This is an optimization exercise on Yosys and OpenROAD, whose aim is small area, a short achievable clock period and few clock cycles, not a production implementation.
RTL that was checked went through simulation tests only; none was proved equivalent to the original.
Some runs may be left out. An edit can pass the tests and still lose a function that they never use.
For runs 1 to 5 and 12, only the layout was checked, not whether the RTL still works.

run_1/wire_density.png
The die is cut into 29 by 29 equal tiles; white is low, dark blue is high, scaled to the fullest tile. Values are wire area over tile area, all layers added.
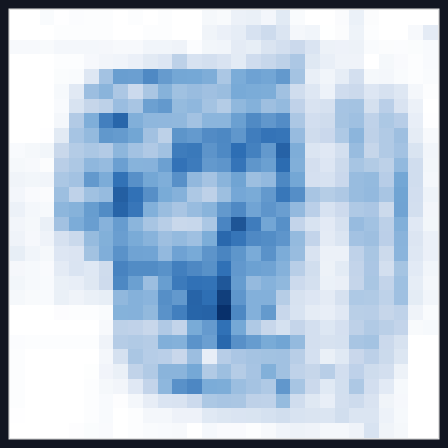
run_1/gate_families.png
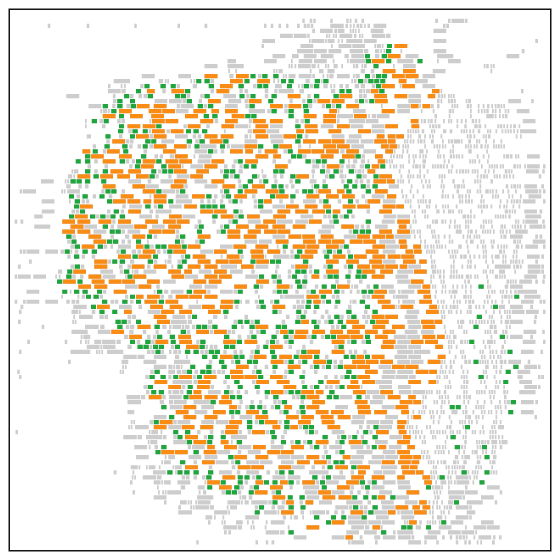
run_1/final_congestion.png
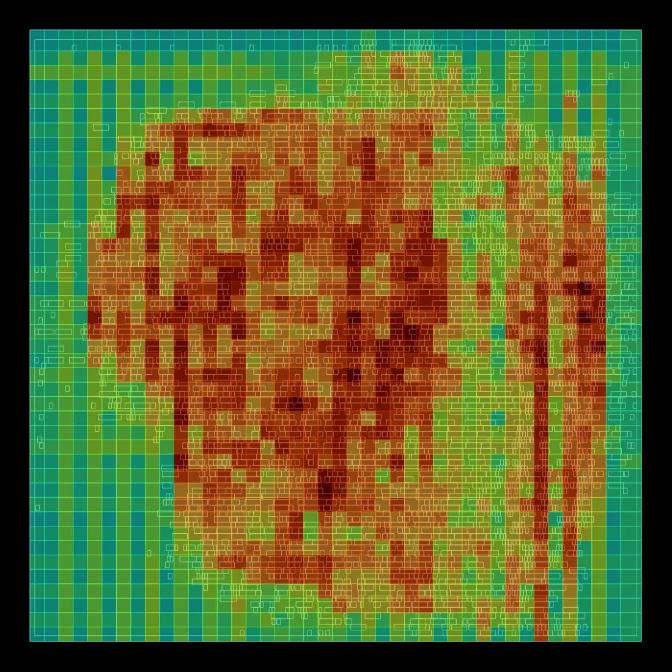
run_1/met3.png
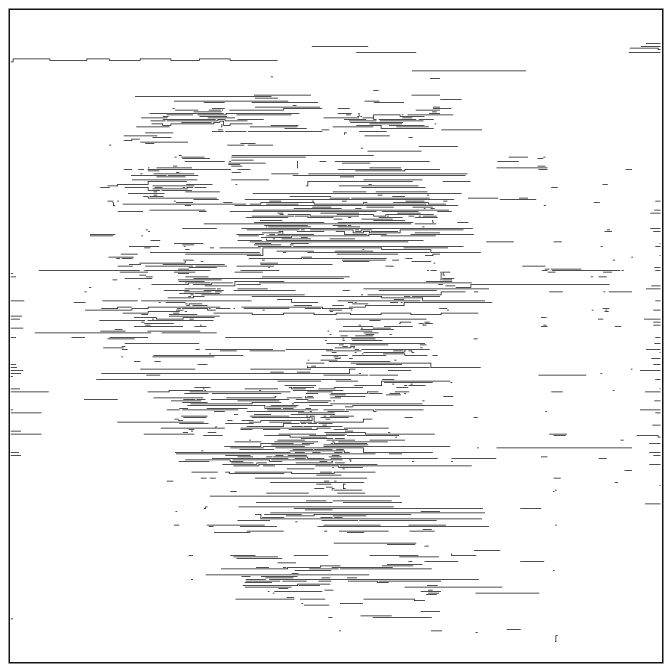
**config.mk**
```make
export PLATFORM = sky130hd
export DESIGN_NAME = mult
export DESIGN_NICKNAME = mult
export VERILOG_FILES = /design/flow/design.v
export SDC_FILE = /design/flow/constraint.sdc
export NUM_CORES = 4
export LEC_CHECK = 0
export ABC_AREA = 1
export CAP_MARGIN = 20
export CORE_MARGIN = 2
export CORE_UTILIZATION = 40
export PLACE_DENSITY = 0.6
export SLEW_MARGIN = 20
export SYNTH_HIERARCHICAL = 1
```
**constraint.sdc**
```tcl
create_clock -name core_clock -period 10.0 [get_ports {clock}]
set_input_delay 2.0000 -clock core_clock [delete_from_list [all_inputs] [get_ports {clock}]]
set_output_delay 2.0000 -clock core_clock [all_outputs]
set_load 0.01 [all_outputs]
```
**design.v**
```verilog
module mult #(parameter XLEN = 32, parameter NUM_STAGE = 4)
(
    input clock, reset,
    input start,
    input [1:0] sign,
    input [XLEN-1:0] mcand, mplier,
    output [(2*XLEN)-1:0] product,
    output logic done
);
    wire [32:0] a = {sign[0] & mcand[31], mcand};
    wire [32:0] b = {sign[1] & mplier[31], mplier};
    wire one0_d = b[0] ^ 1'b0;
    wire two0_d = (b[1] & ~b[0] & ~1'b0) | (~b[1] & b[0] & 1'b0);
    wire neg0_d = b[1];
    wire one1_d = b[2] ^ b[1];
    wire two1_d = (b[3] & ~b[2] & ~b[1]) | (~b[3] & b[2] & b[1]);
    wire neg1_d = b[3];
    wire one2_d = b[4] ^ b[3];
    wire two2_d = (b[5] & ~b[4] & ~b[3]) | (~b[5] & b[4] & b[3]);
    wire neg2_d = b[5];
    wire one3_d = b[6] ^ b[5];
    wire two3_d = (b[7] & ~b[6] & ~b[5]) | (~b[7] & b[6] & b[5]);
    wire neg3_d = b[7];
    wire one4_d = b[8] ^ b[7];
    wire two4_d = (b[9] & ~b[8] & ~b[7]) | (~b[9] & b[8] & b[7]);
    wire neg4_d = b[9];
    wire one5_d = b[10] ^ b[9];
    wire two5_d = (b[11] & ~b[10] & ~b[9]) | (~b[11] & b[10] & b[9]);
    wire neg5_d = b[11];
    wire one6_d = b[12] ^ b[11];
    wire two6_d = (b[13] & ~b[12] & ~b[11]) | (~b[13] & b[12] & b[11]);
    wire neg6_d = b[13];
    wire one7_d = b[14] ^ b[13];
    wire two7_d = (b[15] & ~b[14] & ~b[13]) | (~b[15] & b[14] & b[13]);
    wire neg7_d = b[15];
    wire one8_d = b[16] ^ b[15];
    wire two8_d = (b[17] & ~b[16] & ~b[15]) | (~b[17] & b[16] & b[15]);
    wire neg8_d = b[17];
    wire one9_d = b[18] ^ b[17];
    wire two9_d = (b[19] & ~b[18] & ~b[17]) | (~b[19] & b[18] & b[17]);
    wire neg9_d = b[19];
    wire one10_d = b[20] ^ b[19];
    wire two10_d = (b[21] & ~b[20] & ~b[19]) | (~b[21] & b[20] & b[19]);
    wire neg10_d = b[21];
    wire one11_d = b[22] ^ b[21];
    wire two11_d = (b[23] & ~b[22] & ~b[21]) | (~b[23] & b[22] & b[21]);
    wire neg11_d = b[23];
    wire one12_d = b[24] ^ b[23];
    wire two12_d = (b[25] & ~b[24] & ~b[23]) | (~b[25] & b[24] & b[23]);
    wire neg12_d = b[25];
    wire one13_d = b[26] ^ b[25];
    wire two13_d = (b[27] & ~b[26] & ~b[25]) | (~b[27] & b[26] & b[25]);
    wire neg13_d = b[27];
    wire one14_d = b[28] ^ b[27];
    wire two14_d = (b[29] & ~b[28] & ~b[27]) | (~b[29] & b[28] & b[27]);
    wire neg14_d = b[29];
    wire one15_d = b[30] ^ b[29];
    wire two15_d = (b[31] & ~b[30] & ~b[29]) | (~b[31] & b[30] & b[29]);
    wire neg15_d = b[31];
    wire one16_d = b[32] ^ b[31];
    wire two16_d = (b[32] & ~b[32] & ~b[31]) | (~b[32] & b[32] & b[31]);
    wire neg16_d = b[32];
    logic [32:0] ar;
    logic [16:0] one, two, neg;
    wire pp0_0 = ((one[0] & ar[0]) | (two[0] & 1'b0)) ^ neg[0];
    wire pp0_1 = ((one[0] & ar[1]) | (two[0] & ar[0])) ^ neg[0];
    wire pp0_2 = ((one[0] & ar[2]) | (two[0] & ar[1])) ^ neg[0];
    wire pp0_3 = ((one[0] & ar[3]) | (two[0] & ar[2])) ^ neg[0];
    wire pp0_4 = ((one[0] & ar[4]) | (two[0] & ar[3])) ^ neg[0];
    wire pp0_5 = ((one[0] & ar[5]) | (two[0] & ar[4])) ^ neg[0];
    wire pp0_6 = ((one[0] & ar[6]) | (two[0] & ar[5])) ^ neg[0];
    wire pp0_7 = ((one[0] & ar[7]) | (two[0] & ar[6])) ^ neg[0];
    wire pp0_8 = ((one[0] & ar[8]) | (two[0] & ar[7])) ^ neg[0];
    wire pp0_9 = ((one[0] & ar[9]) | (two[0] & ar[8])) ^ neg[0];
    wire pp0_10 = ((one[0] & ar[10]) | (two[0] & ar[9])) ^ neg[0];
    wire pp0_11 = ((one[0] & ar[11]) | (two[0] & ar[10])) ^ neg[0];
    wire pp0_12 = ((one[0] & ar[12]) | (two[0] & ar[11])) ^ neg[0];
    wire pp0_13 = ((one[0] & ar[13]) | (two[0] & ar[12])) ^ neg[0];
    wire pp0_14 = ((one[0] & ar[14]) | (two[0] & ar[13])) ^ neg[0];
    wire pp0_15 = ((one[0] & ar[15]) | (two[0] & ar[14])) ^ neg[0];
    wire pp0_16 = ((one[0] & ar[16]) | (two[0] & ar[15])) ^ neg[0];
    wire pp0_17 = ((one[0] & ar[17]) | (two[0] & ar[16])) ^ neg[0];
    wire pp0_18 = ((one[0] & ar[18]) | (two[0] & ar[17])) ^ neg[0];
    wire pp0_19 = ((one[0] & ar[19]) | (two[0] & ar[18])) ^ neg[0];
    wire pp0_20 = ((one[0] & ar[20]) | (two[0] & ar[19])) ^ neg[0];
    wire pp0_21 = ((one[0] & ar[21]) | (two[0] & ar[20])) ^ neg[0];
    wire pp0_22 = ((one[0] & ar[22]) | (two[0] & ar[21])) ^ neg[0];
    wire pp0_23 = ((one[0] & ar[23]) | (two[0] & ar[22])) ^ neg[0];
    wire pp0_24 = ((one[0] & ar[24]) | (two[0] & ar[23])) ^ neg[0];
    wire pp0_25 = ((one[0] & ar[25]) | (two[0] & ar[24])) ^ neg[0];
    wire pp0_26 = ((one[0] & ar[26]) | (two[0] & ar[25])) ^ neg[0];
    wire pp0_27 = ((one[0] & ar[27]) | (two[0] & ar[26])) ^ neg[0];
    wire pp0_28 = ((one[0] & ar[28]) | (two[0] & ar[27])) ^ neg[0];
    wire pp0_29 = ((one[0] & ar[29]) | (two[0] & ar[28])) ^ neg[0];
    wire pp0_30 = ((one[0] & ar[30]) | (two[0] & ar[29])) ^ neg[0];
    wire pp0_31 = ((one[0] & ar[31]) | (two[0] & ar[30])) ^ neg[0];
    wire pp0_32 = ((one[0] & ar[32]) | (two[0] & ar[31])) ^ neg[0];
    wire pp0_33 = ~(((one[0] & ar[32]) | (two[0] & ar[32])) ^ neg[0]);
    wire pp1_0 = ((one[1] & ar[0]) | (two[1] & 1'b0)) ^ neg[1];
    wire pp1_1 = ((one[1] & ar[1]) | (two[1] & ar[0])) ^ neg[1];
    wire pp1_2 = ((one[1] & ar[2]) | (two[1] & ar[1])) ^ neg[1];
    wire pp1_3 = ((one[1] & ar[3]) | (two[1] & ar[2])) ^ neg[1];
    wire pp1_4 = ((one[1] & ar[4]) | (two[1] & ar[3])) ^ neg[1];
    wire pp1_5 = ((one[1] & ar[5]) | (two[1] & ar[4])) ^ neg[1];
    wire pp1_6 = ((one[1] & ar[6]) | (two[1] & ar[5])) ^ neg[1];
    wire pp1_7 = ((one[1] & ar[7]) | (two[1] & ar[6])) ^ neg[1];
    wire pp1_8 = ((one[1] & ar[8]) | (two[1] & ar[7])) ^ neg[1];
    wire pp1_9 = ((one[1] & ar[9]) | (two[1] & ar[8])) ^ neg[1];
    wire pp1_10 = ((one[1] & ar[10]) | (two[1] & ar[9])) ^ neg[1];
    wire pp1_11 = ((one[1] & ar[11]) | (two[1] & ar[10])) ^ neg[1];
    wire pp1_12 = ((one[1] & ar[12]) | (two[1] & ar[11])) ^ neg[1];
    wire pp1_13 = ((one[1] & ar[13]) | (two[1] & ar[12])) ^ neg[1];
    wire pp1_14 = ((one[1] & ar[14]) | (two[1] & ar[13])) ^ neg[1];
    wire pp1_15 = ((one[1] & ar[15]) | (two[1] & ar[14])) ^ neg[1];
    wire pp1_16 = ((one[1] & ar[16]) | (two[1] & ar[15])) ^ neg[1];
    wire pp1_17 = ((one[1] & ar[17]) | (two[1] & ar[16])) ^ neg[1];
    wire pp1_18 = ((one[1] & ar[18]) | (two[1] & ar[17])) ^ neg[1];
    wire pp1_19 = ((one[1] & ar[19]) | (two[1] & ar[18])) ^ neg[1];
    wire pp1_20 = ((one[1] & ar[20]) | (two[1] & ar[19])) ^ neg[1];
    wire pp1_21 = ((one[1] & ar[21]) | (two[1] & ar[20])) ^ neg[1];
    wire pp1_22 = ((one[1] & ar[22]) | (two[1] & ar[21])) ^ neg[1];
    wire pp1_23 = ((one[1] & ar[23]) | (two[1] & ar[22])) ^ neg[1];
    wire pp1_24 = ((one[1] & ar[24]) | (two[1] & ar[23])) ^ neg[1];
    wire pp1_25 = ((one[1] & ar[25]) | (two[1] & ar[24])) ^ neg[1];
    wire pp1_26 = ((one[1] & ar[26]) | (two[1] & ar[25])) ^ neg[1];
    wire pp1_27 = ((one[1] & ar[27]) | (two[1] & ar[26])) ^ neg[1];
    wire pp1_28 = ((one[1] & ar[28]) | (two[1] & ar[27])) ^ neg[1];
    wire pp1_29 = ((one[1] & ar[29]) | (two[1] & ar[28])) ^ neg[1];
    wire pp1_30 = ((one[1] & ar[30]) | (two[1] & ar[29])) ^ neg[1];
    wire pp1_31 = ((one[1] & ar[31]) | (two[1] & ar[30])) ^ neg[1];
    wire pp1_32 = ((one[1] & ar[32]) | (two[1] & ar[31])) ^ neg[1];
    wire pp1_33 = ~(((one[1] & ar[32]) | (two[1] & ar[32])) ^ neg[1]);
    wire pp2_0 = ((one[2] & ar[0]) | (two[2] & 1'b0)) ^ neg[2];
    wire pp2_1 = ((one[2] & ar[1]) | (two[2] & ar[0])) ^ neg[2];
    wire pp2_2 = ((one[2] & ar[2]) | (two[2] & ar[1])) ^ neg[2];
    wire pp2_3 = ((one[2] & ar[3]) | (two[2] & ar[2])) ^ neg[2];
    wire pp2_4 = ((one[2] & ar[4]) | (two[2] & ar[3])) ^ neg[2];
    wire pp2_5 = ((one[2] & ar[5]) | (two[2] & ar[4])) ^ neg[2];
    wire pp2_6 = ((one[2] & ar[6]) | (two[2] & ar[5])) ^ neg[2];
    wire pp2_7 = ((one[2] & ar[7]) | (two[2] & ar[6])) ^ neg[2];
    wire pp2_8 = ((one[2] & ar[8]) | (two[2] & ar[7])) ^ neg[2];
    wire pp2_9 = ((one[2] & ar[9]) | (two[2] & ar[8])) ^ neg[2];
    wire pp2_10 = ((one[2] & ar[10]) | (two[2] & ar[9])) ^ neg[2];
    wire pp2_11 = ((one[2] & ar[11]) | (two[2] & ar[10])) ^ neg[2];
    wire pp2_12 = ((one[2] & ar[12]) | (two[2] & ar[11])) ^ neg[2];
    wire pp2_13 = ((one[2] & ar[13]) | (two[2] & ar[12])) ^ neg[2];
    wire pp2_14 = ((one[2] & ar[14]) | (two[2] & ar[13])) ^ neg[2];
    wire pp2_15 = ((one[2] & ar[15]) | (two[2] & ar[14])) ^ neg[2];
    wire pp2_16 = ((one[2] & ar[16]) | (two[2] & ar[15])) ^ neg[2];
    wire pp2_17 = ((one[2] & ar[17]) | (two[2] & ar[16])) ^ neg[2];
    wire pp2_18 = ((one[2] & ar[18]) | (two[2] & ar[17])) ^ neg[2];
    wire pp2_19 = ((one[2] & ar[19]) | (two[2] & ar[18])) ^ neg[2];
    wire pp2_20 = ((one[2] & ar[20]) | (two[2] & ar[19])) ^ neg[2];
    wire pp2_21 = ((one[2] & ar[21]) | (two[2] & ar[20])) ^ neg[2];
    wire pp2_22 = ((one[2] & ar[22]) | (two[2] & ar[21])) ^ neg[2];
    wire pp2_23 = ((one[2] & ar[23]) | (two[2] & ar[22])) ^ neg[2];
    wire pp2_24 = ((one[2] & ar[24]) | (two[2] & ar[23])) ^ neg[2];
    wire pp2_25 = ((one[2] & ar[25]) | (two[2] & ar[24])) ^ neg[2];
    wire pp2_26 = ((one[2] & ar[26]) | (two[2] & ar[25])) ^ neg[2];
    wire pp2_27 = ((one[2] & ar[27]) | (two[2] & ar[26])) ^ neg[2];
    wire pp2_28 = ((one[2] & ar[28]) | (two[2] & ar[27])) ^ neg[2];
    wire pp2_29 = ((one[2] & ar[29]) | (two[2] & ar[28])) ^ neg[2];
    wire pp2_30 = ((one[2] & ar[30]) | (two[2] & ar[29])) ^ neg[2];
    wire pp2_31 = ((one[2] & ar[31]) | (two[2] & ar[30])) ^ neg[2];
    wire pp2_32 = ((one[2] & ar[32]) | (two[2] & ar[31])) ^ neg[2];
    wire pp2_33 = ~(((one[2] & ar[32]) | (two[2] & ar[32])) ^ neg[2]);
    wire pp3_0 = ((one[3] & ar[0]) | (two[3] & 1'b0)) ^ neg[3];
    wire pp3_1 = ((one[3] & ar[1]) | (two[3] & ar[0])) ^ neg[3];
    wire pp3_2 = ((one[3] & ar[2]) | (two[3] & ar[1])) ^ neg[3];
    wire pp3_3 = ((one[3] & ar[3]) | (two[3] & ar[2])) ^ neg[3];
    wire pp3_4 = ((one[3] & ar[4]) | (two[3] & ar[3])) ^ neg[3];
    wire pp3_5 = ((one[3] & ar[5]) | (two[3] & ar[4])) ^ neg[3];
    wire pp3_6 = ((one[3] & ar[6]) | (two[3] & ar[5])) ^ neg[3];
    wire pp3_7 = ((one[3] & ar[7]) | (two[3] & ar[6])) ^ neg[3];
    wire pp3_8 = ((one[3] & ar[8]) | (two[3] & ar[7])) ^ neg[3];
    wire pp3_9 = ((one[3] & ar[9]) | (two[3] & ar[8])) ^ neg[3];
    wire pp3_10 = ((one[3] & ar[10]) | (two[3] & ar[9])) ^ neg[3];
    wire pp3_11 = ((one[3] & ar[11]) | (two[3] & ar[10])) ^ neg[3];
    wire pp3_12 = ((one[3] & ar[12]) | (two[3] & ar[11])) ^ neg[3];
    wire pp3_13 = ((one[3] & ar[13]) | (two[3] & ar[12])) ^ neg[3];
    wire pp3_14 = ((one[3] & ar[14]) | (two[3] & ar[13])) ^ neg[3];
    wire pp3_15 = ((one[3] & ar[15]) | (two[3] & ar[14])) ^ neg[3];
    wire pp3_16 = ((one[3] & ar[16]) | (two[3] & ar[15])) ^ neg[3];
    wire pp3_17 = ((one[3] & ar[17]) | (two[3] & ar[16])) ^ neg[3];
    wire pp3_18 = ((one[3] & ar[18]) | (two[3] & ar[17])) ^ neg[3];
    wire pp3_19 = ((one[3] & ar[19]) | (two[3] & ar[18])) ^ neg[3];
    wire pp3_20 = ((one[3] & ar[20]) | (two[3] & ar[19])) ^ neg[3];
    wire pp3_21 = ((one[3] & ar[21]) | (two[3] & ar[20])) ^ neg[3];
    wire pp3_22 = ((one[3] & ar[22]) | (two[3] & ar[21])) ^ neg[3];
    wire pp3_23 = ((one[3] & ar[23]) | (two[3] & ar[22])) ^ neg[3];
    wire pp3_24 = ((one[3] & ar[24]) | (two[3] & ar[23])) ^ neg[3];
    wire pp3_25 = ((one[3] & ar[25]) | (two[3] & ar[24])) ^ neg[3];
    wire pp3_26 = ((one[3] & ar[26]) | (two[3] & ar[25])) ^ neg[3];
    wire pp3_27 = ((one[3] & ar[27]) | (two[3] & ar[26])) ^ neg[3];
    wire pp3_28 = ((one[3] & ar[28]) | (two[3] & ar[27])) ^ neg[3];
    wire pp3_29 = ((one[3] & ar[29]) | (two[3] & ar[28])) ^ neg[3];
    wire pp3_30 = ((one[3] & ar[30]) | (two[3] & ar[29])) ^ neg[3];
    wire pp3_31 = ((one[3] & ar[31]) | (two[3] & ar[30])) ^ neg[3];
    wire pp3_32 = ((one[3] & ar[32]) | (two[3] & ar[31])) ^ neg[3];
    wire pp3_33 = ~(((one[3] & ar[32]) | (two[3] & ar[32])) ^ neg[3]);
    wire pp4_0 = ((one[4] & ar[0]) | (two[4] & 1'b0)) ^ neg[4];
    wire pp4_1 = ((one[4] & ar[1]) | (two[4] & ar[0])) ^ neg[4];
    wire pp4_2 = ((one[4] & ar[2]) | (two[4] & ar[1])) ^ neg[4];
    wire pp4_3 = ((one[4] & ar[3]) | (two[4] & ar[2])) ^ neg[4];
    wire pp4_4 = ((one[4] & ar[4]) | (two[4] & ar[3])) ^ neg[4];
    wire pp4_5 = ((one[4] & ar[5]) | (two[4] & ar[4])) ^ neg[4];
    wire pp4_6 = ((one[4] & ar[6]) | (two[4] & ar[5])) ^ neg[4];
    wire pp4_7 = ((one[4] & ar[7]) | (two[4] & ar[6])) ^ neg[4];
    wire pp4_8 = ((one[4] & ar[8]) | (two[4] & ar[7])) ^ neg[4];
    wire pp4_9 = ((one[4] & ar[9]) | (two[4] & ar[8])) ^ neg[4];
    wire pp4_10 = ((one[4] & ar[10]) | (two[4] & ar[9])) ^ neg[4];
    wire pp4_11 = ((one[4] & ar[11]) | (two[4] & ar[10])) ^ neg[4];
    wire pp4_12 = ((one[4] & ar[12]) | (two[4] & ar[11])) ^ neg[4];
    wire pp4_13 = ((one[4] & ar[13]) | (two[4] & ar[12])) ^ neg[4];
    wire pp4_14 = ((one[4] & ar[14]) | (two[4] & ar[13])) ^ neg[4];
    wire pp4_15 = ((one[4] & ar[15]) | (two[4] & ar[14])) ^ neg[4];
    wire pp4_16 = ((one[4] & ar[16]) | (two[4] & ar[15])) ^ neg[4];
    wire pp4_17 = ((one[4] & ar[17]) | (two[4] & ar[16])) ^ neg[4];
    wire pp4_18 = ((one[4] & ar[18]) | (two[4] & ar[17])) ^ neg[4];
    wire pp4_19 = ((one[4] & ar[19]) | (two[4] & ar[18])) ^ neg[4];
    wire pp4_20 = ((one[4] & ar[20]) | (two[4] & ar[19])) ^ neg[4];
    wire pp4_21 = ((one[4] & ar[21]) | (two[4] & ar[20])) ^ neg[4];
    wire pp4_22 = ((one[4] & ar[22]) | (two[4] & ar[21])) ^ neg[4];
    wire pp4_23 = ((one[4] & ar[23]) | (two[4] & ar[22])) ^ neg[4];
    wire pp4_24 = ((one[4] & ar[24]) | (two[4] & ar[23])) ^ neg[4];
    wire pp4_25 = ((one[4] & ar[25]) | (two[4] & ar[24])) ^ neg[4];
    wire pp4_26 = ((one[4] & ar[26]) | (two[4] & ar[25])) ^ neg[4];
    wire pp4_27 = ((one[4] & ar[27]) | (two[4] & ar[26])) ^ neg[4];
    wire pp4_28 = ((one[4] & ar[28]) | (two[4] & ar[27])) ^ neg[4];
    wire pp4_29 = ((one[4] & ar[29]) | (two[4] & ar[28])) ^ neg[4];
    wire pp4_30 = ((one[4] & ar[30]) | (two[4] & ar[29])) ^ neg[4];
    wire pp4_31 = ((one[4] & ar[31]) | (two[4] & ar[30])) ^ neg[4];
    wire pp4_32 = ((one[4] & ar[32]) | (two[4] & ar[31])) ^ neg[4];
    wire pp4_33 = ~(((one[4] & ar[32]) | (two[4] & ar[32])) ^ neg[4]);
    wire pp5_0 = ((one[5] & ar[0]) | (two[5] & 1'b0)) ^ neg[5];
    wire pp5_1 = ((one[5] & ar[1]) | (two[5] & ar[0])) ^ neg[5];
    wire pp5_2 = ((one[5] & ar[2]) | (two[5] & ar[1])) ^ neg[5];
    wire pp5_3 = ((one[5] & ar[3]) | (two[5] & ar[2])) ^ neg[5];
    wire pp5_4 = ((one[5] & ar[4]) | (two[5] & ar[3])) ^ neg[5];
    wire pp5_5 = ((one[5] & ar[5]) | (two[5] & ar[4])) ^ neg[5];
    wire pp5_6 = ((one[5] & ar[6]) | (two[5] & ar[5])) ^ neg[5];
    wire pp5_7 = ((one[5] & ar[7]) | (two[5] & ar[6])) ^ neg[5];
    wire pp5_8 = ((one[5] & ar[8]) | (two[5] & ar[7])) ^ neg[5];
    wire pp5_9 = ((one[5] & ar[9]) | (two[5] & ar[8])) ^ neg[5];
    wire pp5_10 = ((one[5] & ar[10]) | (two[5] & ar[9])) ^ neg[5];
    wire pp5_11 = ((one[5] & ar[11]) | (two[5] & ar[10])) ^ neg[5];
    wire pp5_12 = ((one[5] & ar[12]) | (two[5] & ar[11])) ^ neg[5];
    wire pp5_13 = ((one[5] & ar[13]) | (two[5] & ar[12])) ^ neg[5];
    wire pp5_14 = ((one[5] & ar[14]) | (two[5] & ar[13])) ^ neg[5];
    wire pp5_15 = ((one[5] & ar[15]) | (two[5] & ar[14])) ^ neg[5];
    wire pp5_16 = ((one[5] & ar[16]) | (two[5] & ar[15])) ^ neg[5];
    wire pp5_17 = ((one[5] & ar[17]) | (two[5] & ar[16])) ^ neg[5];
    wire pp5_18 = ((one[5] & ar[18]) | (two[5] & ar[17])) ^ neg[5];
    wire pp5_19 = ((one[5] & ar[19]) | (two[5] & ar[18])) ^ neg[5];
    wire pp5_20 = ((one[5] & ar[20]) | (two[5] & ar[19])) ^ neg[5];
    wire pp5_21 = ((one[5] & ar[21]) | (two[5] & ar[20])) ^ neg[5];
    wire pp5_22 = ((one[5] & ar[22]) | (two[5] & ar[21])) ^ neg[5];
    wire pp5_23 = ((one[5] & ar[23]) | (two[5] & ar[22])) ^ neg[5];
    wire pp5_24 = ((one[5] & ar[24]) | (two[5] & ar[23])) ^ neg[5];
    wire pp5_25 = ((one[5] & ar[25]) | (two[5] & ar[24])) ^ neg[5];
    wire pp5_26 = ((one[5] & ar[26]) | (two[5] & ar[25])) ^ neg[5];
    wire pp5_27 = ((one[5] & ar[27]) | (two[5] & ar[26])) ^ neg[5];
    wire pp5_28 = ((one[5] & ar[28]) | (two[5] & ar[27])) ^ neg[5];
    wire pp5_29 = ((one[5] & ar[29]) | (two[5] & ar[28])) ^ neg[5];
    wire pp5_30 = ((one[5] & ar[30]) | (two[5] & ar[29])) ^ neg[5];
    wire pp5_31 = ((one[5] & ar[31]) | (two[5] & ar[30])) ^ neg[5];
    wire pp5_32 = ((one[5] & ar[32]) | (two[5] & ar[31])) ^ neg[5];
    wire pp5_33 = ~(((one[5] & ar[32]) | (two[5] & ar[32])) ^ neg[5]);
    wire pp6_0 = ((one[6] & ar[0]) | (two[6] & 1'b0)) ^ neg[6];
    wire pp6_1 = ((one[6] & ar[1]) | (two[6] & ar[0])) ^ neg[6];
    wire pp6_2 = ((one[6] & ar[2]) | (two[6] & ar[1])) ^ neg[6];
    wire pp6_3 = ((one[6] & ar[3]) | (two[6] & ar[2])) ^ neg[6];
    wire pp6_4 = ((one[6] & ar[4]) | (two[6] & ar[3])) ^ neg[6];
    wire pp6_5 = ((one[6] & ar[5]) | (two[6] & ar[4])) ^ neg[6];
    wire pp6_6 = ((one[6] & ar[6]) | (two[6] & ar[5])) ^ neg[6];
    wire pp6_7 = ((one[6] & ar[7]) | (two[6] & ar[6])) ^ neg[6];
    wire pp6_8 = ((one[6] & ar[8]) | (two[6] & ar[7])) ^ neg[6];
    wire pp6_9 = ((one[6] & ar[9]) | (two[6] & ar[8])) ^ neg[6];
    wire pp6_10 = ((one[6] & ar[10]) | (two[6] & ar[9])) ^ neg[6];
    wire pp6_11 = ((one[6] & ar[11]) | (two[6] & ar[10])) ^ neg[6];
    wire pp6_12 = ((one[6] & ar[12]) | (two[6] & ar[11])) ^ neg[6];
    wire pp6_13 = ((one[6] & ar[13]) | (two[6] & ar[12])) ^ neg[6];
    wire pp6_14 = ((one[6] & ar[14]) | (two[6] & ar[13])) ^ neg[6];
    wire pp6_15 = ((one[6] & ar[15]) | (two[6] & ar[14])) ^ neg[6];
    wire pp6_16 = ((one[6] & ar[16]) | (two[6] & ar[15])) ^ neg[6];
    wire pp6_17 = ((one[6] & ar[17]) | (two[6] & ar[16])) ^ neg[6];
    wire pp6_18 = ((one[6] & ar[18]) | (two[6] & ar[17])) ^ neg[6];
    wire pp6_19 = ((one[6] & ar[19]) | (two[6] & ar[18])) ^ neg[6];
    wire pp6_20 = ((one[6] & ar[20]) | (two[6] & ar[19])) ^ neg[6];
    wire pp6_21 = ((one[6] & ar[21]) | (two[6] & ar[20])) ^ neg[6];
    wire pp6_22 = ((one[6] & ar[22]) | (two[6] & ar[21])) ^ neg[6];
    wire pp6_23 = ((one[6] & ar[23]) | (two[6] & ar[22])) ^ neg[6];
    wire pp6_24 = ((one[6] & ar[24]) | (two[6] & ar[23])) ^ neg[6];
    wire pp6_25 = ((one[6] & ar[25]) | (two[6] & ar[24])) ^ neg[6];
    wire pp6_26 = ((one[6] & ar[26]) | (two[6] & ar[25])) ^ neg[6];
    wire pp6_27 = ((one[6] & ar[27]) | (two[6] & ar[26])) ^ neg[6];
    wire pp6_28 = ((one[6] & ar[28]) | (two[6] & ar[27])) ^ neg[6];
    wire pp6_29 = ((one[6] & ar[29]) | (two[6] & ar[28])) ^ neg[6];
    wire pp6_30 = ((one[6] & ar[30]) | (two[6] & ar[29])) ^ neg[6];
    wire pp6_31 = ((one[6] & ar[31]) | (two[6] & ar[30])) ^ neg[6];
    wire pp6_32 = ((one[6] & ar[32]) | (two[6] & ar[31])) ^ neg[6];
    wire pp6_33 = ~(((one[6] & ar[32]) | (two[6] & ar[32])) ^ neg[6]);
    wire pp7_0 = ((one[7] & ar[0]) | (two[7] & 1'b0)) ^ neg[7];
    wire pp7_1 = ((one[7] & ar[1]) | (two[7] & ar[0])) ^ neg[7];
    wire pp7_2 = ((one[7] & ar[2]) | (two[7] & ar[1])) ^ neg[7];
    wire pp7_3 = ((one[7] & ar[3]) | (two[7] & ar[2])) ^ neg[7];
    wire pp7_4 = ((one[7] & ar[4]) | (two[7] & ar[3])) ^ neg[7];
    wire pp7_5 = ((one[7] & ar[5]) | (two[7] & ar[4])) ^ neg[7];
    wire pp7_6 = ((one[7] & ar[6]) | (two[7] & ar[5])) ^ neg[7];
    wire pp7_7 = ((one[7] & ar[7]) | (two[7] & ar[6])) ^ neg[7];
    wire pp7_8 = ((one[7] & ar[8]) | (two[7] & ar[7])) ^ neg[7];
    wire pp7_9 = ((one[7] & ar[9]) | (two[7] & ar[8])) ^ neg[7];
    wire pp7_10 = ((one[7] & ar[10]) | (two[7] & ar[9])) ^ neg[7];
    wire pp7_11 = ((one[7] & ar[11]) | (two[7] & ar[10])) ^ neg[7];
    wire pp7_12 = ((one[7] & ar[12]) | (two[7] & ar[11])) ^ neg[7];
    wire pp7_13 = ((one[7] & ar[13]) | (two[7] & ar[12])) ^ neg[7];
    wire pp7_14 = ((one[7] & ar[14]) | (two[7] & ar[13])) ^ neg[7];
    wire pp7_15 = ((one[7] & ar[15]) | (two[7] & ar[14])) ^ neg[7];
    wire pp7_16 = ((one[7] & ar[16]) | (two[7] & ar[15])) ^ neg[7];
    wire pp7_17 = ((one[7] & ar[17]) | (two[7] & ar[16])) ^ neg[7];
    wire pp7_18 = ((one[7] & ar[18]) | (two[7] & ar[17])) ^ neg[7];
    wire pp7_19 = ((one[7] & ar[19]) | (two[7] & ar[18])) ^ neg[7];
    wire pp7_20 = ((one[7] & ar[20]) | (two[7] & ar[19])) ^ neg[7];
    wire pp7_21 = ((one[7] & ar[21]) | (two[7] & ar[20])) ^ neg[7];
    wire pp7_22 = ((one[7] & ar[22]) | (two[7] & ar[21])) ^ neg[7];
    wire pp7_23 = ((one[7] & ar[23]) | (two[7] & ar[22])) ^ neg[7];
    wire pp7_24 = ((one[7] & ar[24]) | (two[7] & ar[23])) ^ neg[7];
    wire pp7_25 = ((one[7] & ar[25]) | (two[7] & ar[24])) ^ neg[7];
    wire pp7_26 = ((one[7] & ar[26]) | (two[7] & ar[25])) ^ neg[7];
    wire pp7_27 = ((one[7] & ar[27]) | (two[7] & ar[26])) ^ neg[7];
    wire pp7_28 = ((one[7] & ar[28]) | (two[7] & ar[27])) ^ neg[7];
    wire pp7_29 = ((one[7] & ar[29]) | (two[7] & ar[28])) ^ neg[7];
    wire pp7_30 = ((one[7] & ar[30]) | (two[7] & ar[29])) ^ neg[7];
    wire pp7_31 = ((one[7] & ar[31]) | (two[7] & ar[30])) ^ neg[7];
    wire pp7_32 = ((one[7] & ar[32]) | (two[7] & ar[31])) ^ neg[7];
    wire pp7_33 = ~(((one[7] & ar[32]) | (two[7] & ar[32])) ^ neg[7]);
    wire pp8_0 = ((one[8] & ar[0]) | (two[8] & 1'b0)) ^ neg[8];
    wire pp8_1 = ((one[8] & ar[1]) | (two[8] & ar[0])) ^ neg[8];
    wire pp8_2 = ((one[8] & ar[2]) | (two[8] & ar[1])) ^ neg[8];
    wire pp8_3 = ((one[8] & ar[3]) | (two[8] & ar[2])) ^ neg[8];
    wire pp8_4 = ((one[8] & ar[4]) | (two[8] & ar[3])) ^ neg[8];
    wire pp8_5 = ((one[8] & ar[5]) | (two[8] & ar[4])) ^ neg[8];
    wire pp8_6 = ((one[8] & ar[6]) | (two[8] & ar[5])) ^ neg[8];
    wire pp8_7 = ((one[8] & ar[7]) | (two[8] & ar[6])) ^ neg[8];
    wire pp8_8 = ((one[8] & ar[8]) | (two[8] & ar[7])) ^ neg[8];
    wire pp8_9 = ((one[8] & ar[9]) | (two[8] & ar[8])) ^ neg[8];
    wire pp8_10 = ((one[8] & ar[10]) | (two[8] & ar[9])) ^ neg[8];
    wire pp8_11 = ((one[8] & ar[11]) | (two[8] & ar[10])) ^ neg[8];
    wire pp8_12 = ((one[8] & ar[12]) | (two[8] & ar[11])) ^ neg[8];
    wire pp8_13 = ((one[8] & ar[13]) | (two[8] & ar[12])) ^ neg[8];
    wire pp8_14 = ((one[8] & ar[14]) | (two[8] & ar[13])) ^ neg[8];
    wire pp8_15 = ((one[8] & ar[15]) | (two[8] & ar[14])) ^ neg[8];
    wire pp8_16 = ((one[8] & ar[16]) | (two[8] & ar[15])) ^ neg[8];
    wire pp8_17 = ((one[8] & ar[17]) | (two[8] & ar[16])) ^ neg[8];
    wire pp8_18 = ((one[8] & ar[18]) | (two[8] & ar[17])) ^ neg[8];
    wire pp8_19 = ((one[8] & ar[19]) | (two[8] & ar[18])) ^ neg[8];
    wire pp8_20 = ((one[8] & ar[20]) | (two[8] & ar[19])) ^ neg[8];
    wire pp8_21 = ((one[8] & ar[21]) | (two[8] & ar[20])) ^ neg[8];
    wire pp8_22 = ((one[8] & ar[22]) | (two[8] & ar[21])) ^ neg[8];
    wire pp8_23 = ((one[8] & ar[23]) | (two[8] & ar[22])) ^ neg[8];
    wire pp8_24 = ((one[8] & ar[24]) | (two[8] & ar[23])) ^ neg[8];
    wire pp8_25 = ((one[8] & ar[25]) | (two[8] & ar[24])) ^ neg[8];
    wire pp8_26 = ((one[8] & ar[26]) | (two[8] & ar[25])) ^ neg[8];
    wire pp8_27 = ((one[8] & ar[27]) | (two[8] & ar[26])) ^ neg[8];
    wire pp8_28 = ((one[8] & ar[28]) | (two[8] & ar[27])) ^ neg[8];
    wire pp8_29 = ((one[8] & ar[29]) | (two[8] & ar[28])) ^ neg[8];
    wire pp8_30 = ((one[8] & ar[30]) | (two[8] & ar[29])) ^ neg[8];
    wire pp8_31 = ((one[8] & ar[31]) | (two[8] & ar[30])) ^ neg[8];
    wire pp8_32 = ((one[8] & ar[32]) | (two[8] & ar[31])) ^ neg[8];
    wire pp8_33 = ~(((one[8] & ar[32]) | (two[8] & ar[32])) ^ neg[8]);
    wire pp9_0 = ((one[9] & ar[0]) | (two[9] & 1'b0)) ^ neg[9];
    wire pp9_1 = ((one[9] & ar[1]) | (two[9] & ar[0])) ^ neg[9];
    wire pp9_2 = ((one[9] & ar[2]) | (two[9] & ar[1])) ^ neg[9];
    wire pp9_3 = ((one[9] & ar[3]) | (two[9] & ar[2])) ^ neg[9];
    wire pp9_4 = ((one[9] & ar[4]) | (two[9] & ar[3])) ^ neg[9];
    wire pp9_5 = ((one[9] & ar[5]) | (two[9] & ar[4])) ^ neg[9];
    wire pp9_6 = ((one[9] & ar[6]) | (two[9] & ar[5])) ^ neg[9];
    wire pp9_7 = ((one[9] & ar[7]) | (two[9] & ar[6])) ^ neg[9];
    wire pp9_8 = ((one[9] & ar[8]) | (two[9] & ar[7])) ^ neg[9];
    wire pp9_9 = ((one[9] & ar[9]) | (two[9] & ar[8])) ^ neg[9];
    wire pp9_10 = ((one[9] & ar[10]) | (two[9] & ar[9])) ^ neg[9];
    wire pp9_11 = ((one[9] & ar[11]) | (two[9] & ar[10])) ^ neg[9];
    wire pp9_12 = ((one[9] & ar[12]) | (two[9] & ar[11])) ^ neg[9];
    wire pp9_13 = ((one[9] & ar[13]) | (two[9] & ar[12])) ^ neg[9];
    wire pp9_14 = ((one[9] & ar[14]) | (two[9] & ar[13])) ^ neg[9];
    wire pp9_15 = ((one[9] & ar[15]) | (two[9] & ar[14])) ^ neg[9];
    wire pp9_16 = ((one[9] & ar[16]) | (two[9] & ar[15])) ^ neg[9];
    wire pp9_17 = ((one[9] & ar[17]) | (two[9] & ar[16])) ^ neg[9];
    wire pp9_18 = ((one[9] & ar[18]) | (two[9] & ar[17])) ^ neg[9];
    wire pp9_19 = ((one[9] & ar[19]) | (two[9] & ar[18])) ^ neg[9];
    wire pp9_20 = ((one[9] & ar[20]) | (two[9] & ar[19])) ^ neg[9];
    wire pp9_21 = ((one[9] & ar[21]) | (two[9] & ar[20])) ^ neg[9];
    wire pp9_22 = ((one[9] & ar[22]) | (two[9] & ar[21])) ^ neg[9];
    wire pp9_23 = ((one[9] & ar[23]) | (two[9] & ar[22])) ^ neg[9];
    wire pp9_24 = ((one[9] & ar[24]) | (two[9] & ar[23])) ^ neg[9];
    wire pp9_25 = ((one[9] & ar[25]) | (two[9] & ar[24])) ^ neg[9];
    wire pp9_26 = ((one[9] & ar[26]) | (two[9] & ar[25])) ^ neg[9];
    wire pp9_27 = ((one[9] & ar[27]) | (two[9] & ar[26])) ^ neg[9];
    wire pp9_28 = ((one[9] & ar[28]) | (two[9] & ar[27])) ^ neg[9];
    wire pp9_29 = ((one[9] & ar[29]) | (two[9] & ar[28])) ^ neg[9];
    wire pp9_30 = ((one[9] & ar[30]) | (two[9] & ar[29])) ^ neg[9];
    wire pp9_31 = ((one[9] & ar[31]) | (two[9] & ar[30])) ^ neg[9];
    wire pp9_32 = ((one[9] & ar[32]) | (two[9] & ar[31])) ^ neg[9];
    wire pp9_33 = ~(((one[9] & ar[32]) | (two[9] & ar[32])) ^ neg[9]);
    wire pp10_0 = ((one[10] & ar[0]) | (two[10] & 1'b0)) ^ neg[10];
    wire pp10_1 = ((one[10] & ar[1]) | (two[10] & ar[0])) ^ neg[10];
    wire pp10_2 = ((one[10] & ar[2]) | (two[10] & ar[1])) ^ neg[10];
    wire pp10_3 = ((one[10] & ar[3]) | (two[10] & ar[2])) ^ neg[10];
    wire pp10_4 = ((one[10] & ar[4]) | (two[10] & ar[3])) ^ neg[10];
    wire pp10_5 = ((one[10] & ar[5]) | (two[10] & ar[4])) ^ neg[10];
    wire pp10_6 = ((one[10] & ar[6]) | (two[10] & ar[5])) ^ neg[10];
    wire pp10_7 = ((one[10] & ar[7]) | (two[10] & ar[6])) ^ neg[10];
    wire pp10_8 = ((one[10] & ar[8]) | (two[10] & ar[7])) ^ neg[10];
    wire pp10_9 = ((one[10] & ar[9]) | (two[10] & ar[8])) ^ neg[10];
    wire pp10_10 = ((one[10] & ar[10]) | (two[10] & ar[9])) ^ neg[10];
    wire pp10_11 = ((one[10] & ar[11]) | (two[10] & ar[10])) ^ neg[10];
    wire pp10_12 = ((one[10] & ar[12]) | (two[10] & ar[11])) ^ neg[10];
    wire pp10_13 = ((one[10] & ar[13]) | (two[10] & ar[12])) ^ neg[10];
    wire pp10_14 = ((one[10] & ar[14]) | (two[10] & ar[13])) ^ neg[10];
    wire pp10_15 = ((one[10] & ar[15]) | (two[10] & ar[14])) ^ neg[10];
    wire pp10_16 = ((one[10] & ar[16]) | (two[10] & ar[15])) ^ neg[10];
    wire pp10_17 = ((one[10] & ar[17]) | (two[10] & ar[16])) ^ neg[10];
    wire pp10_18 = ((one[10] & ar[18]) | (two[10] & ar[17])) ^ neg[10];
    wire pp10_19 = ((one[10] & ar[19]) | (two[10] & ar[18])) ^ neg[10];
    wire pp10_20 = ((one[10] & ar[20]) | (two[10] & ar[19])) ^ neg[10];
    wire pp10_21 = ((one[10] & ar[21]) | (two[10] & ar[20])) ^ neg[10];
    wire pp10_22 = ((one[10] & ar[22]) | (two[10] & ar[21])) ^ neg[10];
    wire pp10_23 = ((one[10] & ar[23]) | (two[10] & ar[22])) ^ neg[10];
    wire pp10_24 = ((one[10] & ar[24]) | (two[10] & ar[23])) ^ neg[10];
    wire pp10_25 = ((one[10] & ar[25]) | (two[10] & ar[24])) ^ neg[10];
    wire pp10_26 = ((one[10] & ar[26]) | (two[10] & ar[25])) ^ neg[10];
    wire pp10_27 = ((one[10] & ar[27]) | (two[10] & ar[26])) ^ neg[10];
    wire pp10_28 = ((one[10] & ar[28]) | (two[10] & ar[27])) ^ neg[10];
    wire pp10_29 = ((one[10] & ar[29]) | (two[10] & ar[28])) ^ neg[10];
    wire pp10_30 = ((one[10] & ar[30]) | (two[10] & ar[29])) ^ neg[10];
    wire pp10_31 = ((one[10] & ar[31]) | (two[10] & ar[30])) ^ neg[10];
    wire pp10_32 = ((one[10] & ar[32]) | (two[10] & ar[31])) ^ neg[10];
    wire pp10_33 = ~(((one[10] & ar[32]) | (two[10] & ar[32])) ^ neg[10]);
    wire pp11_0 = ((one[11] & ar[0]) | (two[11] & 1'b0)) ^ neg[11];
    wire pp11_1 = ((one[11] & ar[1]) | (two[11] & ar[0])) ^ neg[11];
    wire pp11_2 = ((one[11] & ar[2]) | (two[11] & ar[1])) ^ neg[11];
    wire pp11_3 = ((one[11] & ar[3]) | (two[11] & ar[2])) ^ neg[11];
    wire pp11_4 = ((one[11] & ar[4]) | (two[11] & ar[3])) ^ neg[11];
    wire pp11_5 = ((one[11] & ar[5]) | (two[11] & ar[4])) ^ neg[11];
    wire pp11_6 = ((one[11] & ar[6]) | (two[11] & ar[5])) ^ neg[11];
    wire pp11_7 = ((one[11] & ar[7]) | (two[11] & ar[6])) ^ neg[11];
    wire pp11_8 = ((one[11] & ar[8]) | (two[11] & ar[7])) ^ neg[11];
    wire pp11_9 = ((one[11] & ar[9]) | (two[11] & ar[8])) ^ neg[11];
    wire pp11_10 = ((one[11] & ar[10]) | (two[11] & ar[9])) ^ neg[11];
    wire pp11_11 = ((one[11] & ar[11]) | (two[11] & ar[10])) ^ neg[11];
    wire pp11_12 = ((one[11] & ar[12]) | (two[11] & ar[11])) ^ neg[11];
    wire pp11_13 = ((one[11] & ar[13]) | (two[11] & ar[12])) ^ neg[11];
    wire pp11_14 = ((one[11] & ar[14]) | (two[11] & ar[13])) ^ neg[11];
    wire pp11_15 = ((one[11] & ar[15]) | (two[11] & ar[14])) ^ neg[11];
    wire pp11_16 = ((one[11] & ar[16]) | (two[11] & ar[15])) ^ neg[11];
    wire pp11_17 = ((one[11] & ar[17]) | (two[11] & ar[16])) ^ neg[11];
    wire pp11_18 = ((one[11] & ar[18]) | (two[11] & ar[17])) ^ neg[11];
    wire pp11_19 = ((one[11] & ar[19]) | (two[11] & ar[18])) ^ neg[11];
    wire pp11_20 = ((one[11] & ar[20]) | (two[11] & ar[19])) ^ neg[11];
    wire pp11_21 = ((one[11] & ar[21]) | (two[11] & ar[20])) ^ neg[11];
    wire pp11_22 = ((one[11] & ar[22]) | (two[11] & ar[21])) ^ neg[11];
    wire pp11_23 = ((one[11] & ar[23]) | (two[11] & ar[22])) ^ neg[11];
    wire pp11_24 = ((one[11] & ar[24]) | (two[11] & ar[23])) ^ neg[11];
    wire pp11_25 = ((one[11] & ar[25]) | (two[11] & ar[24])) ^ neg[11];
    wire pp11_26 = ((one[11] & ar[26]) | (two[11] & ar[25])) ^ neg[11];
    wire pp11_27 = ((one[11] & ar[27]) | (two[11] & ar[26])) ^ neg[11];
    wire pp11_28 = ((one[11] & ar[28]) | (two[11] & ar[27])) ^ neg[11];
    wire pp11_29 = ((one[11] & ar[29]) | (two[11] & ar[28])) ^ neg[11];
    wire pp11_30 = ((one[11] & ar[30]) | (two[11] & ar[29])) ^ neg[11];
    wire pp11_31 = ((one[11] & ar[31]) | (two[11] & ar[30])) ^ neg[11];
    wire pp11_32 = ((one[11] & ar[32]) | (two[11] & ar[31])) ^ neg[11];
    wire pp11_33 = ~(((one[11] & ar[32]) | (two[11] & ar[32])) ^ neg[11]);
    wire pp12_0 = ((one[12] & ar[0]) | (two[12] & 1'b0)) ^ neg[12];
    wire pp12_1 = ((one[12] & ar[1]) | (two[12] & ar[0])) ^ neg[12];
    wire pp12_2 = ((one[12] & ar[2]) | (two[12] & ar[1])) ^ neg[12];
    wire pp12_3 = ((one[12] & ar[3]) | (two[12] & ar[2])) ^ neg[12];
    wire pp12_4 = ((one[12] & ar[4]) | (two[12] & ar[3])) ^ neg[12];
    wire pp12_5 = ((one[12] & ar[5]) | (two[12] & ar[4])) ^ neg[12];
    wire pp12_6 = ((one[12] & ar[6]) | (two[12] & ar[5])) ^ neg[12];
    wire pp12_7 = ((one[12] & ar[7]) | (two[12] & ar[6])) ^ neg[12];
    wire pp12_8 = ((one[12] & ar[8]) | (two[12] & ar[7])) ^ neg[12];
    wire pp12_9 = ((one[12] & ar[9]) | (two[12] & ar[8])) ^ neg[12];
    wire pp12_10 = ((one[12] & ar[10]) | (two[12] & ar[9])) ^ neg[12];
    wire pp12_11 = ((one[12] & ar[11]) | (two[12] & ar[10])) ^ neg[12];
    wire pp12_12 = ((one[12] & ar[12]) | (two[12] & ar[11])) ^ neg[12];
    wire pp12_13 = ((one[12] & ar[13]) | (two[12] & ar[12])) ^ neg[12];
    wire pp12_14 = ((one[12] & ar[14]) | (two[12] & ar[13])) ^ neg[12];
    wire pp12_15 = ((one[12] & ar[15]) | (two[12] & ar[14])) ^ neg[12];
    wire pp12_16 = ((one[12] & ar[16]) | (two[12] & ar[15])) ^ neg[12];
    wire pp12_17 = ((one[12] & ar[17]) | (two[12] & ar[16])) ^ neg[12];
    wire pp12_18 = ((one[12] & ar[18]) | (two[12] & ar[17])) ^ neg[12];
    wire pp12_19 = ((one[12] & ar[19]) | (two[12] & ar[18])) ^ neg[12];
    wire pp12_20 = ((one[12] & ar[20]) | (two[12] & ar[19])) ^ neg[12];
    wire pp12_21 = ((one[12] & ar[21]) | (two[12] & ar[20])) ^ neg[12];
    wire pp12_22 = ((one[12] & ar[22]) | (two[12] & ar[21])) ^ neg[12];
    wire pp12_23 = ((one[12] & ar[23]) | (two[12] & ar[22])) ^ neg[12];
    wire pp12_24 = ((one[12] & ar[24]) | (two[12] & ar[23])) ^ neg[12];
    wire pp12_25 = ((one[12] & ar[25]) | (two[12] & ar[24])) ^ neg[12];
    wire pp12_26 = ((one[12] & ar[26]) | (two[12] & ar[25])) ^ neg[12];
    wire pp12_27 = ((one[12] & ar[27]) | (two[12] & ar[26])) ^ neg[12];
    wire pp12_28 = ((one[12] & ar[28]) | (two[12] & ar[27])) ^ neg[12];
    wire pp12_29 = ((one[12] & ar[29]) | (two[12] & ar[28])) ^ neg[12];
    wire pp12_30 = ((one[12] & ar[30]) | (two[12] & ar[29])) ^ neg[12];
    wire pp12_31 = ((one[12] & ar[31]) | (two[12] & ar[30])) ^ neg[12];
    wire pp12_32 = ((one[12] & ar[32]) | (two[12] & ar[31])) ^ neg[12];
    wire pp12_33 = ~(((one[12] & ar[32]) | (two[12] & ar[32])) ^ neg[12]);
    wire pp13_0 = ((one[13] & ar[0]) | (two[13] & 1'b0)) ^ neg[13];
    wire pp13_1 = ((one[13] & ar[1]) | (two[13] & ar[0])) ^ neg[13];
    wire pp13_2 = ((one[13] & ar[2]) | (two[13] & ar[1])) ^ neg[13];
    wire pp13_3 = ((one[13] & ar[3]) | (two[13] & ar[2])) ^ neg[13];
    wire pp13_4 = ((one[13] & ar[4]) | (two[13] & ar[3])) ^ neg[13];
    wire pp13_5 = ((one[13] & ar[5]) | (two[13] & ar[4])) ^ neg[13];
    wire pp13_6 = ((one[13] & ar[6]) | (two[13] & ar[5])) ^ neg[13];
    wire pp13_7 = ((one[13] & ar[7]) | (two[13] & ar[6])) ^ neg[13];
    wire pp13_8 = ((one[13] & ar[8]) | (two[13] & ar[7])) ^ neg[13];
    wire pp13_9 = ((one[13] & ar[9]) | (two[13] & ar[8])) ^ neg[13];
    wire pp13_10 = ((one[13] & ar[10]) | (two[13] & ar[9])) ^ neg[13];
    wire pp13_11 = ((one[13] & ar[11]) | (two[13] & ar[10])) ^ neg[13];
    wire pp13_12 = ((one[13] & ar[12]) | (two[13] & ar[11])) ^ neg[13];
    wire pp13_13 = ((one[13] & ar[13]) | (two[13] & ar[12])) ^ neg[13];
    wire pp13_14 = ((one[13] & ar[14]) | (two[13] & ar[13])) ^ neg[13];
    wire pp13_15 = ((one[13] & ar[15]) | (two[13] & ar[14])) ^ neg[13];
    wire pp13_16 = ((one[13] & ar[16]) | (two[13] & ar[15])) ^ neg[13];
    wire pp13_17 = ((one[13] & ar[17]) | (two[13] & ar[16])) ^ neg[13];
    wire pp13_18 = ((one[13] & ar[18]) | (two[13] & ar[17])) ^ neg[13];
    wire pp13_19 = ((one[13] & ar[19]) | (two[13] & ar[18])) ^ neg[13];
    wire pp13_20 = ((one[13] & ar[20]) | (two[13] & ar[19])) ^ neg[13];
    wire pp13_21 = ((one[13] & ar[21]) | (two[13] & ar[20])) ^ neg[13];
    wire pp13_22 = ((one[13] & ar[22]) | (two[13] & ar[21])) ^ neg[13];
    wire pp13_23 = ((one[13] & ar[23]) | (two[13] & ar[22])) ^ neg[13];
    wire pp13_24 = ((one[13] & ar[24]) | (two[13] & ar[23])) ^ neg[13];
    wire pp13_25 = ((one[13] & ar[25]) | (two[13] & ar[24])) ^ neg[13];
    wire pp13_26 = ((one[13] & ar[26]) | (two[13] & ar[25])) ^ neg[13];
    wire pp13_27 = ((one[13] & ar[27]) | (two[13] & ar[26])) ^ neg[13];
    wire pp13_28 = ((one[13] & ar[28]) | (two[13] & ar[27])) ^ neg[13];
    wire pp13_29 = ((one[13] & ar[29]) | (two[13] & ar[28])) ^ neg[13];
    wire pp13_30 = ((one[13] & ar[30]) | (two[13] & ar[29])) ^ neg[13];
    wire pp13_31 = ((one[13] & ar[31]) | (two[13] & ar[30])) ^ neg[13];
    wire pp13_32 = ((one[13] & ar[32]) | (two[13] & ar[31])) ^ neg[13];
    wire pp13_33 = ~(((one[13] & ar[32]) | (two[13] & ar[32])) ^ neg[13]);
    wire pp14_0 = ((one[14] & ar[0]) | (two[14] & 1'b0)) ^ neg[14];
    wire pp14_1 = ((one[14] & ar[1]) | (two[14] & ar[0])) ^ neg[14];
    wire pp14_2 = ((one[14] & ar[2]) | (two[14] & ar[1])) ^ neg[14];
    wire pp14_3 = ((one[14] & ar[3]) | (two[14] & ar[2])) ^ neg[14];
    wire pp14_4 = ((one[14] & ar[4]) | (two[14] & ar[3])) ^ neg[14];
    wire pp14_5 = ((one[14] & ar[5]) | (two[14] & ar[4])) ^ neg[14];
    wire pp14_6 = ((one[14] & ar[6]) | (two[14] & ar[5])) ^ neg[14];
    wire pp14_7 = ((one[14] & ar[7]) | (two[14] & ar[6])) ^ neg[14];
    wire pp14_8 = ((one[14] & ar[8]) | (two[14] & ar[7])) ^ neg[14];
    wire pp14_9 = ((one[14] & ar[9]) | (two[14] & ar[8])) ^ neg[14];
    wire pp14_10 = ((one[14] & ar[10]) | (two[14] & ar[9])) ^ neg[14];
    wire pp14_11 = ((one[14] & ar[11]) | (two[14] & ar[10])) ^ neg[14];
    wire pp14_12 = ((one[14] & ar[12]) | (two[14] & ar[11])) ^ neg[14];
    wire pp14_13 = ((one[14] & ar[13]) | (two[14] & ar[12])) ^ neg[14];
    wire pp14_14 = ((one[14] & ar[14]) | (two[14] & ar[13])) ^ neg[14];
    wire pp14_15 = ((one[14] & ar[15]) | (two[14] & ar[14])) ^ neg[14];
    wire pp14_16 = ((one[14] & ar[16]) | (two[14] & ar[15])) ^ neg[14];
    wire pp14_17 = ((one[14] & ar[17]) | (two[14] & ar[16])) ^ neg[14];
    wire pp14_18 = ((one[14] & ar[18]) | (two[14] & ar[17])) ^ neg[14];
    wire pp14_19 = ((one[14] & ar[19]) | (two[14] & ar[18])) ^ neg[14];
    wire pp14_20 = ((one[14] & ar[20]) | (two[14] & ar[19])) ^ neg[14];
    wire pp14_21 = ((one[14] & ar[21]) | (two[14] & ar[20])) ^ neg[14];
    wire pp14_22 = ((one[14] & ar[22]) | (two[14] & ar[21])) ^ neg[14];
    wire pp14_23 = ((one[14] & ar[23]) | (two[14] & ar[22])) ^ neg[14];
    wire pp14_24 = ((one[14] & ar[24]) | (two[14] & ar[23])) ^ neg[14];
    wire pp14_25 = ((one[14] & ar[25]) | (two[14] & ar[24])) ^ neg[14];
    wire pp14_26 = ((one[14] & ar[26]) | (two[14] & ar[25])) ^ neg[14];
    wire pp14_27 = ((one[14] & ar[27]) | (two[14] & ar[26])) ^ neg[14];
    wire pp14_28 = ((one[14] & ar[28]) | (two[14] & ar[27])) ^ neg[14];
    wire pp14_29 = ((one[14] & ar[29]) | (two[14] & ar[28])) ^ neg[14];
    wire pp14_30 = ((one[14] & ar[30]) | (two[14] & ar[29])) ^ neg[14];
    wire pp14_31 = ((one[14] & ar[31]) | (two[14] & ar[30])) ^ neg[14];
    wire pp14_32 = ((one[14] & ar[32]) | (two[14] & ar[31])) ^ neg[14];
    wire pp14_33 = ~(((one[14] & ar[32]) | (two[14] & ar[32])) ^ neg[14]);
    wire pp15_0 = ((one[15] & ar[0]) | (two[15] & 1'b0)) ^ neg[15];
    wire pp15_1 = ((one[15] & ar[1]) | (two[15] & ar[0])) ^ neg[15];
    wire pp15_2 = ((one[15] & ar[2]) | (two[15] & ar[1])) ^ neg[15];
    wire pp15_3 = ((one[15] & ar[3]) | (two[15] & ar[2])) ^ neg[15];
    wire pp15_4 = ((one[15] & ar[4]) | (two[15] & ar[3])) ^ neg[15];
    wire pp15_5 = ((one[15] & ar[5]) | (two[15] & ar[4])) ^ neg[15];
    wire pp15_6 = ((one[15] & ar[6]) | (two[15] & ar[5])) ^ neg[15];
    wire pp15_7 = ((one[15] & ar[7]) | (two[15] & ar[6])) ^ neg[15];
    wire pp15_8 = ((one[15] & ar[8]) | (two[15] & ar[7])) ^ neg[15];
    wire pp15_9 = ((one[15] & ar[9]) | (two[15] & ar[8])) ^ neg[15];
    wire pp15_10 = ((one[15] & ar[10]) | (two[15] & ar[9])) ^ neg[15];
    wire pp15_11 = ((one[15] & ar[11]) | (two[15] & ar[10])) ^ neg[15];
    wire pp15_12 = ((one[15] & ar[12]) | (two[15] & ar[11])) ^ neg[15];
    wire pp15_13 = ((one[15] & ar[13]) | (two[15] & ar[12])) ^ neg[15];
    wire pp15_14 = ((one[15] & ar[14]) | (two[15] & ar[13])) ^ neg[15];
    wire pp15_15 = ((one[15] & ar[15]) | (two[15] & ar[14])) ^ neg[15];
    wire pp15_16 = ((one[15] & ar[16]) | (two[15] & ar[15])) ^ neg[15];
    wire pp15_17 = ((one[15] & ar[17]) | (two[15] & ar[16])) ^ neg[15];
    wire pp15_18 = ((one[15] & ar[18]) | (two[15] & ar[17])) ^ neg[15];
    wire pp15_19 = ((one[15] & ar[19]) | (two[15] & ar[18])) ^ neg[15];
    wire pp15_20 = ((one[15] & ar[20]) | (two[15] & ar[19])) ^ neg[15];
    wire pp15_21 = ((one[15] & ar[21]) | (two[15] & ar[20])) ^ neg[15];
    wire pp15_22 = ((one[15] & ar[22]) | (two[15] & ar[21])) ^ neg[15];
    wire pp15_23 = ((one[15] & ar[23]) | (two[15] & ar[22])) ^ neg[15];
    wire pp15_24 = ((one[15] & ar[24]) | (two[15] & ar[23])) ^ neg[15];
    wire pp15_25 = ((one[15] & ar[25]) | (two[15] & ar[24])) ^ neg[15];
    wire pp15_26 = ((one[15] & ar[26]) | (two[15] & ar[25])) ^ neg[15];
    wire pp15_27 = ((one[15] & ar[27]) | (two[15] & ar[26])) ^ neg[15];
    wire pp15_28 = ((one[15] & ar[28]) | (two[15] & ar[27])) ^ neg[15];
    wire pp15_29 = ((one[15] & ar[29]) | (two[15] & ar[28])) ^ neg[15];
    wire pp15_30 = ((one[15] & ar[30]) | (two[15] & ar[29])) ^ neg[15];
    wire pp15_31 = ((one[15] & ar[31]) | (two[15] & ar[30])) ^ neg[15];
    wire pp15_32 = ((one[15] & ar[32]) | (two[15] & ar[31])) ^ neg[15];
    wire pp15_33 = ~(((one[15] & ar[32]) | (two[15] & ar[32])) ^ neg[15]);
    wire pp16_0 = ((one[16] & ar[0]) | (two[16] & 1'b0)) ^ neg[16];
    wire pp16_1 = ((one[16] & ar[1]) | (two[16] & ar[0])) ^ neg[16];
    wire pp16_2 = ((one[16] & ar[2]) | (two[16] & ar[1])) ^ neg[16];
    wire pp16_3 = ((one[16] & ar[3]) | (two[16] & ar[2])) ^ neg[16];
    wire pp16_4 = ((one[16] & ar[4]) | (two[16] & ar[3])) ^ neg[16];
    wire pp16_5 = ((one[16] & ar[5]) | (two[16] & ar[4])) ^ neg[16];
    wire pp16_6 = ((one[16] & ar[6]) | (two[16] & ar[5])) ^ neg[16];
    wire pp16_7 = ((one[16] & ar[7]) | (two[16] & ar[6])) ^ neg[16];
    wire pp16_8 = ((one[16] & ar[8]) | (two[16] & ar[7])) ^ neg[16];
    wire pp16_9 = ((one[16] & ar[9]) | (two[16] & ar[8])) ^ neg[16];
    wire pp16_10 = ((one[16] & ar[10]) | (two[16] & ar[9])) ^ neg[16];
    wire pp16_11 = ((one[16] & ar[11]) | (two[16] & ar[10])) ^ neg[16];
    wire pp16_12 = ((one[16] & ar[12]) | (two[16] & ar[11])) ^ neg[16];
    wire pp16_13 = ((one[16] & ar[13]) | (two[16] & ar[12])) ^ neg[16];
    wire pp16_14 = ((one[16] & ar[14]) | (two[16] & ar[13])) ^ neg[16];
    wire pp16_15 = ((one[16] & ar[15]) | (two[16] & ar[14])) ^ neg[16];
    wire pp16_16 = ((one[16] & ar[16]) | (two[16] & ar[15])) ^ neg[16];
    wire pp16_17 = ((one[16] & ar[17]) | (two[16] & ar[16])) ^ neg[16];
    wire pp16_18 = ((one[16] & ar[18]) | (two[16] & ar[17])) ^ neg[16];
    wire pp16_19 = ((one[16] & ar[19]) | (two[16] & ar[18])) ^ neg[16];
    wire pp16_20 = ((one[16] & ar[20]) | (two[16] & ar[19])) ^ neg[16];
    wire pp16_21 = ((one[16] & ar[21]) | (two[16] & ar[20])) ^ neg[16];
    wire pp16_22 = ((one[16] & ar[22]) | (two[16] & ar[21])) ^ neg[16];
    wire pp16_23 = ((one[16] & ar[23]) | (two[16] & ar[22])) ^ neg[16];
    wire pp16_24 = ((one[16] & ar[24]) | (two[16] & ar[23])) ^ neg[16];
    wire pp16_25 = ((one[16] & ar[25]) | (two[16] & ar[24])) ^ neg[16];
    wire pp16_26 = ((one[16] & ar[26]) | (two[16] & ar[25])) ^ neg[16];
    wire pp16_27 = ((one[16] & ar[27]) | (two[16] & ar[26])) ^ neg[16];
    wire pp16_28 = ((one[16] & ar[28]) | (two[16] & ar[27])) ^ neg[16];
    wire pp16_29 = ((one[16] & ar[29]) | (two[16] & ar[28])) ^ neg[16];
    wire pp16_30 = ((one[16] & ar[30]) | (two[16] & ar[29])) ^ neg[16];
    wire pp16_31 = ((one[16] & ar[31]) | (two[16] & ar[30])) ^ neg[16];
    wire hs24_0, hc24_0;
    mult_ha v0 (.a(pp0_24), .b(pp1_22), .s(hs24_0), .co(hc24_0));
    wire hs25_1, hc25_1;
    mult_ha v1 (.a(pp0_25), .b(pp1_23), .s(hs25_1), .co(hc25_1));
    wire s26_0, c26_0;
    mult_fa u0 (.a(pp0_26), .b(pp1_24), .c(pp2_22), .s(s26_0), .co(c26_0));
    wire hs26_2, hc26_2;
    mult_ha v2 (.a(pp3_20), .b(pp4_18), .s(hs26_2), .co(hc26_2));
    wire s27_1, c27_1;
    mult_fa u1 (.a(pp0_27), .b(pp1_25), .c(pp2_23), .s(s27_1), .co(c27_1));
    wire hs27_3, hc27_3;
    mult_ha v3 (.a(pp3_21), .b(pp4_19), .s(hs27_3), .co(hc27_3));
    wire s28_2, c28_2;
    mult_fa u2 (.a(pp0_28), .b(pp1_26), .c(pp2_24), .s(s28_2), .co(c28_2));
    wire s28_3, c28_3;
    mult_fa u3 (.a(pp3_22), .b(pp4_20), .c(pp5_18), .s(s28_3), .co(c28_3));
    wire hs28_4, hc28_4;
    mult_ha v4 (.a(pp6_16), .b(pp7_14), .s(hs28_4), .co(hc28_4));
    wire s29_4, c29_4;
    mult_fa u4 (.a(pp0_29), .b(pp1_27), .c(pp2_25), .s(s29_4), .co(c29_4));
    wire s29_5, c29_5;
    mult_fa u5 (.a(pp3_23), .b(pp4_21), .c(pp5_19), .s(s29_5), .co(c29_5));
    wire hs29_5, hc29_5;
    mult_ha v5 (.a(pp6_17), .b(pp7_15), .s(hs29_5), .co(hc29_5));
    wire s30_6, c30_6;
    mult_fa u6 (.a(pp0_30), .b(pp1_28), .c(pp2_26), .s(s30_6), .co(c30_6));
    wire s30_7, c30_7;
    mult_fa u7 (.a(pp3_24), .b(pp4_22), .c(pp5_20), .s(s30_7), .co(c30_7));
    wire s30_8, c30_8;
    mult_fa u8 (.a(pp6_18), .b(pp7_16), .c(pp8_14), .s(s30_8), .co(c30_8));
    wire hs30_6, hc30_6;
    mult_ha v6 (.a(pp9_12), .b(pp10_10), .s(hs30_6), .co(hc30_6));
    wire s31_9, c31_9;
    mult_fa u9 (.a(pp0_31), .b(pp1_29), .c(pp2_27), .s(s31_9), .co(c31_9));
    wire s31_10, c31_10;
    mult_fa u10 (.a(pp3_25), .b(pp4_23), .c(pp5_21), .s(s31_10), .co(c31_10));
    wire s31_11, c31_11;
    mult_fa u11 (.a(pp6_19), .b(pp7_17), .c(pp8_15), .s(s31_11), .co(c31_11));
    wire hs31_7, hc31_7;
    mult_ha v7 (.a(pp9_13), .b(pp10_11), .s(hs31_7), .co(hc31_7));
    wire s32_12, c32_12;
    mult_fa u12 (.a(pp0_32), .b(pp1_30), .c(pp2_28), .s(s32_12), .co(c32_12));
    wire s32_13, c32_13;
    mult_fa u13 (.a(pp3_26), .b(pp4_24), .c(pp5_22), .s(s32_13), .co(c32_13));
    wire s32_14, c32_14;
    mult_fa u14 (.a(pp6_20), .b(pp7_18), .c(pp8_16), .s(s32_14), .co(c32_14));
    wire s32_15, c32_15;
    mult_fa u15 (.a(pp9_14), .b(pp10_12), .c(pp11_10), .s(s32_15), .co(c32_15));
    wire hs32_8, hc32_8;
    mult_ha v8 (.a(pp12_8), .b(pp13_6), .s(hs32_8), .co(hc32_8));
    wire s33_16, c33_16;
    mult_fa u16 (.a(1'b1), .b(pp0_33), .c(pp1_31), .s(s33_16), .co(c33_16));
    wire s33_17, c33_17;
    mult_fa u17 (.a(pp2_29), .b(pp3_27), .c(pp4_25), .s(s33_17), .co(c33_17));
    wire s33_18, c33_18;
    mult_fa u18 (.a(pp5_23), .b(pp6_21), .c(pp7_19), .s(s33_18), .co(c33_18));
    wire s33_19, c33_19;
    mult_fa u19 (.a(pp8_17), .b(pp9_15), .c(pp10_13), .s(s33_19), .co(c33_19));
    wire s33_20, c33_20;
    mult_fa u20 (.a(pp11_11), .b(pp12_9), .c(pp13_7), .s(s33_20), .co(c33_20));
    wire s34_21, c34_21;
    mult_fa u21 (.a(1'b1), .b(pp1_32), .c(pp2_30), .s(s34_21), .co(c34_21));
    wire s34_22, c34_22;
    mult_fa u22 (.a(pp3_28), .b(pp4_26), .c(pp5_24), .s(s34_22), .co(c34_22));
    wire s34_23, c34_23;
    mult_fa u23 (.a(pp6_22), .b(pp7_20), .c(pp8_18), .s(s34_23), .co(c34_23));
    wire s34_24, c34_24;
    mult_fa u24 (.a(pp9_16), .b(pp10_14), .c(pp11_12), .s(s34_24), .co(c34_24));
    wire hs34_9, hc34_9;
    mult_ha v9 (.a(pp12_10), .b(pp13_8), .s(hs34_9), .co(hc34_9));
    wire s35_25, c35_25;
    mult_fa u25 (.a(pp1_33), .b(pp2_31), .c(pp3_29), .s(s35_25), .co(c35_25));
    wire s35_26, c35_26;
    mult_fa u26 (.a(pp4_27), .b(pp5_25), .c(pp6_23), .s(s35_26), .co(c35_26));
    wire s35_27, c35_27;
    mult_fa u27 (.a(pp7_21), .b(pp8_19), .c(pp9_17), .s(s35_27), .co(c35_27));
    wire s35_28, c35_28;
    mult_fa u28 (.a(pp10_15), .b(pp11_13), .c(pp12_11), .s(s35_28), .co(c35_28));
    wire s36_29, c36_29;
    mult_fa u29 (.a(1'b1), .b(pp2_32), .c(pp3_30), .s(s36_29), .co(c36_29));
    wire s36_30, c36_30;
    mult_fa u30 (.a(pp4_28), .b(pp5_26), .c(pp6_24), .s(s36_30), .co(c36_30));
    wire s36_31, c36_31;
    mult_fa u31 (.a(pp7_22), .b(pp8_20), .c(pp9_18), .s(s36_31), .co(c36_31));
    wire hs36_10, hc36_10;
    mult_ha v10 (.a(pp10_16), .b(pp11_14), .s(hs36_10), .co(hc36_10));
    wire s37_32, c37_32;
    mult_fa u32 (.a(pp2_33), .b(pp3_31), .c(pp4_29), .s(s37_32), .co(c37_32));
    wire s37_33, c37_33;
    mult_fa u33 (.a(pp5_27), .b(pp6_25), .c(pp7_23), .s(s37_33), .co(c37_33));
    wire s37_34, c37_34;
    mult_fa u34 (.a(pp8_21), .b(pp9_19), .c(pp10_17), .s(s37_34), .co(c37_34));
    wire s38_35, c38_35;
    mult_fa u35 (.a(1'b1), .b(pp3_32), .c(pp4_30), .s(s38_35), .co(c38_35));
    wire s38_36, c38_36;
    mult_fa u36 (.a(pp5_28), .b(pp6_26), .c(pp7_24), .s(s38_36), .co(c38_36));
    wire hs38_11, hc38_11;
    mult_ha v11 (.a(pp8_22), .b(pp9_20), .s(hs38_11), .co(hc38_11));
    wire s39_37, c39_37;
    mult_fa u37 (.a(pp3_33), .b(pp4_31), .c(pp5_29), .s(s39_37), .co(c39_37));
    wire s39_38, c39_38;
    mult_fa u38 (.a(pp6_27), .b(pp7_25), .c(pp8_23), .s(s39_38), .co(c39_38));
    wire s40_39, c40_39;
    mult_fa u39 (.a(1'b1), .b(pp4_32), .c(pp5_30), .s(s40_39), .co(c40_39));
    wire hs40_12, hc40_12;
    mult_ha v12 (.a(pp6_28), .b(pp7_26), .s(hs40_12), .co(hc40_12));
    wire s41_40, c41_40;
    mult_fa u40 (.a(pp4_33), .b(pp5_31), .c(pp6_29), .s(s41_40), .co(c41_40));
    wire hs42_13, hc42_13;
    mult_ha v13 (.a(1'b1), .b(pp5_32), .s(hs42_13), .co(hc42_13));
    wire hs16_14, hc16_14;
    mult_ha v14 (.a(pp0_16), .b(pp1_14), .s(hs16_14), .co(hc16_14));
    wire hs17_15, hc17_15;
    mult_ha v15 (.a(pp0_17), .b(pp1_15), .s(hs17_15), .co(hc17_15));
    wire s18_41, c18_41;
    mult_fa u41 (.a(pp0_18), .b(pp1_16), .c(pp2_14), .s(s18_41), .co(c18_41));
    wire hs18_16, hc18_16;
    mult_ha v16 (.a(pp3_12), .b(pp4_10), .s(hs18_16), .co(hc18_16));
    wire s19_42, c19_42;
    mult_fa u42 (.a(pp0_19), .b(pp1_17), .c(pp2_15), .s(s19_42), .co(c19_42));
    wire hs19_17, hc19_17;
    mult_ha v17 (.a(pp3_13), .b(pp4_11), .s(hs19_17), .co(hc19_17));
    wire s20_43, c20_43;
    mult_fa u43 (.a(pp0_20), .b(pp1_18), .c(pp2_16), .s(s20_43), .co(c20_43));
    wire s20_44, c20_44;
    mult_fa u44 (.a(pp3_14), .b(pp4_12), .c(pp5_10), .s(s20_44), .co(c20_44));
    wire hs20_18, hc20_18;
    mult_ha v18 (.a(pp6_8), .b(pp7_6), .s(hs20_18), .co(hc20_18));
    wire s21_45, c21_45;
    mult_fa u45 (.a(pp0_21), .b(pp1_19), .c(pp2_17), .s(s21_45), .co(c21_45));
    wire s21_46, c21_46;
    mult_fa u46 (.a(pp3_15), .b(pp4_13), .c(pp5_11), .s(s21_46), .co(c21_46));
    wire hs21_19, hc21_19;
    mult_ha v19 (.a(pp6_9), .b(pp7_7), .s(hs21_19), .co(hc21_19));
    wire s22_47, c22_47;
    mult_fa u47 (.a(pp0_22), .b(pp1_20), .c(pp2_18), .s(s22_47), .co(c22_47));
    wire s22_48, c22_48;
    mult_fa u48 (.a(pp3_16), .b(pp4_14), .c(pp5_12), .s(s22_48), .co(c22_48));
    wire s22_49, c22_49;
    mult_fa u49 (.a(pp6_10), .b(pp7_8), .c(pp8_6), .s(s22_49), .co(c22_49));
    wire hs22_20, hc22_20;
    mult_ha v20 (.a(pp9_4), .b(pp10_2), .s(hs22_20), .co(hc22_20));
    wire s23_50, c23_50;
    mult_fa u50 (.a(pp0_23), .b(pp1_21), .c(pp2_19), .s(s23_50), .co(c23_50));
    wire s23_51, c23_51;
    mult_fa u51 (.a(pp3_17), .b(pp4_15), .c(pp5_13), .s(s23_51), .co(c23_51));
    wire s23_52, c23_52;
    mult_fa u52 (.a(pp6_11), .b(pp7_9), .c(pp8_7), .s(s23_52), .co(c23_52));
    wire hs23_21, hc23_21;
    mult_ha v21 (.a(pp9_5), .b(pp10_3), .s(hs23_21), .co(hc23_21));
    wire s24_53, c24_53;
    mult_fa u53 (.a(pp2_20), .b(pp3_18), .c(pp4_16), .s(s24_53), .co(c24_53));
    wire s24_54, c24_54;
    mult_fa u54 (.a(pp5_14), .b(pp6_12), .c(pp7_10), .s(s24_54), .co(c24_54));
    wire s24_55, c24_55;
    mult_fa u55 (.a(pp8_8), .b(pp9_6), .c(pp10_4), .s(s24_55), .co(c24_55));
    wire s24_56, c24_56;
    mult_fa u56 (.a(pp11_2), .b(pp12_0), .c(neg[12]), .s(s24_56), .co(c24_56));
    wire s25_57, c25_57;
    mult_fa u57 (.a(pp2_21), .b(pp3_19), .c(pp4_17), .s(s25_57), .co(c25_57));
    wire s25_58, c25_58;
    mult_fa u58 (.a(pp5_15), .b(pp6_13), .c(pp7_11), .s(s25_58), .co(c25_58));
    wire s25_59, c25_59;
    mult_fa u59 (.a(pp8_9), .b(pp9_7), .c(pp10_5), .s(s25_59), .co(c25_59));
    wire s25_60, c25_60;
    mult_fa u60 (.a(pp11_3), .b(pp12_1), .c(hc24_0), .s(s25_60), .co(c25_60));
    wire s26_61, c26_61;
    mult_fa u61 (.a(pp5_16), .b(pp6_14), .c(pp7_12), .s(s26_61), .co(c26_61));
    wire s26_62, c26_62;
    mult_fa u62 (.a(pp8_10), .b(pp9_8), .c(pp10_6), .s(s26_62), .co(c26_62));
    wire s26_63, c26_63;
    mult_fa u63 (.a(pp11_4), .b(pp12_2), .c(pp13_0), .s(s26_63), .co(c26_63));
    wire s26_64, c26_64;
    mult_fa u64 (.a(neg[13]), .b(hc25_1), .c(hs26_2), .s(s26_64), .co(c26_64));
    wire s27_65, c27_65;
    mult_fa u65 (.a(pp5_17), .b(pp6_15), .c(pp7_13), .s(s27_65), .co(c27_65));
    wire s27_66, c27_66;
    mult_fa u66 (.a(pp8_11), .b(pp9_9), .c(pp10_7), .s(s27_66), .co(c27_66));
    wire s27_67, c27_67;
    mult_fa u67 (.a(pp11_5), .b(pp12_3), .c(pp13_1), .s(s27_67), .co(c27_67));
    wire s27_68, c27_68;
    mult_fa u68 (.a(hc26_2), .b(hs27_3), .c(c26_0), .s(s27_68), .co(c27_68));
    wire s28_69, c28_69;
    mult_fa u69 (.a(pp8_12), .b(pp9_10), .c(pp10_8), .s(s28_69), .co(c28_69));
    wire s28_70, c28_70;
    mult_fa u70 (.a(pp11_6), .b(pp12_4), .c(pp13_2), .s(s28_70), .co(c28_70));
    wire s28_71, c28_71;
    mult_fa u71 (.a(pp14_0), .b(neg[14]), .c(hc27_3), .s(s28_71), .co(c28_71));
    wire s28_72, c28_72;
    mult_fa u72 (.a(hs28_4), .b(c27_1), .c(s28_2), .s(s28_72), .co(c28_72));
    wire s29_73, c29_73;
    mult_fa u73 (.a(pp8_13), .b(pp9_11), .c(pp10_9), .s(s29_73), .co(c29_73));
    wire s29_74, c29_74;
    mult_fa u74 (.a(pp11_7), .b(pp12_5), .c(pp13_3), .s(s29_74), .co(c29_74));
    wire s29_75, c29_75;
    mult_fa u75 (.a(pp14_1), .b(hc28_4), .c(hs29_5), .s(s29_75), .co(c29_75));
    wire s29_76, c29_76;
    mult_fa u76 (.a(c28_2), .b(c28_3), .c(s29_4), .s(s29_76), .co(c29_76));
    wire s30_77, c30_77;
    mult_fa u77 (.a(pp11_8), .b(pp12_6), .c(pp13_4), .s(s30_77), .co(c30_77));
    wire s30_78, c30_78;
    mult_fa u78 (.a(pp14_2), .b(pp15_0), .c(neg[15]), .s(s30_78), .co(c30_78));
    wire s30_79, c30_79;
    mult_fa u79 (.a(hc29_5), .b(hs30_6), .c(c29_4), .s(s30_79), .co(c30_79));
    wire s30_80, c30_80;
    mult_fa u80 (.a(c29_5), .b(s30_6), .c(s30_7), .s(s30_80), .co(c30_80));
    wire s31_81, c31_81;
    mult_fa u81 (.a(pp11_9), .b(pp12_7), .c(pp13_5), .s(s31_81), .co(c31_81));
    wire s31_82, c31_82;
    mult_fa u82 (.a(pp14_3), .b(pp15_1), .c(hc30_6), .s(s31_82), .co(c31_82));
    wire s31_83, c31_83;
    mult_fa u83 (.a(hs31_7), .b(c30_6), .c(c30_7), .s(s31_83), .co(c31_83));
    wire s31_84, c31_84;
    mult_fa u84 (.a(c30_8), .b(s31_9), .c(s31_10), .s(s31_84), .co(c31_84));
    wire s32_85, c32_85;
    mult_fa u85 (.a(pp14_4), .b(pp15_2), .c(pp16_0), .s(s32_85), .co(c32_85));
    wire s32_86, c32_86;
    mult_fa u86 (.a(neg[16]), .b(hc31_7), .c(hs32_8), .s(s32_86), .co(c32_86));
    wire s32_87, c32_87;
    mult_fa u87 (.a(c31_9), .b(c31_10), .c(c31_11), .s(s32_87), .co(c32_87));
    wire s32_88, c32_88;
    mult_fa u88 (.a(s32_12), .b(s32_13), .c(s32_14), .s(s32_88), .co(c32_88));
    wire s33_89, c33_89;
    mult_fa u89 (.a(pp14_5), .b(pp15_3), .c(pp16_1), .s(s33_89), .co(c33_89));
    wire s33_90, c33_90;
    mult_fa u90 (.a(hc32_8), .b(c32_12), .c(c32_13), .s(s33_90), .co(c33_90));
    wire s33_91, c33_91;
    mult_fa u91 (.a(c32_14), .b(c32_15), .c(s33_16), .s(s33_91), .co(c33_91));
    wire s33_92, c33_92;
    mult_fa u92 (.a(s33_17), .b(s33_18), .c(s33_19), .s(s33_92), .co(c33_92));
    wire s34_93, c34_93;
    mult_fa u93 (.a(pp14_6), .b(pp15_4), .c(pp16_2), .s(s34_93), .co(c34_93));
    wire s34_94, c34_94;
    mult_fa u94 (.a(hs34_9), .b(c33_16), .c(c33_17), .s(s34_94), .co(c34_94));
    wire s34_95, c34_95;
    mult_fa u95 (.a(c33_18), .b(c33_19), .c(c33_20), .s(s34_95), .co(c34_95));
    wire s34_96, c34_96;
    mult_fa u96 (.a(s34_21), .b(s34_22), .c(s34_23), .s(s34_96), .co(c34_96));
    wire s35_97, c35_97;
    mult_fa u97 (.a(pp13_9), .b(pp14_7), .c(pp15_5), .s(s35_97), .co(c35_97));
    wire s35_98, c35_98;
    mult_fa u98 (.a(pp16_3), .b(hc34_9), .c(c34_21), .s(s35_98), .co(c35_98));
    wire s35_99, c35_99;
    mult_fa u99 (.a(c34_22), .b(c34_23), .c(c34_24), .s(s35_99), .co(c35_99));
    wire s35_100, c35_100;
    mult_fa u100 (.a(s35_25), .b(s35_26), .c(s35_27), .s(s35_100), .co(c35_100));
    wire s36_101, c36_101;
    mult_fa u101 (.a(pp12_12), .b(pp13_10), .c(pp14_8), .s(s36_101), .co(c36_101));
    wire s36_102, c36_102;
    mult_fa u102 (.a(pp15_6), .b(pp16_4), .c(hs36_10), .s(s36_102), .co(c36_102));
    wire s36_103, c36_103;
    mult_fa u103 (.a(c35_25), .b(c35_26), .c(c35_27), .s(s36_103), .co(c36_103));
    wire s36_104, c36_104;
    mult_fa u104 (.a(c35_28), .b(s36_29), .c(s36_30), .s(s36_104), .co(c36_104));
    wire s37_105, c37_105;
    mult_fa u105 (.a(pp11_15), .b(pp12_13), .c(pp13_11), .s(s37_105), .co(c37_105));
    wire s37_106, c37_106;
    mult_fa u106 (.a(pp14_9), .b(pp15_7), .c(pp16_5), .s(s37_106), .co(c37_106));
    wire s37_107, c37_107;
    mult_fa u107 (.a(hc36_10), .b(c36_29), .c(c36_30), .s(s37_107), .co(c37_107));
    wire s37_108, c37_108;
    mult_fa u108 (.a(c36_31), .b(s37_32), .c(s37_33), .s(s37_108), .co(c37_108));
    wire s38_109, c38_109;
    mult_fa u109 (.a(pp10_18), .b(pp11_16), .c(pp12_14), .s(s38_109), .co(c38_109));
    wire s38_110, c38_110;
    mult_fa u110 (.a(pp13_12), .b(pp14_10), .c(pp15_8), .s(s38_110), .co(c38_110));
    wire s38_111, c38_111;
    mult_fa u111 (.a(pp16_6), .b(hs38_11), .c(c37_32), .s(s38_111), .co(c38_111));
    wire s38_112, c38_112;
    mult_fa u112 (.a(c37_33), .b(c37_34), .c(s38_35), .s(s38_112), .co(c38_112));
    wire s39_113, c39_113;
    mult_fa u113 (.a(pp9_21), .b(pp10_19), .c(pp11_17), .s(s39_113), .co(c39_113));
    wire s39_114, c39_114;
    mult_fa u114 (.a(pp12_15), .b(pp13_13), .c(pp14_11), .s(s39_114), .co(c39_114));
    wire s39_115, c39_115;
    mult_fa u115 (.a(pp15_9), .b(pp16_7), .c(hc38_11), .s(s39_115), .co(c39_115));
    wire s39_116, c39_116;
    mult_fa u116 (.a(c38_35), .b(c38_36), .c(s39_37), .s(s39_116), .co(c39_116));
    wire s40_117, c40_117;
    mult_fa u117 (.a(pp8_24), .b(pp9_22), .c(pp10_20), .s(s40_117), .co(c40_117));
    wire s40_118, c40_118;
    mult_fa u118 (.a(pp11_18), .b(pp12_16), .c(pp13_14), .s(s40_118), .co(c40_118));
    wire s40_119, c40_119;
    mult_fa u119 (.a(pp14_12), .b(pp15_10), .c(pp16_8), .s(s40_119), .co(c40_119));
    wire s40_120, c40_120;
    mult_fa u120 (.a(hs40_12), .b(c39_37), .c(c39_38), .s(s40_120), .co(c40_120));
    wire s41_121, c41_121;
    mult_fa u121 (.a(pp7_27), .b(pp8_25), .c(pp9_23), .s(s41_121), .co(c41_121));
    wire s41_122, c41_122;
    mult_fa u122 (.a(pp10_21), .b(pp11_19), .c(pp12_17), .s(s41_122), .co(c41_122));
    wire s41_123, c41_123;
    mult_fa u123 (.a(pp13_15), .b(pp14_13), .c(pp15_11), .s(s41_123), .co(c41_123));
    wire s41_124, c41_124;
    mult_fa u124 (.a(pp16_9), .b(hc40_12), .c(c40_39), .s(s41_124), .co(c41_124));
    wire s42_125, c42_125;
    mult_fa u125 (.a(pp6_30), .b(pp7_28), .c(pp8_26), .s(s42_125), .co(c42_125));
    wire s42_126, c42_126;
    mult_fa u126 (.a(pp9_24), .b(pp10_22), .c(pp11_20), .s(s42_126), .co(c42_126));
    wire s42_127, c42_127;
    mult_fa u127 (.a(pp12_18), .b(pp13_16), .c(pp14_14), .s(s42_127), .co(c42_127));
    wire s42_128, c42_128;
    mult_fa u128 (.a(pp15_12), .b(pp16_10), .c(hs42_13), .s(s42_128), .co(c42_128));
    wire s43_129, c43_129;
    mult_fa u129 (.a(pp5_33), .b(pp6_31), .c(pp7_29), .s(s43_129), .co(c43_129));
    wire s43_130, c43_130;
    mult_fa u130 (.a(pp8_27), .b(pp9_25), .c(pp10_23), .s(s43_130), .co(c43_130));
    wire s43_131, c43_131;
    mult_fa u131 (.a(pp11_21), .b(pp12_19), .c(pp13_17), .s(s43_131), .co(c43_131));
    wire s43_132, c43_132;
    mult_fa u132 (.a(pp14_15), .b(pp15_13), .c(pp16_11), .s(s43_132), .co(c43_132));
    wire s44_133, c44_133;
    mult_fa u133 (.a(1'b1), .b(pp6_32), .c(pp7_30), .s(s44_133), .co(c44_133));
    wire s44_134, c44_134;
    mult_fa u134 (.a(pp8_28), .b(pp9_26), .c(pp10_24), .s(s44_134), .co(c44_134));
    wire s44_135, c44_135;
    mult_fa u135 (.a(pp11_22), .b(pp12_20), .c(pp13_18), .s(s44_135), .co(c44_135));
    wire hs44_22, hc44_22;
    mult_ha v22 (.a(pp14_16), .b(pp15_14), .s(hs44_22), .co(hc44_22));
    wire s45_136, c45_136;
    mult_fa u136 (.a(pp6_33), .b(pp7_31), .c(pp8_29), .s(s45_136), .co(c45_136));
    wire s45_137, c45_137;
    mult_fa u137 (.a(pp9_27), .b(pp10_25), .c(pp11_23), .s(s45_137), .co(c45_137));
    wire s45_138, c45_138;
    mult_fa u138 (.a(pp12_21), .b(pp13_19), .c(pp14_17), .s(s45_138), .co(c45_138));
    wire s46_139, c46_139;
    mult_fa u139 (.a(1'b1), .b(pp7_32), .c(pp8_30), .s(s46_139), .co(c46_139));
    wire s46_140, c46_140;
    mult_fa u140 (.a(pp9_28), .b(pp10_26), .c(pp11_24), .s(s46_140), .co(c46_140));
    wire hs46_23, hc46_23;
    mult_ha v23 (.a(pp12_22), .b(pp13_20), .s(hs46_23), .co(hc46_23));
    wire s47_141, c47_141;
    mult_fa u141 (.a(pp7_33), .b(pp8_31), .c(pp9_29), .s(s47_141), .co(c47_141));
    wire s47_142, c47_142;
    mult_fa u142 (.a(pp10_27), .b(pp11_25), .c(pp12_23), .s(s47_142), .co(c47_142));
    wire s48_143, c48_143;
    mult_fa u143 (.a(1'b1), .b(pp8_32), .c(pp9_30), .s(s48_143), .co(c48_143));
    wire hs48_24, hc48_24;
    mult_ha v24 (.a(pp10_28), .b(pp11_26), .s(hs48_24), .co(hc48_24));
    wire s49_144, c49_144;
    mult_fa u144 (.a(pp8_33), .b(pp9_31), .c(pp10_29), .s(s49_144), .co(c49_144));
    wire hs50_25, hc50_25;
    mult_ha v25 (.a(1'b1), .b(pp9_32), .s(hs50_25), .co(hc50_25));
    wire hs10_26, hc10_26;
    mult_ha v26 (.a(pp0_10), .b(pp1_8), .s(hs10_26), .co(hc10_26));
    wire hs11_27, hc11_27;
    mult_ha v27 (.a(pp0_11), .b(pp1_9), .s(hs11_27), .co(hc11_27));
    wire s12_145, c12_145;
    mult_fa u145 (.a(pp0_12), .b(pp1_10), .c(pp2_8), .s(s12_145), .co(c12_145));
    wire hs12_28, hc12_28;
    mult_ha v28 (.a(pp3_6), .b(pp4_4), .s(hs12_28), .co(hc12_28));
    wire s13_146, c13_146;
    mult_fa u146 (.a(pp0_13), .b(pp1_11), .c(pp2_9), .s(s13_146), .co(c13_146));
    wire hs13_29, hc13_29;
    mult_ha v29 (.a(pp3_7), .b(pp4_5), .s(hs13_29), .co(hc13_29));
    wire s14_147, c14_147;
    mult_fa u147 (.a(pp0_14), .b(pp1_12), .c(pp2_10), .s(s14_147), .co(c14_147));
    wire s14_148, c14_148;
    mult_fa u148 (.a(pp3_8), .b(pp4_6), .c(pp5_4), .s(s14_148), .co(c14_148));
    wire hs14_30, hc14_30;
    mult_ha v30 (.a(pp6_2), .b(pp7_0), .s(hs14_30), .co(hc14_30));
    wire s15_149, c15_149;
    mult_fa u149 (.a(pp0_15), .b(pp1_13), .c(pp2_11), .s(s15_149), .co(c15_149));
    wire s15_150, c15_150;
    mult_fa u150 (.a(pp3_9), .b(pp4_7), .c(pp5_5), .s(s15_150), .co(c15_150));
    wire hs15_31, hc15_31;
    mult_ha v31 (.a(pp6_3), .b(pp7_1), .s(hs15_31), .co(hc15_31));
    wire s16_151, c16_151;
    mult_fa u151 (.a(pp2_12), .b(pp3_10), .c(pp4_8), .s(s16_151), .co(c16_151));
    wire s16_152, c16_152;
    mult_fa u152 (.a(pp5_6), .b(pp6_4), .c(pp7_2), .s(s16_152), .co(c16_152));
    wire s16_153, c16_153;
    mult_fa u153 (.a(pp8_0), .b(neg[8]), .c(hs16_14), .s(s16_153), .co(c16_153));
    wire s17_154, c17_154;
    mult_fa u154 (.a(pp2_13), .b(pp3_11), .c(pp4_9), .s(s17_154), .co(c17_154));
    wire s17_155, c17_155;
    mult_fa u155 (.a(pp5_7), .b(pp6_5), .c(pp7_3), .s(s17_155), .co(c17_155));
    wire s17_156, c17_156;
    mult_fa u156 (.a(pp8_1), .b(hc16_14), .c(hs17_15), .s(s17_156), .co(c17_156));
    wire s18_157, c18_157;
    mult_fa u157 (.a(pp5_8), .b(pp6_6), .c(pp7_4), .s(s18_157), .co(c18_157));
    wire s18_158, c18_158;
    mult_fa u158 (.a(pp8_2), .b(pp9_0), .c(neg[9]), .s(s18_158), .co(c18_158));
    wire s18_159, c18_159;
    mult_fa u159 (.a(hc17_15), .b(hs18_16), .c(s18_41), .s(s18_159), .co(c18_159));
    wire s19_160, c19_160;
    mult_fa u160 (.a(pp5_9), .b(pp6_7), .c(pp7_5), .s(s19_160), .co(c19_160));
    wire s19_161, c19_161;
    mult_fa u161 (.a(pp8_3), .b(pp9_1), .c(hc18_16), .s(s19_161), .co(c19_161));
    wire s19_162, c19_162;
    mult_fa u162 (.a(hs19_17), .b(c18_41), .c(s19_42), .s(s19_162), .co(c19_162));
    wire s20_163, c20_163;
    mult_fa u163 (.a(pp8_4), .b(pp9_2), .c(pp10_0), .s(s20_163), .co(c20_163));
    wire s20_164, c20_164;
    mult_fa u164 (.a(neg[10]), .b(hc19_17), .c(hs20_18), .s(s20_164), .co(c20_164));
    wire s20_165, c20_165;
    mult_fa u165 (.a(c19_42), .b(s20_43), .c(s20_44), .s(s20_165), .co(c20_165));
    wire s21_166, c21_166;
    mult_fa u166 (.a(pp8_5), .b(pp9_3), .c(pp10_1), .s(s21_166), .co(c21_166));
    wire s21_167, c21_167;
    mult_fa u167 (.a(hc20_18), .b(hs21_19), .c(c20_43), .s(s21_167), .co(c21_167));
    wire s21_168, c21_168;
    mult_fa u168 (.a(c20_44), .b(s21_45), .c(s21_46), .s(s21_168), .co(c21_168));
    wire s22_169, c22_169;
    mult_fa u169 (.a(pp11_0), .b(neg[11]), .c(hc21_19), .s(s22_169), .co(c22_169));
    wire s22_170, c22_170;
    mult_fa u170 (.a(hs22_20), .b(c21_45), .c(c21_46), .s(s22_170), .co(c22_170));
    wire s22_171, c22_171;
    mult_fa u171 (.a(s22_47), .b(s22_48), .c(s22_49), .s(s22_171), .co(c22_171));
    wire s23_172, c23_172;
    mult_fa u172 (.a(pp11_1), .b(hc22_20), .c(hs23_21), .s(s23_172), .co(c23_172));
    wire s23_173, c23_173;
    mult_fa u173 (.a(c22_47), .b(c22_48), .c(c22_49), .s(s23_173), .co(c23_173));
    wire s23_174, c23_174;
    mult_fa u174 (.a(s23_50), .b(s23_51), .c(s23_52), .s(s23_174), .co(c23_174));
    wire s24_175, c24_175;
    mult_fa u175 (.a(hc23_21), .b(hs24_0), .c(c23_50), .s(s24_175), .co(c24_175));
    wire s24_176, c24_176;
    mult_fa u176 (.a(c23_51), .b(c23_52), .c(s24_53), .s(s24_176), .co(c24_176));
    wire s24_177, c24_177;
    mult_fa u177 (.a(s24_54), .b(s24_55), .c(s24_56), .s(s24_177), .co(c24_177));
    wire s25_178, c25_178;
    mult_fa u178 (.a(hs25_1), .b(c24_53), .c(c24_54), .s(s25_178), .co(c25_178));
    wire s25_179, c25_179;
    mult_fa u179 (.a(c24_55), .b(c24_56), .c(s25_57), .s(s25_179), .co(c25_179));
    wire s25_180, c25_180;
    mult_fa u180 (.a(s25_58), .b(s25_59), .c(s25_60), .s(s25_180), .co(c25_180));
    wire s26_181, c26_181;
    mult_fa u181 (.a(c25_57), .b(c25_58), .c(c25_59), .s(s26_181), .co(c26_181));
    wire s26_182, c26_182;
    mult_fa u182 (.a(s26_0), .b(s26_61), .c(s26_62), .s(s26_182), .co(c26_182));
    wire s26_183, c26_183;
    mult_fa u183 (.a(s26_63), .b(c25_60), .c(s26_64), .s(s26_183), .co(c26_183));
    wire s27_184, c27_184;
    mult_fa u184 (.a(c26_61), .b(c26_62), .c(c26_63), .s(s27_184), .co(c27_184));
    wire s27_185, c27_185;
    mult_fa u185 (.a(s27_1), .b(s27_65), .c(s27_66), .s(s27_185), .co(c27_185));
    wire s27_186, c27_186;
    mult_fa u186 (.a(s27_67), .b(c26_64), .c(s27_68), .s(s27_186), .co(c27_186));
    wire s28_187, c28_187;
    mult_fa u187 (.a(c27_65), .b(c27_66), .c(c27_67), .s(s28_187), .co(c28_187));
    wire s28_188, c28_188;
    mult_fa u188 (.a(s28_3), .b(s28_69), .c(s28_70), .s(s28_188), .co(c28_188));
    wire s28_189, c28_189;
    mult_fa u189 (.a(s28_71), .b(c27_68), .c(s28_72), .s(s28_189), .co(c28_189));
    wire s29_190, c29_190;
    mult_fa u190 (.a(c28_69), .b(c28_70), .c(s29_5), .s(s29_190), .co(c29_190));
    wire s29_191, c29_191;
    mult_fa u191 (.a(s29_73), .b(s29_74), .c(c28_71), .s(s29_191), .co(c29_191));
    wire s29_192, c29_192;
    mult_fa u192 (.a(s29_75), .b(c28_72), .c(s29_76), .s(s29_192), .co(c29_192));
    wire s30_193, c30_193;
    mult_fa u193 (.a(c29_73), .b(c29_74), .c(s30_8), .s(s30_193), .co(c30_193));
    wire s30_194, c30_194;
    mult_fa u194 (.a(s30_77), .b(s30_78), .c(c29_75), .s(s30_194), .co(c30_194));
    wire s30_195, c30_195;
    mult_fa u195 (.a(s30_79), .b(c29_76), .c(s30_80), .s(s30_195), .co(c30_195));
    wire s31_196, c31_196;
    mult_fa u196 (.a(c30_77), .b(c30_78), .c(s31_11), .s(s31_196), .co(c31_196));
    wire s31_197, c31_197;
    mult_fa u197 (.a(s31_81), .b(s31_82), .c(c30_79), .s(s31_197), .co(c31_197));
    wire s31_198, c31_198;
    mult_fa u198 (.a(s31_83), .b(c30_80), .c(s31_84), .s(s31_198), .co(c31_198));
    wire s32_199, c32_199;
    mult_fa u199 (.a(c31_81), .b(s32_15), .c(s32_85), .s(s32_199), .co(c32_199));
    wire s32_200, c32_200;
    mult_fa u200 (.a(c31_82), .b(c31_83), .c(s32_86), .s(s32_200), .co(c32_200));
    wire s32_201, c32_201;
    mult_fa u201 (.a(c31_84), .b(s32_87), .c(s32_88), .s(s32_201), .co(c32_201));
    wire s33_202, c33_202;
    mult_fa u202 (.a(c32_85), .b(s33_20), .c(s33_89), .s(s33_202), .co(c33_202));
    wire s33_203, c33_203;
    mult_fa u203 (.a(c32_86), .b(c32_87), .c(s33_90), .s(s33_203), .co(c33_203));
    wire s33_204, c33_204;
    mult_fa u204 (.a(c32_88), .b(s33_91), .c(s33_92), .s(s33_204), .co(c33_204));
    wire s34_205, c34_205;
    mult_fa u205 (.a(c33_89), .b(s34_24), .c(s34_93), .s(s34_205), .co(c34_205));
    wire s34_206, c34_206;
    mult_fa u206 (.a(c33_90), .b(c33_91), .c(s34_94), .s(s34_206), .co(c34_206));
    wire s34_207, c34_207;
    mult_fa u207 (.a(c33_92), .b(s34_95), .c(s34_96), .s(s34_207), .co(c34_207));
    wire s35_208, c35_208;
    mult_fa u208 (.a(c34_93), .b(s35_28), .c(s35_97), .s(s35_208), .co(c35_208));
    wire s35_209, c35_209;
    mult_fa u209 (.a(c34_94), .b(c34_95), .c(s35_98), .s(s35_209), .co(c35_209));
    wire s35_210, c35_210;
    mult_fa u210 (.a(c34_96), .b(s35_99), .c(s35_100), .s(s35_210), .co(c35_210));
    wire s36_211, c36_211;
    mult_fa u211 (.a(c35_97), .b(s36_31), .c(s36_101), .s(s36_211), .co(c36_211));
    wire s36_212, c36_212;
    mult_fa u212 (.a(c35_98), .b(c35_99), .c(s36_102), .s(s36_212), .co(c36_212));
    wire s36_213, c36_213;
    mult_fa u213 (.a(c35_100), .b(s36_103), .c(s36_104), .s(s36_213), .co(c36_213));
    wire s37_214, c37_214;
    mult_fa u214 (.a(c36_101), .b(s37_34), .c(s37_105), .s(s37_214), .co(c37_214));
    wire s37_215, c37_215;
    mult_fa u215 (.a(s37_106), .b(c36_102), .c(c36_103), .s(s37_215), .co(c37_215));
    wire s37_216, c37_216;
    mult_fa u216 (.a(s37_107), .b(c36_104), .c(s37_108), .s(s37_216), .co(c37_216));
    wire s38_217, c38_217;
    mult_fa u217 (.a(c37_105), .b(c37_106), .c(s38_36), .s(s38_217), .co(c38_217));
    wire s38_218, c38_218;
    mult_fa u218 (.a(s38_109), .b(s38_110), .c(c37_107), .s(s38_218), .co(c38_218));
    wire s38_219, c38_219;
    mult_fa u219 (.a(s38_111), .b(c37_108), .c(s38_112), .s(s38_219), .co(c38_219));
    wire s39_220, c39_220;
    mult_fa u220 (.a(c38_109), .b(c38_110), .c(s39_38), .s(s39_220), .co(c39_220));
    wire s39_221, c39_221;
    mult_fa u221 (.a(s39_113), .b(s39_114), .c(s39_115), .s(s39_221), .co(c39_221));
    wire s39_222, c39_222;
    mult_fa u222 (.a(c38_111), .b(c38_112), .c(s39_116), .s(s39_222), .co(c39_222));
    wire s40_223, c40_223;
    mult_fa u223 (.a(c39_113), .b(c39_114), .c(s40_39), .s(s40_223), .co(c40_223));
    wire s40_224, c40_224;
    mult_fa u224 (.a(s40_117), .b(s40_118), .c(s40_119), .s(s40_224), .co(c40_224));
    wire s40_225, c40_225;
    mult_fa u225 (.a(c39_115), .b(s40_120), .c(c39_116), .s(s40_225), .co(c40_225));
    wire s41_226, c41_226;
    mult_fa u226 (.a(c40_117), .b(c40_118), .c(c40_119), .s(s41_226), .co(c41_226));
    wire s41_227, c41_227;
    mult_fa u227 (.a(s41_40), .b(s41_121), .c(s41_122), .s(s41_227), .co(c41_227));
    wire s41_228, c41_228;
    mult_fa u228 (.a(s41_123), .b(c40_120), .c(s41_124), .s(s41_228), .co(c41_228));
    wire s42_229, c42_229;
    mult_fa u229 (.a(c41_40), .b(c41_121), .c(c41_122), .s(s42_229), .co(c42_229));
    wire s42_230, c42_230;
    mult_fa u230 (.a(c41_123), .b(s42_125), .c(s42_126), .s(s42_230), .co(c42_230));
    wire s42_231, c42_231;
    mult_fa u231 (.a(s42_127), .b(c41_124), .c(s42_128), .s(s42_231), .co(c42_231));
    wire s43_232, c43_232;
    mult_fa u232 (.a(hc42_13), .b(c42_125), .c(c42_126), .s(s43_232), .co(c43_232));
    wire s43_233, c43_233;
    mult_fa u233 (.a(c42_127), .b(s43_129), .c(s43_130), .s(s43_233), .co(c43_233));
    wire s43_234, c43_234;
    mult_fa u234 (.a(s43_131), .b(s43_132), .c(c42_128), .s(s43_234), .co(c43_234));
    wire s44_235, c44_235;
    mult_fa u235 (.a(pp16_12), .b(hs44_22), .c(c43_129), .s(s44_235), .co(c44_235));
    wire s44_236, c44_236;
    mult_fa u236 (.a(c43_130), .b(c43_131), .c(c43_132), .s(s44_236), .co(c44_236));
    wire s44_237, c44_237;
    mult_fa u237 (.a(s44_133), .b(s44_134), .c(s44_135), .s(s44_237), .co(c44_237));
    wire s45_238, c45_238;
    mult_fa u238 (.a(pp15_15), .b(pp16_13), .c(hc44_22), .s(s45_238), .co(c45_238));
    wire s45_239, c45_239;
    mult_fa u239 (.a(c44_133), .b(c44_134), .c(c44_135), .s(s45_239), .co(c45_239));
    wire s45_240, c45_240;
    mult_fa u240 (.a(s45_136), .b(s45_137), .c(s45_138), .s(s45_240), .co(c45_240));
    wire s46_241, c46_241;
    mult_fa u241 (.a(pp14_18), .b(pp15_16), .c(pp16_14), .s(s46_241), .co(c46_241));
    wire s46_242, c46_242;
    mult_fa u242 (.a(hs46_23), .b(c45_136), .c(c45_137), .s(s46_242), .co(c46_242));
    wire s46_243, c46_243;
    mult_fa u243 (.a(c45_138), .b(s46_139), .c(s46_140), .s(s46_243), .co(c46_243));
    wire s47_244, c47_244;
    mult_fa u244 (.a(pp13_21), .b(pp14_19), .c(pp15_17), .s(s47_244), .co(c47_244));
    wire s47_245, c47_245;
    mult_fa u245 (.a(pp16_15), .b(hc46_23), .c(c46_139), .s(s47_245), .co(c47_245));
    wire s47_246, c47_246;
    mult_fa u246 (.a(c46_140), .b(s47_141), .c(s47_142), .s(s47_246), .co(c47_246));
    wire s48_247, c48_247;
    mult_fa u247 (.a(pp12_24), .b(pp13_22), .c(pp14_20), .s(s48_247), .co(c48_247));
    wire s48_248, c48_248;
    mult_fa u248 (.a(pp15_18), .b(pp16_16), .c(hs48_24), .s(s48_248), .co(c48_248));
    wire s48_249, c48_249;
    mult_fa u249 (.a(c47_141), .b(c47_142), .c(s48_143), .s(s48_249), .co(c48_249));
    wire s49_250, c49_250;
    mult_fa u250 (.a(pp11_27), .b(pp12_25), .c(pp13_23), .s(s49_250), .co(c49_250));
    wire s49_251, c49_251;
    mult_fa u251 (.a(pp14_21), .b(pp15_19), .c(pp16_17), .s(s49_251), .co(c49_251));
    wire s49_252, c49_252;
    mult_fa u252 (.a(hc48_24), .b(c48_143), .c(s49_144), .s(s49_252), .co(c49_252));
    wire s50_253, c50_253;
    mult_fa u253 (.a(pp10_30), .b(pp11_28), .c(pp12_26), .s(s50_253), .co(c50_253));
    wire s50_254, c50_254;
    mult_fa u254 (.a(pp13_24), .b(pp14_22), .c(pp15_20), .s(s50_254), .co(c50_254));
    wire s50_255, c50_255;
    mult_fa u255 (.a(pp16_18), .b(hs50_25), .c(c49_144), .s(s50_255), .co(c50_255));
    wire s51_256, c51_256;
    mult_fa u256 (.a(pp9_33), .b(pp10_31), .c(pp11_29), .s(s51_256), .co(c51_256));
    wire s51_257, c51_257;
    mult_fa u257 (.a(pp12_27), .b(pp13_25), .c(pp14_23), .s(s51_257), .co(c51_257));
    wire s51_258, c51_258;
    mult_fa u258 (.a(pp15_21), .b(pp16_19), .c(hc50_25), .s(s51_258), .co(c51_258));
    wire s52_259, c52_259;
    mult_fa u259 (.a(1'b1), .b(pp10_32), .c(pp11_30), .s(s52_259), .co(c52_259));
    wire s52_260, c52_260;
    mult_fa u260 (.a(pp12_28), .b(pp13_26), .c(pp14_24), .s(s52_260), .co(c52_260));
    wire hs52_32, hc52_32;
    mult_ha v32 (.a(pp15_22), .b(pp16_20), .s(hs52_32), .co(hc52_32));
    wire s53_261, c53_261;
    mult_fa u261 (.a(pp10_33), .b(pp11_31), .c(pp12_29), .s(s53_261), .co(c53_261));
    wire s53_262, c53_262;
    mult_fa u262 (.a(pp13_27), .b(pp14_25), .c(pp15_23), .s(s53_262), .co(c53_262));
    wire s54_263, c54_263;
    mult_fa u263 (.a(1'b1), .b(pp11_32), .c(pp12_30), .s(s54_263), .co(c54_263));
    wire hs54_33, hc54_33;
    mult_ha v33 (.a(pp13_28), .b(pp14_26), .s(hs54_33), .co(hc54_33));
    wire s55_264, c55_264;
    mult_fa u264 (.a(pp11_33), .b(pp12_31), .c(pp13_29), .s(s55_264), .co(c55_264));
    wire hs56_34, hc56_34;
    mult_ha v34 (.a(1'b1), .b(pp12_32), .s(hs56_34), .co(hc56_34));
    wire hs6_35, hc6_35;
    mult_ha v35 (.a(pp0_6), .b(pp1_4), .s(hs6_35), .co(hc6_35));
    wire hs7_36, hc7_36;
    mult_ha v36 (.a(pp0_7), .b(pp1_5), .s(hs7_36), .co(hc7_36));
    wire s8_265, c8_265;
    mult_fa u265 (.a(pp0_8), .b(pp1_6), .c(pp2_4), .s(s8_265), .co(c8_265));
    wire hs8_37, hc8_37;
    mult_ha v37 (.a(pp3_2), .b(pp4_0), .s(hs8_37), .co(hc8_37));
    wire s9_266, c9_266;
    mult_fa u266 (.a(pp0_9), .b(pp1_7), .c(pp2_5), .s(s9_266), .co(c9_266));
    wire hs9_38, hc9_38;
    mult_ha v38 (.a(pp3_3), .b(pp4_1), .s(hs9_38), .co(hc9_38));
    wire s10_267, c10_267;
    mult_fa u267 (.a(pp2_6), .b(pp3_4), .c(pp4_2), .s(s10_267), .co(c10_267));
    wire s10_268, c10_268;
    mult_fa u268 (.a(pp5_0), .b(neg[5]), .c(hs10_26), .s(s10_268), .co(c10_268));
    wire s11_269, c11_269;
    mult_fa u269 (.a(pp2_7), .b(pp3_5), .c(pp4_3), .s(s11_269), .co(c11_269));
    wire s11_270, c11_270;
    mult_fa u270 (.a(pp5_1), .b(hc10_26), .c(hs11_27), .s(s11_270), .co(c11_270));
    wire s12_271, c12_271;
    mult_fa u271 (.a(pp5_2), .b(pp6_0), .c(neg[6]), .s(s12_271), .co(c12_271));
    wire s12_272, c12_272;
    mult_fa u272 (.a(hc11_27), .b(hs12_28), .c(s12_145), .s(s12_272), .co(c12_272));
    wire s13_273, c13_273;
    mult_fa u273 (.a(pp5_3), .b(pp6_1), .c(hc12_28), .s(s13_273), .co(c13_273));
    wire s13_274, c13_274;
    mult_fa u274 (.a(hs13_29), .b(c12_145), .c(s13_146), .s(s13_274), .co(c13_274));
    wire s14_275, c14_275;
    mult_fa u275 (.a(neg[7]), .b(hc13_29), .c(hs14_30), .s(s14_275), .co(c14_275));
    wire s14_276, c14_276;
    mult_fa u276 (.a(c13_146), .b(s14_147), .c(s14_148), .s(s14_276), .co(c14_276));
    wire s15_277, c15_277;
    mult_fa u277 (.a(hc14_30), .b(hs15_31), .c(c14_147), .s(s15_277), .co(c15_277));
    wire s15_278, c15_278;
    mult_fa u278 (.a(c14_148), .b(s15_149), .c(s15_150), .s(s15_278), .co(c15_278));
    wire s16_279, c16_279;
    mult_fa u279 (.a(hc15_31), .b(c15_149), .c(c15_150), .s(s16_279), .co(c16_279));
    wire s16_280, c16_280;
    mult_fa u280 (.a(s16_151), .b(s16_152), .c(s16_153), .s(s16_280), .co(c16_280));
    wire s17_281, c17_281;
    mult_fa u281 (.a(c16_151), .b(c16_152), .c(s17_154), .s(s17_281), .co(c17_281));
    wire s17_282, c17_282;
    mult_fa u282 (.a(s17_155), .b(c16_153), .c(s17_156), .s(s17_282), .co(c17_282));
    wire s18_283, c18_283;
    mult_fa u283 (.a(c17_154), .b(c17_155), .c(s18_157), .s(s18_283), .co(c18_283));
    wire s18_284, c18_284;
    mult_fa u284 (.a(s18_158), .b(c17_156), .c(s18_159), .s(s18_284), .co(c18_284));
    wire s19_285, c19_285;
    mult_fa u285 (.a(c18_157), .b(c18_158), .c(s19_160), .s(s19_285), .co(c19_285));
    wire s19_286, c19_286;
    mult_fa u286 (.a(s19_161), .b(c18_159), .c(s19_162), .s(s19_286), .co(c19_286));
    wire s20_287, c20_287;
    mult_fa u287 (.a(c19_160), .b(s20_163), .c(c19_161), .s(s20_287), .co(c20_287));
    wire s20_288, c20_288;
    mult_fa u288 (.a(s20_164), .b(c19_162), .c(s20_165), .s(s20_288), .co(c20_288));
    wire s21_289, c21_289;
    mult_fa u289 (.a(c20_163), .b(s21_166), .c(c20_164), .s(s21_289), .co(c21_289));
    wire s21_290, c21_290;
    mult_fa u290 (.a(s21_167), .b(c20_165), .c(s21_168), .s(s21_290), .co(c21_290));
    wire s22_291, c22_291;
    mult_fa u291 (.a(c21_166), .b(s22_169), .c(c21_167), .s(s22_291), .co(c22_291));
    wire s22_292, c22_292;
    mult_fa u292 (.a(s22_170), .b(c21_168), .c(s22_171), .s(s22_292), .co(c22_292));
    wire s23_293, c23_293;
    mult_fa u293 (.a(c22_169), .b(c22_170), .c(s23_172), .s(s23_293), .co(c23_293));
    wire s23_294, c23_294;
    mult_fa u294 (.a(c22_171), .b(s23_173), .c(s23_174), .s(s23_294), .co(c23_294));
    wire s24_295, c24_295;
    mult_fa u295 (.a(c23_172), .b(c23_173), .c(s24_175), .s(s24_295), .co(c24_295));
    wire s24_296, c24_296;
    mult_fa u296 (.a(c23_174), .b(s24_176), .c(s24_177), .s(s24_296), .co(c24_296));
    wire s25_297, c25_297;
    mult_fa u297 (.a(c24_175), .b(s25_178), .c(c24_176), .s(s25_297), .co(c25_297));
    wire s25_298, c25_298;
    mult_fa u298 (.a(c24_177), .b(s25_179), .c(s25_180), .s(s25_298), .co(c25_298));
    wire s26_299, c26_299;
    mult_fa u299 (.a(c25_178), .b(c25_179), .c(s26_181), .s(s26_299), .co(c26_299));
    wire s26_300, c26_300;
    mult_fa u300 (.a(s26_182), .b(c25_180), .c(s26_183), .s(s26_300), .co(c26_300));
    wire s27_301, c27_301;
    mult_fa u301 (.a(c26_181), .b(c26_182), .c(s27_184), .s(s27_301), .co(c27_301));
    wire s27_302, c27_302;
    mult_fa u302 (.a(s27_185), .b(c26_183), .c(s27_186), .s(s27_302), .co(c27_302));
    wire s28_303, c28_303;
    mult_fa u303 (.a(c27_184), .b(c27_185), .c(s28_187), .s(s28_303), .co(c28_303));
    wire s28_304, c28_304;
    mult_fa u304 (.a(s28_188), .b(c27_186), .c(s28_189), .s(s28_304), .co(c28_304));
    wire s29_305, c29_305;
    mult_fa u305 (.a(c28_187), .b(c28_188), .c(s29_190), .s(s29_305), .co(c29_305));
    wire s29_306, c29_306;
    mult_fa u306 (.a(s29_191), .b(c28_189), .c(s29_192), .s(s29_306), .co(c29_306));
    wire s30_307, c30_307;
    mult_fa u307 (.a(c29_190), .b(s30_193), .c(c29_191), .s(s30_307), .co(c30_307));
    wire s30_308, c30_308;
    mult_fa u308 (.a(s30_194), .b(c29_192), .c(s30_195), .s(s30_308), .co(c30_308));
    wire s31_309, c31_309;
    mult_fa u309 (.a(c30_193), .b(s31_196), .c(c30_194), .s(s31_309), .co(c31_309));
    wire s31_310, c31_310;
    mult_fa u310 (.a(s31_197), .b(c30_195), .c(s31_198), .s(s31_310), .co(c31_310));
    wire s32_311, c32_311;
    mult_fa u311 (.a(c31_196), .b(s32_199), .c(c31_197), .s(s32_311), .co(c32_311));
    wire s32_312, c32_312;
    mult_fa u312 (.a(s32_200), .b(c31_198), .c(s32_201), .s(s32_312), .co(c32_312));
    wire s33_313, c33_313;
    mult_fa u313 (.a(c32_199), .b(s33_202), .c(c32_200), .s(s33_313), .co(c33_313));
    wire s33_314, c33_314;
    mult_fa u314 (.a(s33_203), .b(c32_201), .c(s33_204), .s(s33_314), .co(c33_314));
    wire s34_315, c34_315;
    mult_fa u315 (.a(c33_202), .b(s34_205), .c(c33_203), .s(s34_315), .co(c34_315));
    wire s34_316, c34_316;
    mult_fa u316 (.a(s34_206), .b(c33_204), .c(s34_207), .s(s34_316), .co(c34_316));
    wire s35_317, c35_317;
    mult_fa u317 (.a(c34_205), .b(s35_208), .c(c34_206), .s(s35_317), .co(c35_317));
    wire s35_318, c35_318;
    mult_fa u318 (.a(s35_209), .b(c34_207), .c(s35_210), .s(s35_318), .co(c35_318));
    wire s36_319, c36_319;
    mult_fa u319 (.a(c35_208), .b(s36_211), .c(c35_209), .s(s36_319), .co(c36_319));
    wire s36_320, c36_320;
    mult_fa u320 (.a(s36_212), .b(c35_210), .c(s36_213), .s(s36_320), .co(c36_320));
    wire s37_321, c37_321;
    mult_fa u321 (.a(c36_211), .b(s37_214), .c(c36_212), .s(s37_321), .co(c37_321));
    wire s37_322, c37_322;
    mult_fa u322 (.a(s37_215), .b(c36_213), .c(s37_216), .s(s37_322), .co(c37_322));
    wire s38_323, c38_323;
    mult_fa u323 (.a(c37_214), .b(s38_217), .c(c37_215), .s(s38_323), .co(c38_323));
    wire s38_324, c38_324;
    mult_fa u324 (.a(s38_218), .b(c37_216), .c(s38_219), .s(s38_324), .co(c38_324));
    wire s39_325, c39_325;
    mult_fa u325 (.a(c38_217), .b(s39_220), .c(s39_221), .s(s39_325), .co(c39_325));
    wire s39_326, c39_326;
    mult_fa u326 (.a(c38_218), .b(c38_219), .c(s39_222), .s(s39_326), .co(c39_326));
    wire s40_327, c40_327;
    mult_fa u327 (.a(c39_220), .b(s40_223), .c(s40_224), .s(s40_327), .co(c40_327));
    wire s40_328, c40_328;
    mult_fa u328 (.a(c39_221), .b(c39_222), .c(s40_225), .s(s40_328), .co(c40_328));
    wire s41_329, c41_329;
    mult_fa u329 (.a(c40_223), .b(c40_224), .c(s41_226), .s(s41_329), .co(c41_329));
    wire s41_330, c41_330;
    mult_fa u330 (.a(s41_227), .b(c40_225), .c(s41_228), .s(s41_330), .co(c41_330));
    wire s42_331, c42_331;
    mult_fa u331 (.a(c41_226), .b(c41_227), .c(s42_229), .s(s42_331), .co(c42_331));
    wire s42_332, c42_332;
    mult_fa u332 (.a(s42_230), .b(c41_228), .c(s42_231), .s(s42_332), .co(c42_332));
    wire s43_333, c43_333;
    mult_fa u333 (.a(c42_229), .b(s43_232), .c(c42_230), .s(s43_333), .co(c43_333));
    wire s43_334, c43_334;
    mult_fa u334 (.a(s43_233), .b(s43_234), .c(c42_231), .s(s43_334), .co(c43_334));
    wire s44_335, c44_335;
    mult_fa u335 (.a(c43_232), .b(s44_235), .c(c43_233), .s(s44_335), .co(c44_335));
    wire s44_336, c44_336;
    mult_fa u336 (.a(s44_236), .b(s44_237), .c(c43_234), .s(s44_336), .co(c44_336));
    wire s45_337, c45_337;
    mult_fa u337 (.a(s45_238), .b(c44_235), .c(c44_236), .s(s45_337), .co(c45_337));
    wire s45_338, c45_338;
    mult_fa u338 (.a(c44_237), .b(s45_239), .c(s45_240), .s(s45_338), .co(c45_338));
    wire s46_339, c46_339;
    mult_fa u339 (.a(s46_241), .b(c45_238), .c(c45_239), .s(s46_339), .co(c46_339));
    wire s46_340, c46_340;
    mult_fa u340 (.a(s46_242), .b(c45_240), .c(s46_243), .s(s46_340), .co(c46_340));
    wire s47_341, c47_341;
    mult_fa u341 (.a(c46_241), .b(s47_244), .c(c46_242), .s(s47_341), .co(c47_341));
    wire s47_342, c47_342;
    mult_fa u342 (.a(s47_245), .b(c46_243), .c(s47_246), .s(s47_342), .co(c47_342));
    wire s48_343, c48_343;
    mult_fa u343 (.a(c47_244), .b(s48_247), .c(c47_245), .s(s48_343), .co(c48_343));
    wire s48_344, c48_344;
    mult_fa u344 (.a(s48_248), .b(c47_246), .c(s48_249), .s(s48_344), .co(c48_344));
    wire s49_345, c49_345;
    mult_fa u345 (.a(c48_247), .b(s49_250), .c(s49_251), .s(s49_345), .co(c49_345));
    wire s49_346, c49_346;
    mult_fa u346 (.a(c48_248), .b(c48_249), .c(s49_252), .s(s49_346), .co(c49_346));
    wire s50_347, c50_347;
    mult_fa u347 (.a(c49_250), .b(c49_251), .c(s50_253), .s(s50_347), .co(c50_347));
    wire s50_348, c50_348;
    mult_fa u348 (.a(s50_254), .b(s50_255), .c(c49_252), .s(s50_348), .co(c50_348));
    wire s51_349, c51_349;
    mult_fa u349 (.a(c50_253), .b(c50_254), .c(s51_256), .s(s51_349), .co(c51_349));
    wire s51_350, c51_350;
    mult_fa u350 (.a(s51_257), .b(s51_258), .c(c50_255), .s(s51_350), .co(c51_350));
    wire s52_351, c52_351;
    mult_fa u351 (.a(hs52_32), .b(c51_256), .c(c51_257), .s(s52_351), .co(c52_351));
    wire s52_352, c52_352;
    mult_fa u352 (.a(s52_259), .b(s52_260), .c(c51_258), .s(s52_352), .co(c52_352));
    wire s53_353, c53_353;
    mult_fa u353 (.a(pp16_21), .b(hc52_32), .c(c52_259), .s(s53_353), .co(c53_353));
    wire s53_354, c53_354;
    mult_fa u354 (.a(c52_260), .b(s53_261), .c(s53_262), .s(s53_354), .co(c53_354));
    wire s54_355, c54_355;
    mult_fa u355 (.a(pp15_24), .b(pp16_22), .c(hs54_33), .s(s54_355), .co(c54_355));
    wire s54_356, c54_356;
    mult_fa u356 (.a(c53_261), .b(c53_262), .c(s54_263), .s(s54_356), .co(c54_356));
    wire s55_357, c55_357;
    mult_fa u357 (.a(pp14_27), .b(pp15_25), .c(pp16_23), .s(s55_357), .co(c55_357));
    wire s55_358, c55_358;
    mult_fa u358 (.a(hc54_33), .b(c54_263), .c(s55_264), .s(s55_358), .co(c55_358));
    wire s56_359, c56_359;
    mult_fa u359 (.a(pp13_30), .b(pp14_28), .c(pp15_26), .s(s56_359), .co(c56_359));
    wire s56_360, c56_360;
    mult_fa u360 (.a(pp16_24), .b(hs56_34), .c(c55_264), .s(s56_360), .co(c56_360));
    wire s57_361, c57_361;
    mult_fa u361 (.a(pp12_33), .b(pp13_31), .c(pp14_29), .s(s57_361), .co(c57_361));
    wire s57_362, c57_362;
    mult_fa u362 (.a(pp15_27), .b(pp16_25), .c(hc56_34), .s(s57_362), .co(c57_362));
    wire s58_363, c58_363;
    mult_fa u363 (.a(1'b1), .b(pp13_32), .c(pp14_30), .s(s58_363), .co(c58_363));
    wire hs58_39, hc58_39;
    mult_ha v39 (.a(pp15_28), .b(pp16_26), .s(hs58_39), .co(hc58_39));
    wire s59_364, c59_364;
    mult_fa u364 (.a(pp13_33), .b(pp14_31), .c(pp15_29), .s(s59_364), .co(c59_364));
    wire hs60_40, hc60_40;
    mult_ha v40 (.a(1'b1), .b(pp14_32), .s(hs60_40), .co(hc60_40));
    wire s62_365, c62_365;
    mult_fa u365 (.a(1'b1), .b(pp15_32), .c(pp16_30), .s(s62_365), .co(c62_365));
    wire s61_366, c61_366;
    mult_fa u366 (.a(pp14_33), .b(pp15_31), .c(pp16_29), .s(s61_366), .co(c61_366));
    wire s60_367, c60_367;
    mult_fa u367 (.a(pp15_30), .b(pp16_28), .c(hs60_40), .s(s60_367), .co(c60_367));
    wire s59_368, c59_368;
    mult_fa u368 (.a(pp16_27), .b(hc58_39), .c(c58_363), .s(s59_368), .co(c59_368));
    wire s58_369, c58_369;
    mult_fa u369 (.a(hs58_39), .b(c57_361), .c(s58_363), .s(s58_369), .co(c58_369));
    wire s57_370, c57_370;
    mult_fa u370 (.a(c56_359), .b(s57_361), .c(s57_362), .s(s57_370), .co(c57_370));
    wire s56_371, c56_371;
    mult_fa u371 (.a(c55_357), .b(s56_359), .c(s56_360), .s(s56_371), .co(c56_371));
    wire s55_372, c55_372;
    mult_fa u372 (.a(s55_357), .b(c54_355), .c(c54_356), .s(s55_372), .co(c55_372));
    wire s54_373, c54_373;
    mult_fa u373 (.a(c53_353), .b(s54_355), .c(c53_354), .s(s54_373), .co(c54_373));
    wire s53_374, c53_374;
    mult_fa u374 (.a(c52_351), .b(s53_353), .c(s53_354), .s(s53_374), .co(c53_374));
    wire s52_375, c52_375;
    mult_fa u375 (.a(s52_351), .b(c51_349), .c(s52_352), .s(s52_375), .co(c52_375));
    wire s51_376, c51_376;
    mult_fa u376 (.a(c50_347), .b(s51_349), .c(s51_350), .s(s51_376), .co(c51_376));
    wire s50_377, c50_377;
    mult_fa u377 (.a(c49_345), .b(s50_347), .c(c49_346), .s(s50_377), .co(c50_377));
    wire s49_378, c49_378;
    mult_fa u378 (.a(s49_345), .b(c48_343), .c(c48_344), .s(s49_378), .co(c49_378));
    wire s48_379, c48_379;
    mult_fa u379 (.a(c47_341), .b(s48_343), .c(c47_342), .s(s48_379), .co(c48_379));
    wire s47_380, c47_380;
    mult_fa u380 (.a(c46_339), .b(s47_341), .c(c46_340), .s(s47_380), .co(c47_380));
    wire s46_381, c46_381;
    mult_fa u381 (.a(c45_337), .b(s46_339), .c(c45_338), .s(s46_381), .co(c46_381));
    wire s45_382, c45_382;
    mult_fa u382 (.a(s45_337), .b(c44_335), .c(s45_338), .s(s45_382), .co(c45_382));
    wire s4_383, c4_383;
    mult_fa u383 (.a(pp0_4), .b(pp1_2), .c(pp2_0), .s(s4_383), .co(c4_383));
    wire s2_384, c2_384;
    mult_fa u384 (.a(pp0_2), .b(pp1_0), .c(neg[1]), .s(s2_384), .co(c2_384));
    wire s63_385, c63_385;
    mult_fa u385 (.a(pp15_33), .b(pp16_31), .c(c62_365), .s(s63_385), .co(c63_385));
    wire s61_386, c61_386;
    mult_fa u386 (.a(hc60_40), .b(s61_366), .c(c60_367), .s(s61_386), .co(c61_386));
    wire s60_387, c60_387;
    mult_fa u387 (.a(c59_364), .b(s60_367), .c(c59_368), .s(s60_387), .co(c60_387));
    wire s59_388, c59_388;
    mult_fa u388 (.a(s59_364), .b(s59_368), .c(c58_369), .s(s59_388), .co(c59_388));
    wire s58_389, c58_389;
    mult_fa u389 (.a(c57_362), .b(s58_369), .c(c57_370), .s(s58_389), .co(c58_389));
    wire s57_390, c57_390;
    mult_fa u390 (.a(c56_360), .b(s57_370), .c(c56_371), .s(s57_390), .co(c57_390));
    wire s56_391, c56_391;
    mult_fa u391 (.a(c55_358), .b(c55_372), .c(s56_371), .s(s56_391), .co(c56_391));
    wire s55_392, c55_392;
    mult_fa u392 (.a(s55_358), .b(c54_373), .c(s55_372), .s(s55_392), .co(c55_392));
    wire s54_393, c54_393;
    mult_fa u393 (.a(s54_356), .b(s54_373), .c(c53_374), .s(s54_393), .co(c54_393));
    wire s3_394, c3_394;
    mult_fa u394 (.a(pp0_3), .b(pp1_1), .c(c2_384), .s(s3_394), .co(c3_394));
    wire s62_395, c62_395;
    mult_fa u395 (.a(c61_366), .b(s62_365), .c(c61_386), .s(s62_395), .co(c62_395));
    logic [211:0] t4;
    wire hs5_41, hc5_41;
    mult_ha v41 (.a(t4[8]), .b(t4[9]), .s(hs5_41), .co(hc5_41));
    wire s6_396, c6_396;
    mult_fa u396 (.a(t4[12]), .b(t4[13]), .c(t4[14]), .s(s6_396), .co(c6_396));
    wire s7_397, c7_397;
    mult_fa u397 (.a(t4[16]), .b(t4[17]), .c(t4[18]), .s(s7_397), .co(c7_397));
    wire s8_398, c8_398;
    mult_fa u398 (.a(t4[20]), .b(t4[21]), .c(t4[22]), .s(s8_398), .co(c8_398));
    wire s9_399, c9_399;
    mult_fa u399 (.a(t4[24]), .b(t4[25]), .c(t4[26]), .s(s9_399), .co(c9_399));
    wire s10_400, c10_400;
    mult_fa u400 (.a(t4[28]), .b(t4[29]), .c(t4[30]), .s(s10_400), .co(c10_400));
    wire s11_401, c11_401;
    mult_fa u401 (.a(t4[32]), .b(t4[33]), .c(t4[34]), .s(s11_401), .co(c11_401));
    wire s12_402, c12_402;
    mult_fa u402 (.a(t4[36]), .b(t4[37]), .c(t4[38]), .s(s12_402), .co(c12_402));
    wire s13_403, c13_403;
    mult_fa u403 (.a(t4[40]), .b(t4[41]), .c(t4[42]), .s(s13_403), .co(c13_403));
    wire s14_404, c14_404;
    mult_fa u404 (.a(t4[44]), .b(t4[45]), .c(t4[46]), .s(s14_404), .co(c14_404));
    wire s15_405, c15_405;
    mult_fa u405 (.a(t4[48]), .b(t4[49]), .c(t4[50]), .s(s15_405), .co(c15_405));
    wire s16_406, c16_406;
    mult_fa u406 (.a(t4[52]), .b(t4[53]), .c(t4[54]), .s(s16_406), .co(c16_406));
    wire s17_407, c17_407;
    mult_fa u407 (.a(t4[56]), .b(t4[57]), .c(t4[58]), .s(s17_407), .co(c17_407));
    wire s18_408, c18_408;
    mult_fa u408 (.a(t4[60]), .b(t4[61]), .c(t4[62]), .s(s18_408), .co(c18_408));
    wire s19_409, c19_409;
    mult_fa u409 (.a(t4[64]), .b(t4[65]), .c(t4[66]), .s(s19_409), .co(c19_409));
    wire s20_410, c20_410;
    mult_fa u410 (.a(t4[68]), .b(t4[69]), .c(t4[70]), .s(s20_410), .co(c20_410));
    wire s21_411, c21_411;
    mult_fa u411 (.a(t4[72]), .b(t4[73]), .c(t4[74]), .s(s21_411), .co(c21_411));
    wire s22_412, c22_412;
    mult_fa u412 (.a(t4[76]), .b(t4[77]), .c(t4[78]), .s(s22_412), .co(c22_412));
    wire s23_413, c23_413;
    mult_fa u413 (.a(t4[80]), .b(t4[81]), .c(t4[82]), .s(s23_413), .co(c23_413));
    wire s24_414, c24_414;
    mult_fa u414 (.a(t4[84]), .b(t4[85]), .c(t4[86]), .s(s24_414), .co(c24_414));
    wire s25_415, c25_415;
    mult_fa u415 (.a(t4[88]), .b(t4[89]), .c(t4[90]), .s(s25_415), .co(c25_415));
    wire s26_416, c26_416;
    mult_fa u416 (.a(t4[92]), .b(t4[93]), .c(t4[94]), .s(s26_416), .co(c26_416));
    wire s27_417, c27_417;
    mult_fa u417 (.a(t4[96]), .b(t4[97]), .c(t4[98]), .s(s27_417), .co(c27_417));
    wire s28_418, c28_418;
    mult_fa u418 (.a(t4[100]), .b(t4[101]), .c(t4[102]), .s(s28_418), .co(c28_418));
    wire s29_419, c29_419;
    mult_fa u419 (.a(t4[104]), .b(t4[105]), .c(t4[106]), .s(s29_419), .co(c29_419));
    wire s30_420, c30_420;
    mult_fa u420 (.a(t4[108]), .b(t4[109]), .c(t4[110]), .s(s30_420), .co(c30_420));
    wire s31_421, c31_421;
    mult_fa u421 (.a(t4[112]), .b(t4[113]), .c(t4[114]), .s(s31_421), .co(c31_421));
    wire s32_422, c32_422;
    mult_fa u422 (.a(t4[116]), .b(t4[117]), .c(t4[118]), .s(s32_422), .co(c32_422));
    wire s33_423, c33_423;
    mult_fa u423 (.a(t4[120]), .b(t4[121]), .c(t4[122]), .s(s33_423), .co(c33_423));
    wire s34_424, c34_424;
    mult_fa u424 (.a(t4[124]), .b(t4[125]), .c(t4[126]), .s(s34_424), .co(c34_424));
    wire s35_425, c35_425;
    mult_fa u425 (.a(t4[128]), .b(t4[129]), .c(t4[130]), .s(s35_425), .co(c35_425));
    wire s36_426, c36_426;
    mult_fa u426 (.a(t4[132]), .b(t4[133]), .c(t4[134]), .s(s36_426), .co(c36_426));
    wire s37_427, c37_427;
    mult_fa u427 (.a(t4[136]), .b(t4[137]), .c(t4[138]), .s(s37_427), .co(c37_427));
    wire s38_428, c38_428;
    mult_fa u428 (.a(t4[140]), .b(t4[141]), .c(t4[142]), .s(s38_428), .co(c38_428));
    wire s39_429, c39_429;
    mult_fa u429 (.a(t4[144]), .b(t4[145]), .c(t4[146]), .s(s39_429), .co(c39_429));
    wire s40_430, c40_430;
    mult_fa u430 (.a(t4[148]), .b(t4[149]), .c(t4[150]), .s(s40_430), .co(c40_430));
    wire s41_431, c41_431;
    mult_fa u431 (.a(t4[152]), .b(t4[153]), .c(t4[154]), .s(s41_431), .co(c41_431));
    wire s42_432, c42_432;
    mult_fa u432 (.a(t4[156]), .b(t4[157]), .c(t4[158]), .s(s42_432), .co(c42_432));
    wire s43_433, c43_433;
    mult_fa u433 (.a(t4[160]), .b(t4[161]), .c(t4[162]), .s(s43_433), .co(c43_433));
    wire s44_434, c44_434;
    mult_fa u434 (.a(t4[164]), .b(t4[165]), .c(t4[166]), .s(s44_434), .co(c44_434));
    wire hs4_42, hc4_42;
    mult_ha v42 (.a(t4[5]), .b(t4[6]), .s(hs4_42), .co(hc4_42));
    wire s5_435, c5_435;
    mult_fa u435 (.a(t4[10]), .b(t4[11]), .c(hs5_41), .s(s5_435), .co(c5_435));
    wire s6_436, c6_436;
    mult_fa u436 (.a(t4[15]), .b(hc5_41), .c(s6_396), .s(s6_436), .co(c6_436));
    wire s7_437, c7_437;
    mult_fa u437 (.a(t4[19]), .b(c6_396), .c(s7_397), .s(s7_437), .co(c7_437));
    wire s8_438, c8_438;
    mult_fa u438 (.a(t4[23]), .b(c7_397), .c(s8_398), .s(s8_438), .co(c8_438));
    wire s9_439, c9_439;
    mult_fa u439 (.a(t4[27]), .b(c8_398), .c(s9_399), .s(s9_439), .co(c9_439));
    wire s10_440, c10_440;
    mult_fa u440 (.a(t4[31]), .b(c9_399), .c(s10_400), .s(s10_440), .co(c10_440));
    wire s11_441, c11_441;
    mult_fa u441 (.a(t4[35]), .b(c10_400), .c(s11_401), .s(s11_441), .co(c11_441));
    wire s12_442, c12_442;
    mult_fa u442 (.a(t4[39]), .b(c11_401), .c(s12_402), .s(s12_442), .co(c12_442));
    wire s13_443, c13_443;
    mult_fa u443 (.a(t4[43]), .b(c12_402), .c(s13_403), .s(s13_443), .co(c13_443));
    wire s14_444, c14_444;
    mult_fa u444 (.a(t4[47]), .b(c13_403), .c(s14_404), .s(s14_444), .co(c14_444));
    wire s15_445, c15_445;
    mult_fa u445 (.a(t4[51]), .b(c14_404), .c(s15_405), .s(s15_445), .co(c15_445));
    wire s16_446, c16_446;
    mult_fa u446 (.a(t4[55]), .b(c15_405), .c(s16_406), .s(s16_446), .co(c16_446));
    wire s17_447, c17_447;
    mult_fa u447 (.a(t4[59]), .b(c16_406), .c(s17_407), .s(s17_447), .co(c17_447));
    wire s18_448, c18_448;
    mult_fa u448 (.a(t4[63]), .b(c17_407), .c(s18_408), .s(s18_448), .co(c18_448));
    wire s19_449, c19_449;
    mult_fa u449 (.a(t4[67]), .b(c18_408), .c(s19_409), .s(s19_449), .co(c19_449));
    wire s20_450, c20_450;
    mult_fa u450 (.a(t4[71]), .b(c19_409), .c(s20_410), .s(s20_450), .co(c20_450));
    wire s21_451, c21_451;
    mult_fa u451 (.a(t4[75]), .b(c20_410), .c(s21_411), .s(s21_451), .co(c21_451));
    wire s22_452, c22_452;
    mult_fa u452 (.a(t4[79]), .b(c21_411), .c(s22_412), .s(s22_452), .co(c22_452));
    wire s23_453, c23_453;
    mult_fa u453 (.a(t4[83]), .b(c22_412), .c(s23_413), .s(s23_453), .co(c23_453));
    wire s24_454, c24_454;
    mult_fa u454 (.a(t4[87]), .b(c23_413), .c(s24_414), .s(s24_454), .co(c24_454));
    wire s25_455, c25_455;
    mult_fa u455 (.a(t4[91]), .b(c24_414), .c(s25_415), .s(s25_455), .co(c25_455));
    wire s26_456, c26_456;
    mult_fa u456 (.a(t4[95]), .b(c25_415), .c(s26_416), .s(s26_456), .co(c26_456));
    wire s27_457, c27_457;
    mult_fa u457 (.a(t4[99]), .b(c26_416), .c(s27_417), .s(s27_457), .co(c27_457));
    wire s28_458, c28_458;
    mult_fa u458 (.a(t4[103]), .b(c27_417), .c(s28_418), .s(s28_458), .co(c28_458));
    wire s29_459, c29_459;
    mult_fa u459 (.a(t4[107]), .b(c28_418), .c(s29_419), .s(s29_459), .co(c29_459));
    wire s30_460, c30_460;
    mult_fa u460 (.a(t4[111]), .b(c29_419), .c(s30_420), .s(s30_460), .co(c30_460));
    wire s31_461, c31_461;
    mult_fa u461 (.a(t4[115]), .b(c30_420), .c(s31_421), .s(s31_461), .co(c31_461));
    wire s32_462, c32_462;
    mult_fa u462 (.a(t4[119]), .b(c31_421), .c(s32_422), .s(s32_462), .co(c32_462));
    wire s33_463, c33_463;
    mult_fa u463 (.a(t4[123]), .b(c32_422), .c(s33_423), .s(s33_463), .co(c33_463));
    wire s34_464, c34_464;
    mult_fa u464 (.a(t4[127]), .b(c33_423), .c(s34_424), .s(s34_464), .co(c34_464));
    wire s35_465, c35_465;
    mult_fa u465 (.a(t4[131]), .b(c34_424), .c(s35_425), .s(s35_465), .co(c35_465));
    wire s36_466, c36_466;
    mult_fa u466 (.a(t4[135]), .b(c35_425), .c(s36_426), .s(s36_466), .co(c36_466));
    wire s37_467, c37_467;
    mult_fa u467 (.a(t4[139]), .b(c36_426), .c(s37_427), .s(s37_467), .co(c37_467));
    wire s38_468, c38_468;
    mult_fa u468 (.a(t4[143]), .b(c37_427), .c(s38_428), .s(s38_468), .co(c38_468));
    wire s39_469, c39_469;
    mult_fa u469 (.a(t4[147]), .b(c38_428), .c(s39_429), .s(s39_469), .co(c39_469));
    wire s40_470, c40_470;
    mult_fa u470 (.a(t4[151]), .b(c39_429), .c(s40_430), .s(s40_470), .co(c40_470));
    wire s41_471, c41_471;
    mult_fa u471 (.a(t4[155]), .b(c40_430), .c(s41_431), .s(s41_471), .co(c41_471));
    wire s42_472, c42_472;
    mult_fa u472 (.a(t4[159]), .b(c41_431), .c(s42_432), .s(s42_472), .co(c42_472));
    wire s43_473, c43_473;
    mult_fa u473 (.a(t4[163]), .b(c42_432), .c(s43_433), .s(s43_473), .co(c43_473));
    wire s44_474, c44_474;
    mult_fa u474 (.a(t4[167]), .b(c43_433), .c(s44_434), .s(s44_474), .co(c44_474));
    wire s45_475, c45_475;
    mult_fa u475 (.a(t4[168]), .b(t4[169]), .c(c44_434), .s(s45_475), .co(c45_475));
    wire s46_476, c46_476;
    mult_fa u476 (.a(t4[170]), .b(t4[171]), .c(t4[172]), .s(s46_476), .co(c46_476));
    wire s47_477, c47_477;
    mult_fa u477 (.a(t4[173]), .b(t4[174]), .c(t4[175]), .s(s47_477), .co(c47_477));
    wire s48_478, c48_478;
    mult_fa u478 (.a(t4[176]), .b(t4[177]), .c(t4[178]), .s(s48_478), .co(c48_478));
    wire s49_479, c49_479;
    mult_fa u479 (.a(t4[179]), .b(t4[180]), .c(t4[181]), .s(s49_479), .co(c49_479));
    wire s50_480, c50_480;
    mult_fa u480 (.a(t4[182]), .b(t4[183]), .c(t4[184]), .s(s50_480), .co(c50_480));
    wire s51_481, c51_481;
    mult_fa u481 (.a(t4[185]), .b(t4[186]), .c(t4[187]), .s(s51_481), .co(c51_481));
    wire s52_482, c52_482;
    mult_fa u482 (.a(t4[188]), .b(t4[189]), .c(t4[190]), .s(s52_482), .co(c52_482));
    wire s53_483, c53_483;
    mult_fa u483 (.a(t4[191]), .b(t4[192]), .c(t4[193]), .s(s53_483), .co(c53_483));
    wire [63:0] row0 = {t4[210], t4[209], t4[207], t4[205], t4[203], t4[201], t4[199], t4[197], t4[195], t4[194], c52_482, c51_481, c50_480, c49_479, c48_478, c47_477, c46_476, c45_475, c44_474, c43_473, c42_472, c41_471, c40_470, c39_469, c38_468, c37_467, c36_466, c35_465, c34_464, c33_463, c32_462, c31_461, c30_460, c29_459, c28_458, c27_457, c26_456, c25_455, c24_454, c23_453, c22_452, c21_451, c20_450, c19_449, c18_448, c17_447, c16_446, c15_445, c14_444, c13_443, c12_442, c11_441, c10_440, c9_439, c8_438, c7_437, c6_436, c5_435, hc4_42, t4[7], t4[4], t4[3], t4[2], t4[0]};
    wire [63:0] row1 = {t4[211], 1'b0, t4[208], t4[206], t4[204], t4[202], t4[200], t4[198], t4[196], c53_483, s53_483, s52_482, s51_481, s50_480, s49_479, s48_478, s47_477, s46_476, s45_475, s44_474, s43_473, s42_472, s41_471, s40_470, s39_469, s38_468, s37_467, s36_466, s35_465, s34_464, s33_463, s32_462, s31_461, s30_460, s29_459, s28_458, s27_457, s26_456, s25_455, s24_454, s23_453, s22_452, s21_451, s20_450, s19_449, s18_448, s17_447, s16_446, s15_445, s14_444, s13_443, s12_442, s11_441, s10_440, s9_439, s8_438, s7_437, s6_436, s5_435, hs4_42, 1'b0, 1'b0, 1'b0, t4[1]};
    logic [63:0] p;
    wire [63:0] sum;
    assign product = p;
    assign sum = row0 + row1;
    always_ff @(posedge clock) begin
        ar <= a;
        one[0] <= one0_d;
        two[0] <= two0_d;
        neg[0] <= neg0_d;
        one[1] <= one1_d;
        two[1] <= two1_d;
        neg[1] <= neg1_d;
        one[2] <= one2_d;
        two[2] <= two2_d;
        neg[2] <= neg2_d;
        one[3] <= one3_d;
        two[3] <= two3_d;
        neg[3] <= neg3_d;
        one[4] <= one4_d;
        two[4] <= two4_d;
        neg[4] <= neg4_d;
        one[5] <= one5_d;
        two[5] <= two5_d;
        neg[5] <= neg5_d;
        one[6] <= one6_d;
        two[6] <= two6_d;
        neg[6] <= neg6_d;
        one[7] <= one7_d;
        two[7] <= two7_d;
        neg[7] <= neg7_d;
        one[8] <= one8_d;
        two[8] <= two8_d;
        neg[8] <= neg8_d;
        one[9] <= one9_d;
        two[9] <= two9_d;
        neg[9] <= neg9_d;
        one[10] <= one10_d;
        two[10] <= two10_d;
        neg[10] <= neg10_d;
        one[11] <= one11_d;
        two[11] <= two11_d;
        neg[11] <= neg11_d;
        one[12] <= one12_d;
        two[12] <= two12_d;
        neg[12] <= neg12_d;
        one[13] <= one13_d;
        two[13] <= two13_d;
        neg[13] <= neg13_d;
        one[14] <= one14_d;
        two[14] <= two14_d;
        neg[14] <= neg14_d;
        one[15] <= one15_d;
        two[15] <= two15_d;
        neg[15] <= neg15_d;
        one[16] <= one16_d;
        two[16] <= two16_d;
        neg[16] <= neg16_d;
        t4[0] <= pp0_0;
        t4[1] <= neg[0];
        t4[2] <= pp0_1;
        t4[3] <= s2_384;
        t4[4] <= s3_394;
        t4[5] <= neg[2];
        t4[6] <= s4_383;
        t4[7] <= c3_394;
        t4[8] <= pp0_5;
        t4[9] <= pp1_3;
        t4[10] <= pp2_1;
        t4[11] <= c4_383;
        t4[12] <= pp2_2;
        t4[13] <= pp3_0;
        t4[14] <= neg[3];
        t4[15] <= hs6_35;
        t4[16] <= pp2_3;
        t4[17] <= pp3_1;
        t4[18] <= hc6_35;
        t4[19] <= hs7_36;
        t4[20] <= neg[4];
        t4[21] <= hc7_36;
        t4[22] <= s8_265;
        t4[23] <= hs8_37;
        t4[24] <= c8_265;
        t4[25] <= hc8_37;
        t4[26] <= s9_266;
        t4[27] <= hs9_38;
        t4[28] <= c9_266;
        t4[29] <= hc9_38;
        t4[30] <= s10_267;
        t4[31] <= s10_268;
        t4[32] <= c10_267;
        t4[33] <= c10_268;
        t4[34] <= s11_269;
        t4[35] <= s11_270;
        t4[36] <= c11_269;
        t4[37] <= c11_270;
        t4[38] <= s12_271;
        t4[39] <= s12_272;
        t4[40] <= c12_271;
        t4[41] <= c12_272;
        t4[42] <= s13_273;
        t4[43] <= s13_274;
        t4[44] <= c13_273;
        t4[45] <= c13_274;
        t4[46] <= s14_275;
        t4[47] <= s14_276;
        t4[48] <= c14_275;
        t4[49] <= c14_276;
        t4[50] <= s15_277;
        t4[51] <= s15_278;
        t4[52] <= c15_277;
        t4[53] <= c15_278;
        t4[54] <= s16_279;
        t4[55] <= s16_280;
        t4[56] <= c16_279;
        t4[57] <= c16_280;
        t4[58] <= s17_281;
        t4[59] <= s17_282;
        t4[60] <= c17_281;
        t4[61] <= c17_282;
        t4[62] <= s18_283;
        t4[63] <= s18_284;
        t4[64] <= c18_283;
        t4[65] <= c18_284;
        t4[66] <= s19_285;
        t4[67] <= s19_286;
        t4[68] <= c19_285;
        t4[69] <= c19_286;
        t4[70] <= s20_287;
        t4[71] <= s20_288;
        t4[72] <= c20_287;
        t4[73] <= c20_288;
        t4[74] <= s21_289;
        t4[75] <= s21_290;
        t4[76] <= c21_289;
        t4[77] <= c21_290;
        t4[78] <= s22_291;
        t4[79] <= s22_292;
        t4[80] <= c22_291;
        t4[81] <= c22_292;
        t4[82] <= s23_293;
        t4[83] <= s23_294;
        t4[84] <= c23_293;
        t4[85] <= c23_294;
        t4[86] <= s24_295;
        t4[87] <= s24_296;
        t4[88] <= c24_295;
        t4[89] <= c24_296;
        t4[90] <= s25_297;
        t4[91] <= s25_298;
        t4[92] <= c25_297;
        t4[93] <= c25_298;
        t4[94] <= s26_299;
        t4[95] <= s26_300;
        t4[96] <= c26_299;
        t4[97] <= c26_300;
        t4[98] <= s27_301;
        t4[99] <= s27_302;
        t4[100] <= c27_301;
        t4[101] <= c27_302;
        t4[102] <= s28_303;
        t4[103] <= s28_304;
        t4[104] <= c28_303;
        t4[105] <= c28_304;
        t4[106] <= s29_305;
        t4[107] <= s29_306;
        t4[108] <= c29_305;
        t4[109] <= c29_306;
        t4[110] <= s30_307;
        t4[111] <= s30_308;
        t4[112] <= c30_307;
        t4[113] <= c30_308;
        t4[114] <= s31_309;
        t4[115] <= s31_310;
        t4[116] <= c31_309;
        t4[117] <= c31_310;
        t4[118] <= s32_311;
        t4[119] <= s32_312;
        t4[120] <= c32_311;
        t4[121] <= c32_312;
        t4[122] <= s33_313;
        t4[123] <= s33_314;
        t4[124] <= c33_313;
        t4[125] <= c33_314;
        t4[126] <= s34_315;
        t4[127] <= s34_316;
        t4[128] <= c34_315;
        t4[129] <= c34_316;
        t4[130] <= s35_317;
        t4[131] <= s35_318;
        t4[132] <= c35_317;
        t4[133] <= c35_318;
        t4[134] <= s36_319;
        t4[135] <= s36_320;
        t4[136] <= c36_319;
        t4[137] <= c36_320;
        t4[138] <= s37_321;
        t4[139] <= s37_322;
        t4[140] <= c37_321;
        t4[141] <= c37_322;
        t4[142] <= s38_323;
        t4[143] <= s38_324;
        t4[144] <= c38_323;
        t4[145] <= c38_324;
        t4[146] <= s39_325;
        t4[147] <= s39_326;
        t4[148] <= c39_325;
        t4[149] <= c39_326;
        t4[150] <= s40_327;
        t4[151] <= s40_328;
        t4[152] <= c40_327;
        t4[153] <= c40_328;
        t4[154] <= s41_329;
        t4[155] <= s41_330;
        t4[156] <= c41_329;
        t4[157] <= c41_330;
        t4[158] <= s42_331;
        t4[159] <= s42_332;
        t4[160] <= c42_331;
        t4[161] <= c42_332;
        t4[162] <= s43_333;
        t4[163] <= s43_334;
        t4[164] <= c43_333;
        t4[165] <= c43_334;
        t4[166] <= s44_335;
        t4[167] <= s44_336;
        t4[168] <= c44_336;
        t4[169] <= s45_382;
        t4[170] <= s46_340;
        t4[171] <= s46_381;
        t4[172] <= c45_382;
        t4[173] <= s47_342;
        t4[174] <= s47_380;
        t4[175] <= c46_381;
        t4[176] <= s48_344;
        t4[177] <= s48_379;
        t4[178] <= c47_380;
        t4[179] <= s49_346;
        t4[180] <= s49_378;
        t4[181] <= c48_379;
        t4[182] <= s50_348;
        t4[183] <= s50_377;
        t4[184] <= c49_378;
        t4[185] <= c50_348;
        t4[186] <= s51_376;
        t4[187] <= c50_377;
        t4[188] <= c51_350;
        t4[189] <= s52_375;
        t4[190] <= c51_376;
        t4[191] <= c52_352;
        t4[192] <= s53_374;
        t4[193] <= c52_375;
        t4[194] <= s54_393;
        t4[195] <= s55_392;
        t4[196] <= c54_393;
        t4[197] <= s56_391;
        t4[198] <= c55_392;
        t4[199] <= s57_390;
        t4[200] <= c56_391;
        t4[201] <= s58_389;
        t4[202] <= c57_390;
        t4[203] <= s59_388;
        t4[204] <= c58_389;
        t4[205] <= s60_387;
        t4[206] <= c59_388;
        t4[207] <= s61_386;
        t4[208] <= c60_387;
        t4[209] <= s62_395;
        t4[210] <= s63_385;
        t4[211] <= c62_395;
        p <= sum;
    end
    logic [2:0] vld;
    always_ff @(posedge clock) begin
        if (reset) vld <= '0;
        else vld <= {vld[1:0], start};
    end
    assign done = vld[2];
endmodule
module mult_fa (input a, b, c, output s, co);
    assign s = a ^ b ^ c;
    assign co = (a & b) | (a & c) | (b & c);
endmodule
module mult_ha (input a, b, output s, co);
    assign s = a ^ b;
    assign co = a & b;
endmodule
```
**flow/run.sh**
```bash
#!/bin/bash
set -euo pipefail
bash standard.sh SETUP_SLACK_MARGIN=6.6 "BUFFER_PORTS_ARGS=-buffer_cell sky130_fd_sc_hd__buf_2" finish > flow_make.log 2>&1
```
**standard.sh**
```bash
#!/bin/bash
# synth_recipe.tcl (not shown) runs the flow's synth.tcl, then flattens the netlist and writes it again
# the make line also repeats each setting of config.mk as NAME=value (left out here)
make -C /OpenROAD-flow-scripts/flow DESIGN_CONFIG=/design/flow/config.mk WORK_HOME=/design/flow/orfs CLKGATE_MAP_FILE= SYNTH_SCRIPT=/design/flow/synth_recipe.tcl "${@:-finish}"
```
==> impl_results.md, run 1 <==
* Fin crit share at around a third
* CP max stage cell: buf_4
* Syn_area_per_cell at approximately 9.1 µm²
* First-pass GRT wire length at between 150,000 and 200,000 µm
* Storage element area at between 7000 and 8000 µm²
* Delay of the slowest critical-path stage at roughly 0.58 ns
* Post-Synth Adder-Cell Area at about 33%
* Fill cell total of the finished layout at approximately 7,900
* Tightest Hold Check Type: reg2reg
* Post-CTS Setup Inserts at 16
* Crit Reg-Reg Endpoint: t4[169]
* Clock Pin Slew Worst Setup and Hold Paths at ~0.06 ns
* Arr. time, crit path at slightly below 4 ns
* M2 GR Usage at a little over two fifths
* Synth area leader: fa_1
* Multi-input gates at around 2,700
* Core box area at 82,400 µm²
* Post-Synth Simple-Gate Area at 10.8%
* WL met3 at between 10,000 and 15,000 µm
* Met2 routed WL at about 52,000 µm
* Max reg flops at 212
* Full die area at 85,800 µm²
* Post-cts hold buffer count at 0
* Fin nets at roughly 4,400
* Mapped Cells at 3,687
* Die W at 293 µm
* Finished Core Util at 44.7%
* Top cell category: multi-input gates
* Mapped Area at about 33,000 µm²
* Cell family with most CP delay: adder cells
* Initial Util at 40.5%
* Sequential share of cell area at 19.8%
* Reg2reg setup slack at 6.60 ns
* RePlAce Congestion at 0.948
* Setup crit end: t4[169]
* WP depth at 6
* Proportion of cell area occupied by multi-input gates at approximately 64%
* Largest register by flop count: t4
* Diodes inserted at 2
* Hold Path Depth at 2
* Largest net degree at the start of global routing at 36
* H-tree depth at 2
* Post-route cell area at roughly 37,000 µm²
* Tmin final at approximately 3.4 ns
* DP Area at around 35,000 µm²
* Row count at between 100 and 150
* Hold Path Origin: vld[0]
* Post-place setup slack at around 5.7 ns
* Commonest non-fill, non-tap cells in the layout: nand2_1, xor2_1, o22ai_1
* Xor-xnor portion of the synthesized cell area at about 16%
* Final non-clock buffer share at between 3 and 4%
* Post-route DRC at 0
* Vias per cell at around 5.6
* Achievable frequency at around 0.29 GHz
* Crit end category: flip-flop
* Area of the multi-input gates at around 24,000 µm²
* Clock buffer depth at 3
* Non-clk bufs at 230
* Largest family of logic cells by synthesized area: adder cells
* Setup tns final at 0 ns
* Largest registers: t4 (212), p (64), ar (33)
* Top Ports at between 100 and 150
* Critical path launch point: neg[5]
* Num tapcells at roughly 1,100
* Worst slew pin tran at approximately 0.83 ns
* Ys flop type: dfxtp_1
* Share of the synthesized area in the top cell type at 29.0%
* Compound-Gate Fraction of Synth Area at roughly a tenth
* Worst Path Buf+Inv at 1
* Clock buffers at 60
* Drt initial violations at 2,922
* Placed Cells incl. Taps at ~4,700
* PnR worst setup slack at roughly 6.6 ns
* RSZ-0062 raised after global routing: true
* Seq cells at 362
* Met1 Usage GRT at between 30% and 40%
* Clock Root Buffer: clkbuf_16
* Top-count cell post-synth: nand2_1
* GR Util met3 at slightly below 9%
* Post-synth top cells: nand2_1, xor2_1, o22ai_1
* Final wirelength at ~120,000 µm
* CTS Sinks at 362
* DR top layer: met5
* Crit Path Category: reg2reg
* Post-route insts no fill at 4,818
* Overflow after GRT at 0
* Commonest non-fill, non-tap cell in the layout: nand2_1
* Hold Crit Endpoint: vld[1]
* Final Hold Fails at 0
* Synth unique cells at 28
* Sequential-to-total area share from yosys stat at about 22%
* R2R depth at 6
* CTS buffer count at 45
* Post-CTS sizing at 19
* Maximum fanout along the worst path at 35
* Area Overhead vs Synth at 10.3%
* HPWL after detailed placement at a little over 80,000 µm
* Initial antenna violation count at 3
* Finish-stage setup viols at 0
* Status: timing/DRC/antenna clean
* Final slew viol count at 0
* Hold_ws at ~0.40 ns
* Avg WL per Cell at between 20 and 25 µm
* Worst setup SP type: flip-flop
* Crit-path cells: buf_4 > xor2_1 > fa_1 > fa_1 > fa_1 > fa_1
* Synthesized flop and latch total at 362
* Clock Skews at 0.0247 ns
* Ys async rst share at 0%
* Warning count from the yosys run at 7
* Port-buffer cells at ~130
* Non-clk invs at slightly below 400
* Clock latency on the worst-skew pair at about 0.60 ns
* Top cells by area, synth: fa_1, dfxtp_1, xor2_1, o22ai_1, nand2_1
* Vias in the first global route at 27,900
* Via count at approximately 27,000
* Critical Path Most Common Cell: fa_1
* Worst path required time at between 10 and 15 ns
* First drt pass iteration count at 5
* Final clock-cell share at 4.06%
* Met1 Wirelength at about 47,000 µm
* EDFF count, synth at 0
* TritonCTS clock tree: built
* # Max-Cap Violations at 0
* Post-route ant nets at 0
* Die Y at slightly below 300 µm
* Relative slew slack at 44.6%
* Mux contribution to synthesized area at less than 1%
* Layout cells sized above 1 at between 10% and 20%
* RR Startpoint: neg[5]
-- wire_density.png (at the start) --
- emptiest ninth of the die: lower left
- mean over tiles: 0.24
- fullest tile: 0.93

-- gate_families.png (at the start) --
- orange: adder and majority cells (cells 587)
- green: XOR/XNOR gates (cells 610)

-- final_congestion.png (at the start) --
most crowded layer after global routing: met2
Total Routing Usage GR: 27.5%

-- met3.png (at the start) --
- nets with wire on the layer: 437
- share of all routed wire: 12%
- wire length on this layer: 14,100 µm

run_1/metal_stack.png
Bar = 100 µm. Only two layers are drawn.
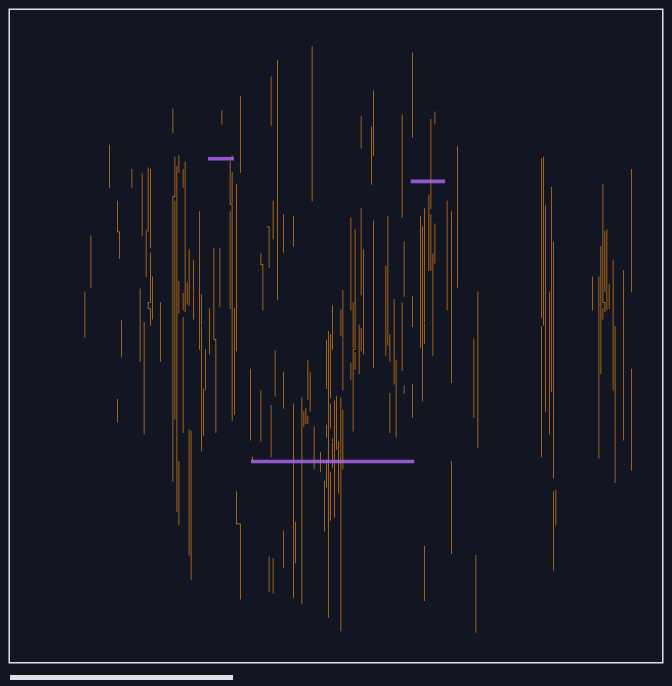

==> inputs of run 2 (changes only) <==
--- a/config.mk
+++ b/config.mk
@@ -10,4 +10,6 @@
 export CORE_MARGIN = 2
 export CORE_UTILIZATION = 40
+export CTS_CLUSTER_DIAMETER = 100
+export CTS_CLUSTER_SIZE = 20
 export PLACE_DENSITY = 0.6
 export SLEW_MARGIN = 20
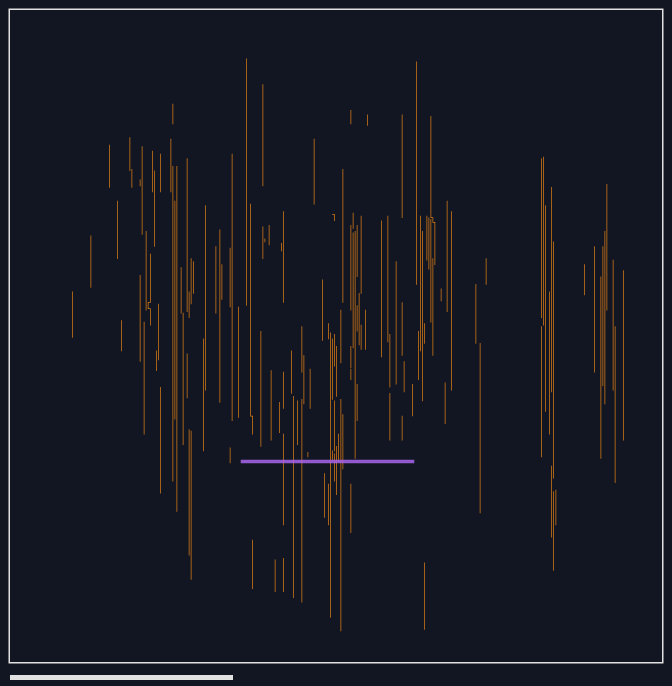
run_2/metal_stack.png
Bar = 100 µm. Only two layers are drawn.
- purple: met5 (wire length 76.4 µm)
- orange: met4 (wire length 5,770 µm)

==> run 2 against run 1 <==
Register-to-register slack worse by 0.03 ns. Worst hold slack better by 0.0033 ns. Die area unchanged. Core utilization down 0.73 points. First-iteration DRC count up 0.51%. Maximum frequency down 1.0%. Final cell count down 0.71%. Synthesized cell count unchanged. Via count down 0.64%. Sequential share of layout area up 0.34 points. Critical endpoint unchanged. Highest routed layer unchanged.
==> impl_results.md, run 2 <==
* Status: timing/DRC/antenna clean
* Largest family of logic cells by synthesized area: adder cells
* Crit end category: flip-flop
* Setup crit end: t4[169]
* Die W at 293 µm
* Crit Path Category: reg2reg
* Initial Util at about two fifths
* Vias per cell at ~5.6
* Worst path required time at 10.48 ns
* WP depth at 6
* Tightest Hold Check Type: reg2reg
* WL met3 at between 10,000 and 15,000 µm
* Core box area at about 80,000 µm²
* Seq cells at 362
* Hold Crit Endpoint: vld[1]
* Fin nets at 4,353
* Overflow after GRT at 0
* CTS Sinks at about 360
* Proportion of cell area occupied by multi-input gates at 65.4%
* Crit Reg-Reg Endpoint: t4[169]
* Hold Path Origin: vld[0]
* Met1 Usage GRT at 35.3%
* Post-cts hold buffer count at 0
* Non-clk bufs at 230
* Sequential-to-total area share from yosys stat at between 20 and 25%
* Synthesized flop and latch total at about 360
* Delay of the slowest critical-path stage at around 0.60 ns
* Post-CTS Setup Inserts at 16
* Cell family with most CP delay: adder cells
* Worst slew pin tran at 0.833 ns
* Mux contribution to synthesized area at less than 1%
* Reg2reg setup slack at between 6 and 7 ns
* Largest net degree at the start of global routing at 36
* R2R depth at 6
* Finish-stage setup viols at 0
* Placed Cells incl. Taps at ~4,700
* Clock Pin Slew Worst Setup and Hold Paths at approximately 0.080 ns
* Mapped Cells at 3,687
* H-tree depth at 1
* Initial antenna violation count at 2
* Area Overhead vs Synth at 8.45%
* TritonCTS clock tree: built
* Setup tns final at 0 ns
* Final non-clock buffer share at between 4 and 5%
* Compound-Gate Fraction of Synth Area at a little over a tenth
* Relative slew slack at 44.4%
* Share of the synthesized area in the top cell type at 29.0%
* Post-route insts no fill at 4,784
* Arr. time, crit path at 3.91 ns
* Via count at between 20,000 and 30,000
* Post-Synth Adder-Cell Area at around a third
* Clock latency on the worst-skew pair at a little over 0.6 ns
* Full die area at between 80,000 and 90,000 µm²
* Tmin final at 3.43 ns
* Vias in the first global route at roughly 28,000
* Top cells by area, synth: fa_1, dfxtp_1, xor2_1, o22ai_1, nand2_1
* Post-Synth Simple-Gate Area at 10.8%
* Finished Core Util at between 40 and 50%
* Post-synth top cells: nand2_1, xor2_1, o22ai_1
* PnR worst setup slack at 6.57 ns
* M2 GR Usage at about two fifths
* Layout cells sized above 1 at 10.5%
* CP max stage cell: buf_4
* Post-route cell area at around 36,000 µm²
* Area of the multi-input gates at 23,700 µm²
* Top cell category: multi-input gates
* Clock buffers at 30
* Largest registers: t4 (212), p (64), ar (33)
* Hold_ws at roughly 0.4 ns
* Drt initial violations at about 2,900
* Post-route ant nets at 0
* Clock buffer depth at 3
* First-pass GRT wire length at between 150,000 and 200,000 µm
* Multi-input gates at 2,684
* Clock Skews at 0.0316 ns
* Maximum fanout along the worst path at 35
* RePlAce Congestion at ~0.95
* Row count at around 110
* Achievable frequency at roughly 0.29 GHz
* Die Y at between 200 and 300 µm
* Top Ports at about 130
* Final slew viol count at 0
* Most crowded layer after global routing: met2
* Hold Path Depth at 2
* Diodes inserted at 3
* CTS buffer count at 27
* HPWL after detailed placement at between 80,000 and 90,000 µm
* Storage element area at ~7300 µm²
* Ys async rst share at 0%
* Critical Path Most Common Cell: fa_1
* Fill cell total of the finished layout at 8,005
* Post-route DRC at 0
* Largest register by flop count: t4
* Warning count from the yosys run at 7
* Clock Root Buffer: clkbuf_16
* Num tapcells at about 1,100
* Port-buffer cells at about 130
* Syn_area_per_cell at a little over 9 µm²
* Final clock-cell share at 2.45%
* Mapped Area at between 30,000 and 40,000 µm²
* Xor-xnor portion of the synthesized cell area at around 16%
* Critical path launch point: neg[5]
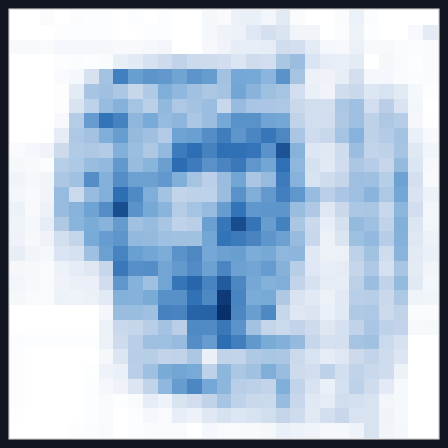
run_2/wire_density.png
The die is cut into 29 by 29 equal tiles; white is low, dark blue is high, scaled to the fullest tile. Values are wire area over tile area, all layers added.
- mean over tiles: 0.24
- densest ninth of the die: center
- emptiest ninth of the die: lower left
- fullest tile: 0.93
- tiles over half the peak: 17%

run_2/met3.png
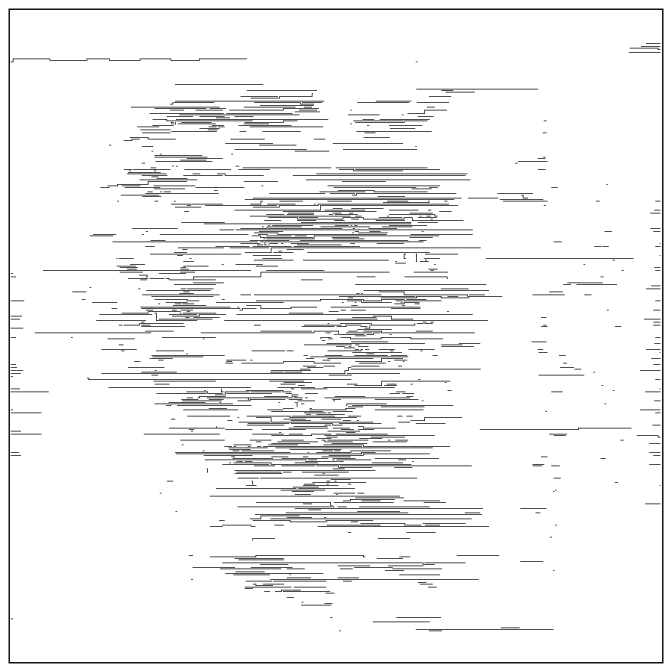

==> inputs of run 3 (changes only) <==
--- a/config.mk
+++ b/config.mk
@@ -10,6 +10,6 @@
 export CORE_MARGIN = 2
 export CORE_UTILIZATION = 40
-export CTS_CLUSTER_DIAMETER = 100
-export CTS_CLUSTER_SIZE = 20
+export CTS_CLUSTER_DIAMETER = 150
+export CTS_CLUSTER_SIZE = 25
 export PLACE_DENSITY = 0.6
 export SLEW_MARGIN = 20
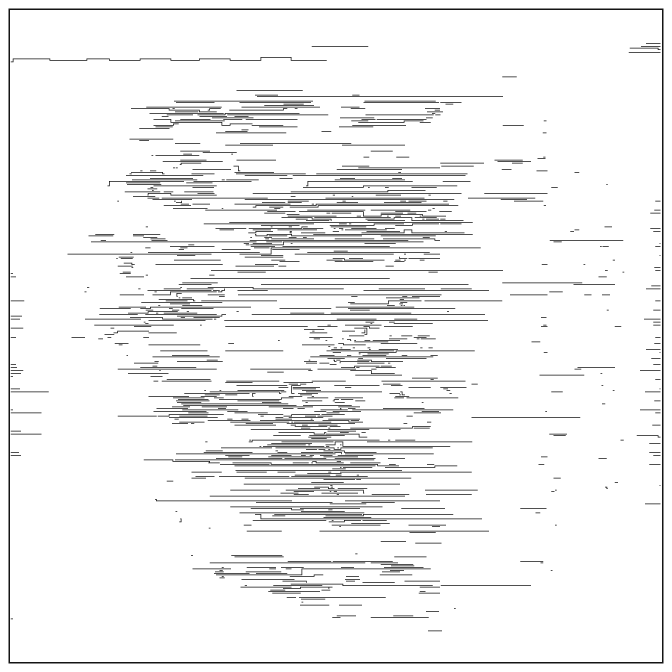
run_3/met3.png
- main direction: horizontal
- wire length on this layer: 14,000 µm
- longest straight run: 131 µm

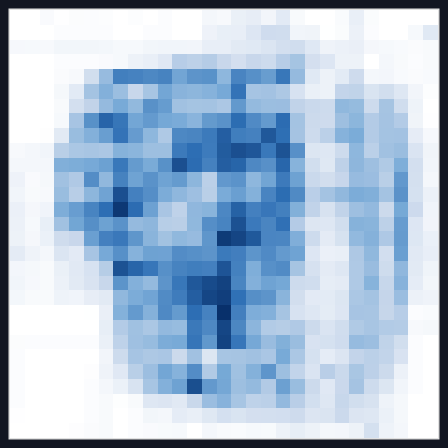
run_3/wire_density.png
The die is cut into 29 by 29 equal tiles; white is low, dark blue is high, scaled to the fullest tile. Values are wire area over tile area, all layers added.
- nearly empty tiles: 16%
- fullest tile: 0.82
- tiles over half the peak: 22%
- densest ninth of the die: center

==> run 3 against run 2 <==
Design area shrank 0.92%. Synthesized cell count is the same. Critical path type unchanged. Via count is essentially flat. Still clean. Sequential cell count is the same.
==> impl_results.md, run 3 <==
* Relative slew slack at between 40 and 50%
* Tightest Hold Check Type: reg2reg
* Overflow after GRT at 0
* Status: timing/DRC/antenna clean
* RSZ-0062 raised after global routing: false
* Clock latency on the worst-skew pair at between 0.5 and 0.6 ns
* Syn_area_per_cell at 9.05 µm²
* Fill cell total of the finished layout at about 8,000
* Critical path launch point: neg[5]
* Final non-clock buffer share at under 10%
* Met2 routed WL at 51,500 µm
* Vias in the first global route at around 28,000
* Final wirelength at about 120,000 µm
* Hold_ws at 0.408 ns
* Area Overhead vs Synth at 7.45%
* Proportion of cell area occupied by multi-input gates at approximately 66%
* Clock buffers at 20
* Finished Core Util at between 40 and 50%
* Crit Reg-Reg Endpoint: t4[169]
* Delay of the slowest critical-path stage at 0.59 ns
* Layout cells sized above 1 at 9.99%
* RR Startpoint: neg[5]
* Clock Pin Slew Worst Setup and Hold Paths at around 0.11 ns
* Diodes inserted at 1
* PnR worst setup slack at 6.61 ns
* Post-route ant nets at 0
* Synthesized flop and latch total at between 300 and 400
* Ys flop type: dfxtp_1
* Crit-path cells: buf_4 > xor2_1 > fa_1 > fa_1 > fa_1 > fa_1
* Die W at roughly 290 µm
* Worst slew pin tran at 0.856 ns
* Vias per cell at around 5.7
* Via count at between 20,000 and 30,000
* Multi-input gates at ~2,700
* Final Hold Fails at 0
* Mux contribution to synthesized area at less than 1%
* Storage element area at approximately 7300 µm²
* First-pass GRT wire length at 175,000 µm
* Post-CTS sizing at 21
* Arr. time, crit path at 3.87 ns
* CP max stage cell: buf_4
* Mapped Area at roughly 33,000 µm²
* Row count at approximately 110
* Largest register by flop count: t4
* Warning count from the yosys run at 7
* Core box area at between 80,000 and 90,000 µm²
* M2 GR Usage at 42.1%
* Worst path required time at ~10 ns
* Largest registers: t4 (212), p (64), ar (33)
* Final clock-cell share at roughly 1.5%
* GR Util met3 at 7.87%
* Clock Root Buffer: clkbuf_16
* WL met3 at roughly 14,000 µm
* Post-place setup slack at around 5.7 ns
* Post-route DRC at 0
* Crit end category: flip-flop
* Top cells by area, synth: fa_1, dfxtp_1, xor2_1, o22ai_1, nand2_1
* TritonCTS clock tree: built
* Xor-xnor portion of the synthesized cell area at approximately 16%
* DR top layer: met5
* Finish-stage setup viols at 0
* Non-clk invs at ~390
* Hold Path Depth at 2
* Post-cts hold buffer count at 0
* Placed Cells incl. Taps at approximately 4,700
* Area of the multi-input gates at ~24,000 µm²
* Max reg flops at roughly 210
* Post-Synth Simple-Gate Area at approximately 11%
* RePlAce Congestion at around 0.95
* Synth area leader: fa_1
* Top cell category: multi-input gates
* Worst Path Buf+Inv at 1
* HPWL after detailed placement at between 80,000 and 90,000 µm
* R2R depth at 6
* WP depth at 6
* Initial Util at 40.5%
* Largest family of logic cells by synthesized area: adder cells
* Met1 Usage GRT at 35.8%
* Commonest non-fill, non-tap cell in the layout: nand2_1
* DP Area at roughly 35,000 µm²
* CTS Sinks at 362
* Critical Path Most Common Cell: fa_1
* First drt pass iteration count at 6
* Post-synth top cells: nand2_1, xor2_1, o22ai_1
* # Max-Cap Violations at 0
* Hold Path Origin: vld[0]
* Tmin final at about 3.4 ns
* Top-count cell post-synth: nand2_1
* Seq cells at ~360
* Crit Path Category: reg2reg
* Final slew viol count at 0
* Met1 Wirelength at around 47,000 µm
* Clock Skews at approximately 0.036 ns
* Post-CTS Setup Inserts at 16
* Non-clk bufs at between 200 and 250
* Hold Crit Endpoint: vld[1]
* Reg2reg setup slack at approximately 6.6 ns
* Post-Synth Adder-Cell Area at between 30 and 40%
* Mapped Cells at 3,687
* Drt initial violations at 2,912
* Port-buffer cells at approximately 130
* Sequential-to-total area share from yosys stat at about 22%
* Largest net degree at the start of global routing at 36
* Full die area at ~86,000 µm²
* Achievable frequency at ~0.29 GHz
* Worst setup SP type: flip-flop
* Cell family with most CP delay: adder cells
* Num tapcells at 1,070
* H-tree depth at 1
* Post-route insts no fill at around 4,800
* Most crowded layer after global routing: met2
* EDFF count, synth at 0
* Maximum fanout along the worst path at 35
* Setup crit end: t4[169]
* Commonest non-fill, non-tap cells in the layout: nand2_1, xor2_1, o22ai_1
* Setup tns final at 0 ns
* Share of the synthesized area in the top cell type at 29.0%
* Clock buffer depth at 3
* Fin crit share at 33.9%
* Top Ports at ~130
* Compound-Gate Fraction of Synth Area at a little over a tenth
* Synth unique cells at 28
* Die Y at approximately 300 µm
* Sequential share of cell area at 20.3%
* Ys async rst share at 0%
* CTS buffer count at 19
* Post-route cell area at about 36,000 µm²
* Initial antenna violation count at 4
* Total Routing Usage GR at 27.3%
* Fin nets at around 4,300
* Avg WL per Cell at ~25 µm
run_3/gate_families.png
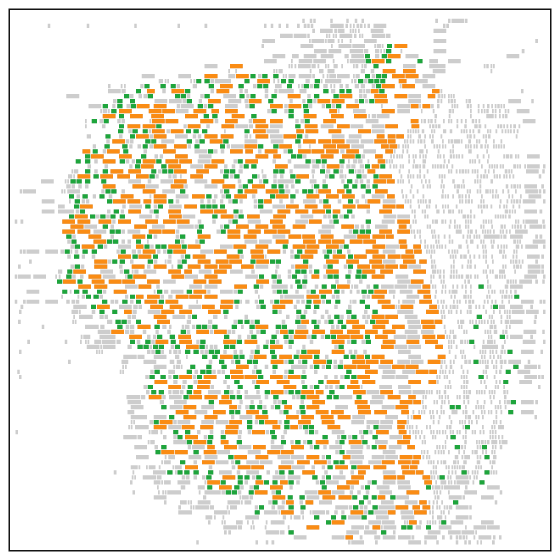

==> inputs of run 4 (changes only) <==
--- a/design.v
+++ b/design.v
@@ -690,5 +690,5 @@
     mult_ha v8 (.a(pp12_8), .b(pp13_6), .s(hs32_8), .co(hc32_8));
     wire s33_16, c33_16;
-    mult_fa u16 (.a(1'b1), .b(pp0_33), .c(pp1_31), .s(s33_16), .co(c33_16));
+    mult_fa1 u16 (.b(pp0_33), .c(pp1_31), .s(s33_16), .co(c33_16));
     wire s33_17, c33_17;
     mult_fa u17 (.a(pp2_29), .b(pp3_27), .c(pp4_25), .s(s33_17), .co(c33_17));
@@ -700,5 +700,5 @@
     mult_fa u20 (.a(pp11_11), .b(pp12_9), .c(pp13_7), .s(s33_20), .co(c33_20));
     wire s34_21, c34_21;
-    mult_fa u21 (.a(1'b1), .b(pp1_32), .c(pp2_30), .s(s34_21), .co(c34_21));
+    mult_fa1 u21 (.b(pp1_32), .c(pp2_30), .s(s34_21), .co(c34_21));
     wire s34_22, c34_22;
     mult_fa u22 (.a(pp3_28), .b(pp4_26), .c(pp5_24), .s(s34_22), .co(c34_22));
@@ -718,5 +718,5 @@
     mult_fa u28 (.a(pp10_15), .b(pp11_13), .c(pp12_11), .s(s35_28), .co(c35_28));
     wire s36_29, c36_29;
-    mult_fa u29 (.a(1'b1), .b(pp2_32), .c(pp3_30), .s(s36_29), .co(c36_29));
+    mult_fa1 u29 (.b(pp2_32), .c(pp3_30), .s(s36_29), .co(c36_29));
     wire s36_30, c36_30;
     mult_fa u30 (.a(pp4_28), .b(pp5_26), .c(pp6_24), .s(s36_30), .co(c36_30));
@@ -732,5 +732,5 @@
     mult_fa u34 (.a(pp8_21), .b(pp9_19), .c(pp10_17), .s(s37_34), .co(c37_34));
     wire s38_35, c38_35;
-    mult_fa u35 (.a(1'b1), .b(pp3_32), .c(pp4_30), .s(s38_35), .co(c38_35));
+    mult_fa1 u35 (.b(pp3_32), .c(pp4_30), .s(s38_35), .co(c38_35));
     wire s38_36, c38_36;
     mult_fa u36 (.a(pp5_28), .b(pp6_26), .c(pp7_24), .s(s38_36), .co(c38_36));
@@ -742,5 +742,5 @@
     mult_fa u38 (.a(pp6_27), .b(pp7_25), .c(pp8_23), .s(s39_38), .co(c39_38));
     wire s40_39, c40_39;
-    mult_fa u39 (.a(1'b1), .b(pp4_32), .c(pp5_30), .s(s40_39), .co(c40_39));
+    mult_fa1 u39 (.b(pp4_32), .c(pp5_30), .s(s40_39), .co(c40_39));
     wire hs40_12, hc40_12;
     mult_ha v12 (.a(pp6_28), .b(pp7_26), .s(hs40_12), .co(hc40_12));
@@ -748,5 +748,6 @@
     mult_fa u40 (.a(pp4_33), .b(pp5_31), .c(pp6_29), .s(s41_40), .co(c41_40));
     wire hs42_13, hc42_13;
-    mult_ha v13 (.a(1'b1), .b(pp5_32), .s(hs42_13), .co(hc42_13));
+    assign hs42_13 = ~pp5_32;
+    assign hc42_13 = pp5_32;
     wire hs16_14, hc16_14;
     mult_ha v14 (.a(pp0_16), .b(pp1_14), .s(hs16_14), .co(hc16_14));
@@ -950,5 +951,5 @@
     mult_fa u132 (.a(pp14_15), .b(pp15_13), .c(pp16_11), .s(s43_132), .co(c43_132));
     wire s44_133, c44_133;
-    mult_fa u133 (.a(1'b1), .b(pp6_32), .c(pp7_30), .s(s44_133), .co(c44_133));
+    mult_fa1 u133 (.b(pp6_32), .c(pp7_30), .s(s44_133), .co(c44_133));
     wire s44_134, c44_134;
     mult_fa u134 (.a(pp8_28), .b(pp9_26), .c(pp10_24), .s(s44_134), .co(c44_134));
@@ -964,5 +965,5 @@
     mult_fa u138 (.a(pp12_21), .b(pp13_19), .c(pp14_17), .s(s45_138), .co(c45_138));
     wire s46_139, c46_139;
-    mult_fa u139 (.a(1'b1), .b(pp7_32), .c(pp8_30), .s(s46_139), .co(c46_139));
+    mult_fa1 u139 (.b(pp7_32), .c(pp8_30), .s(s46_139), .co(c46_139));
     wire s46_140, c46_140;
     mult_fa u140 (.a(pp9_28), .b(pp10_26), .c(pp11_24), .s(s46_140), .co(c46_140));
@@ -974,5 +975,5 @@
     mult_fa u142 (.a(pp10_27), .b(pp11_25), .c(pp12_23), .s(s47_142), .co(c47_142));
     wire s48_143, c48_143;
-    mult_fa u143 (.a(1'b1), .b(pp8_32), .c(pp9_30), .s(s48_143), .co(c48_143));
+    mult_fa1 u143 (.b(pp8_32), .c(pp9_30), .s(s48_143), .co(c48_143));
     wire hs48_24, hc48_24;
     mult_ha v24 (.a(pp10_28), .b(pp11_26), .s(hs48_24), .co(hc48_24));
@@ -980,5 +981,6 @@
     mult_fa u144 (.a(pp8_33), .b(pp9_31), .c(pp10_29), .s(s49_144), .co(c49_144));
     wire hs50_25, hc50_25;
-    mult_ha v25 (.a(1'b1), .b(pp9_32), .s(hs50_25), .co(hc50_25));
+    assign hs50_25 = ~pp9_32;
+    assign hc50_25 = pp9_32;
     wire hs10_26, hc10_26;
     mult_ha v26 (.a(pp0_10), .b(pp1_8), .s(hs10_26), .co(hc10_26));
@@ -1222,5 +1224,5 @@
     mult_fa u258 (.a(pp15_21), .b(pp16_19), .c(hc50_25), .s(s51_258), .co(c51_258));
     wire s52_259, c52_259;
-    mult_fa u259 (.a(1'b1), .b(pp10_32), .c(pp11_30), .s(s52_259), .co(c52_259));
+    mult_fa1 u259 (.b(pp10_32), .c(pp11_30), .s(s52_259), .co(c52_259));
     wire s52_260, c52_260;
     mult_fa u260 (.a(pp12_28), .b(pp13_26), .c(pp14_24), .s(s52_260), .co(c52_260));
@@ -1232,5 +1234,5 @@
     mult_fa u262 (.a(pp13_27), .b(pp14_25), .c(pp15_23), .s(s53_262), .co(c53_262));
     wire s54_263, c54_263;
-    mult_fa u263 (.a(1'b1), .b(pp11_32), .c(pp12_30), .s(s54_263), .co(c54_263));
+    mult_fa1 u263 (.b(pp11_32), .c(pp12_30), .s(s54_263), .co(c54_263));
     wire hs54_33, hc54_33;
     mult_ha v33 (.a(pp13_28), .b(pp14_26), .s(hs54_33), .co(hc54_33));
@@ -1238,5 +1240,6 @@
     mult_fa u264 (.a(pp11_33), .b(pp12_31), .c(pp13_29), .s(s55_264), .co(c55_264));
     wire hs56_34, hc56_34;
-    mult_ha v34 (.a(1'b1), .b(pp12_32), .s(hs56_34), .co(hc56_34));
+    assign hs56_34 = ~pp12_32;
+    assign hc56_34 = pp12_32;
     wire hs6_35, hc6_35;
     mult_ha v35 (.a(pp0_6), .b(pp1_4), .s(hs6_35), .co(hc6_35));
@@ -1444,5 +1447,5 @@
     mult_fa u362 (.a(pp15_27), .b(pp16_25), .c(hc56_34), .s(s57_362), .co(c57_362));
     wire s58_363, c58_363;
-    mult_fa u363 (.a(1'b1), .b(pp13_32), .c(pp14_30), .s(s58_363), .co(c58_363));
+    mult_fa1 u363 (.b(pp13_32), .c(pp14_30), .s(s58_363), .co(c58_363));
     wire hs58_39, hc58_39;
     mult_ha v39 (.a(pp15_28), .b(pp16_26), .s(hs58_39), .co(hc58_39));
@@ -1450,7 +1453,8 @@
     mult_fa u364 (.a(pp13_33), .b(pp14_31), .c(pp15_29), .s(s59_364), .co(c59_364));
     wire hs60_40, hc60_40;
-    mult_ha v40 (.a(1'b1), .b(pp14_32), .s(hs60_40), .co(hc60_40));
+    assign hs60_40 = ~pp14_32;
+    assign hc60_40 = pp14_32;
     wire s62_365, c62_365;
-    mult_fa u365 (.a(1'b1), .b(pp15_32), .c(pp16_30), .s(s62_365), .co(c62_365));
+    mult_fa1 u365 (.b(pp15_32), .c(pp16_30), .s(s62_365), .co(c62_365));
     wire s61_366, c61_366;
     mult_fa u366 (.a(pp14_33), .b(pp15_31), .c(pp16_29), .s(s61_366), .co(c61_366));
@@ -1978,4 +1982,8 @@
     assign co = (a & b) | (a & c) | (b & c);
 endmodule
+module mult_fa1 (input b, c, output s, co);
+    assign s = ~(b ^ c);
+    assign co = b | c;
+endmodule
 module mult_ha (input a, b, output s, co);
     assign s = a ^ b;
==> flow/run.sh (replaced) <==
#!/bin/bash
set -euo pipefail
bash standard.sh SETUP_SLACK_MARGIN=6.8 "BUFFER_PORTS_ARGS=-buffer_cell sky130_fd_sc_hd__buf_2" finish > flow_make.log 2>&1
--- a/config.mk
+++ b/config.mk
@@ -10,6 +10,6 @@
 export CORE_MARGIN = 2
 export CORE_UTILIZATION = 40
-export CTS_CLUSTER_DIAMETER = 150
-export CTS_CLUSTER_SIZE = 25
+export CTS_CLUSTER_DIAMETER = 120
+export CTS_CLUSTER_SIZE = 22
 export PLACE_DENSITY = 0.6
 export SLEW_MARGIN = 20
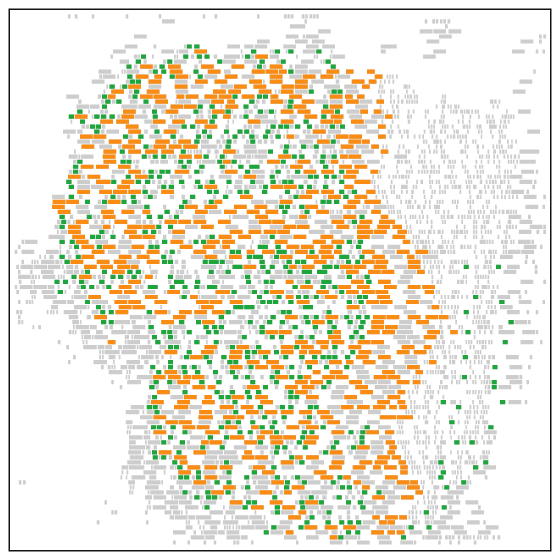
run_4/gate_families.png
- orange: adder and majority cells (cells 583)
- green: XOR/XNOR gates (cells 610)

==> run 4 against run 3 <==
Maximum frequency is 5.1% higher. Critical endpoint is now t4[197]. Still clean on timing, DRC and antenna. Via count rose by 1.9%. Count of clock-buffer cells in the layout increased by 4. Largest cell class unchanged.
==> impl_results.md, run 4 <==
* Post-Synth Adder-Cell Area at 32.4%
* Non-clk bufs at approximately 250
* Area of the multi-input gates at approximately 24,000 µm²
* Largest register by flop count: t4
* First-pass GRT wire length at 180,000 µm
* Post-CTS sizing at between 100 and 150
* Worst setup SP type: flip-flop
* Critical path launch point: one[11]
* Seq cells at ~360
* Total Routing Usage GR at between 20% and 30%
* CP max stage cell: o21ai_0
* Synthesized flop and latch total at between 300 and 400
* Arr. time, crit path at about 3.7 ns
* Post-route insts no fill at slightly below 5,000
* Initial Util at 40.2%
* Clock Pin Slew Worst Setup and Hold Paths at around 0.10 ns
* Ys flop type: dfxtp_1
* Crit-path cells: o21ai_0 > xor2_1 > fa_1 > fa_1 > fa_1 > fa_1
* Worst path required time at around 11 ns
* Fill cell total of the finished layout at 8,151
* Mux contribution to synthesized area at 0.471%
* Post-cts hold buffer count at 0
* Hold_ws at 0.411 ns
* Synth unique cells at 27
* H-tree depth at 1
* Synth area leader: fa_1
* RSZ-0062 raised after global routing: true
* Fin crit share at 32.3%
* Clock Skews at approximately 0.033 ns
* Top-count cell post-synth: nand2_1
* R2R depth at 6
* HPWL after detailed placement at approximately 84,000 µm
* Num tapcells at between 1,000 and 1,500
* Full die area at between 80,000 and 90,000 µm²
* Met2 routed WL at between 50,000 and 60,000 µm
* Area Overhead vs Synth at 12.6%
* First drt pass iteration count at 5
* Final non-clock buffer share at 6.25%
* Crit Path Category: reg2reg
* Tightest Hold Check Type: reg2reg
* Post-place setup slack at approximately 6.1 ns
* # Max-Cap Violations at 0
* Proportion of cell area occupied by multi-input gates at 63.9%
* Clock buffers at 24
* Placed Cells incl. Taps at 4,763
* Reg2reg setup slack at just under 7 ns
* Post-synth top cells: nand2_1, xor2_1, o22ai_1
* Clock latency on the worst-skew pair at ~0.61 ns
* CTS Sinks at roughly 360
* Via count at around 28,000
* Setup tns final at 0 ns
* Tmin final at 3.23 ns
* Delay of the slowest critical-path stage at around 0.61 ns
* Sequential share of cell area at 19.5%
* Commonest non-fill, non-tap cells in the layout: nand2_1, xor2_1, o22ai_1
* Most crowded layer after global routing: met2
* Die W at around 300 µm
* Clock buffer depth at 3
* Top Ports at approximately 130
* Hold Crit Endpoint: vld[1]
* Achievable frequency at about 0.31 GHz
* RR Startpoint: one[11]
* Avg WL per Cell at 25.5 µm
* Initial antenna violation count at 9
* Share of the synthesized area in the top cell type at between 20% and 30%
* PnR worst setup slack at a little under 7 ns
* Final Hold Fails at 0
* Largest net degree at the start of global routing at 36
* Layout cells sized above 1 at approximately 14%
* Met1 Wirelength at around 48,000 µm
* Status: timing/DRC/antenna clean
* Clock Root Buffer: clkbuf_16
* Mapped Cells at about 3,700
* M2 GR Usage at 43.5%
* EDFF count, synth at 0
* Xor-xnor portion of the synthesized cell area at approximately 16%
* Worst Path Buf+Inv at 0
* RePlAce Congestion at around 0.96
* Vias per cell at 5.67
* Warning count from the yosys run at 7
* Cell family with most CP delay: adder cells
* Port-buffer cells at ~130
* Top cells by area, synth: fa_1, dfxtp_1, xor2_1, o22ai_1, nand2_1
* Largest registers: t4 (212), p (64), ar (33)
* Worst slew pin tran at 0.904 ns
* Vias in the first global route at between 20,000 and 30,000
* Final wirelength at around 120,000 µm
* Multi-input gates at 2,664
* Finished Core Util at a little under half
* TritonCTS clock tree: built
* Maximum fanout along the worst path at 3
* Storage element area at roughly 7300 µm²
* Post-route cell area at about 38,000 µm²
* Fin nets at 4,408
* DP Area at between 30,000 and 40,000 µm²
* Mapped Area at roughly 33,000 µm²
* GR Util met3 at 9.30%
* Hold Path Depth at 2
* Largest family of logic cells by synthesized area: adder cells
* Diodes inserted at 6
* Final clock-cell share at 1.99%
* Syn_area_per_cell at slightly below 9 µm²
* Die Y at between 200 and 300 µm
* Finish-stage setup viols at 0
* Critical Path Most Common Cell: fa_1
* Post-route DRC at 0
* Final slew viol count at 0
* Post-Synth Simple-Gate Area at 10.7%
* Row count at between 100 and 150
* Compound-Gate Fraction of Synth Area at 10.6%
* Setup crit end: t4[197]
* Hold Path Origin: vld[0]
* Overflow after GRT at 0
* Ys async rst share at 0%
* DR top layer: met5
* CTS buffer count at 23
* Sequential-to-total area share from yosys stat at 21.7%
* Post-CTS Setup Inserts at 18
* Non-clk invs at ~450
* Core box area at roughly 83,000 µm²
* Top cell category: multi-input gates
* Drt initial violations at approximately 3,200
* Max reg flops at between 200 and 250
* Post-route ant nets at 0
* WL met3 at ~16,000 µm
* Relative slew slack at around 39%
* WP depth at 6
* Crit end category: flip-flop
* Crit Reg-Reg Endpoint: t4[197]
* Commonest non-fill, non-tap cell in the layout: nand2_1
* Met1 Usage GRT at 36.2%
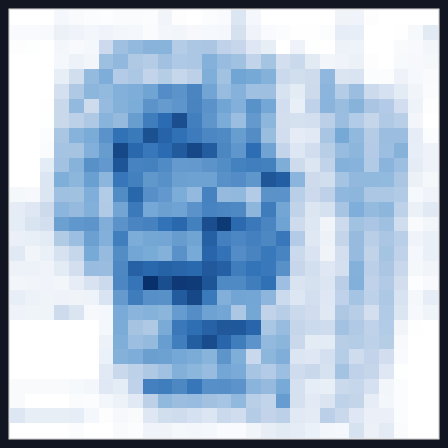
run_4/wire_density.png
The die is cut into 29 by 29 equal tiles; white is low, dark blue is high, scaled to the fullest tile. Values are wire area over tile area, all layers added.
- mean over tiles: 0.25
- fullest tile: 0.84
- nearly empty tiles: 14%
- tiles over half the peak: 23%
- densest ninth of the die: center

run_4/met3.png
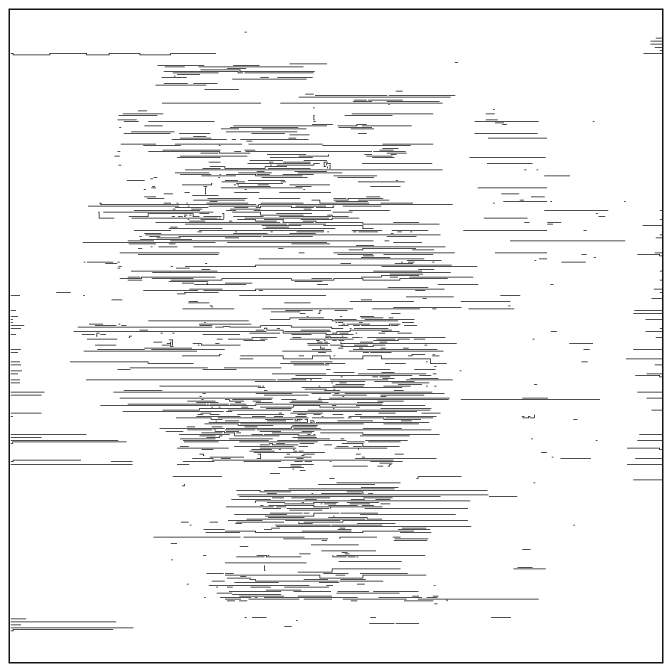

==> inputs of run 5 (changes only) <==
==> flow/run.sh (replaced) <==
#!/bin/bash
set -euo pipefail
bash standard.sh SETUP_SLACK_MARGIN=6.6 "BUFFER_PORTS_ARGS=-buffer_cell sky130_fd_sc_hd__buf_2" finish > flow_make.log 2>&1
--- a/config.mk
+++ b/config.mk
@@ -6,10 +6,10 @@
 export NUM_CORES = 4
 export LEC_CHECK = 0
-export ABC_AREA = 1
+export ABC_AREA = 0
 export CAP_MARGIN = 20
 export CORE_MARGIN = 2
 export CORE_UTILIZATION = 40
-export CTS_CLUSTER_DIAMETER = 120
-export CTS_CLUSTER_SIZE = 22
+export CTS_CLUSTER_DIAMETER = 100
+export CTS_CLUSTER_SIZE = 20
 export PLACE_DENSITY = 0.6
 export SLEW_MARGIN = 20
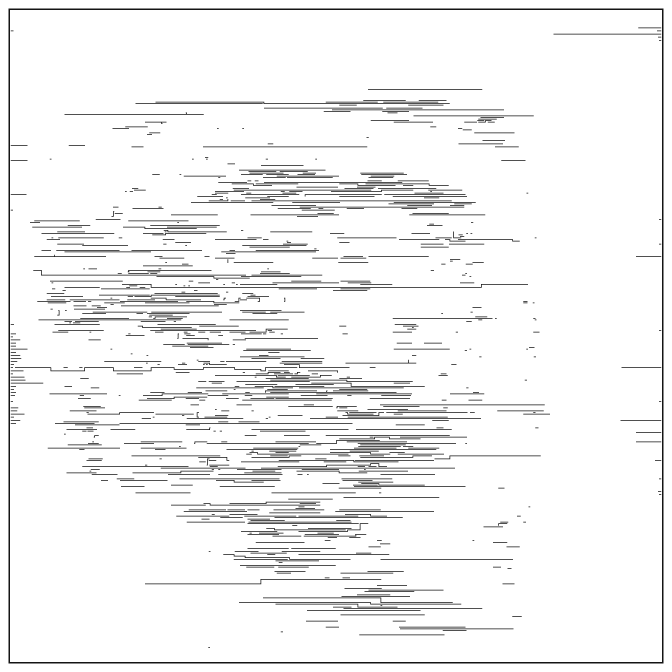
run_5/met3.png
- share of all routed wire: 11%
- longest straight run: 145 µm

==> run 5 against run 4 <==
Still clean. Die area is 4.2% lower. Sequential share of layout area is 1.0 points higher. Critical endpoint is now p[63]. Count of clock-buffer cells in the layout is 4 higher. Highest routed layer is now met4. Worst hold slack better by 0.035 ns. Critical path depth is 5 higher.
==> impl_results.md, run 5 <==
* Post-route DRC at 0
* Post-CTS sizing at between 200 and 250
* RePlAce Congestion at 0.864
* Share of the synthesized area in the top cell type at about 30%
* TritonCTS clock tree: built
* Final Hold Fails at 0
* Fill cell total of the finished layout at approximately 7,400
* Commonest non-fill, non-tap cells in the layout: xnor2_1, a22oi_1, fa_1
* Worst setup SP type: flip-flop
* CTS Sinks at between 300 and 400
* Relative slew slack at a little under two fifths
* Synthesized flop and latch total at 362
* Hold Path Depth at 1
* # Max-Cap Violations at 0
* Worst slew pin tran at a little over 0.9 ns
* Final non-clock buffer share at 5.34%
* Row count at 103
* Most crowded layer after global routing: met2
* Cell family with most CP delay: adder cells
* Ys async rst share at 0%
* Top cell category: multi-input gates
* Crit Path Category: reg2reg
* Xor-xnor portion of the synthesized cell area at between 15 and 20%
* Non-clk invs at 66
* Clock buffers at 28
* Final clock-cell share at under 10%
* Clock Root Buffer: clkbuf_16
* Largest family of logic cells by synthesized area: adder cells
* Status: timing/DRC/antenna clean
* Compound-Gate Fraction of Synth Area at 16.7%
* Multi-input gates at roughly 2,300
* Max reg flops at roughly 210
* Synth area leader: fa_1
* Commonest non-fill, non-tap cell in the layout: xnor2_1
* CP max stage cell: fa_1
* Finish-stage setup viols at 0
* Post-route ant nets at 0
* Post-Synth Adder-Cell Area at 33.8%
* Ys flop type: dfxtp_1
* First drt pass iteration count at 6
* DR top layer: met4
* Post-route cell area at ~36,000 µm²
* Worst Path Buf+Inv at 1
* RSZ-0062 raised after global routing: true
* Final slew viol count at 0
* Post-CTS Setup Inserts at 34
* Mapped Cells at just over 3,000
* Setup tns final at 0 ns
* Final wirelength at 108,000 µm
* Area Overhead vs Synth at 12.2%
* Hold_ws at about 0.45 ns
* Crit Reg-Reg Endpoint: p[63]
* WL met3 at about 12,000 µm
* Core box area at 79,100 µm²
* Non-clk bufs at 250
* Diodes inserted at 1
* Mux contribution to synthesized area at 0%
* Drt initial violations at roughly 2,300
* Crit-path cells: fa_1 > fa_1 > ha_2 > nand4_1 > nor3_2 > nand4_1 > o2111ai_4 > a211oi_4 > buf_6 > a221o_1 > nor4_2
* Fin crit share at 37.1%
* R2R depth at 11
* Sequential share of cell area at slightly above 20%
* Placed Cells incl. Taps at 3,927
* Initial antenna violation count at 0
* Area of the multi-input gates at 24,300 µm²
* Top Ports at between 100 and 150
* Via count at around 24,000
* PnR worst setup slack at approximately 6.3 ns
* Warning count from the yosys run at 7
* DP Area at 33,200 µm²
* Post-place setup slack at roughly 5.7 ns
* Clock latency on the worst-skew pair at 0.61 ns
* Initial Util at between 40% and 50%
* Crit end category: flip-flop
* Maximum fanout along the worst path at 6
* EDFF count, synth at 0
* Reg2reg setup slack at 6.29 ns
* Vias per cell at about 6
* Met2 routed WL at 48,100 µm
* Hold Crit Endpoint: vld[1]
* Die W at 287 µm
* Proportion of cell area occupied by multi-input gates at 67.7%
* Setup crit end: p[63]
* Achievable frequency at approximately 0.27 GHz
* Post-cts hold buffer count at 0
* Post-synth top cells: xnor2_1, a22oi_1, fa_1
* Met1 Usage GRT at 33.4%
* GR Util met3 at 6.18%
* Worst path required time at roughly 11 ns
* Largest register by flop count: t4
* Delay of the slowest critical-path stage at 0.58 ns
* Largest registers: t4 (212), p (64), ar (33)
* Die Y at 287 µm
* Finished Core Util at a little under half
* Full die area at just over 80,000 µm²
* Total Routing Usage GR at between 20% and 30%
* Avg WL per Cell at approximately 27 µm
* Clock Pin Slew Worst Setup and Hold Paths at approximately 0.090 ns
* M2 GR Usage at between 40 and 50%
* First-pass GRT wire length at between 150,000 and 200,000 µm
* RR Startpoint: t4[140]
* Clock Skews at between 0.02 and 0.025 ns
* Port-buffer cells at approximately 130
* Layout cells sized above 1 at around 17%
* CTS buffer count at 25
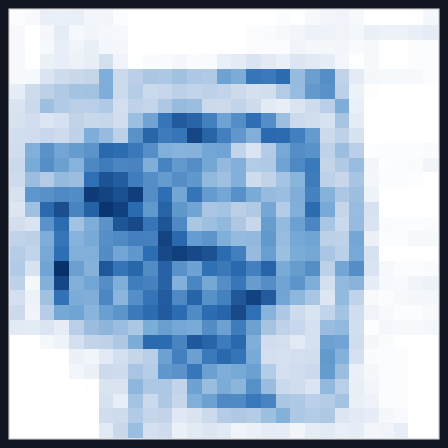
run_5/wire_density.png
The die is cut into 29 by 29 equal tiles; white is low, dark blue is high, scaled to the fullest tile. Values are wire area over tile area, all layers added.
- emptiest ninth of the die: upper right
- mean over tiles: 0.23
- fullest tile: 0.73

run_5/gate_families.png
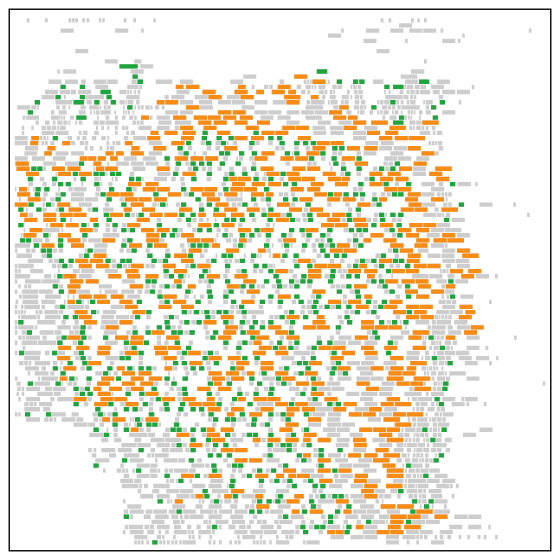

==> inputs of run 6 (changes only) <==
--- a/design.v
+++ b/design.v
@@ -1703,5 +1703,328 @@
     wire [63:0] sum;
     assign product = p;
-    assign sum = row0 + row1;
+  wire [63:0] kg0 = row0 & row1;
+  wire [63:0] kp0 = row0 ^ row1;
+  wire kG0 = kg0[1] | (kp0[1] & kg0[0]);
+  wire kG1 = kg0[3] | (kp0[3] & kg0[2]);
+  wire kP1 = kp0[3] & kp0[2];
+  wire kG2 = kg0[5] | (kp0[5] & kg0[4]);
+  wire kP2 = kp0[5] & kp0[4];
+  wire kG3 = kg0[7] | (kp0[7] & kg0[6]);
+  wire kP3 = kp0[7] & kp0[6];
+  wire kG4 = kg0[9] | (kp0[9] & kg0[8]);
+  wire kP4 = kp0[9] & kp0[8];
+  wire kG5 = kg0[11] | (kp0[11] & kg0[10]);
+  wire kP5 = kp0[11] & kp0[10];
+  wire kG6 = kg0[13] | (kp0[13] & kg0[12]);
+  wire kP6 = kp0[13] & kp0[12];
+  wire kG7 = kg0[15] | (kp0[15] & kg0[14]);
+  wire kP7 = kp0[15] & kp0[14];
+  wire kG8 = kg0[17] | (kp0[17] & kg0[16]);
+  wire kP8 = kp0[17] & kp0[16];
+  wire kG9 = kg0[19] | (kp0[19] & kg0[18]);
+  wire kP9 = kp0[19] & kp0[18];
+  wire kG10 = kg0[21] | (kp0[21] & kg0[20]);
+  wire kP10 = kp0[21] & kp0[20];
+  wire kG11 = kg0[23] | (kp0[23] & kg0[22]);
+  wire kP11 = kp0[23] & kp0[22];
+  wire kG12 = kg0[25] | (kp0[25] & kg0[24]);
+  wire kP12 = kp0[25] & kp0[24];
+  wire kG13 = kg0[27] | (kp0[27] & kg0[26]);
+  wire kP13 = kp0[27] & kp0[26];
+  wire kG14 = kg0[29] | (kp0[29] & kg0[28]);
+  wire kP14 = kp0[29] & kp0[28];
+  wire kG15 = kg0[31] | (kp0[31] & kg0[30]);
+  wire kP15 = kp0[31] & kp0[30];
+  wire kG16 = kg0[33] | (kp0[33] & kg0[32]);
+  wire kP16 = kp0[33] & kp0[32];
+  wire kG17 = kg0[35] | (kp0[35] & kg0[34]);
+  wire kP17 = kp0[35] & kp0[34];
+  wire kG18 = kg0[37] | (kp0[37] & kg0[36]);
+  wire kP18 = kp0[37] & kp0[36];
+  wire kG19 = kg0[39] | (kp0[39] & kg0[38]);
+  wire kP19 = kp0[39] & kp0[38];
+  wire kG20 = kg0[41] | (kp0[41] & kg0[40]);
+  wire kP20 = kp0[41] & kp0[40];
+  wire kG21 = kg0[43] | (kp0[43] & kg0[42]);
+  wire kP21 = kp0[43] & kp0[42];
+  wire kG22 = kg0[45] | (kp0[45] & kg0[44]);
+  wire kP22 = kp0[45] & kp0[44];
+  wire kG23 = kg0[47] | (kp0[47] & kg0[46]);
+  wire kP23 = kp0[47] & kp0[46];
+  wire kG24 = kg0[49] | (kp0[49] & kg0[48]);
+  wire kP24 = kp0[49] & kp0[48];
+  wire kG25 = kg0[51] | (kp0[51] & kg0[50]);
+  wire kP25 = kp0[51] & kp0[50];
+  wire kG26 = kg0[53] | (kp0[53] & kg0[52]);
+  wire kP26 = kp0[53] & kp0[52];
+  wire kG27 = kg0[55] | (kp0[55] & kg0[54]);
+  wire kP27 = kp0[55] & kp0[54];
+  wire kG28 = kg0[57] | (kp0[57] & kg0[56]);
+  wire kP28 = kp0[57] & kp0[56];
+  wire kG29 = kg0[59] | (kp0[59] & kg0[58]);
+  wire kP29 = kp0[59] & kp0[58];
+  wire kG30 = kg0[61] | (kp0[61] & kg0[60]);
+  wire kP30 = kp0[61] & kp0[60];
+  wire kG31 = kg0[63] | (kp0[63] & kg0[62]);
+  wire kP31 = kp0[63] & kp0[62];
+  wire kG32 = kG1 | (kP1 & kG0);
+  wire kG33 = kG2 | (kP2 & kG1);
+  wire kP33 = kP2 & kP1;
+  wire kG34 = kG3 | (kP3 & kG2);
+  wire kP34 = kP3 & kP2;
+  wire kG35 = kG4 | (kP4 & kG3);
+  wire kP35 = kP4 & kP3;
+  wire kG36 = kG5 | (kP5 & kG4);
+  wire kP36 = kP5 & kP4;
+  wire kG37 = kG6 | (kP6 & kG5);
+  wire kP37 = kP6 & kP5;
+  wire kG38 = kG7 | (kP7 & kG6);
+  wire kP38 = kP7 & kP6;
+  wire kG39 = kG8 | (kP8 & kG7);
+  wire kP39 = kP8 & kP7;
+  wire kG40 = kG9 | (kP9 & kG8);
+  wire kP40 = kP9 & kP8;
+  wire kG41 = kG10 | (kP10 & kG9);
+  wire kP41 = kP10 & kP9;
+  wire kG42 = kG11 | (kP11 & kG10);
+  wire kP42 = kP11 & kP10;
+  wire kG43 = kG12 | (kP12 & kG11);
+  wire kP43 = kP12 & kP11;
+  wire kG44 = kG13 | (kP13 & kG12);
+  wire kP44 = kP13 & kP12;
+  wire kG45 = kG14 | (kP14 & kG13);
+  wire kP45 = kP14 & kP13;
+  wire kG46 = kG15 | (kP15 & kG14);
+  wire kP46 = kP15 & kP14;
+  wire kG47 = kG16 | (kP16 & kG15);
+  wire kP47 = kP16 & kP15;
+  wire kG48 = kG17 | (kP17 & kG16);
+  wire kP48 = kP17 & kP16;
+  wire kG49 = kG18 | (kP18 & kG17);
+  wire kP49 = kP18 & kP17;
+  wire kG50 = kG19 | (kP19 & kG18);
+  wire kP50 = kP19 & kP18;
+  wire kG51 = kG20 | (kP20 & kG19);
+  wire kP51 = kP20 & kP19;
+  wire kG52 = kG21 | (kP21 & kG20);
+  wire kP52 = kP21 & kP20;
+  wire kG53 = kG22 | (kP22 & kG21);
+  wire kP53 = kP22 & kP21;
+  wire kG54 = kG23 | (kP23 & kG22);
+  wire kP54 = kP23 & kP22;
+  wire kG55 = kG24 | (kP24 & kG23);
+  wire kP55 = kP24 & kP23;
+  wire kG56 = kG25 | (kP25 & kG24);
+  wire kP56 = kP25 & kP24;
+  wire kG57 = kG26 | (kP26 & kG25);
+  wire kP57 = kP26 & kP25;
+  wire kG58 = kG27 | (kP27 & kG26);
+  wire kP58 = kP27 & kP26;
+  wire kG59 = kG28 | (kP28 & kG27);
+  wire kP59 = kP28 & kP27;
+  wire kG60 = kG29 | (kP29 & kG28);
+  wire kP60 = kP29 & kP28;
+  wire kG61 = kG30 | (kP30 & kG29);
+  wire kP61 = kP30 & kP29;
+  wire kG62 = kG31 | (kP31 & kG30);
+  wire kP62 = kP31 & kP30;
+  wire kG63 = kG33 | (kP33 & kG0);
+  wire kG64 = kG34 | (kP34 & kG32);
+  wire kG65 = kG35 | (kP35 & kG33);
+  wire kP65 = kP35 & kP33;
+  wire kG66 = kG36 | (kP36 & kG34);
+  wire kP66 = kP36 & kP34;
+  wire kG67 = kG37 | (kP37 & kG35);
+  wire kP67 = kP37 & kP35;
+  wire kG68 = kG38 | (kP38 & kG36);
+  wire kP68 = kP38 & kP36;
+  wire kG69 = kG39 | (kP39 & kG37);
+  wire kP69 = kP39 & kP37;
+  wire kG70 = kG40 | (kP40 & kG38);
+  wire kP70 = kP40 & kP38;
+  wire kG71 = kG41 | (kP41 & kG39);
+  wire kP71 = kP41 & kP39;
+  wire kG72 = kG42 | (kP42 & kG40);
+  wire kP72 = kP42 & kP40;
+  wire kG73 = kG43 | (kP43 & kG41);
+  wire kP73 = kP43 & kP41;
+  wire kG74 = kG44 | (kP44 & kG42);
+  wire kP74 = kP44 & kP42;
+  wire kG75 = kG45 | (kP45 & kG43);
+  wire kP75 = kP45 & kP43;
+  wire kG76 = kG46 | (kP46 & kG44);
+  wire kP76 = kP46 & kP44;
+  wire kG77 = kG47 | (kP47 & kG45);
+  wire kP77 = kP47 & kP45;
+  wire kG78 = kG48 | (kP48 & kG46);
+  wire kP78 = kP48 & kP46;
+  wire kG79 = kG49 | (kP49 & kG47);
+  wire kP79 = kP49 & kP47;
+  wire kG80 = kG50 | (kP50 & kG48);
+  wire kP80 = kP50 & kP48;
+  wire kG81 = kG51 | (kP51 & kG49);
+  wire kP81 = kP51 & kP49;
+  wire kG82 = kG52 | (kP52 & kG50);
+  wire kP82 = kP52 & kP50;
+  wire kG83 = kG53 | (kP53 & kG51);
+  wire kP83 = kP53 & kP51;
+  wire kG84 = kG54 | (kP54 & kG52);
+  wire kP84 = kP54 & kP52;
+  wire kG85 = kG55 | (kP55 & kG53);
+  wire kP85 = kP55 & kP53;
+  wire kG86 = kG56 | (kP56 & kG54);
+  wire kP86 = kP56 & kP54;
+  wire kG87 = kG57 | (kP57 & kG55);
+  wire kP87 = kP57 & kP55;
+  wire kG88 = kG58 | (kP58 & kG56);
+  wire kP88 = kP58 & kP56;
+  wire kG89 = kG59 | (kP59 & kG57);
+  wire kP89 = kP59 & kP57;
+  wire kG90 = kG60 | (kP60 & kG58);
+  wire kP90 = kP60 & kP58;
+  wire kG91 = kG61 | (kP61 & kG59);
+  wire kP91 = kP61 & kP59;
+  wire kG92 = kG62 | (kP62 & kG60);
+  wire kP92 = kP62 & kP60;
+  wire kG93 = kG65 | (kP65 & kG0);
+  wire kG94 = kG66 | (kP66 & kG32);
+  wire kG95 = kG67 | (kP67 & kG63);
+  wire kG96 = kG68 | (kP68 & kG64);
+  wire kG97 = kG69 | (kP69 & kG65);
+  wire kP97 = kP69 & kP65;
+  wire kG98 = kG70 | (kP70 & kG66);
+  wire kP98 = kP70 & kP66;
+  wire kG99 = kG71 | (kP71 & kG67);
+  wire kP99 = kP71 & kP67;
+  wire kG100 = kG72 | (kP72 & kG68);
+  wire kP100 = kP72 & kP68;
+  wire kG101 = kG73 | (kP73 & kG69);
+  wire kP101 = kP73 & kP69;
+  wire kG102 = kG74 | (kP74 & kG70);
+  wire kP102 = kP74 & kP70;
+  wire kG103 = kG75 | (kP75 & kG71);
+  wire kP103 = kP75 & kP71;
+  wire kG104 = kG76 | (kP76 & kG72);
+  wire kP104 = kP76 & kP72;
+  wire kG105 = kG77 | (kP77 & kG73);
+  wire kP105 = kP77 & kP73;
+  wire kG106 = kG78 | (kP78 & kG74);
+  wire kP106 = kP78 & kP74;
+  wire kG107 = kG79 | (kP79 & kG75);
+  wire kP107 = kP79 & kP75;
+  wire kG108 = kG80 | (kP80 & kG76);
+  wire kP108 = kP80 & kP76;
+  wire kG109 = kG81 | (kP81 & kG77);
+  wire kP109 = kP81 & kP77;
+  wire kG110 = kG82 | (kP82 & kG78);
+  wire kP110 = kP82 & kP78;
+  wire kG111 = kG83 | (kP83 & kG79);
+  wire kP111 = kP83 & kP79;
+  wire kG112 = kG84 | (kP84 & kG80);
+  wire kP112 = kP84 & kP80;
+  wire kG113 = kG85 | (kP85 & kG81);
+  wire kP113 = kP85 & kP81;
+  wire kG114 = kG86 | (kP86 & kG82);
+  wire kP114 = kP86 & kP82;
+  wire kG115 = kG87 | (kP87 & kG83);
+  wire kP115 = kP87 & kP83;
+  wire kG116 = kG88 | (kP88 & kG84);
+  wire kP116 = kP88 & kP84;
+  wire kG117 = kG89 | (kP89 & kG85);
+  wire kP117 = kP89 & kP85;
+  wire kG118 = kG90 | (kP90 & kG86);
+  wire kP118 = kP90 & kP86;
+  wire kG119 = kG91 | (kP91 & kG87);
+  wire kP119 = kP91 & kP87;
+  wire kG120 = kG92 | (kP92 & kG88);
+  wire kP120 = kP92 & kP88;
+  wire kG121 = kG97 | (kP97 & kG0);
+  wire kG122 = kG98 | (kP98 & kG32);
+  wire kG123 = kG99 | (kP99 & kG63);
+  wire kG124 = kG100 | (kP100 & kG64);
+  wire kG125 = kG101 | (kP101 & kG93);
+  wire kG126 = kG102 | (kP102 & kG94);
+  wire kG127 = kG103 | (kP103 & kG95);
+  wire kG128 = kG104 | (kP104 & kG96);
+  wire kG129 = kG105 | (kP105 & kG97);
+  wire kP129 = kP105 & kP97;
+  wire kG130 = kG106 | (kP106 & kG98);
+  wire kP130 = kP106 & kP98;
+  wire kG131 = kG107 | (kP107 & kG99);
+  wire kP131 = kP107 & kP99;
+  wire kG132 = kG108 | (kP108 & kG100);
+  wire kP132 = kP108 & kP100;
+  wire kG133 = kG109 | (kP109 & kG101);
+  wire kP133 = kP109 & kP101;
+  wire kG134 = kG110 | (kP110 & kG102);
+  wire kP134 = kP110 & kP102;
+  wire kG135 = kG111 | (kP111 & kG103);
+  wire kP135 = kP111 & kP103;
+  wire kG136 = kG112 | (kP112 & kG104);
+  wire kP136 = kP112 & kP104;
+  wire kG137 = kG113 | (kP113 & kG105);
+  wire kP137 = kP113 & kP105;
+  wire kG138 = kG114 | (kP114 & kG106);
+  wire kP138 = kP114 & kP106;
+  wire kG139 = kG115 | (kP115 & kG107);
+  wire kP139 = kP115 & kP107;
+  wire kG140 = kG116 | (kP116 & kG108);
+  wire kP140 = kP116 & kP108;
+  wire kG141 = kG117 | (kP117 & kG109);
+  wire kP141 = kP117 & kP109;
+  wire kG142 = kG118 | (kP118 & kG110);
+  wire kP142 = kP118 & kP110;
+  wire kG143 = kG119 | (kP119 & kG111);
+  wire kP143 = kP119 & kP111;
+  wire kG144 = kG120 | (kP120 & kG112);
+  wire kP144 = kP120 & kP112;
+  wire kG145 = kG129 | (kP129 & kG0);
+  wire kG146 = kG130 | (kP130 & kG32);
+  wire kG147 = kG131 | (kP131 & kG63);
+  wire kG148 = kG132 | (kP132 & kG64);
+  wire kG149 = kG133 | (kP133 & kG93);
+  wire kG150 = kG134 | (kP134 & kG94);
+  wire kG151 = kG135 | (kP135 & kG95);
+  wire kG152 = kG136 | (kP136 & kG96);
+  wire kG153 = kG137 | (kP137 & kG121);
+  wire kG154 = kG138 | (kP138 & kG122);
+  wire kG155 = kG139 | (kP139 & kG123);
+  wire kG156 = kG140 | (kP140 & kG124);
+  wire kG157 = kG141 | (kP141 & kG125);
+  wire kG158 = kG142 | (kP142 & kG126);
+  wire kG159 = kG143 | (kP143 & kG127);
+  wire kG160 = kG144 | (kP144 & kG128);
+  wire kG161 = kg0[2] | (kp0[2] & kG0);
+  wire kG162 = kg0[4] | (kp0[4] & kG32);
+  wire kG163 = kg0[6] | (kp0[6] & kG63);
+  wire kG164 = kg0[8] | (kp0[8] & kG64);
+  wire kG165 = kg0[10] | (kp0[10] & kG93);
+  wire kG166 = kg0[12] | (kp0[12] & kG94);
+  wire kG167 = kg0[14] | (kp0[14] & kG95);
+  wire kG168 = kg0[16] | (kp0[16] & kG96);
+  wire kG169 = kg0[18] | (kp0[18] & kG121);
+  wire kG170 = kg0[20] | (kp0[20] & kG122);
+  wire kG171 = kg0[22] | (kp0[22] & kG123);
+  wire kG172 = kg0[24] | (kp0[24] & kG124);
+  wire kG173 = kg0[26] | (kp0[26] & kG125);
+  wire kG174 = kg0[28] | (kp0[28] & kG126);
+  wire kG175 = kg0[30] | (kp0[30] & kG127);
+  wire kG176 = kg0[32] | (kp0[32] & kG128);
+  wire kG177 = kg0[34] | (kp0[34] & kG145);
+  wire kG178 = kg0[36] | (kp0[36] & kG146);
+  wire kG179 = kg0[38] | (kp0[38] & kG147);
+  wire kG180 = kg0[40] | (kp0[40] & kG148);
+  wire kG181 = kg0[42] | (kp0[42] & kG149);
+  wire kG182 = kg0[44] | (kp0[44] & kG150);
+  wire kG183 = kg0[46] | (kp0[46] & kG151);
+  wire kG184 = kg0[48] | (kp0[48] & kG152);
+  wire kG185 = kg0[50] | (kp0[50] & kG153);
+  wire kG186 = kg0[52] | (kp0[52] & kG154);
+  wire kG187 = kg0[54] | (kp0[54] & kG155);
+  wire kG188 = kg0[56] | (kp0[56] & kG156);
+  wire kG189 = kg0[58] | (kp0[58] & kG157);
+  wire kG190 = kg0[60] | (kp0[60] & kG158);
+  wire kG191 = kg0[62] | (kp0[62] & kG159);
+  assign sum = {kp0[63] ^ kG191, kp0[62] ^ kG159, kp0[61] ^ kG190, kp0[60] ^ kG158, kp0[59] ^ kG189, kp0[58] ^ kG157, kp0[57] ^ kG188, kp0[56] ^ kG156, kp0[55] ^ kG187, kp0[54] ^ kG155, kp0[53] ^ kG186, kp0[52] ^ kG154, kp0[51] ^ kG185, kp0[50] ^ kG153, kp0[49] ^ kG184, kp0[48] ^ kG152, kp0[47] ^ kG183, kp0[46] ^ kG151, kp0[45] ^ kG182, kp0[44] ^ kG150, kp0[43] ^ kG181, kp0[42] ^ kG149, kp0[41] ^ kG180, kp0[40] ^ kG148, kp0[39] ^ kG179, kp0[38] ^ kG147, kp0[37] ^ kG178, kp0[36] ^ kG146, kp0[35] ^ kG177, kp0[34] ^ kG145, kp0[33] ^ kG176, kp0[32] ^ kG128, kp0[31] ^ kG175, kp0[30] ^ kG127, kp0[29] ^ kG174, kp0[28] ^ kG126, kp0[27] ^ kG173, kp0[26] ^ kG125, kp0[25] ^ kG172, kp0[24] ^ kG124, kp0[23] ^ kG171, kp0[22] ^ kG123, kp0[21] ^ kG170, kp0[20] ^ kG122, kp0[19] ^ kG169, kp0[18] ^ kG121, kp0[17] ^ kG168, kp0[16] ^ kG96, kp0[15] ^ kG167, kp0[14] ^ kG95, kp0[13] ^ kG166, kp0[12] ^ kG94, kp0[11] ^ kG165, kp0[10] ^ kG93, kp0[9] ^ kG164, kp0[8] ^ kG64, kp0[7] ^ kG163, kp0[6] ^ kG63, kp0[5] ^ kG162, kp0[4] ^ kG32, kp0[3] ^ kG161, kp0[2] ^ kG0, kp0[1] ^ kg0[0], kp0[0]};
     always_ff @(posedge clock) begin
         ar <= a;
--- a/config.mk
+++ b/config.mk
@@ -6,11 +6,11 @@
 export NUM_CORES = 4
 export LEC_CHECK = 0
-export ABC_AREA = 0
+export ABC_AREA = 1
 export CAP_MARGIN = 20
 export CORE_MARGIN = 2
-export CORE_UTILIZATION = 40
+export CORE_UTILIZATION = 65
 export CTS_CLUSTER_DIAMETER = 100
 export CTS_CLUSTER_SIZE = 20
-export PLACE_DENSITY = 0.6
+export PLACE_DENSITY = 0.75
 export SLEW_MARGIN = 20
 export SYNTH_HIERARCHICAL = 1
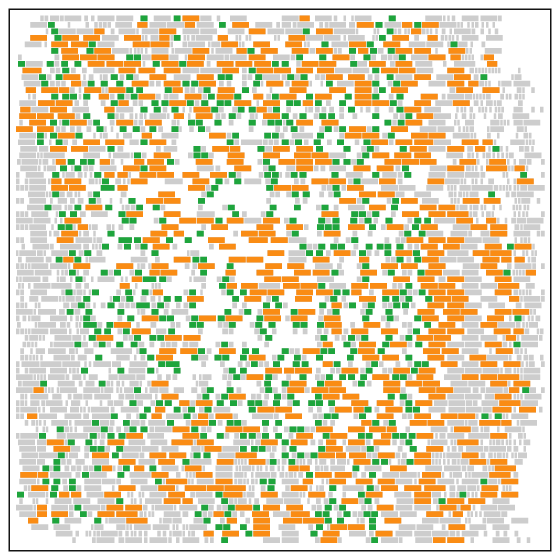
run_6/gate_families.png
- green: XOR/XNOR gates (cells 608)
- orange: adder and majority cells (cells 614; where spread over the die)

==> run 6 against run 5 <==
Still clean. Routed wire length up 3.3%. Final cell count down 6.0%. Die area fell by 38%. Register-to-register slack better by 0.29 ns. Worst hold slack lost 0.039 ns. Design area decreased by 4.0%. Largest cell class unchanged.
==> impl_results.md, run 6 <==
* Status: timing/DRC/antenna clean
* Initial Util at 65.3%
* Relative slew slack at 24.1%
* Row count at 81
* Fin nets at roughly 3,800
* RR Startpoint: t4[56]
* RSZ-0062 raised after global routing: true
* Ys flop type: dfxtp_1
* DP Area at between 30,000 and 40,000 µm²
* CTS buffer count at 23
* Clock Skews at 0.0167 ns
* Finish-stage setup viols at 0
* M2 GR Usage at ~63%
* Worst slew pin tran at 1.13 ns
* Layout cells sized above 1 at between 10% and 20%
* Worst Path Buf+Inv at 1
* Crit Reg-Reg Endpoint: p[58]
* Cell family with most CP delay: adder cells
* Delay of the slowest critical-path stage at between 0.5 and 0.6 ns
* Most crowded layer after global routing: met2
* Full die area at 50,700 µm²
* Share of the synthesized area in the top cell type at between 30% and 40%
* Multi-input gates at roughly 2,200
* Clock buffer depth at 3
* Post-route ant nets at 0
* Arr. time, crit path at around 3.9 ns
* # Max-Cap Violations at 0
* Largest family of logic cells by synthesized area: adder cells
* CTS Sinks at around 360
* DR top layer: met5
* Warning count from the yosys run at 7
* Post-route DRC at 0
* Post-place setup slack at a little over 6 ns
* Synth area leader: fa_1
* H-tree depth at 1
* Compound-Gate Fraction of Synth Area at ~11%
* Tmin final at approximately 3.4 ns
* Mapped Area at roughly 32,000 µm²
* Non-clk bufs at roughly 240
* Crit-path cells: fa_1 > fa_1 > ha_2 > nand2_4 > nor2_2 > nand2_1 > inv_1 > nand3_2 > nand2_2 > nand2_2 > nand2_4 > fa_2
* Clock buffers at 25
* PnR worst setup slack at 6.58 ns
* Synth unique cells at 33
* Largest registers: t4 (212), p (64), ar (33)
* Core box area at just under 50,000 µm²
* Syn_area_per_cell at ~10 µm²
* Worst setup SP type: flip-flop
* R2R depth at 12
* Port-buffer cells at 133
* Proportion of cell area occupied by multi-input gates at 66.5%
* Post-synth top cells: xor2_1, o22ai_1, fa_1
* Setup tns final at 0 ns
* Hold Path Origin: vld[0]
* GR Util met3 at 20.9%
* Vias per cell at approximately 6.7
* Placed Cells incl. Taps at between 3,000 and 4,000
* Maximum fanout along the worst path at 3
* Post-route insts no fill at ~3,800
* Seq cells at between 300 and 400
* Hold_ws at roughly 0.4 ns
* HPWL after detailed placement at ~75,000 µm
* TritonCTS clock tree: built
* RePlAce Congestion at just under 1
* Met2 routed WL at 46,400 µm
* Max reg flops at roughly 210
* Commonest non-fill, non-tap cell in the layout: xor2_1
* Non-clk invs at roughly 300
* Drt initial violations at between 3,000 and 4,000
* Num tapcells at 622
* Tightest Hold Check Type: reg2reg
* Top cell category: multi-input gates
* Commonest non-fill, non-tap cells in the layout: xor2_1, o22ai_1, fa_1
* CP max stage cell: fa_1
* Reg2reg setup slack at approximately 6.6 ns
* Post-Synth Simple-Gate Area at under 10%
* Final slew viol count at 0
* Clock Pin Slew Worst Setup and Hold Paths at 0.09 ns
* Overflow after GRT at 0
* Top cells by area, synth: fa_1, dfxtp_1, xor2_1, o22ai_1, ha_1
* Die Y at ~230 µm
* First-pass GRT wire length at 164,000 µm
* Area of the multi-input gates at between 20,000 and 25,000 µm²
* First drt pass iteration count at 7
* Post-cts hold buffer count at 0
* Largest net degree at the start of global routing at 36
* Fill cell total of the finished layout at 3,520
* Crit end category: flip-flop
Testbench counts for the RTL of run 6, summed over its fixed seeds: cycles 7,056.
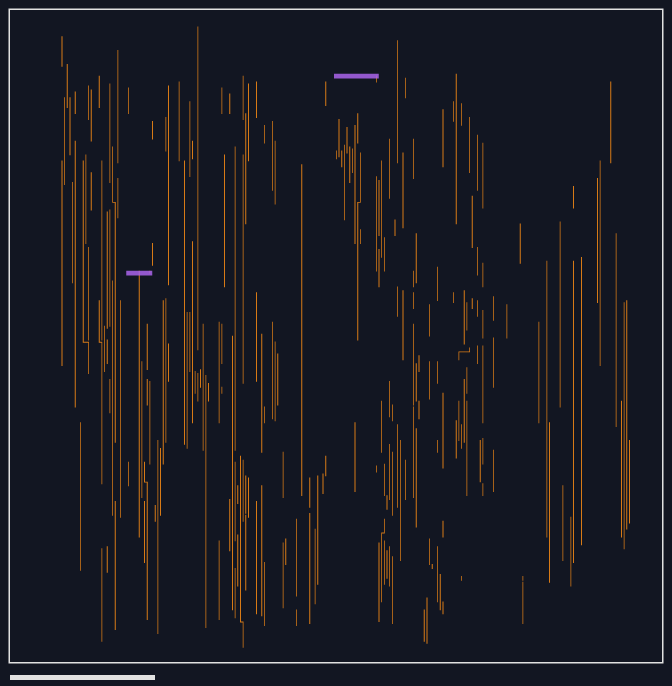
run_6/metal_stack.png
Bar = 50 µm. Only two layers are drawn.
- purple: met5 (wire length 21.2 µm)
- orange: met4 (wire length 6,230 µm)

run_6/wire_density.png
The die is cut into 23 by 23 equal tiles; white is low, dark blue is high, scaled to the fullest tile. Values are wire area over tile area, all layers added.
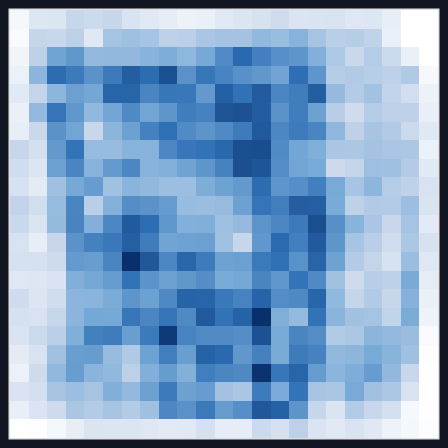

==> inputs of run 7 (changes only) <==
--- a/config.mk
+++ b/config.mk
@@ -9,8 +9,8 @@
 export CAP_MARGIN = 20
 export CORE_MARGIN = 2
-export CORE_UTILIZATION = 65
+export CORE_UTILIZATION = 40
 export CTS_CLUSTER_DIAMETER = 100
 export CTS_CLUSTER_SIZE = 20
-export PLACE_DENSITY = 0.75
+export PLACE_DENSITY = 0.6
 export SLEW_MARGIN = 20
 export SYNTH_HIERARCHICAL = 1
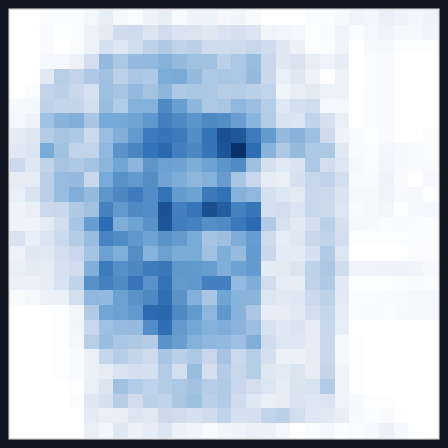
run_7/wire_density.png
The die is cut into 29 by 29 equal tiles; white is low, dark blue is high, scaled to the fullest tile. Values are wire area over tile area, all layers added.
- fullest tile: 1.0
- tiles over half the peak: 15%
- mean over tiles: 0.24
- nearly empty tiles: 18%
- densest ninth of the die: center

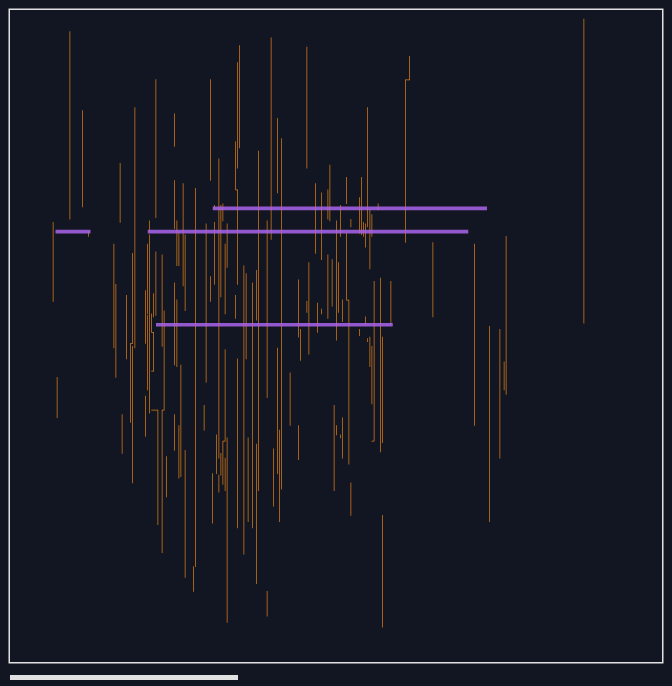
run_7/metal_stack.png
Bar = 100 µm. Only two layers are drawn.
- orange: met4 (wire length 5,140 µm)
- purple: met5 (wire length 374 µm)

==> run 7 against run 6 <==
Sequential cell count unchanged. Sequential share of layout area shrank 0.24 points. First-iteration DRC count shrank 20%. Worst setup slack barely moved. Global-route usage fell by 18 points. Die area is 61% higher. Critical endpoint is now t4[127].
==> impl_results.md, run 7 <==
* Status: timing/DRC/antenna clean
* Met1 Wirelength at 42,900 µm
* Port-buffer cells at about 130
* Max reg flops at between 200 and 250
* Initial Util at 40.3%
* HPWL after detailed placement at 74,200 µm
* Post-CTS sizing at 43
* Area Overhead vs Synth at 9.77%
* Worst setup SP type: flip-flop
* Via count at between 20,000 and 25,000
* Row count at about 100
* Top Ports at roughly 130
* Initial antenna violation count at 2
* Top cell category: multi-input gates
* Warning count from the yosys run at 7
* First-pass GRT wire length at roughly 160,000 µm
* WL met3 at about 15,000 µm
* Sequential-to-total area share from yosys stat at a little under a quarter
* Reg2reg setup slack at 6.58 ns
* Setup tns final at 0 ns
* CP max stage cell: fa_1
* Post-route cell area at roughly 35,000 µm²
* Avg WL per Cell at roughly 26 µm
* Setup crit end: t4[127]
* Clock latency on the worst-skew pair at 0.63 ns
* Top cells by area, synth: fa_1, dfxtp_1, xor2_1, o22ai_1, ha_1
* PnR worst setup slack at around 6.6 ns
* Final Hold Fails at 0
* Worst path required time at 10.50 ns
* Mapped Cells at 3,152
* Compound-Gate Fraction of Synth Area at 10.9%
* Clock Pin Slew Worst Setup and Hold Paths at 0.09 ns
* Non-clk bufs at roughly 230
* RePlAce Congestion at between 0.9 and 1
* Synthesized flop and latch total at 362
* Syn_area_per_cell at approximately 10 µm²
* RR Startpoint: one[7]
* EDFF count, synth at 0
* Largest registers: t4 (212), p (64), ar (33)
* H-tree depth at 1
* Tmin final at around 3.4 ns
* Met2 routed WL at about 47,000 µm
* Synth unique cells at 33
* Critical Path Most Common Cell: fa_1
* Sequential share of cell area at between 20% and 30%
* Final wirelength at about 110,000 µm
* Layout cells sized above 1 at between 10% and 20%
* TritonCTS clock tree: built
* Fill cell total of the finished layout at 7,555
* Share of the synthesized area in the top cell type at about a third
* Clock Skews at about 0.031 ns
* Clock buffer depth at 3
* DP Area at approximately 33,000 µm²
* Vias per cell at about 5.7
* Full die area at slightly above 80,000 µm²
* Area of the multi-input gates at 22,800 µm²
* Hold Path Depth at 2
* Diodes inserted at 1
* Drt initial violations at ~2,800
* Proportion of cell area occupied by multi-input gates at 65.3%
* Arr. time, crit path at 3.92 ns
* Top-count cell post-synth: xor2_1
* Mapped Area at about 32,000 µm²
* Worst Path Buf+Inv at 2
* Crit Path Category: reg2reg
* GR Util met3 at 9.56%
* RSZ-0062 raised after global routing: true
* Fin crit share at between 30% and 40%
* Post-route DRC at 0
* Achievable frequency at about 0.29 GHz
run_7/gate_families.png
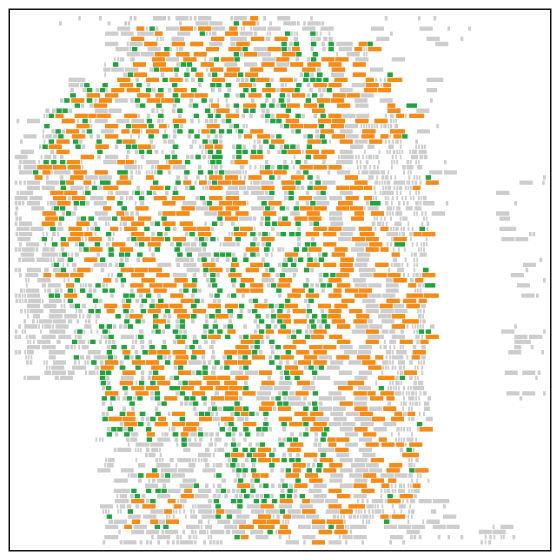

==> run 8: too many edits to list; what changed since run 7 <==
design.v: 2314 -> 2314 lines; modules unchanged: 3
  mult: edited, 2302 -> 2302 lines
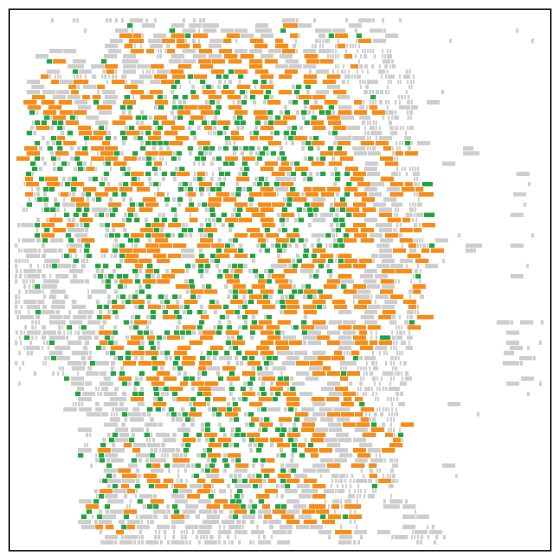
run_8/gate_families.png
- green: XOR/XNOR gates (cells 623)
- orange: adder and majority cells (cells 614)

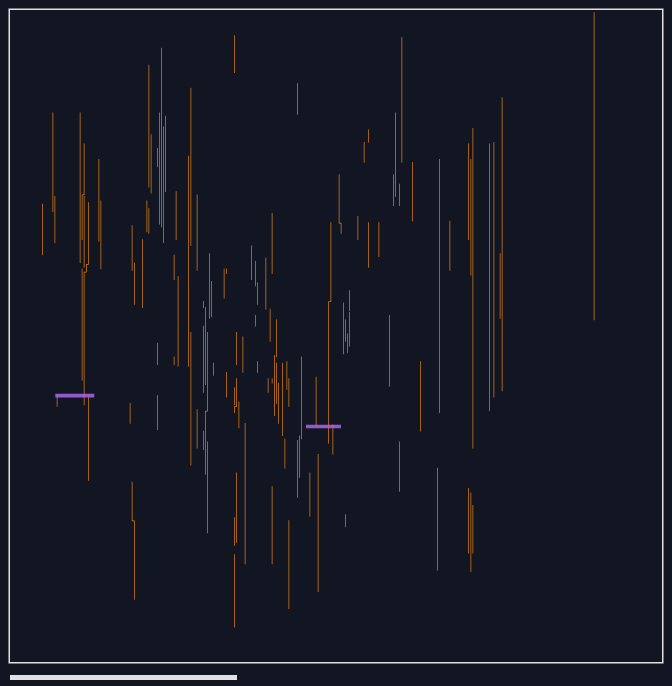
run_8/metal_stack.png
Bar = 100 µm. Only two layers are drawn.
- purple: met5 (wire length 29.4 µm)
- orange: met4 (wire length 3,810 µm)

==> run 8 against run 7 <==
Register-to-register slack better by 0.02 ns. Worst hold slack better by 0.00087 ns. Clock skew up 0.0049 ns. First-iteration DRC count down 1.8%. Global-route usage down 1.5 points. Maximum frequency up 0.65%. Critical path depth down 2. Critical endpoint is now t4[125].
==> impl_results.md, run 8 <==
* Status: timing/DRC/antenna clean
* TritonCTS clock tree: built
* Share of the synthesized area in the top cell type at a little under a third
* Sequential-to-total area share from yosys stat at between 20 and 25%
* Top Ports at 134
* Port-buffer cells at 133
* Diodes inserted at 2
* Overflow after GRT at 0
* Initial Util at between 40 and 50%
* Vias per cell at about 5.7
* # Max-Cap Violations at 0
* Finished Core Util at between 40% and 50%
* Post-route cell area at 34,500 µm²
* Mapped Cells at around 3,200
* Num tapcells at 1,050
* DP Area at between 30,000 and 40,000 µm²
* Delay of the slowest critical-path stage at between 0.6 and 0.7 ns
* RSZ-0062 raised after global routing: true
* Finish-stage setup viols at 0
* Non-clk invs at 256
* Final wirelength at between 100,000 and 150,000 µm
* Syn_area_per_cell at between 10 and 15 µm²
* Fin crit share at around 34%
* Mux contribution to synthesized area at 0%
* First drt pass iteration count at 7
* Mapped Area at between 30,000 and 40,000 µm²
* WP depth at 6
* Met2 routed WL at 45,400 µm
* Hold Path Depth at 2
* Hold Path Origin: vld[0]
* Largest registers: t4 (212), p (64), nar (33)
* Synth area leader: fa_1
* Setup tns final at 0 ns
* Post-place setup slack at roughly 6.3 ns
* Largest family of logic cells by synthesized area: adder cells
* Final Hold Fails at 0
* Xor-xnor portion of the synthesized cell area at 17.0%
* H-tree depth at 1
* Placed Cells incl. Taps at about 4,100
* Clock Skews at around 0.036 ns
* Crit end category: flip-flop
* Compound-Gate Fraction of Synth Area at roughly 11%
* Post-route insts no fill at just over 4,000
* Crit-path cells: buf_4 > xor2_1 > fa_1 > fa_1 > fa_1 > fa_1
* Final slew viol count at 0
* Top cells by area, synth: fa_1, dfxtp_1, xor2_1, o22ai_1, ha_1
* Max reg flops at about 210
* Proportion of cell area occupied by multi-input gates at between 60% and 70%
* Met1 Usage GRT at roughly 34%
* CTS buffer count at 27
* Maximum fanout along the worst path at 35
* Crit Path Category: reg2reg
* Fin nets at ~3,800
* Setup crit end: t4[125]
* Cell family with most CP delay: adder cells
* PnR worst setup slack at 6.60 ns
* Tmin final at 3.40 ns
* Commonest non-fill, non-tap cell in the layout: xor2_1
* Worst path required time at ~10 ns
* Post-CTS Setup Inserts at 1
* DR top layer: met5
* Tightest Hold Check Type: reg2reg
* EDFF count, synth at 0
* Final non-clock buffer share at around 3.8%
* Multi-input gates at roughly 2,200
* Row count at between 100 and 150
* Storage element area at 7310 µm²
* R2R depth at 6
* Total Routing Usage GR at 25.1%
* Top cell category: multi-input gates
* Full die area at 82,400 µm²
* Initial antenna violation count at 6
* RePlAce Congestion at ~0.90
* Layout cells sized above 1 at between 10 and 15%
* Area of the multi-input gates at approximately 23,000 µm²
* Synthesized flop and latch total at about 360
* Critical path launch point: neg[3]
* Sequential share of cell area at about a fifth
* Largest register by flop count: t4
* CTS Sinks at 362
* Post-cts hold buffer count at 0
* Worst slew pin tran at 0.962 ns
* RR Startpoint: neg[3]
* Most crowded layer after global routing: met2
* Drt initial violations at between 2,000 and 3,000
* Arr. time, crit path at a little under 4 ns
* Warning count from the yosys run at 7
* CP max stage cell: fa_1
* Post-Synth Adder-Cell Area at a little over a third
* Core box area at ~79,000 µm²
* Post-route DRC at 0
* Hold Crit Endpoint: vld[1]
* Synth unique cells at 28
* Reg2reg setup slack at between 6 and 7 ns
* First-pass GRT wire length at about 160,000 µm
* Die Y at ~290 µm
* Relative slew slack at between 30% and 40%
* Largest net degree at the start of global routing at 36
* Post-route ant nets at 0
* Top-count cell post-synth: xor2_1
* GR Util met3 at just over 8%
* Clock Pin Slew Worst Setup and Hold Paths at about 0.08 ns
Testbench counts for the RTL of run 8, summed over its fixed seeds: cycles 7,056.
run_8/met3.png
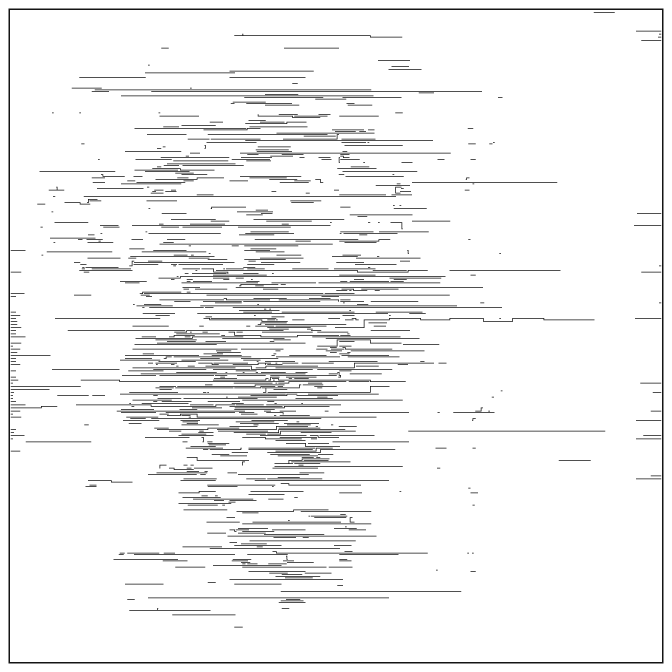

==> inputs of run 9 (changes only) <==
==> flow/run.sh (replaced) <==
#!/bin/bash
set -euo pipefail
bash standard.sh SETUP_SLACK_MARGIN=6.6 "BUFFER_PORTS_ARGS=-buffer_cell sky130_fd_sc_hd__buf_1" finish > flow_make.log 2>&1
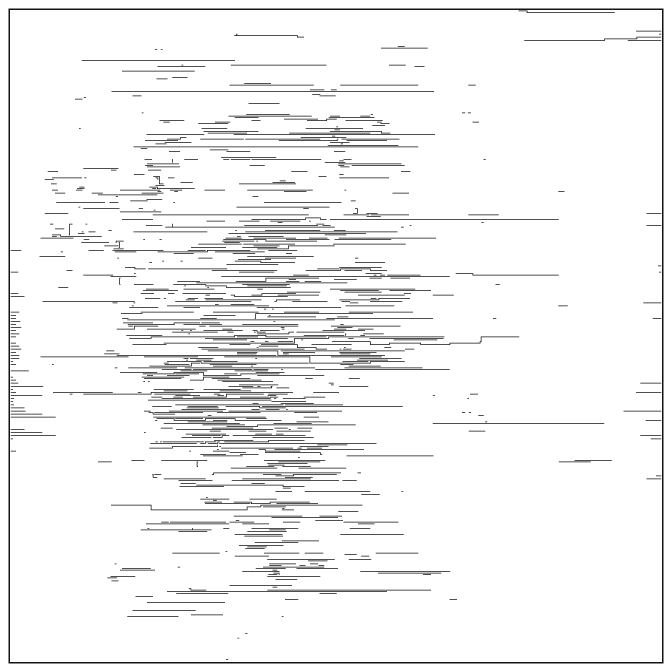
run_9/met3.png
- nets with wire on the layer: 338
- wire length on this layer: 11,300 µm
- main direction: horizontal

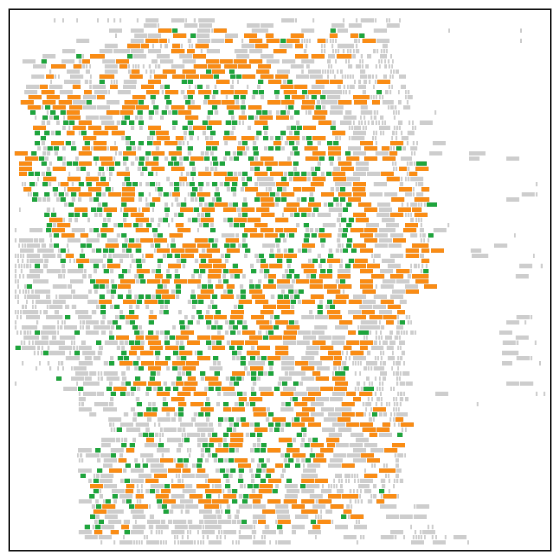
run_9/gate_families.png
- green: XOR/XNOR gates (cells 623)
- orange: adder and majority cells (cells 614)

==> run 9 against run 8 <==
Worst setup slack improved by 0.015 ns. First-iteration DRC count decreased by 5.2%. Synthesized area unchanged. Worst hold slack improved by 0.0041 ns.
==> impl_results.md, run 9 <==
* Delay of the slowest critical-path stage at 0.61 ns
* Synth area leader: fa_1
* Met1 Usage GRT at 34.5%
* Sequential share of cell area at a little over a fifth
* Xor-xnor portion of the synthesized cell area at 17.0%
* Full die area at 82,400 µm²
* Status: timing/DRC/antenna clean
* Met2 routed WL at about 45,000 µm
* Finished Core Util at between 40% and 50%
* Diodes inserted at 3
* Synth unique cells at 28
* Num tapcells at between 1,000 and 1,500
* DR top layer: met5
* Initial Util at slightly above 40%
* Most crowded layer after global routing: met2
* # Max-Cap Violations at 0
* Clock buffers at 29
* Maximum fanout along the worst path at 35
* Worst setup SP type: flip-flop
* Post-CTS sizing at 38
* Fill cell total of the finished layout at about 7,600
* Hold Path Depth at 2
* Cell family with most CP delay: adder cells
* TritonCTS clock tree: built
* HPWL after detailed placement at a little under 70,000 µm
* Tightest Hold Check Type: reg2reg
* CP max stage cell: fa_1
* Clock latency on the worst-skew pair at a little over 0.6 ns
* Post-Synth Adder-Cell Area at 35.7%
* Top cells by area, synth: fa_1, dfxtp_1, xor2_1, o22ai_1, ha_1
* Avg WL per Cell at ~25 µm
* Share of the synthesized area in the top cell type at a little under a third
* Post-route insts no fill at between 4,000 and 5,000
* Port-buffer cells at 133
* Area of the multi-input gates at between 20,000 and 25,000 µm²
* DP Area at between 30,000 and 40,000 µm²
* RR Startpoint: neg[3]
* Final slew viol count at 0
* Final clock-cell share at under 10%
* Critical Path Most Common Cell: fa_1
* R2R depth at 6
* Total Routing Usage GR at between 20% and 30%
* CTS buffer count at 28
* Top Ports at about 130
* PnR worst setup slack at 6.62 ns
* Synthesized flop and latch total at approximately 360
* GR Util met3 at 6.82%
* Clock Pin Slew Worst Setup and Hold Paths at around 0.09 ns
* Setup crit end: t4[125]
* Arr. time, crit path at about 3.8 ns
* Drt initial violations at ~2,600
* Post-route DRC at 0
* Crit-path cells: buf_4 > xor2_1 > fa_1 > fa_1 > fa_1 > fa_1
* Area Overhead vs Synth at 7.55%
* Hold Crit Endpoint: vld[2]
* RSZ-0062 raised after global routing: true
* Crit end category: flip-flop
* Sequential-to-total area share from yosys stat at 22.6%
* Placed Cells incl. Taps at a little over 4,000
* Post-route cell area at around 34,000 µm²
* Met1 Wirelength at roughly 43,000 µm
* EDFF count, synth at 0
* Compound-Gate Fraction of Synth Area at 11.0%
* Die W at around 290 µm
* Hold_ws at between 0.4 and 0.5 ns
* Mux contribution to synthesized area at 0%
* Achievable frequency at a little under 0.3 GHz
* Post-CTS Setup Inserts at 0
* Final Hold Fails at 0
* Worst Path Buf+Inv at 1
* WL met3 at 11,300 µm
* Ys flop type: dfxtp_1
* Proportion of cell area occupied by multi-input gates at 66.1%
* Clock Skews at 0.0244 ns
* Hold Path Origin: vld[1]
* Fin crit share at around a third
* Setup tns final at 0 ns
* Via count at 23,400
* Vias in the first global route at approximately 24,000
* Post-route ant nets at 0
* Reg2reg setup slack at around 6.6 ns
* Top cell category: multi-input gates
* Syn_area_per_cell at roughly 10 µm²
* Warning count from the yosys run at 7
* Mapped Area at ~32,000 µm²
* Multi-input gates at ~2,200
* Vias per cell at 5.64
* Relative slew slack at a little under two fifths
* Clock Root Buffer: clkbuf_16
* Post-place setup slack at 6.34 ns
* Final wirelength at 103,000 µm
* Storage element area at around 7300 µm²
* Initial antenna violation count at 5
* Largest net degree at the start of global routing at 36
* Overflow after GRT at 0
* Largest family of logic cells by synthesized area: adder cells
* First-pass GRT wire length at about 160,000 µm
* M2 GR Usage at a little under two fifths
* Ys async rst share at 0%
* Layout cells sized above 1 at 10.1%
* Row count at just over 100
* Non-clk invs at between 200 and 300
* Max reg flops at between 200 and 250
* Non-clk bufs at roughly 210
* First drt pass iteration count at 6
* CTS Sinks at around 360
* Largest registers: t4 (212), p (64), nar (33)
* Crit Path Category: reg2reg
* Mapped Cells at ~3,200
* Die Y at ~290 µm
* Seq cells at between 300 and 400
* Final non-clock buffer share at under 10%
* Commonest non-fill, non-tap cell in the layout: xor2_1
* Post-cts hold buffer count at 0
* Core box area at 79,100 µm²
* Worst slew pin tran at just over 0.9 ns
* Largest register by flop count: t4
* Commonest non-fill, non-tap cells in the layout: xor2_1, o22ai_1, fa_1
* Post-synth top cells: xor2_1, o22ai_1, fa_1
* Crit Reg-Reg Endpoint: t4[125]
* WP depth at 6
* Worst path required time at around 10 ns
* Critical path launch point: neg[3]
* RePlAce Congestion at slightly below 0.9
* H-tree depth at 1
* Tmin final at around 3.4 ns
* Post-Synth Simple-Gate Area at approximately 6.0%
* Top-count cell post-synth: xor2_1
* Finish-stage setup viols at 0
* Clock buffer depth at 3
* Fin nets at about 3,800
run_9/metal_stack.png
Bar = 100 µm. Only two layers are drawn.
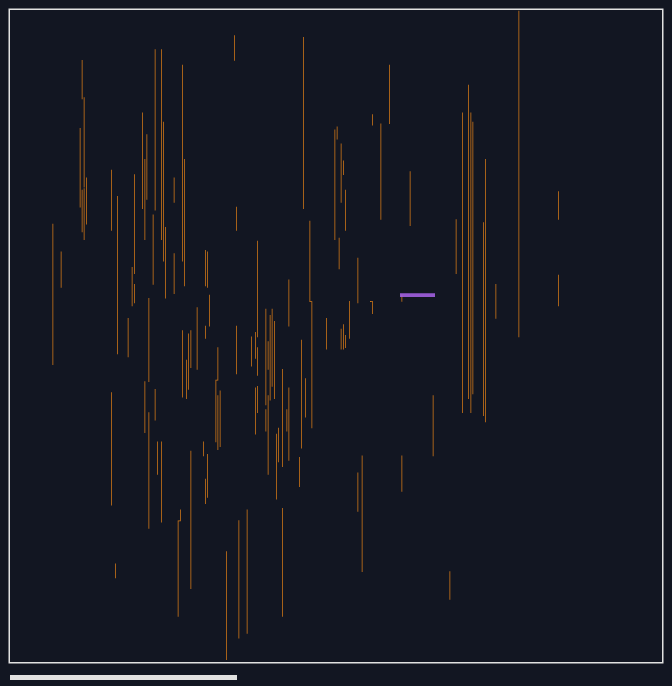

==> inputs of run 10 (changes only) <==
==> flow/run.sh (replaced) <==
#!/bin/bash
set -euo pipefail
bash standard.sh SETUP_SLACK_MARGIN=6.7 "BUFFER_PORTS_ARGS=-buffer_cell sky130_fd_sc_hd__buf_1" finish > flow_make.log 2>&1
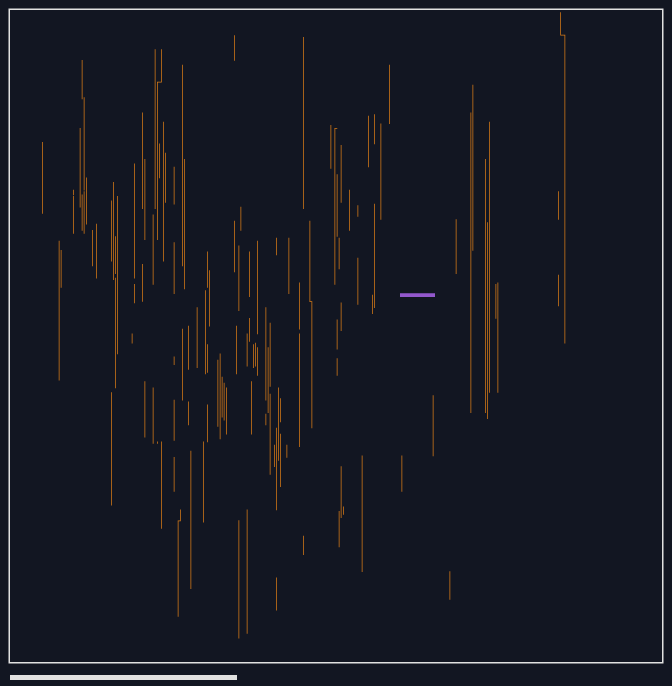
run_10/metal_stack.png
Bar = 100 µm. Only two layers are drawn.
- purple: met5 (wire length 13.8 µm)
- orange: met4 (wire length 3,970 µm)

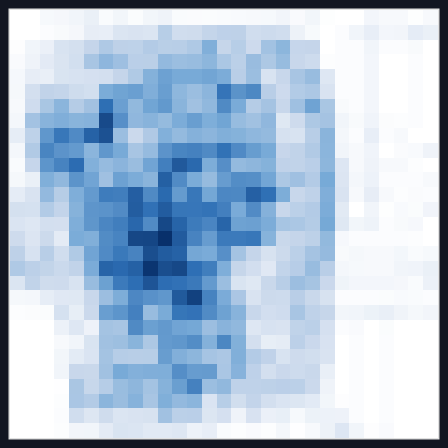
run_10/wire_density.png
The die is cut into 29 by 29 equal tiles; white is low, dark blue is high, scaled to the fullest tile. Values are wire area over tile area, all layers added.
- densest ninth of the die: center
- emptiest ninth of the die: lower right
- tiles over half the peak: 19%
- mean over tiles: 0.22
- fullest tile: 0.79

==> run 10 against run 9 <==
Global-route usage up 0.084 points. Synthesized cell count unchanged. Non-clock buffer count up 16. Register-to-register slack better by 0.08 ns. Synthesized area unchanged. Highest routed layer unchanged.
==> impl_results.md, run 10 <==
* Initial Util at slightly above 40%
* Post-route ant nets at 0
* RePlAce Congestion at just under 0.9
* EDFF count, synth at 0
* Largest register by flop count: t4
* Die W at ~290 µm
* Ys flop type: dfxtp_1
* Post-route DRC at 0
* Largest registers: t4 (212), p (64), nar (33)
* Non-clk bufs at about 220
* Met2 routed WL at approximately 46,000 µm
* Clock buffers at 29
* First drt pass iteration count at 5
* Proportion of cell area occupied by multi-input gates at 66.0%
* Post-Synth Simple-Gate Area at under 10%
* Setup crit end: t4[125]
* Post-cts hold buffer count at 0
* Core box area at between 70,000 and 80,000 µm²
* WP depth at 7
* Status: timing/DRC/antenna clean
* Mux contribution to synthesized area at 0%
* Maximum fanout along the worst path at 33
* Synth area leader: fa_1
* Worst slew pin tran at around 0.94 ns
* Post-synth top cells: xor2_1, o22ai_1, fa_1
* Hold Path Depth at 2
* Non-clk invs at 256
* Area of the multi-input gates at around 23,000 µm²
* Tmin final at around 3.3 ns
* Post-route insts no fill at 4,169
* Overflow after GRT at 0
* Placed Cells incl. Taps at slightly above 4,000
* Vias per cell at 5.70
* Clock Root Buffer: clkbuf_16
* Sequential share of cell area at around 21%
* Final wirelength at roughly 110,000 µm
* Commonest non-fill, non-tap cells in the layout: xor2_1, o22ai_1, fa_1
* R2R depth at 7
* Top cell category: multi-input gates
* GR Util met3 at between 6 and 7%
* Port-buffer cells at roughly 130
* RR Startpoint: nar[16]
* WL met3 at 11,700 µm
* Post-CTS Setup Inserts at 4
* Multi-input gates at approximately 2,200
* Finish-stage setup viols at 0
* CP max stage cell: fa_1
* Most crowded layer after global routing: met2
* Synth unique cells at 28
* Post-CTS sizing at 102
* Crit Path Category: reg2reg
* Largest net degree at the start of global routing at 36
* H-tree depth at 1
* Clock latency on the worst-skew pair at a little over 0.6 ns
* Post-route cell area at approximately 35,000 µm²
* Post-place setup slack at around 6.3 ns
* Relative slew slack at 37.3%
* Via count at around 24,000
* Critical Path Most Common Cell: fa_1
* Hold Path Origin: vld[1]
* Cell family with most CP delay: adder cells
* Worst Path Buf+Inv at 1
* Syn_area_per_cell at ~10 µm²
* Final non-clock buffer share at 4.18%
* Post-Synth Adder-Cell Area at a little over a third
* DR top layer: met5
* Arr. time, crit path at 3.76 ns
* Met1 Wirelength at 43,600 µm
* Final Hold Fails at 0
* Mapped Cells at 3,184
* Row count at 103
* Reg2reg setup slack at 6.69 ns
* Final clock-cell share at under 10%
* Crit Reg-Reg Endpoint: t4[125]
* Initial antenna violation count at 5
* Crit-path cells: buf_4 > o22ai_1 > xor2_1 > fa_1 > fa_1 > fa_1 > fa_1
* Clock buffer depth at 3
* Layout cells sized above 1 at between 10 and 15%
* Largest family of logic cells by synthesized area: adder cells
* Fin crit share at between 30% and 40%
* Clock Skews at 0.0261 ns
* Top cells by area, synth: fa_1, dfxtp_1, xor2_1, o22ai_1, ha_1
* Fill cell total of the finished layout at between 7,000 and 8,000
* Met1 Usage GRT at between 30% and 40%
* Fin nets at 3,791
* Warning count from the yosys run at 7
* Xor-xnor portion of the synthesized cell area at between 15 and 20%
* Diodes inserted at 0
* Commonest non-fill, non-tap cell in the layout: xor2_1
* Area Overhead vs Synth at 10.3%
* Die Y at approximately 290 µm
* # Max-Cap Violations at 0
* Seq cells at 362
* PnR worst setup slack at 6.69 ns
* Vias in the first global route at about 24,000
* CTS buffer count at 28
* TritonCTS clock tree: built
* Final slew viol count at 0
* Sequential-to-total area share from yosys stat at between 20% and 30%
* Synthesized flop and latch total at roughly 360
* Achievable frequency at about 0.30 GHz
* Drt initial violations at roughly 2,600
* Max reg flops at between 200 and 250
run_10/gate_families.png
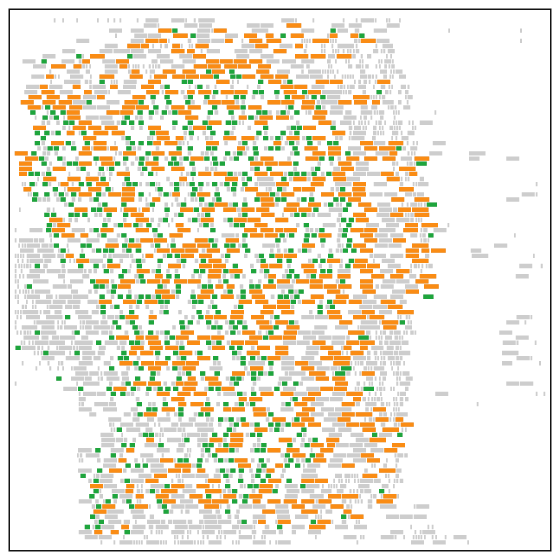

==> inputs of run 11 (changes only) <==
==> flow/run.sh (replaced) <==
#!/bin/bash
set -euo pipefail
bash standard.sh SETUP_SLACK_MARGIN=6.75 "BUFFER_PORTS_ARGS=-buffer_cell sky130_fd_sc_hd__buf_2" finish > flow_make.log 2>&1
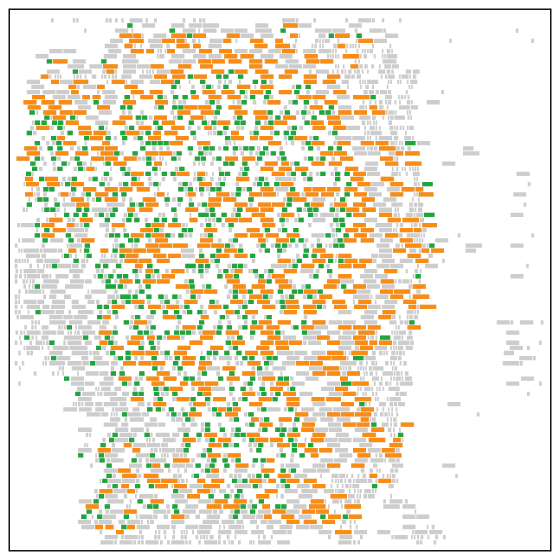
run_11/gate_families.png
- orange: adder and majority cells (cells 614)
- green: XOR/XNOR gates (cells 623)

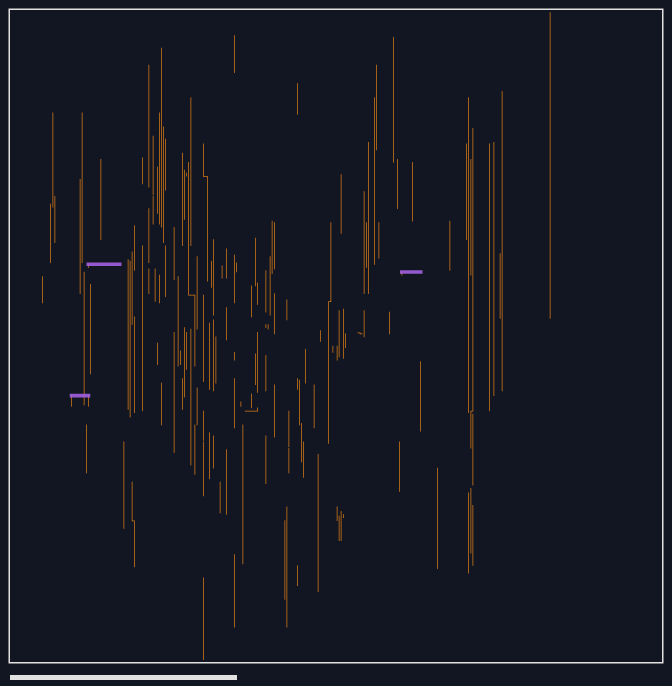
run_11/metal_stack.png
Bar = 100 µm. Only two layers are drawn.
- purple: met5 (wire length 29.4 µm)
- orange: met4 (wire length 4,600 µm)

==> run 11 against run 10 <==
Clock skew is 0.010 ns higher. Final cell count is 0.24% higher. Sequential cell count stayed put. Register-to-register slack better by 0.06 ns. Via count is 0.40% higher. Critical path depth stayed put. First-iteration DRC count is 7.8% lower. Non-clock buffer count is 12 higher. Routed wire length is 0.88% higher. Worst hold slack worse by 0.0043 ns. Critical path type unchanged. Critical endpoint is now t4[121].
==> impl_results.md, run 11 <==
* Clock buffer depth at 3
* Proportion of cell area occupied by multi-input gates at 65.6%
* Row count at between 100 and 150
* Fill cell total of the finished layout at between 7,000 and 8,000
* Via count at between 20,000 and 25,000
* Vias in the first global route at roughly 24,000
* Crit end category: flip-flop
* Syn_area_per_cell at slightly above 10 µm²
* Top cell category: multi-input gates
* Top-count cell post-synth: xor2_1
* Final slew viol count at 0
* Tightest Hold Check Type: reg2reg
* Mapped Cells at 3,184
* Met1 Usage GRT at about a third
* Hold_ws at 0.408 ns
* M2 GR Usage at approximately 37%
* Status: timing/DRC/antenna clean
* Post-route DRC at 0
* Clock Skews at between 0.03 and 0.04 ns
* Warning count from the yosys run at 7
* Achievable frequency at 0.308 GHz
* Arr. time, crit path at 3.69 ns
* Post-CTS sizing at ~150
* Met1 Wirelength at ~43,000 µm
* Synth unique cells at 28
* Vias per cell at about 5.7
* Area Overhead vs Synth at 11.3%
* Ys flop type: dfxtp_1
* Relative slew slack at roughly half
* Crit-path cells: buf_6 > o22ai_1 > xor2_1 > fa_1 > fa_1 > fa_1 > fa_1
* Compound-Gate Fraction of Synth Area at around 11%
* Crit Path Category: reg2reg
* Port-buffer cells at between 100 and 150
* Worst Path Buf+Inv at 1
* Finished Core Util at a little under half
* Synth area leader: fa_1
* Xor-xnor portion of the synthesized cell area at between 10% and 20%
* TritonCTS clock tree: built
* Post-synth top cells: xor2_1, o22ai_1, fa_1
* Share of the synthesized area in the top cell type at 31.3%
* Final clock-cell share at between 2 and 2.5%
* GR Util met3 at under 10%
* R2R depth at 7
* Most crowded layer after global routing: met2
* Non-clk bufs at between 200 and 250
* WL met3 at 13,000 µm
* Largest net degree at the start of global routing at 36
* Seq cells at between 300 and 400
* Storage element area at 7320 µm²
* Post-cts hold buffer count at 0
* Mapped Area at 32,000 µm²
* Mux contribution to synthesized area at 0%
* Post-place setup slack at 6.32 ns
* Diodes inserted at 1
* Layout cells sized above 1 at between 10% and 20%
* Maximum fanout along the worst path at 33
* RR Startpoint: nar[17]
* Cell family with most CP delay: adder cells
* CP max stage cell: fa_1
* Clock Root Buffer: clkbuf_16
* RSZ-0062 raised after global routing: true
* HPWL after detailed placement at 69,500 µm
* Post-CTS Setup Inserts at 10
* Core box area at 79,100 µm²
* Final wirelength at 106,000 µm
* Post-route insts no fill at 4,179
* Fin crit share at 32.4%
* Die W at between 200 and 300 µm
* First drt pass iteration count at 6
* Hold Crit Endpoint: vld[1]
* EDFF count, synth at 0
* Hold Path Depth at 2
* Met2 routed WL at 46,100 µm
* Max reg flops at about 210
* DP Area at roughly 33,000 µm²
* Largest family of logic cells by synthesized area: adder cells
* Clock Pin Slew Worst Setup and Hold Paths at approximately 0.09 ns
* Sequential share of cell area at around a fifth
* Top Ports at around 130
* Drt initial violations at roughly 2,400
* CTS Sinks at 362
* Commonest non-fill, non-tap cells in the layout: xor2_1, o22ai_1, fa_1
* Largest register by flop count: t4
* Post-route cell area at between 30,000 and 40,000 µm²
* Total Routing Usage GR at around a quarter
* PnR worst setup slack at 6.76 ns
* Clock buffers at 28
* WP depth at 7
* Final non-clock buffer share at under 10%
* H-tree depth at 1
* Area of the multi-input gates at 23,400 µm²
* Placed Cells incl. Taps at between 4,000 and 5,000
* CTS buffer count at 27
* Critical path launch point: nar[17]
* Reg2reg setup slack at approximately 6.8 ns
* Initial Util at 40.5%
* Num tapcells at 1,050
* Hold Path Origin: vld[0]
* Initial antenna violation count at 7
* Finish-stage setup viols at 0
* Post-Synth Adder-Cell Area at 35.7%
* Delay of the slowest critical-path stage at between 0.5 and 0.6 ns
* Setup crit end: t4[121]
* Critical Path Most Common Cell: fa_1
* Setup tns final at 0 ns
* Largest registers: t4 (212), p (64), nar (33)
* Top cells by area, synth: fa_1, dfxtp_1, xor2_1, o22ai_1, ha_1
* DR top layer: met5
run_11/final_congestion.png
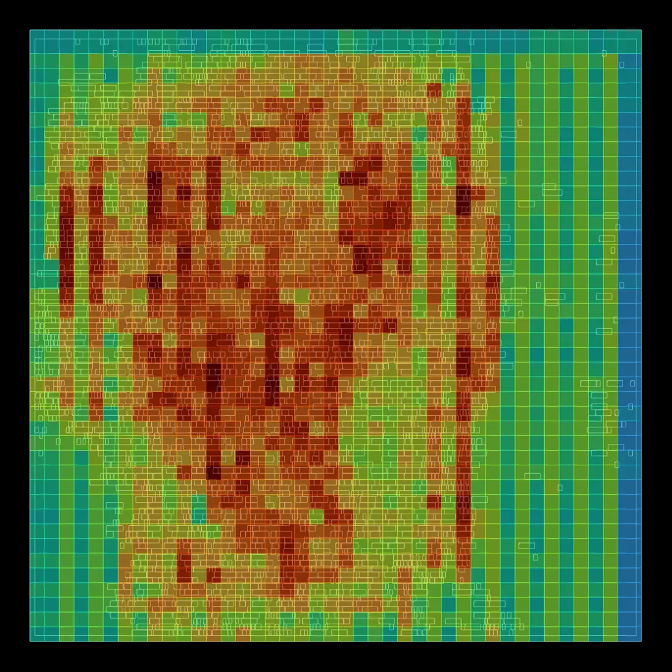

==> run 12: too many edits to list; what changed since run 11 <==
design.v: 2314 -> 1991 lines; modules unchanged: 3
  mult: edited, 2302 -> 1979 lines
==> flow/run.sh (replaced) <==
#!/bin/bash
set -euo pipefail
bash standard.sh SETUP_SLACK_MARGIN=6.7 "BUFFER_PORTS_ARGS=-buffer_cell sky130_fd_sc_hd__buf_1" finish > flow_make.log 2>&1
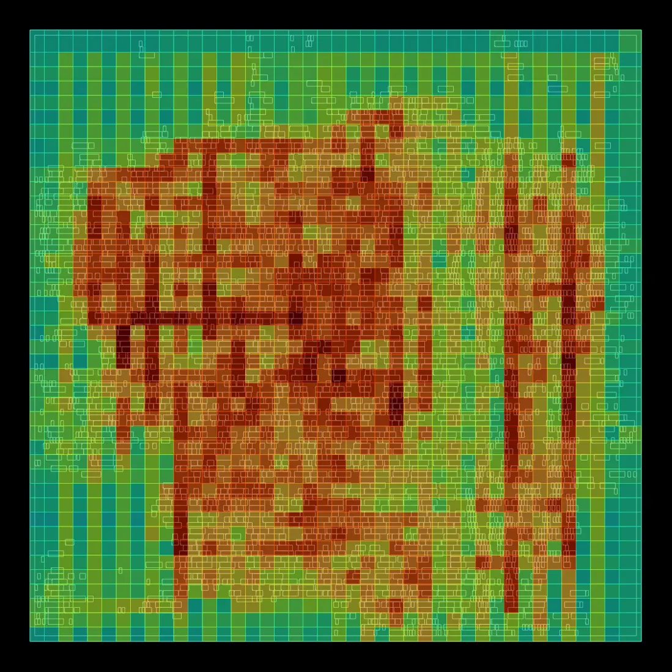
run_12/final_congestion.png
M2 GR Usage: 39.2%
Finished Core Util: 43.0%
GR Util met3: 9.19%
Avg WL per Cell: 23.8 µm
met1 Usage GRT: 34.5%

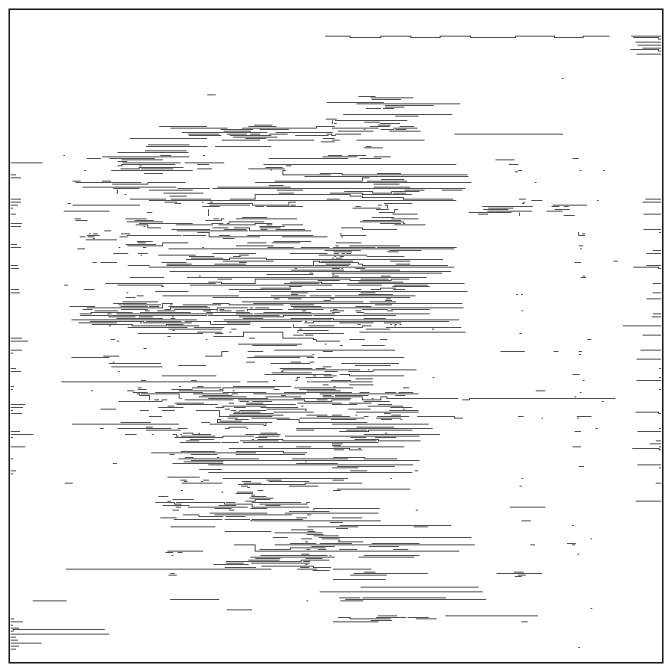
run_12/met3.png
- wire length on this layer: 14,600 µm
- share of all routed wire: 13%
- nets with wire on the layer: 424

==> run 12 against run 11 <==
Still clean. Final cell count increased by 14%. Core utilization decreased by 2.1 points. Worst hold slack improved by 0.00054 ns. Count of clock-buffer cells in the layout increased by 1. Critical path type unchanged. Critical endpoint is now t4[169]. Highest routed layer unchanged.
==> impl_results.md, run 12 <==
* Via count at approximately 27,000
* Sequential-to-total area share from yosys stat at between 20% and 30%
* Max reg flops at approximately 210
* Synthesized flop and latch total at around 360
* Post-synth top cells: xor2_1, nand2_1, o22ai_1
* Hold Path Origin: vld[1]
* Top Ports at 134
* Die W at 294 µm
* Commonest non-fill, non-tap cells in the layout: xor2_1, nand2_1, o22ai_1
* Final wirelength at between 100,000 and 150,000 µm
* Vias in the first global route at ~27,000
* Crit Path Category: reg2reg
* Xor-xnor portion of the synthesized cell area at 16.3%
* Area of the multi-input gates at ~24,000 µm²
* RSZ-0062 raised after global routing: true
* Initial antenna violation count at 1
* Post-Synth Simple-Gate Area at between 10 and 15%
* RePlAce Congestion at 0.953
* Post-route cell area at between 30,000 and 40,000 µm²
* Worst Path Buf+Inv at 1
* Row count at 106
* Crit end category: flip-flop
* EDFF count, synth at 0
* Cell family with most CP delay: adder cells
* PnR worst setup slack at around 6.7 ns
* Total Routing Usage GR at between 20% and 30%
* Fin nets at about 4,300
* CTS Sinks at 362
* Overflow after GRT at 0
* Final non-clock buffer share at under 10%
* Delay of the slowest critical-path stage at roughly 0.62 ns
* Die Y at between 200 and 300 µm
* Clock Root Buffer: clkbuf_16
* First-pass GRT wire length at around 170,000 µm
* Hold Path Depth at 2
* Share of the synthesized area in the top cell type at around 28%
* Top-count cell post-synth: xor2_1
* Drt initial violations at ~2,700
* Most crowded layer after global routing: met2
* DP Area at roughly 35,000 µm²
* Final slew viol count at 0
* First drt pass iteration count at 5
* Mux contribution to synthesized area at 0%
* Diodes inserted at 0
* Commonest non-fill, non-tap cell in the layout: xor2_1
* Syn_area_per_cell at 8.91 µm²
* RR Startpoint: ntwo[7]
* Mapped Area at 33,500 µm²
* Post-cts hold buffer count at 0
* Vias per cell at 5.63
* Post-place setup slack at around 6.6 ns
* Finish-stage setup viols at 0
* Worst path required time at about 10 ns
* Warning count from the yosys run at 7
* TritonCTS clock tree: built
* Final Hold Fails at 0
* Worst setup SP type: flip-flop
* # Max-Cap Violations at 0
* Num tapcells at approximately 1,100
* DR top layer: met5
* Layout cells sized above 1 at under 10%
* Largest registers: t4 (212), p (64), nar (33)
* Sequential share of cell area at between 20% and 30%
* Placed Cells incl. Taps at between 4,000 and 5,000
* Reg2reg setup slack at 6.70 ns
* Hold Crit Endpoint: vld[2]
* Proportion of cell area occupied by multi-input gates at about two thirds
* Ys flop type: dfxtp_1
* Seq cells at approximately 360
* WP depth at 7
* Initial Util at between 40% and 50%
* Post-CTS sizing at 10
* Maximum fanout along the worst path at 33
* WL met3 at ~15,000 µm
* Tightest Hold Check Type: reg2reg
* Top cells by area, synth: fa_1, dfxtp_1, xor2_1, o22ai_1, nand2_1
* Clock Pin Slew Worst Setup and Hold Paths at ~0.090 ns
* Post-route DRC at 0
* Port-buffer cells at 133
* Synth area leader: fa_1
* Fill cell total of the finished layout at 8,163
* Fin crit share at between 30% and 40%
* Full die area at roughly 86,000 µm²
* Synth unique cells at 25
* Setup crit end: t4[169]
* CP max stage cell: fa_1
* Post-Synth Adder-Cell Area at 32.3%
* Status: timing/DRC/antenna clean
* Hold_ws at 0.409 ns
* Met1 Wirelength at between 40,000 and 50,000 µm
* Largest net degree at the start of global routing at 36
* Critical path launch point: ntwo[7]
* Clock Skews at between 0.02 and 0.025 ns
* Post-route insts no fill at roughly 4,800
* Achievable frequency at 0.303 GHz
* Tmin final at 3.30 ns
* Clock latency on the worst-skew pair at 0.61 ns
* Non-clk bufs at between 200 and 250
* Worst slew pin tran at between 0.7 and 0.8 ns
* Arr. time, crit path at around 3.8 ns
* Storage element area at between 7000 and 8000 µm²
* Setup tns final at 0 ns
* Multi-input gates at about 2,700
* Ys async rst share at 0%
* Clock buffer depth at 3
* Non-clk invs at roughly 400
* Post-route ant nets at 0
* Largest family of logic cells by synthesized area: adder cells
* R2R depth at 7
* H-tree depth at 1
* Clock buffers at 29
* Post-CTS Setup Inserts at 0
* Mapped Cells at 3,766
* CTS buffer count at 26
* Largest register by flop count: t4
* Final clock-cell share at under 10%
* HPWL after detailed placement at 76,100 µm
* Crit Reg-Reg Endpoint: t4[169]
* Core box area at approximately 83,000 µm²
* Compound-Gate Fraction of Synth Area at between 10% and 20%
* Relative slew slack at between 40% and 50%
* Crit-path cells: buf_4 > o22ai_1 > xor2_1 > fa_1 > fa_1 > fa_1 > fa_1
* Critical Path Most Common Cell: fa_1
* Top cell category: multi-input gates
* Met2 routed WL at about 48,000 µm
* Area Overhead vs Synth at 6.72%

-- static timing again, ports no longer ideal --
The results above use ideal ports. As a check the final layouts listed here were re-extracted and re-timed, cells and wires unchanged.
Step 1 sets driving cells, clkbuf_16 on the clock port and buf_2 on the other inputs (assumed; they add their load-dependent delay and slew).
Step 2 adds t to the input delays and takes it off the output delays; t is the mean of the earliest and latest rising clock arrival at the registers after step 1. Input paths then give back, and output paths get back, about the clock's delay inside the block.
Three values: ideal, step 1, step 2; two values: the first two.
run	t, ns	setup slack, ns	worst register clock-pin slew, ns
run 1	0.651	6.605 / 6.605 / 6.605	0.06 / 0.06
run 2	0.657	6.570 / 6.570 / 6.570	0.09 / 0.09
run 3	0.635	6.608 / 6.608 / 6.608	0.12 / 0.12
run 4	0.669	6.771 / 6.771 / 6.771	0.10 / 0.10
run 5	0.661	6.290 / 6.290 / 6.290	0.09 / 0.09
run 6	0.639	6.581 / 6.581 / 6.581	0.09 / 0.09
run 7	0.673	6.581 / 6.581 / 6.581	0.09 / 0.09
run 8	0.676	6.603 / 6.603 / 6.603	0.10 / 0.10
run 9	0.673	6.619 / 6.619 / 6.619	0.09 / 0.09
run 10	0.671	6.695 / 6.695 / 6.695	0.09 / 0.09
run 11	0.673	6.755 / 6.755 / 6.755	0.09 / 0.09
run 12	0.659	6.704 / 6.704 / 6.704	0.09 / 0.09
After both steps setup and hold are still met in every run listed.
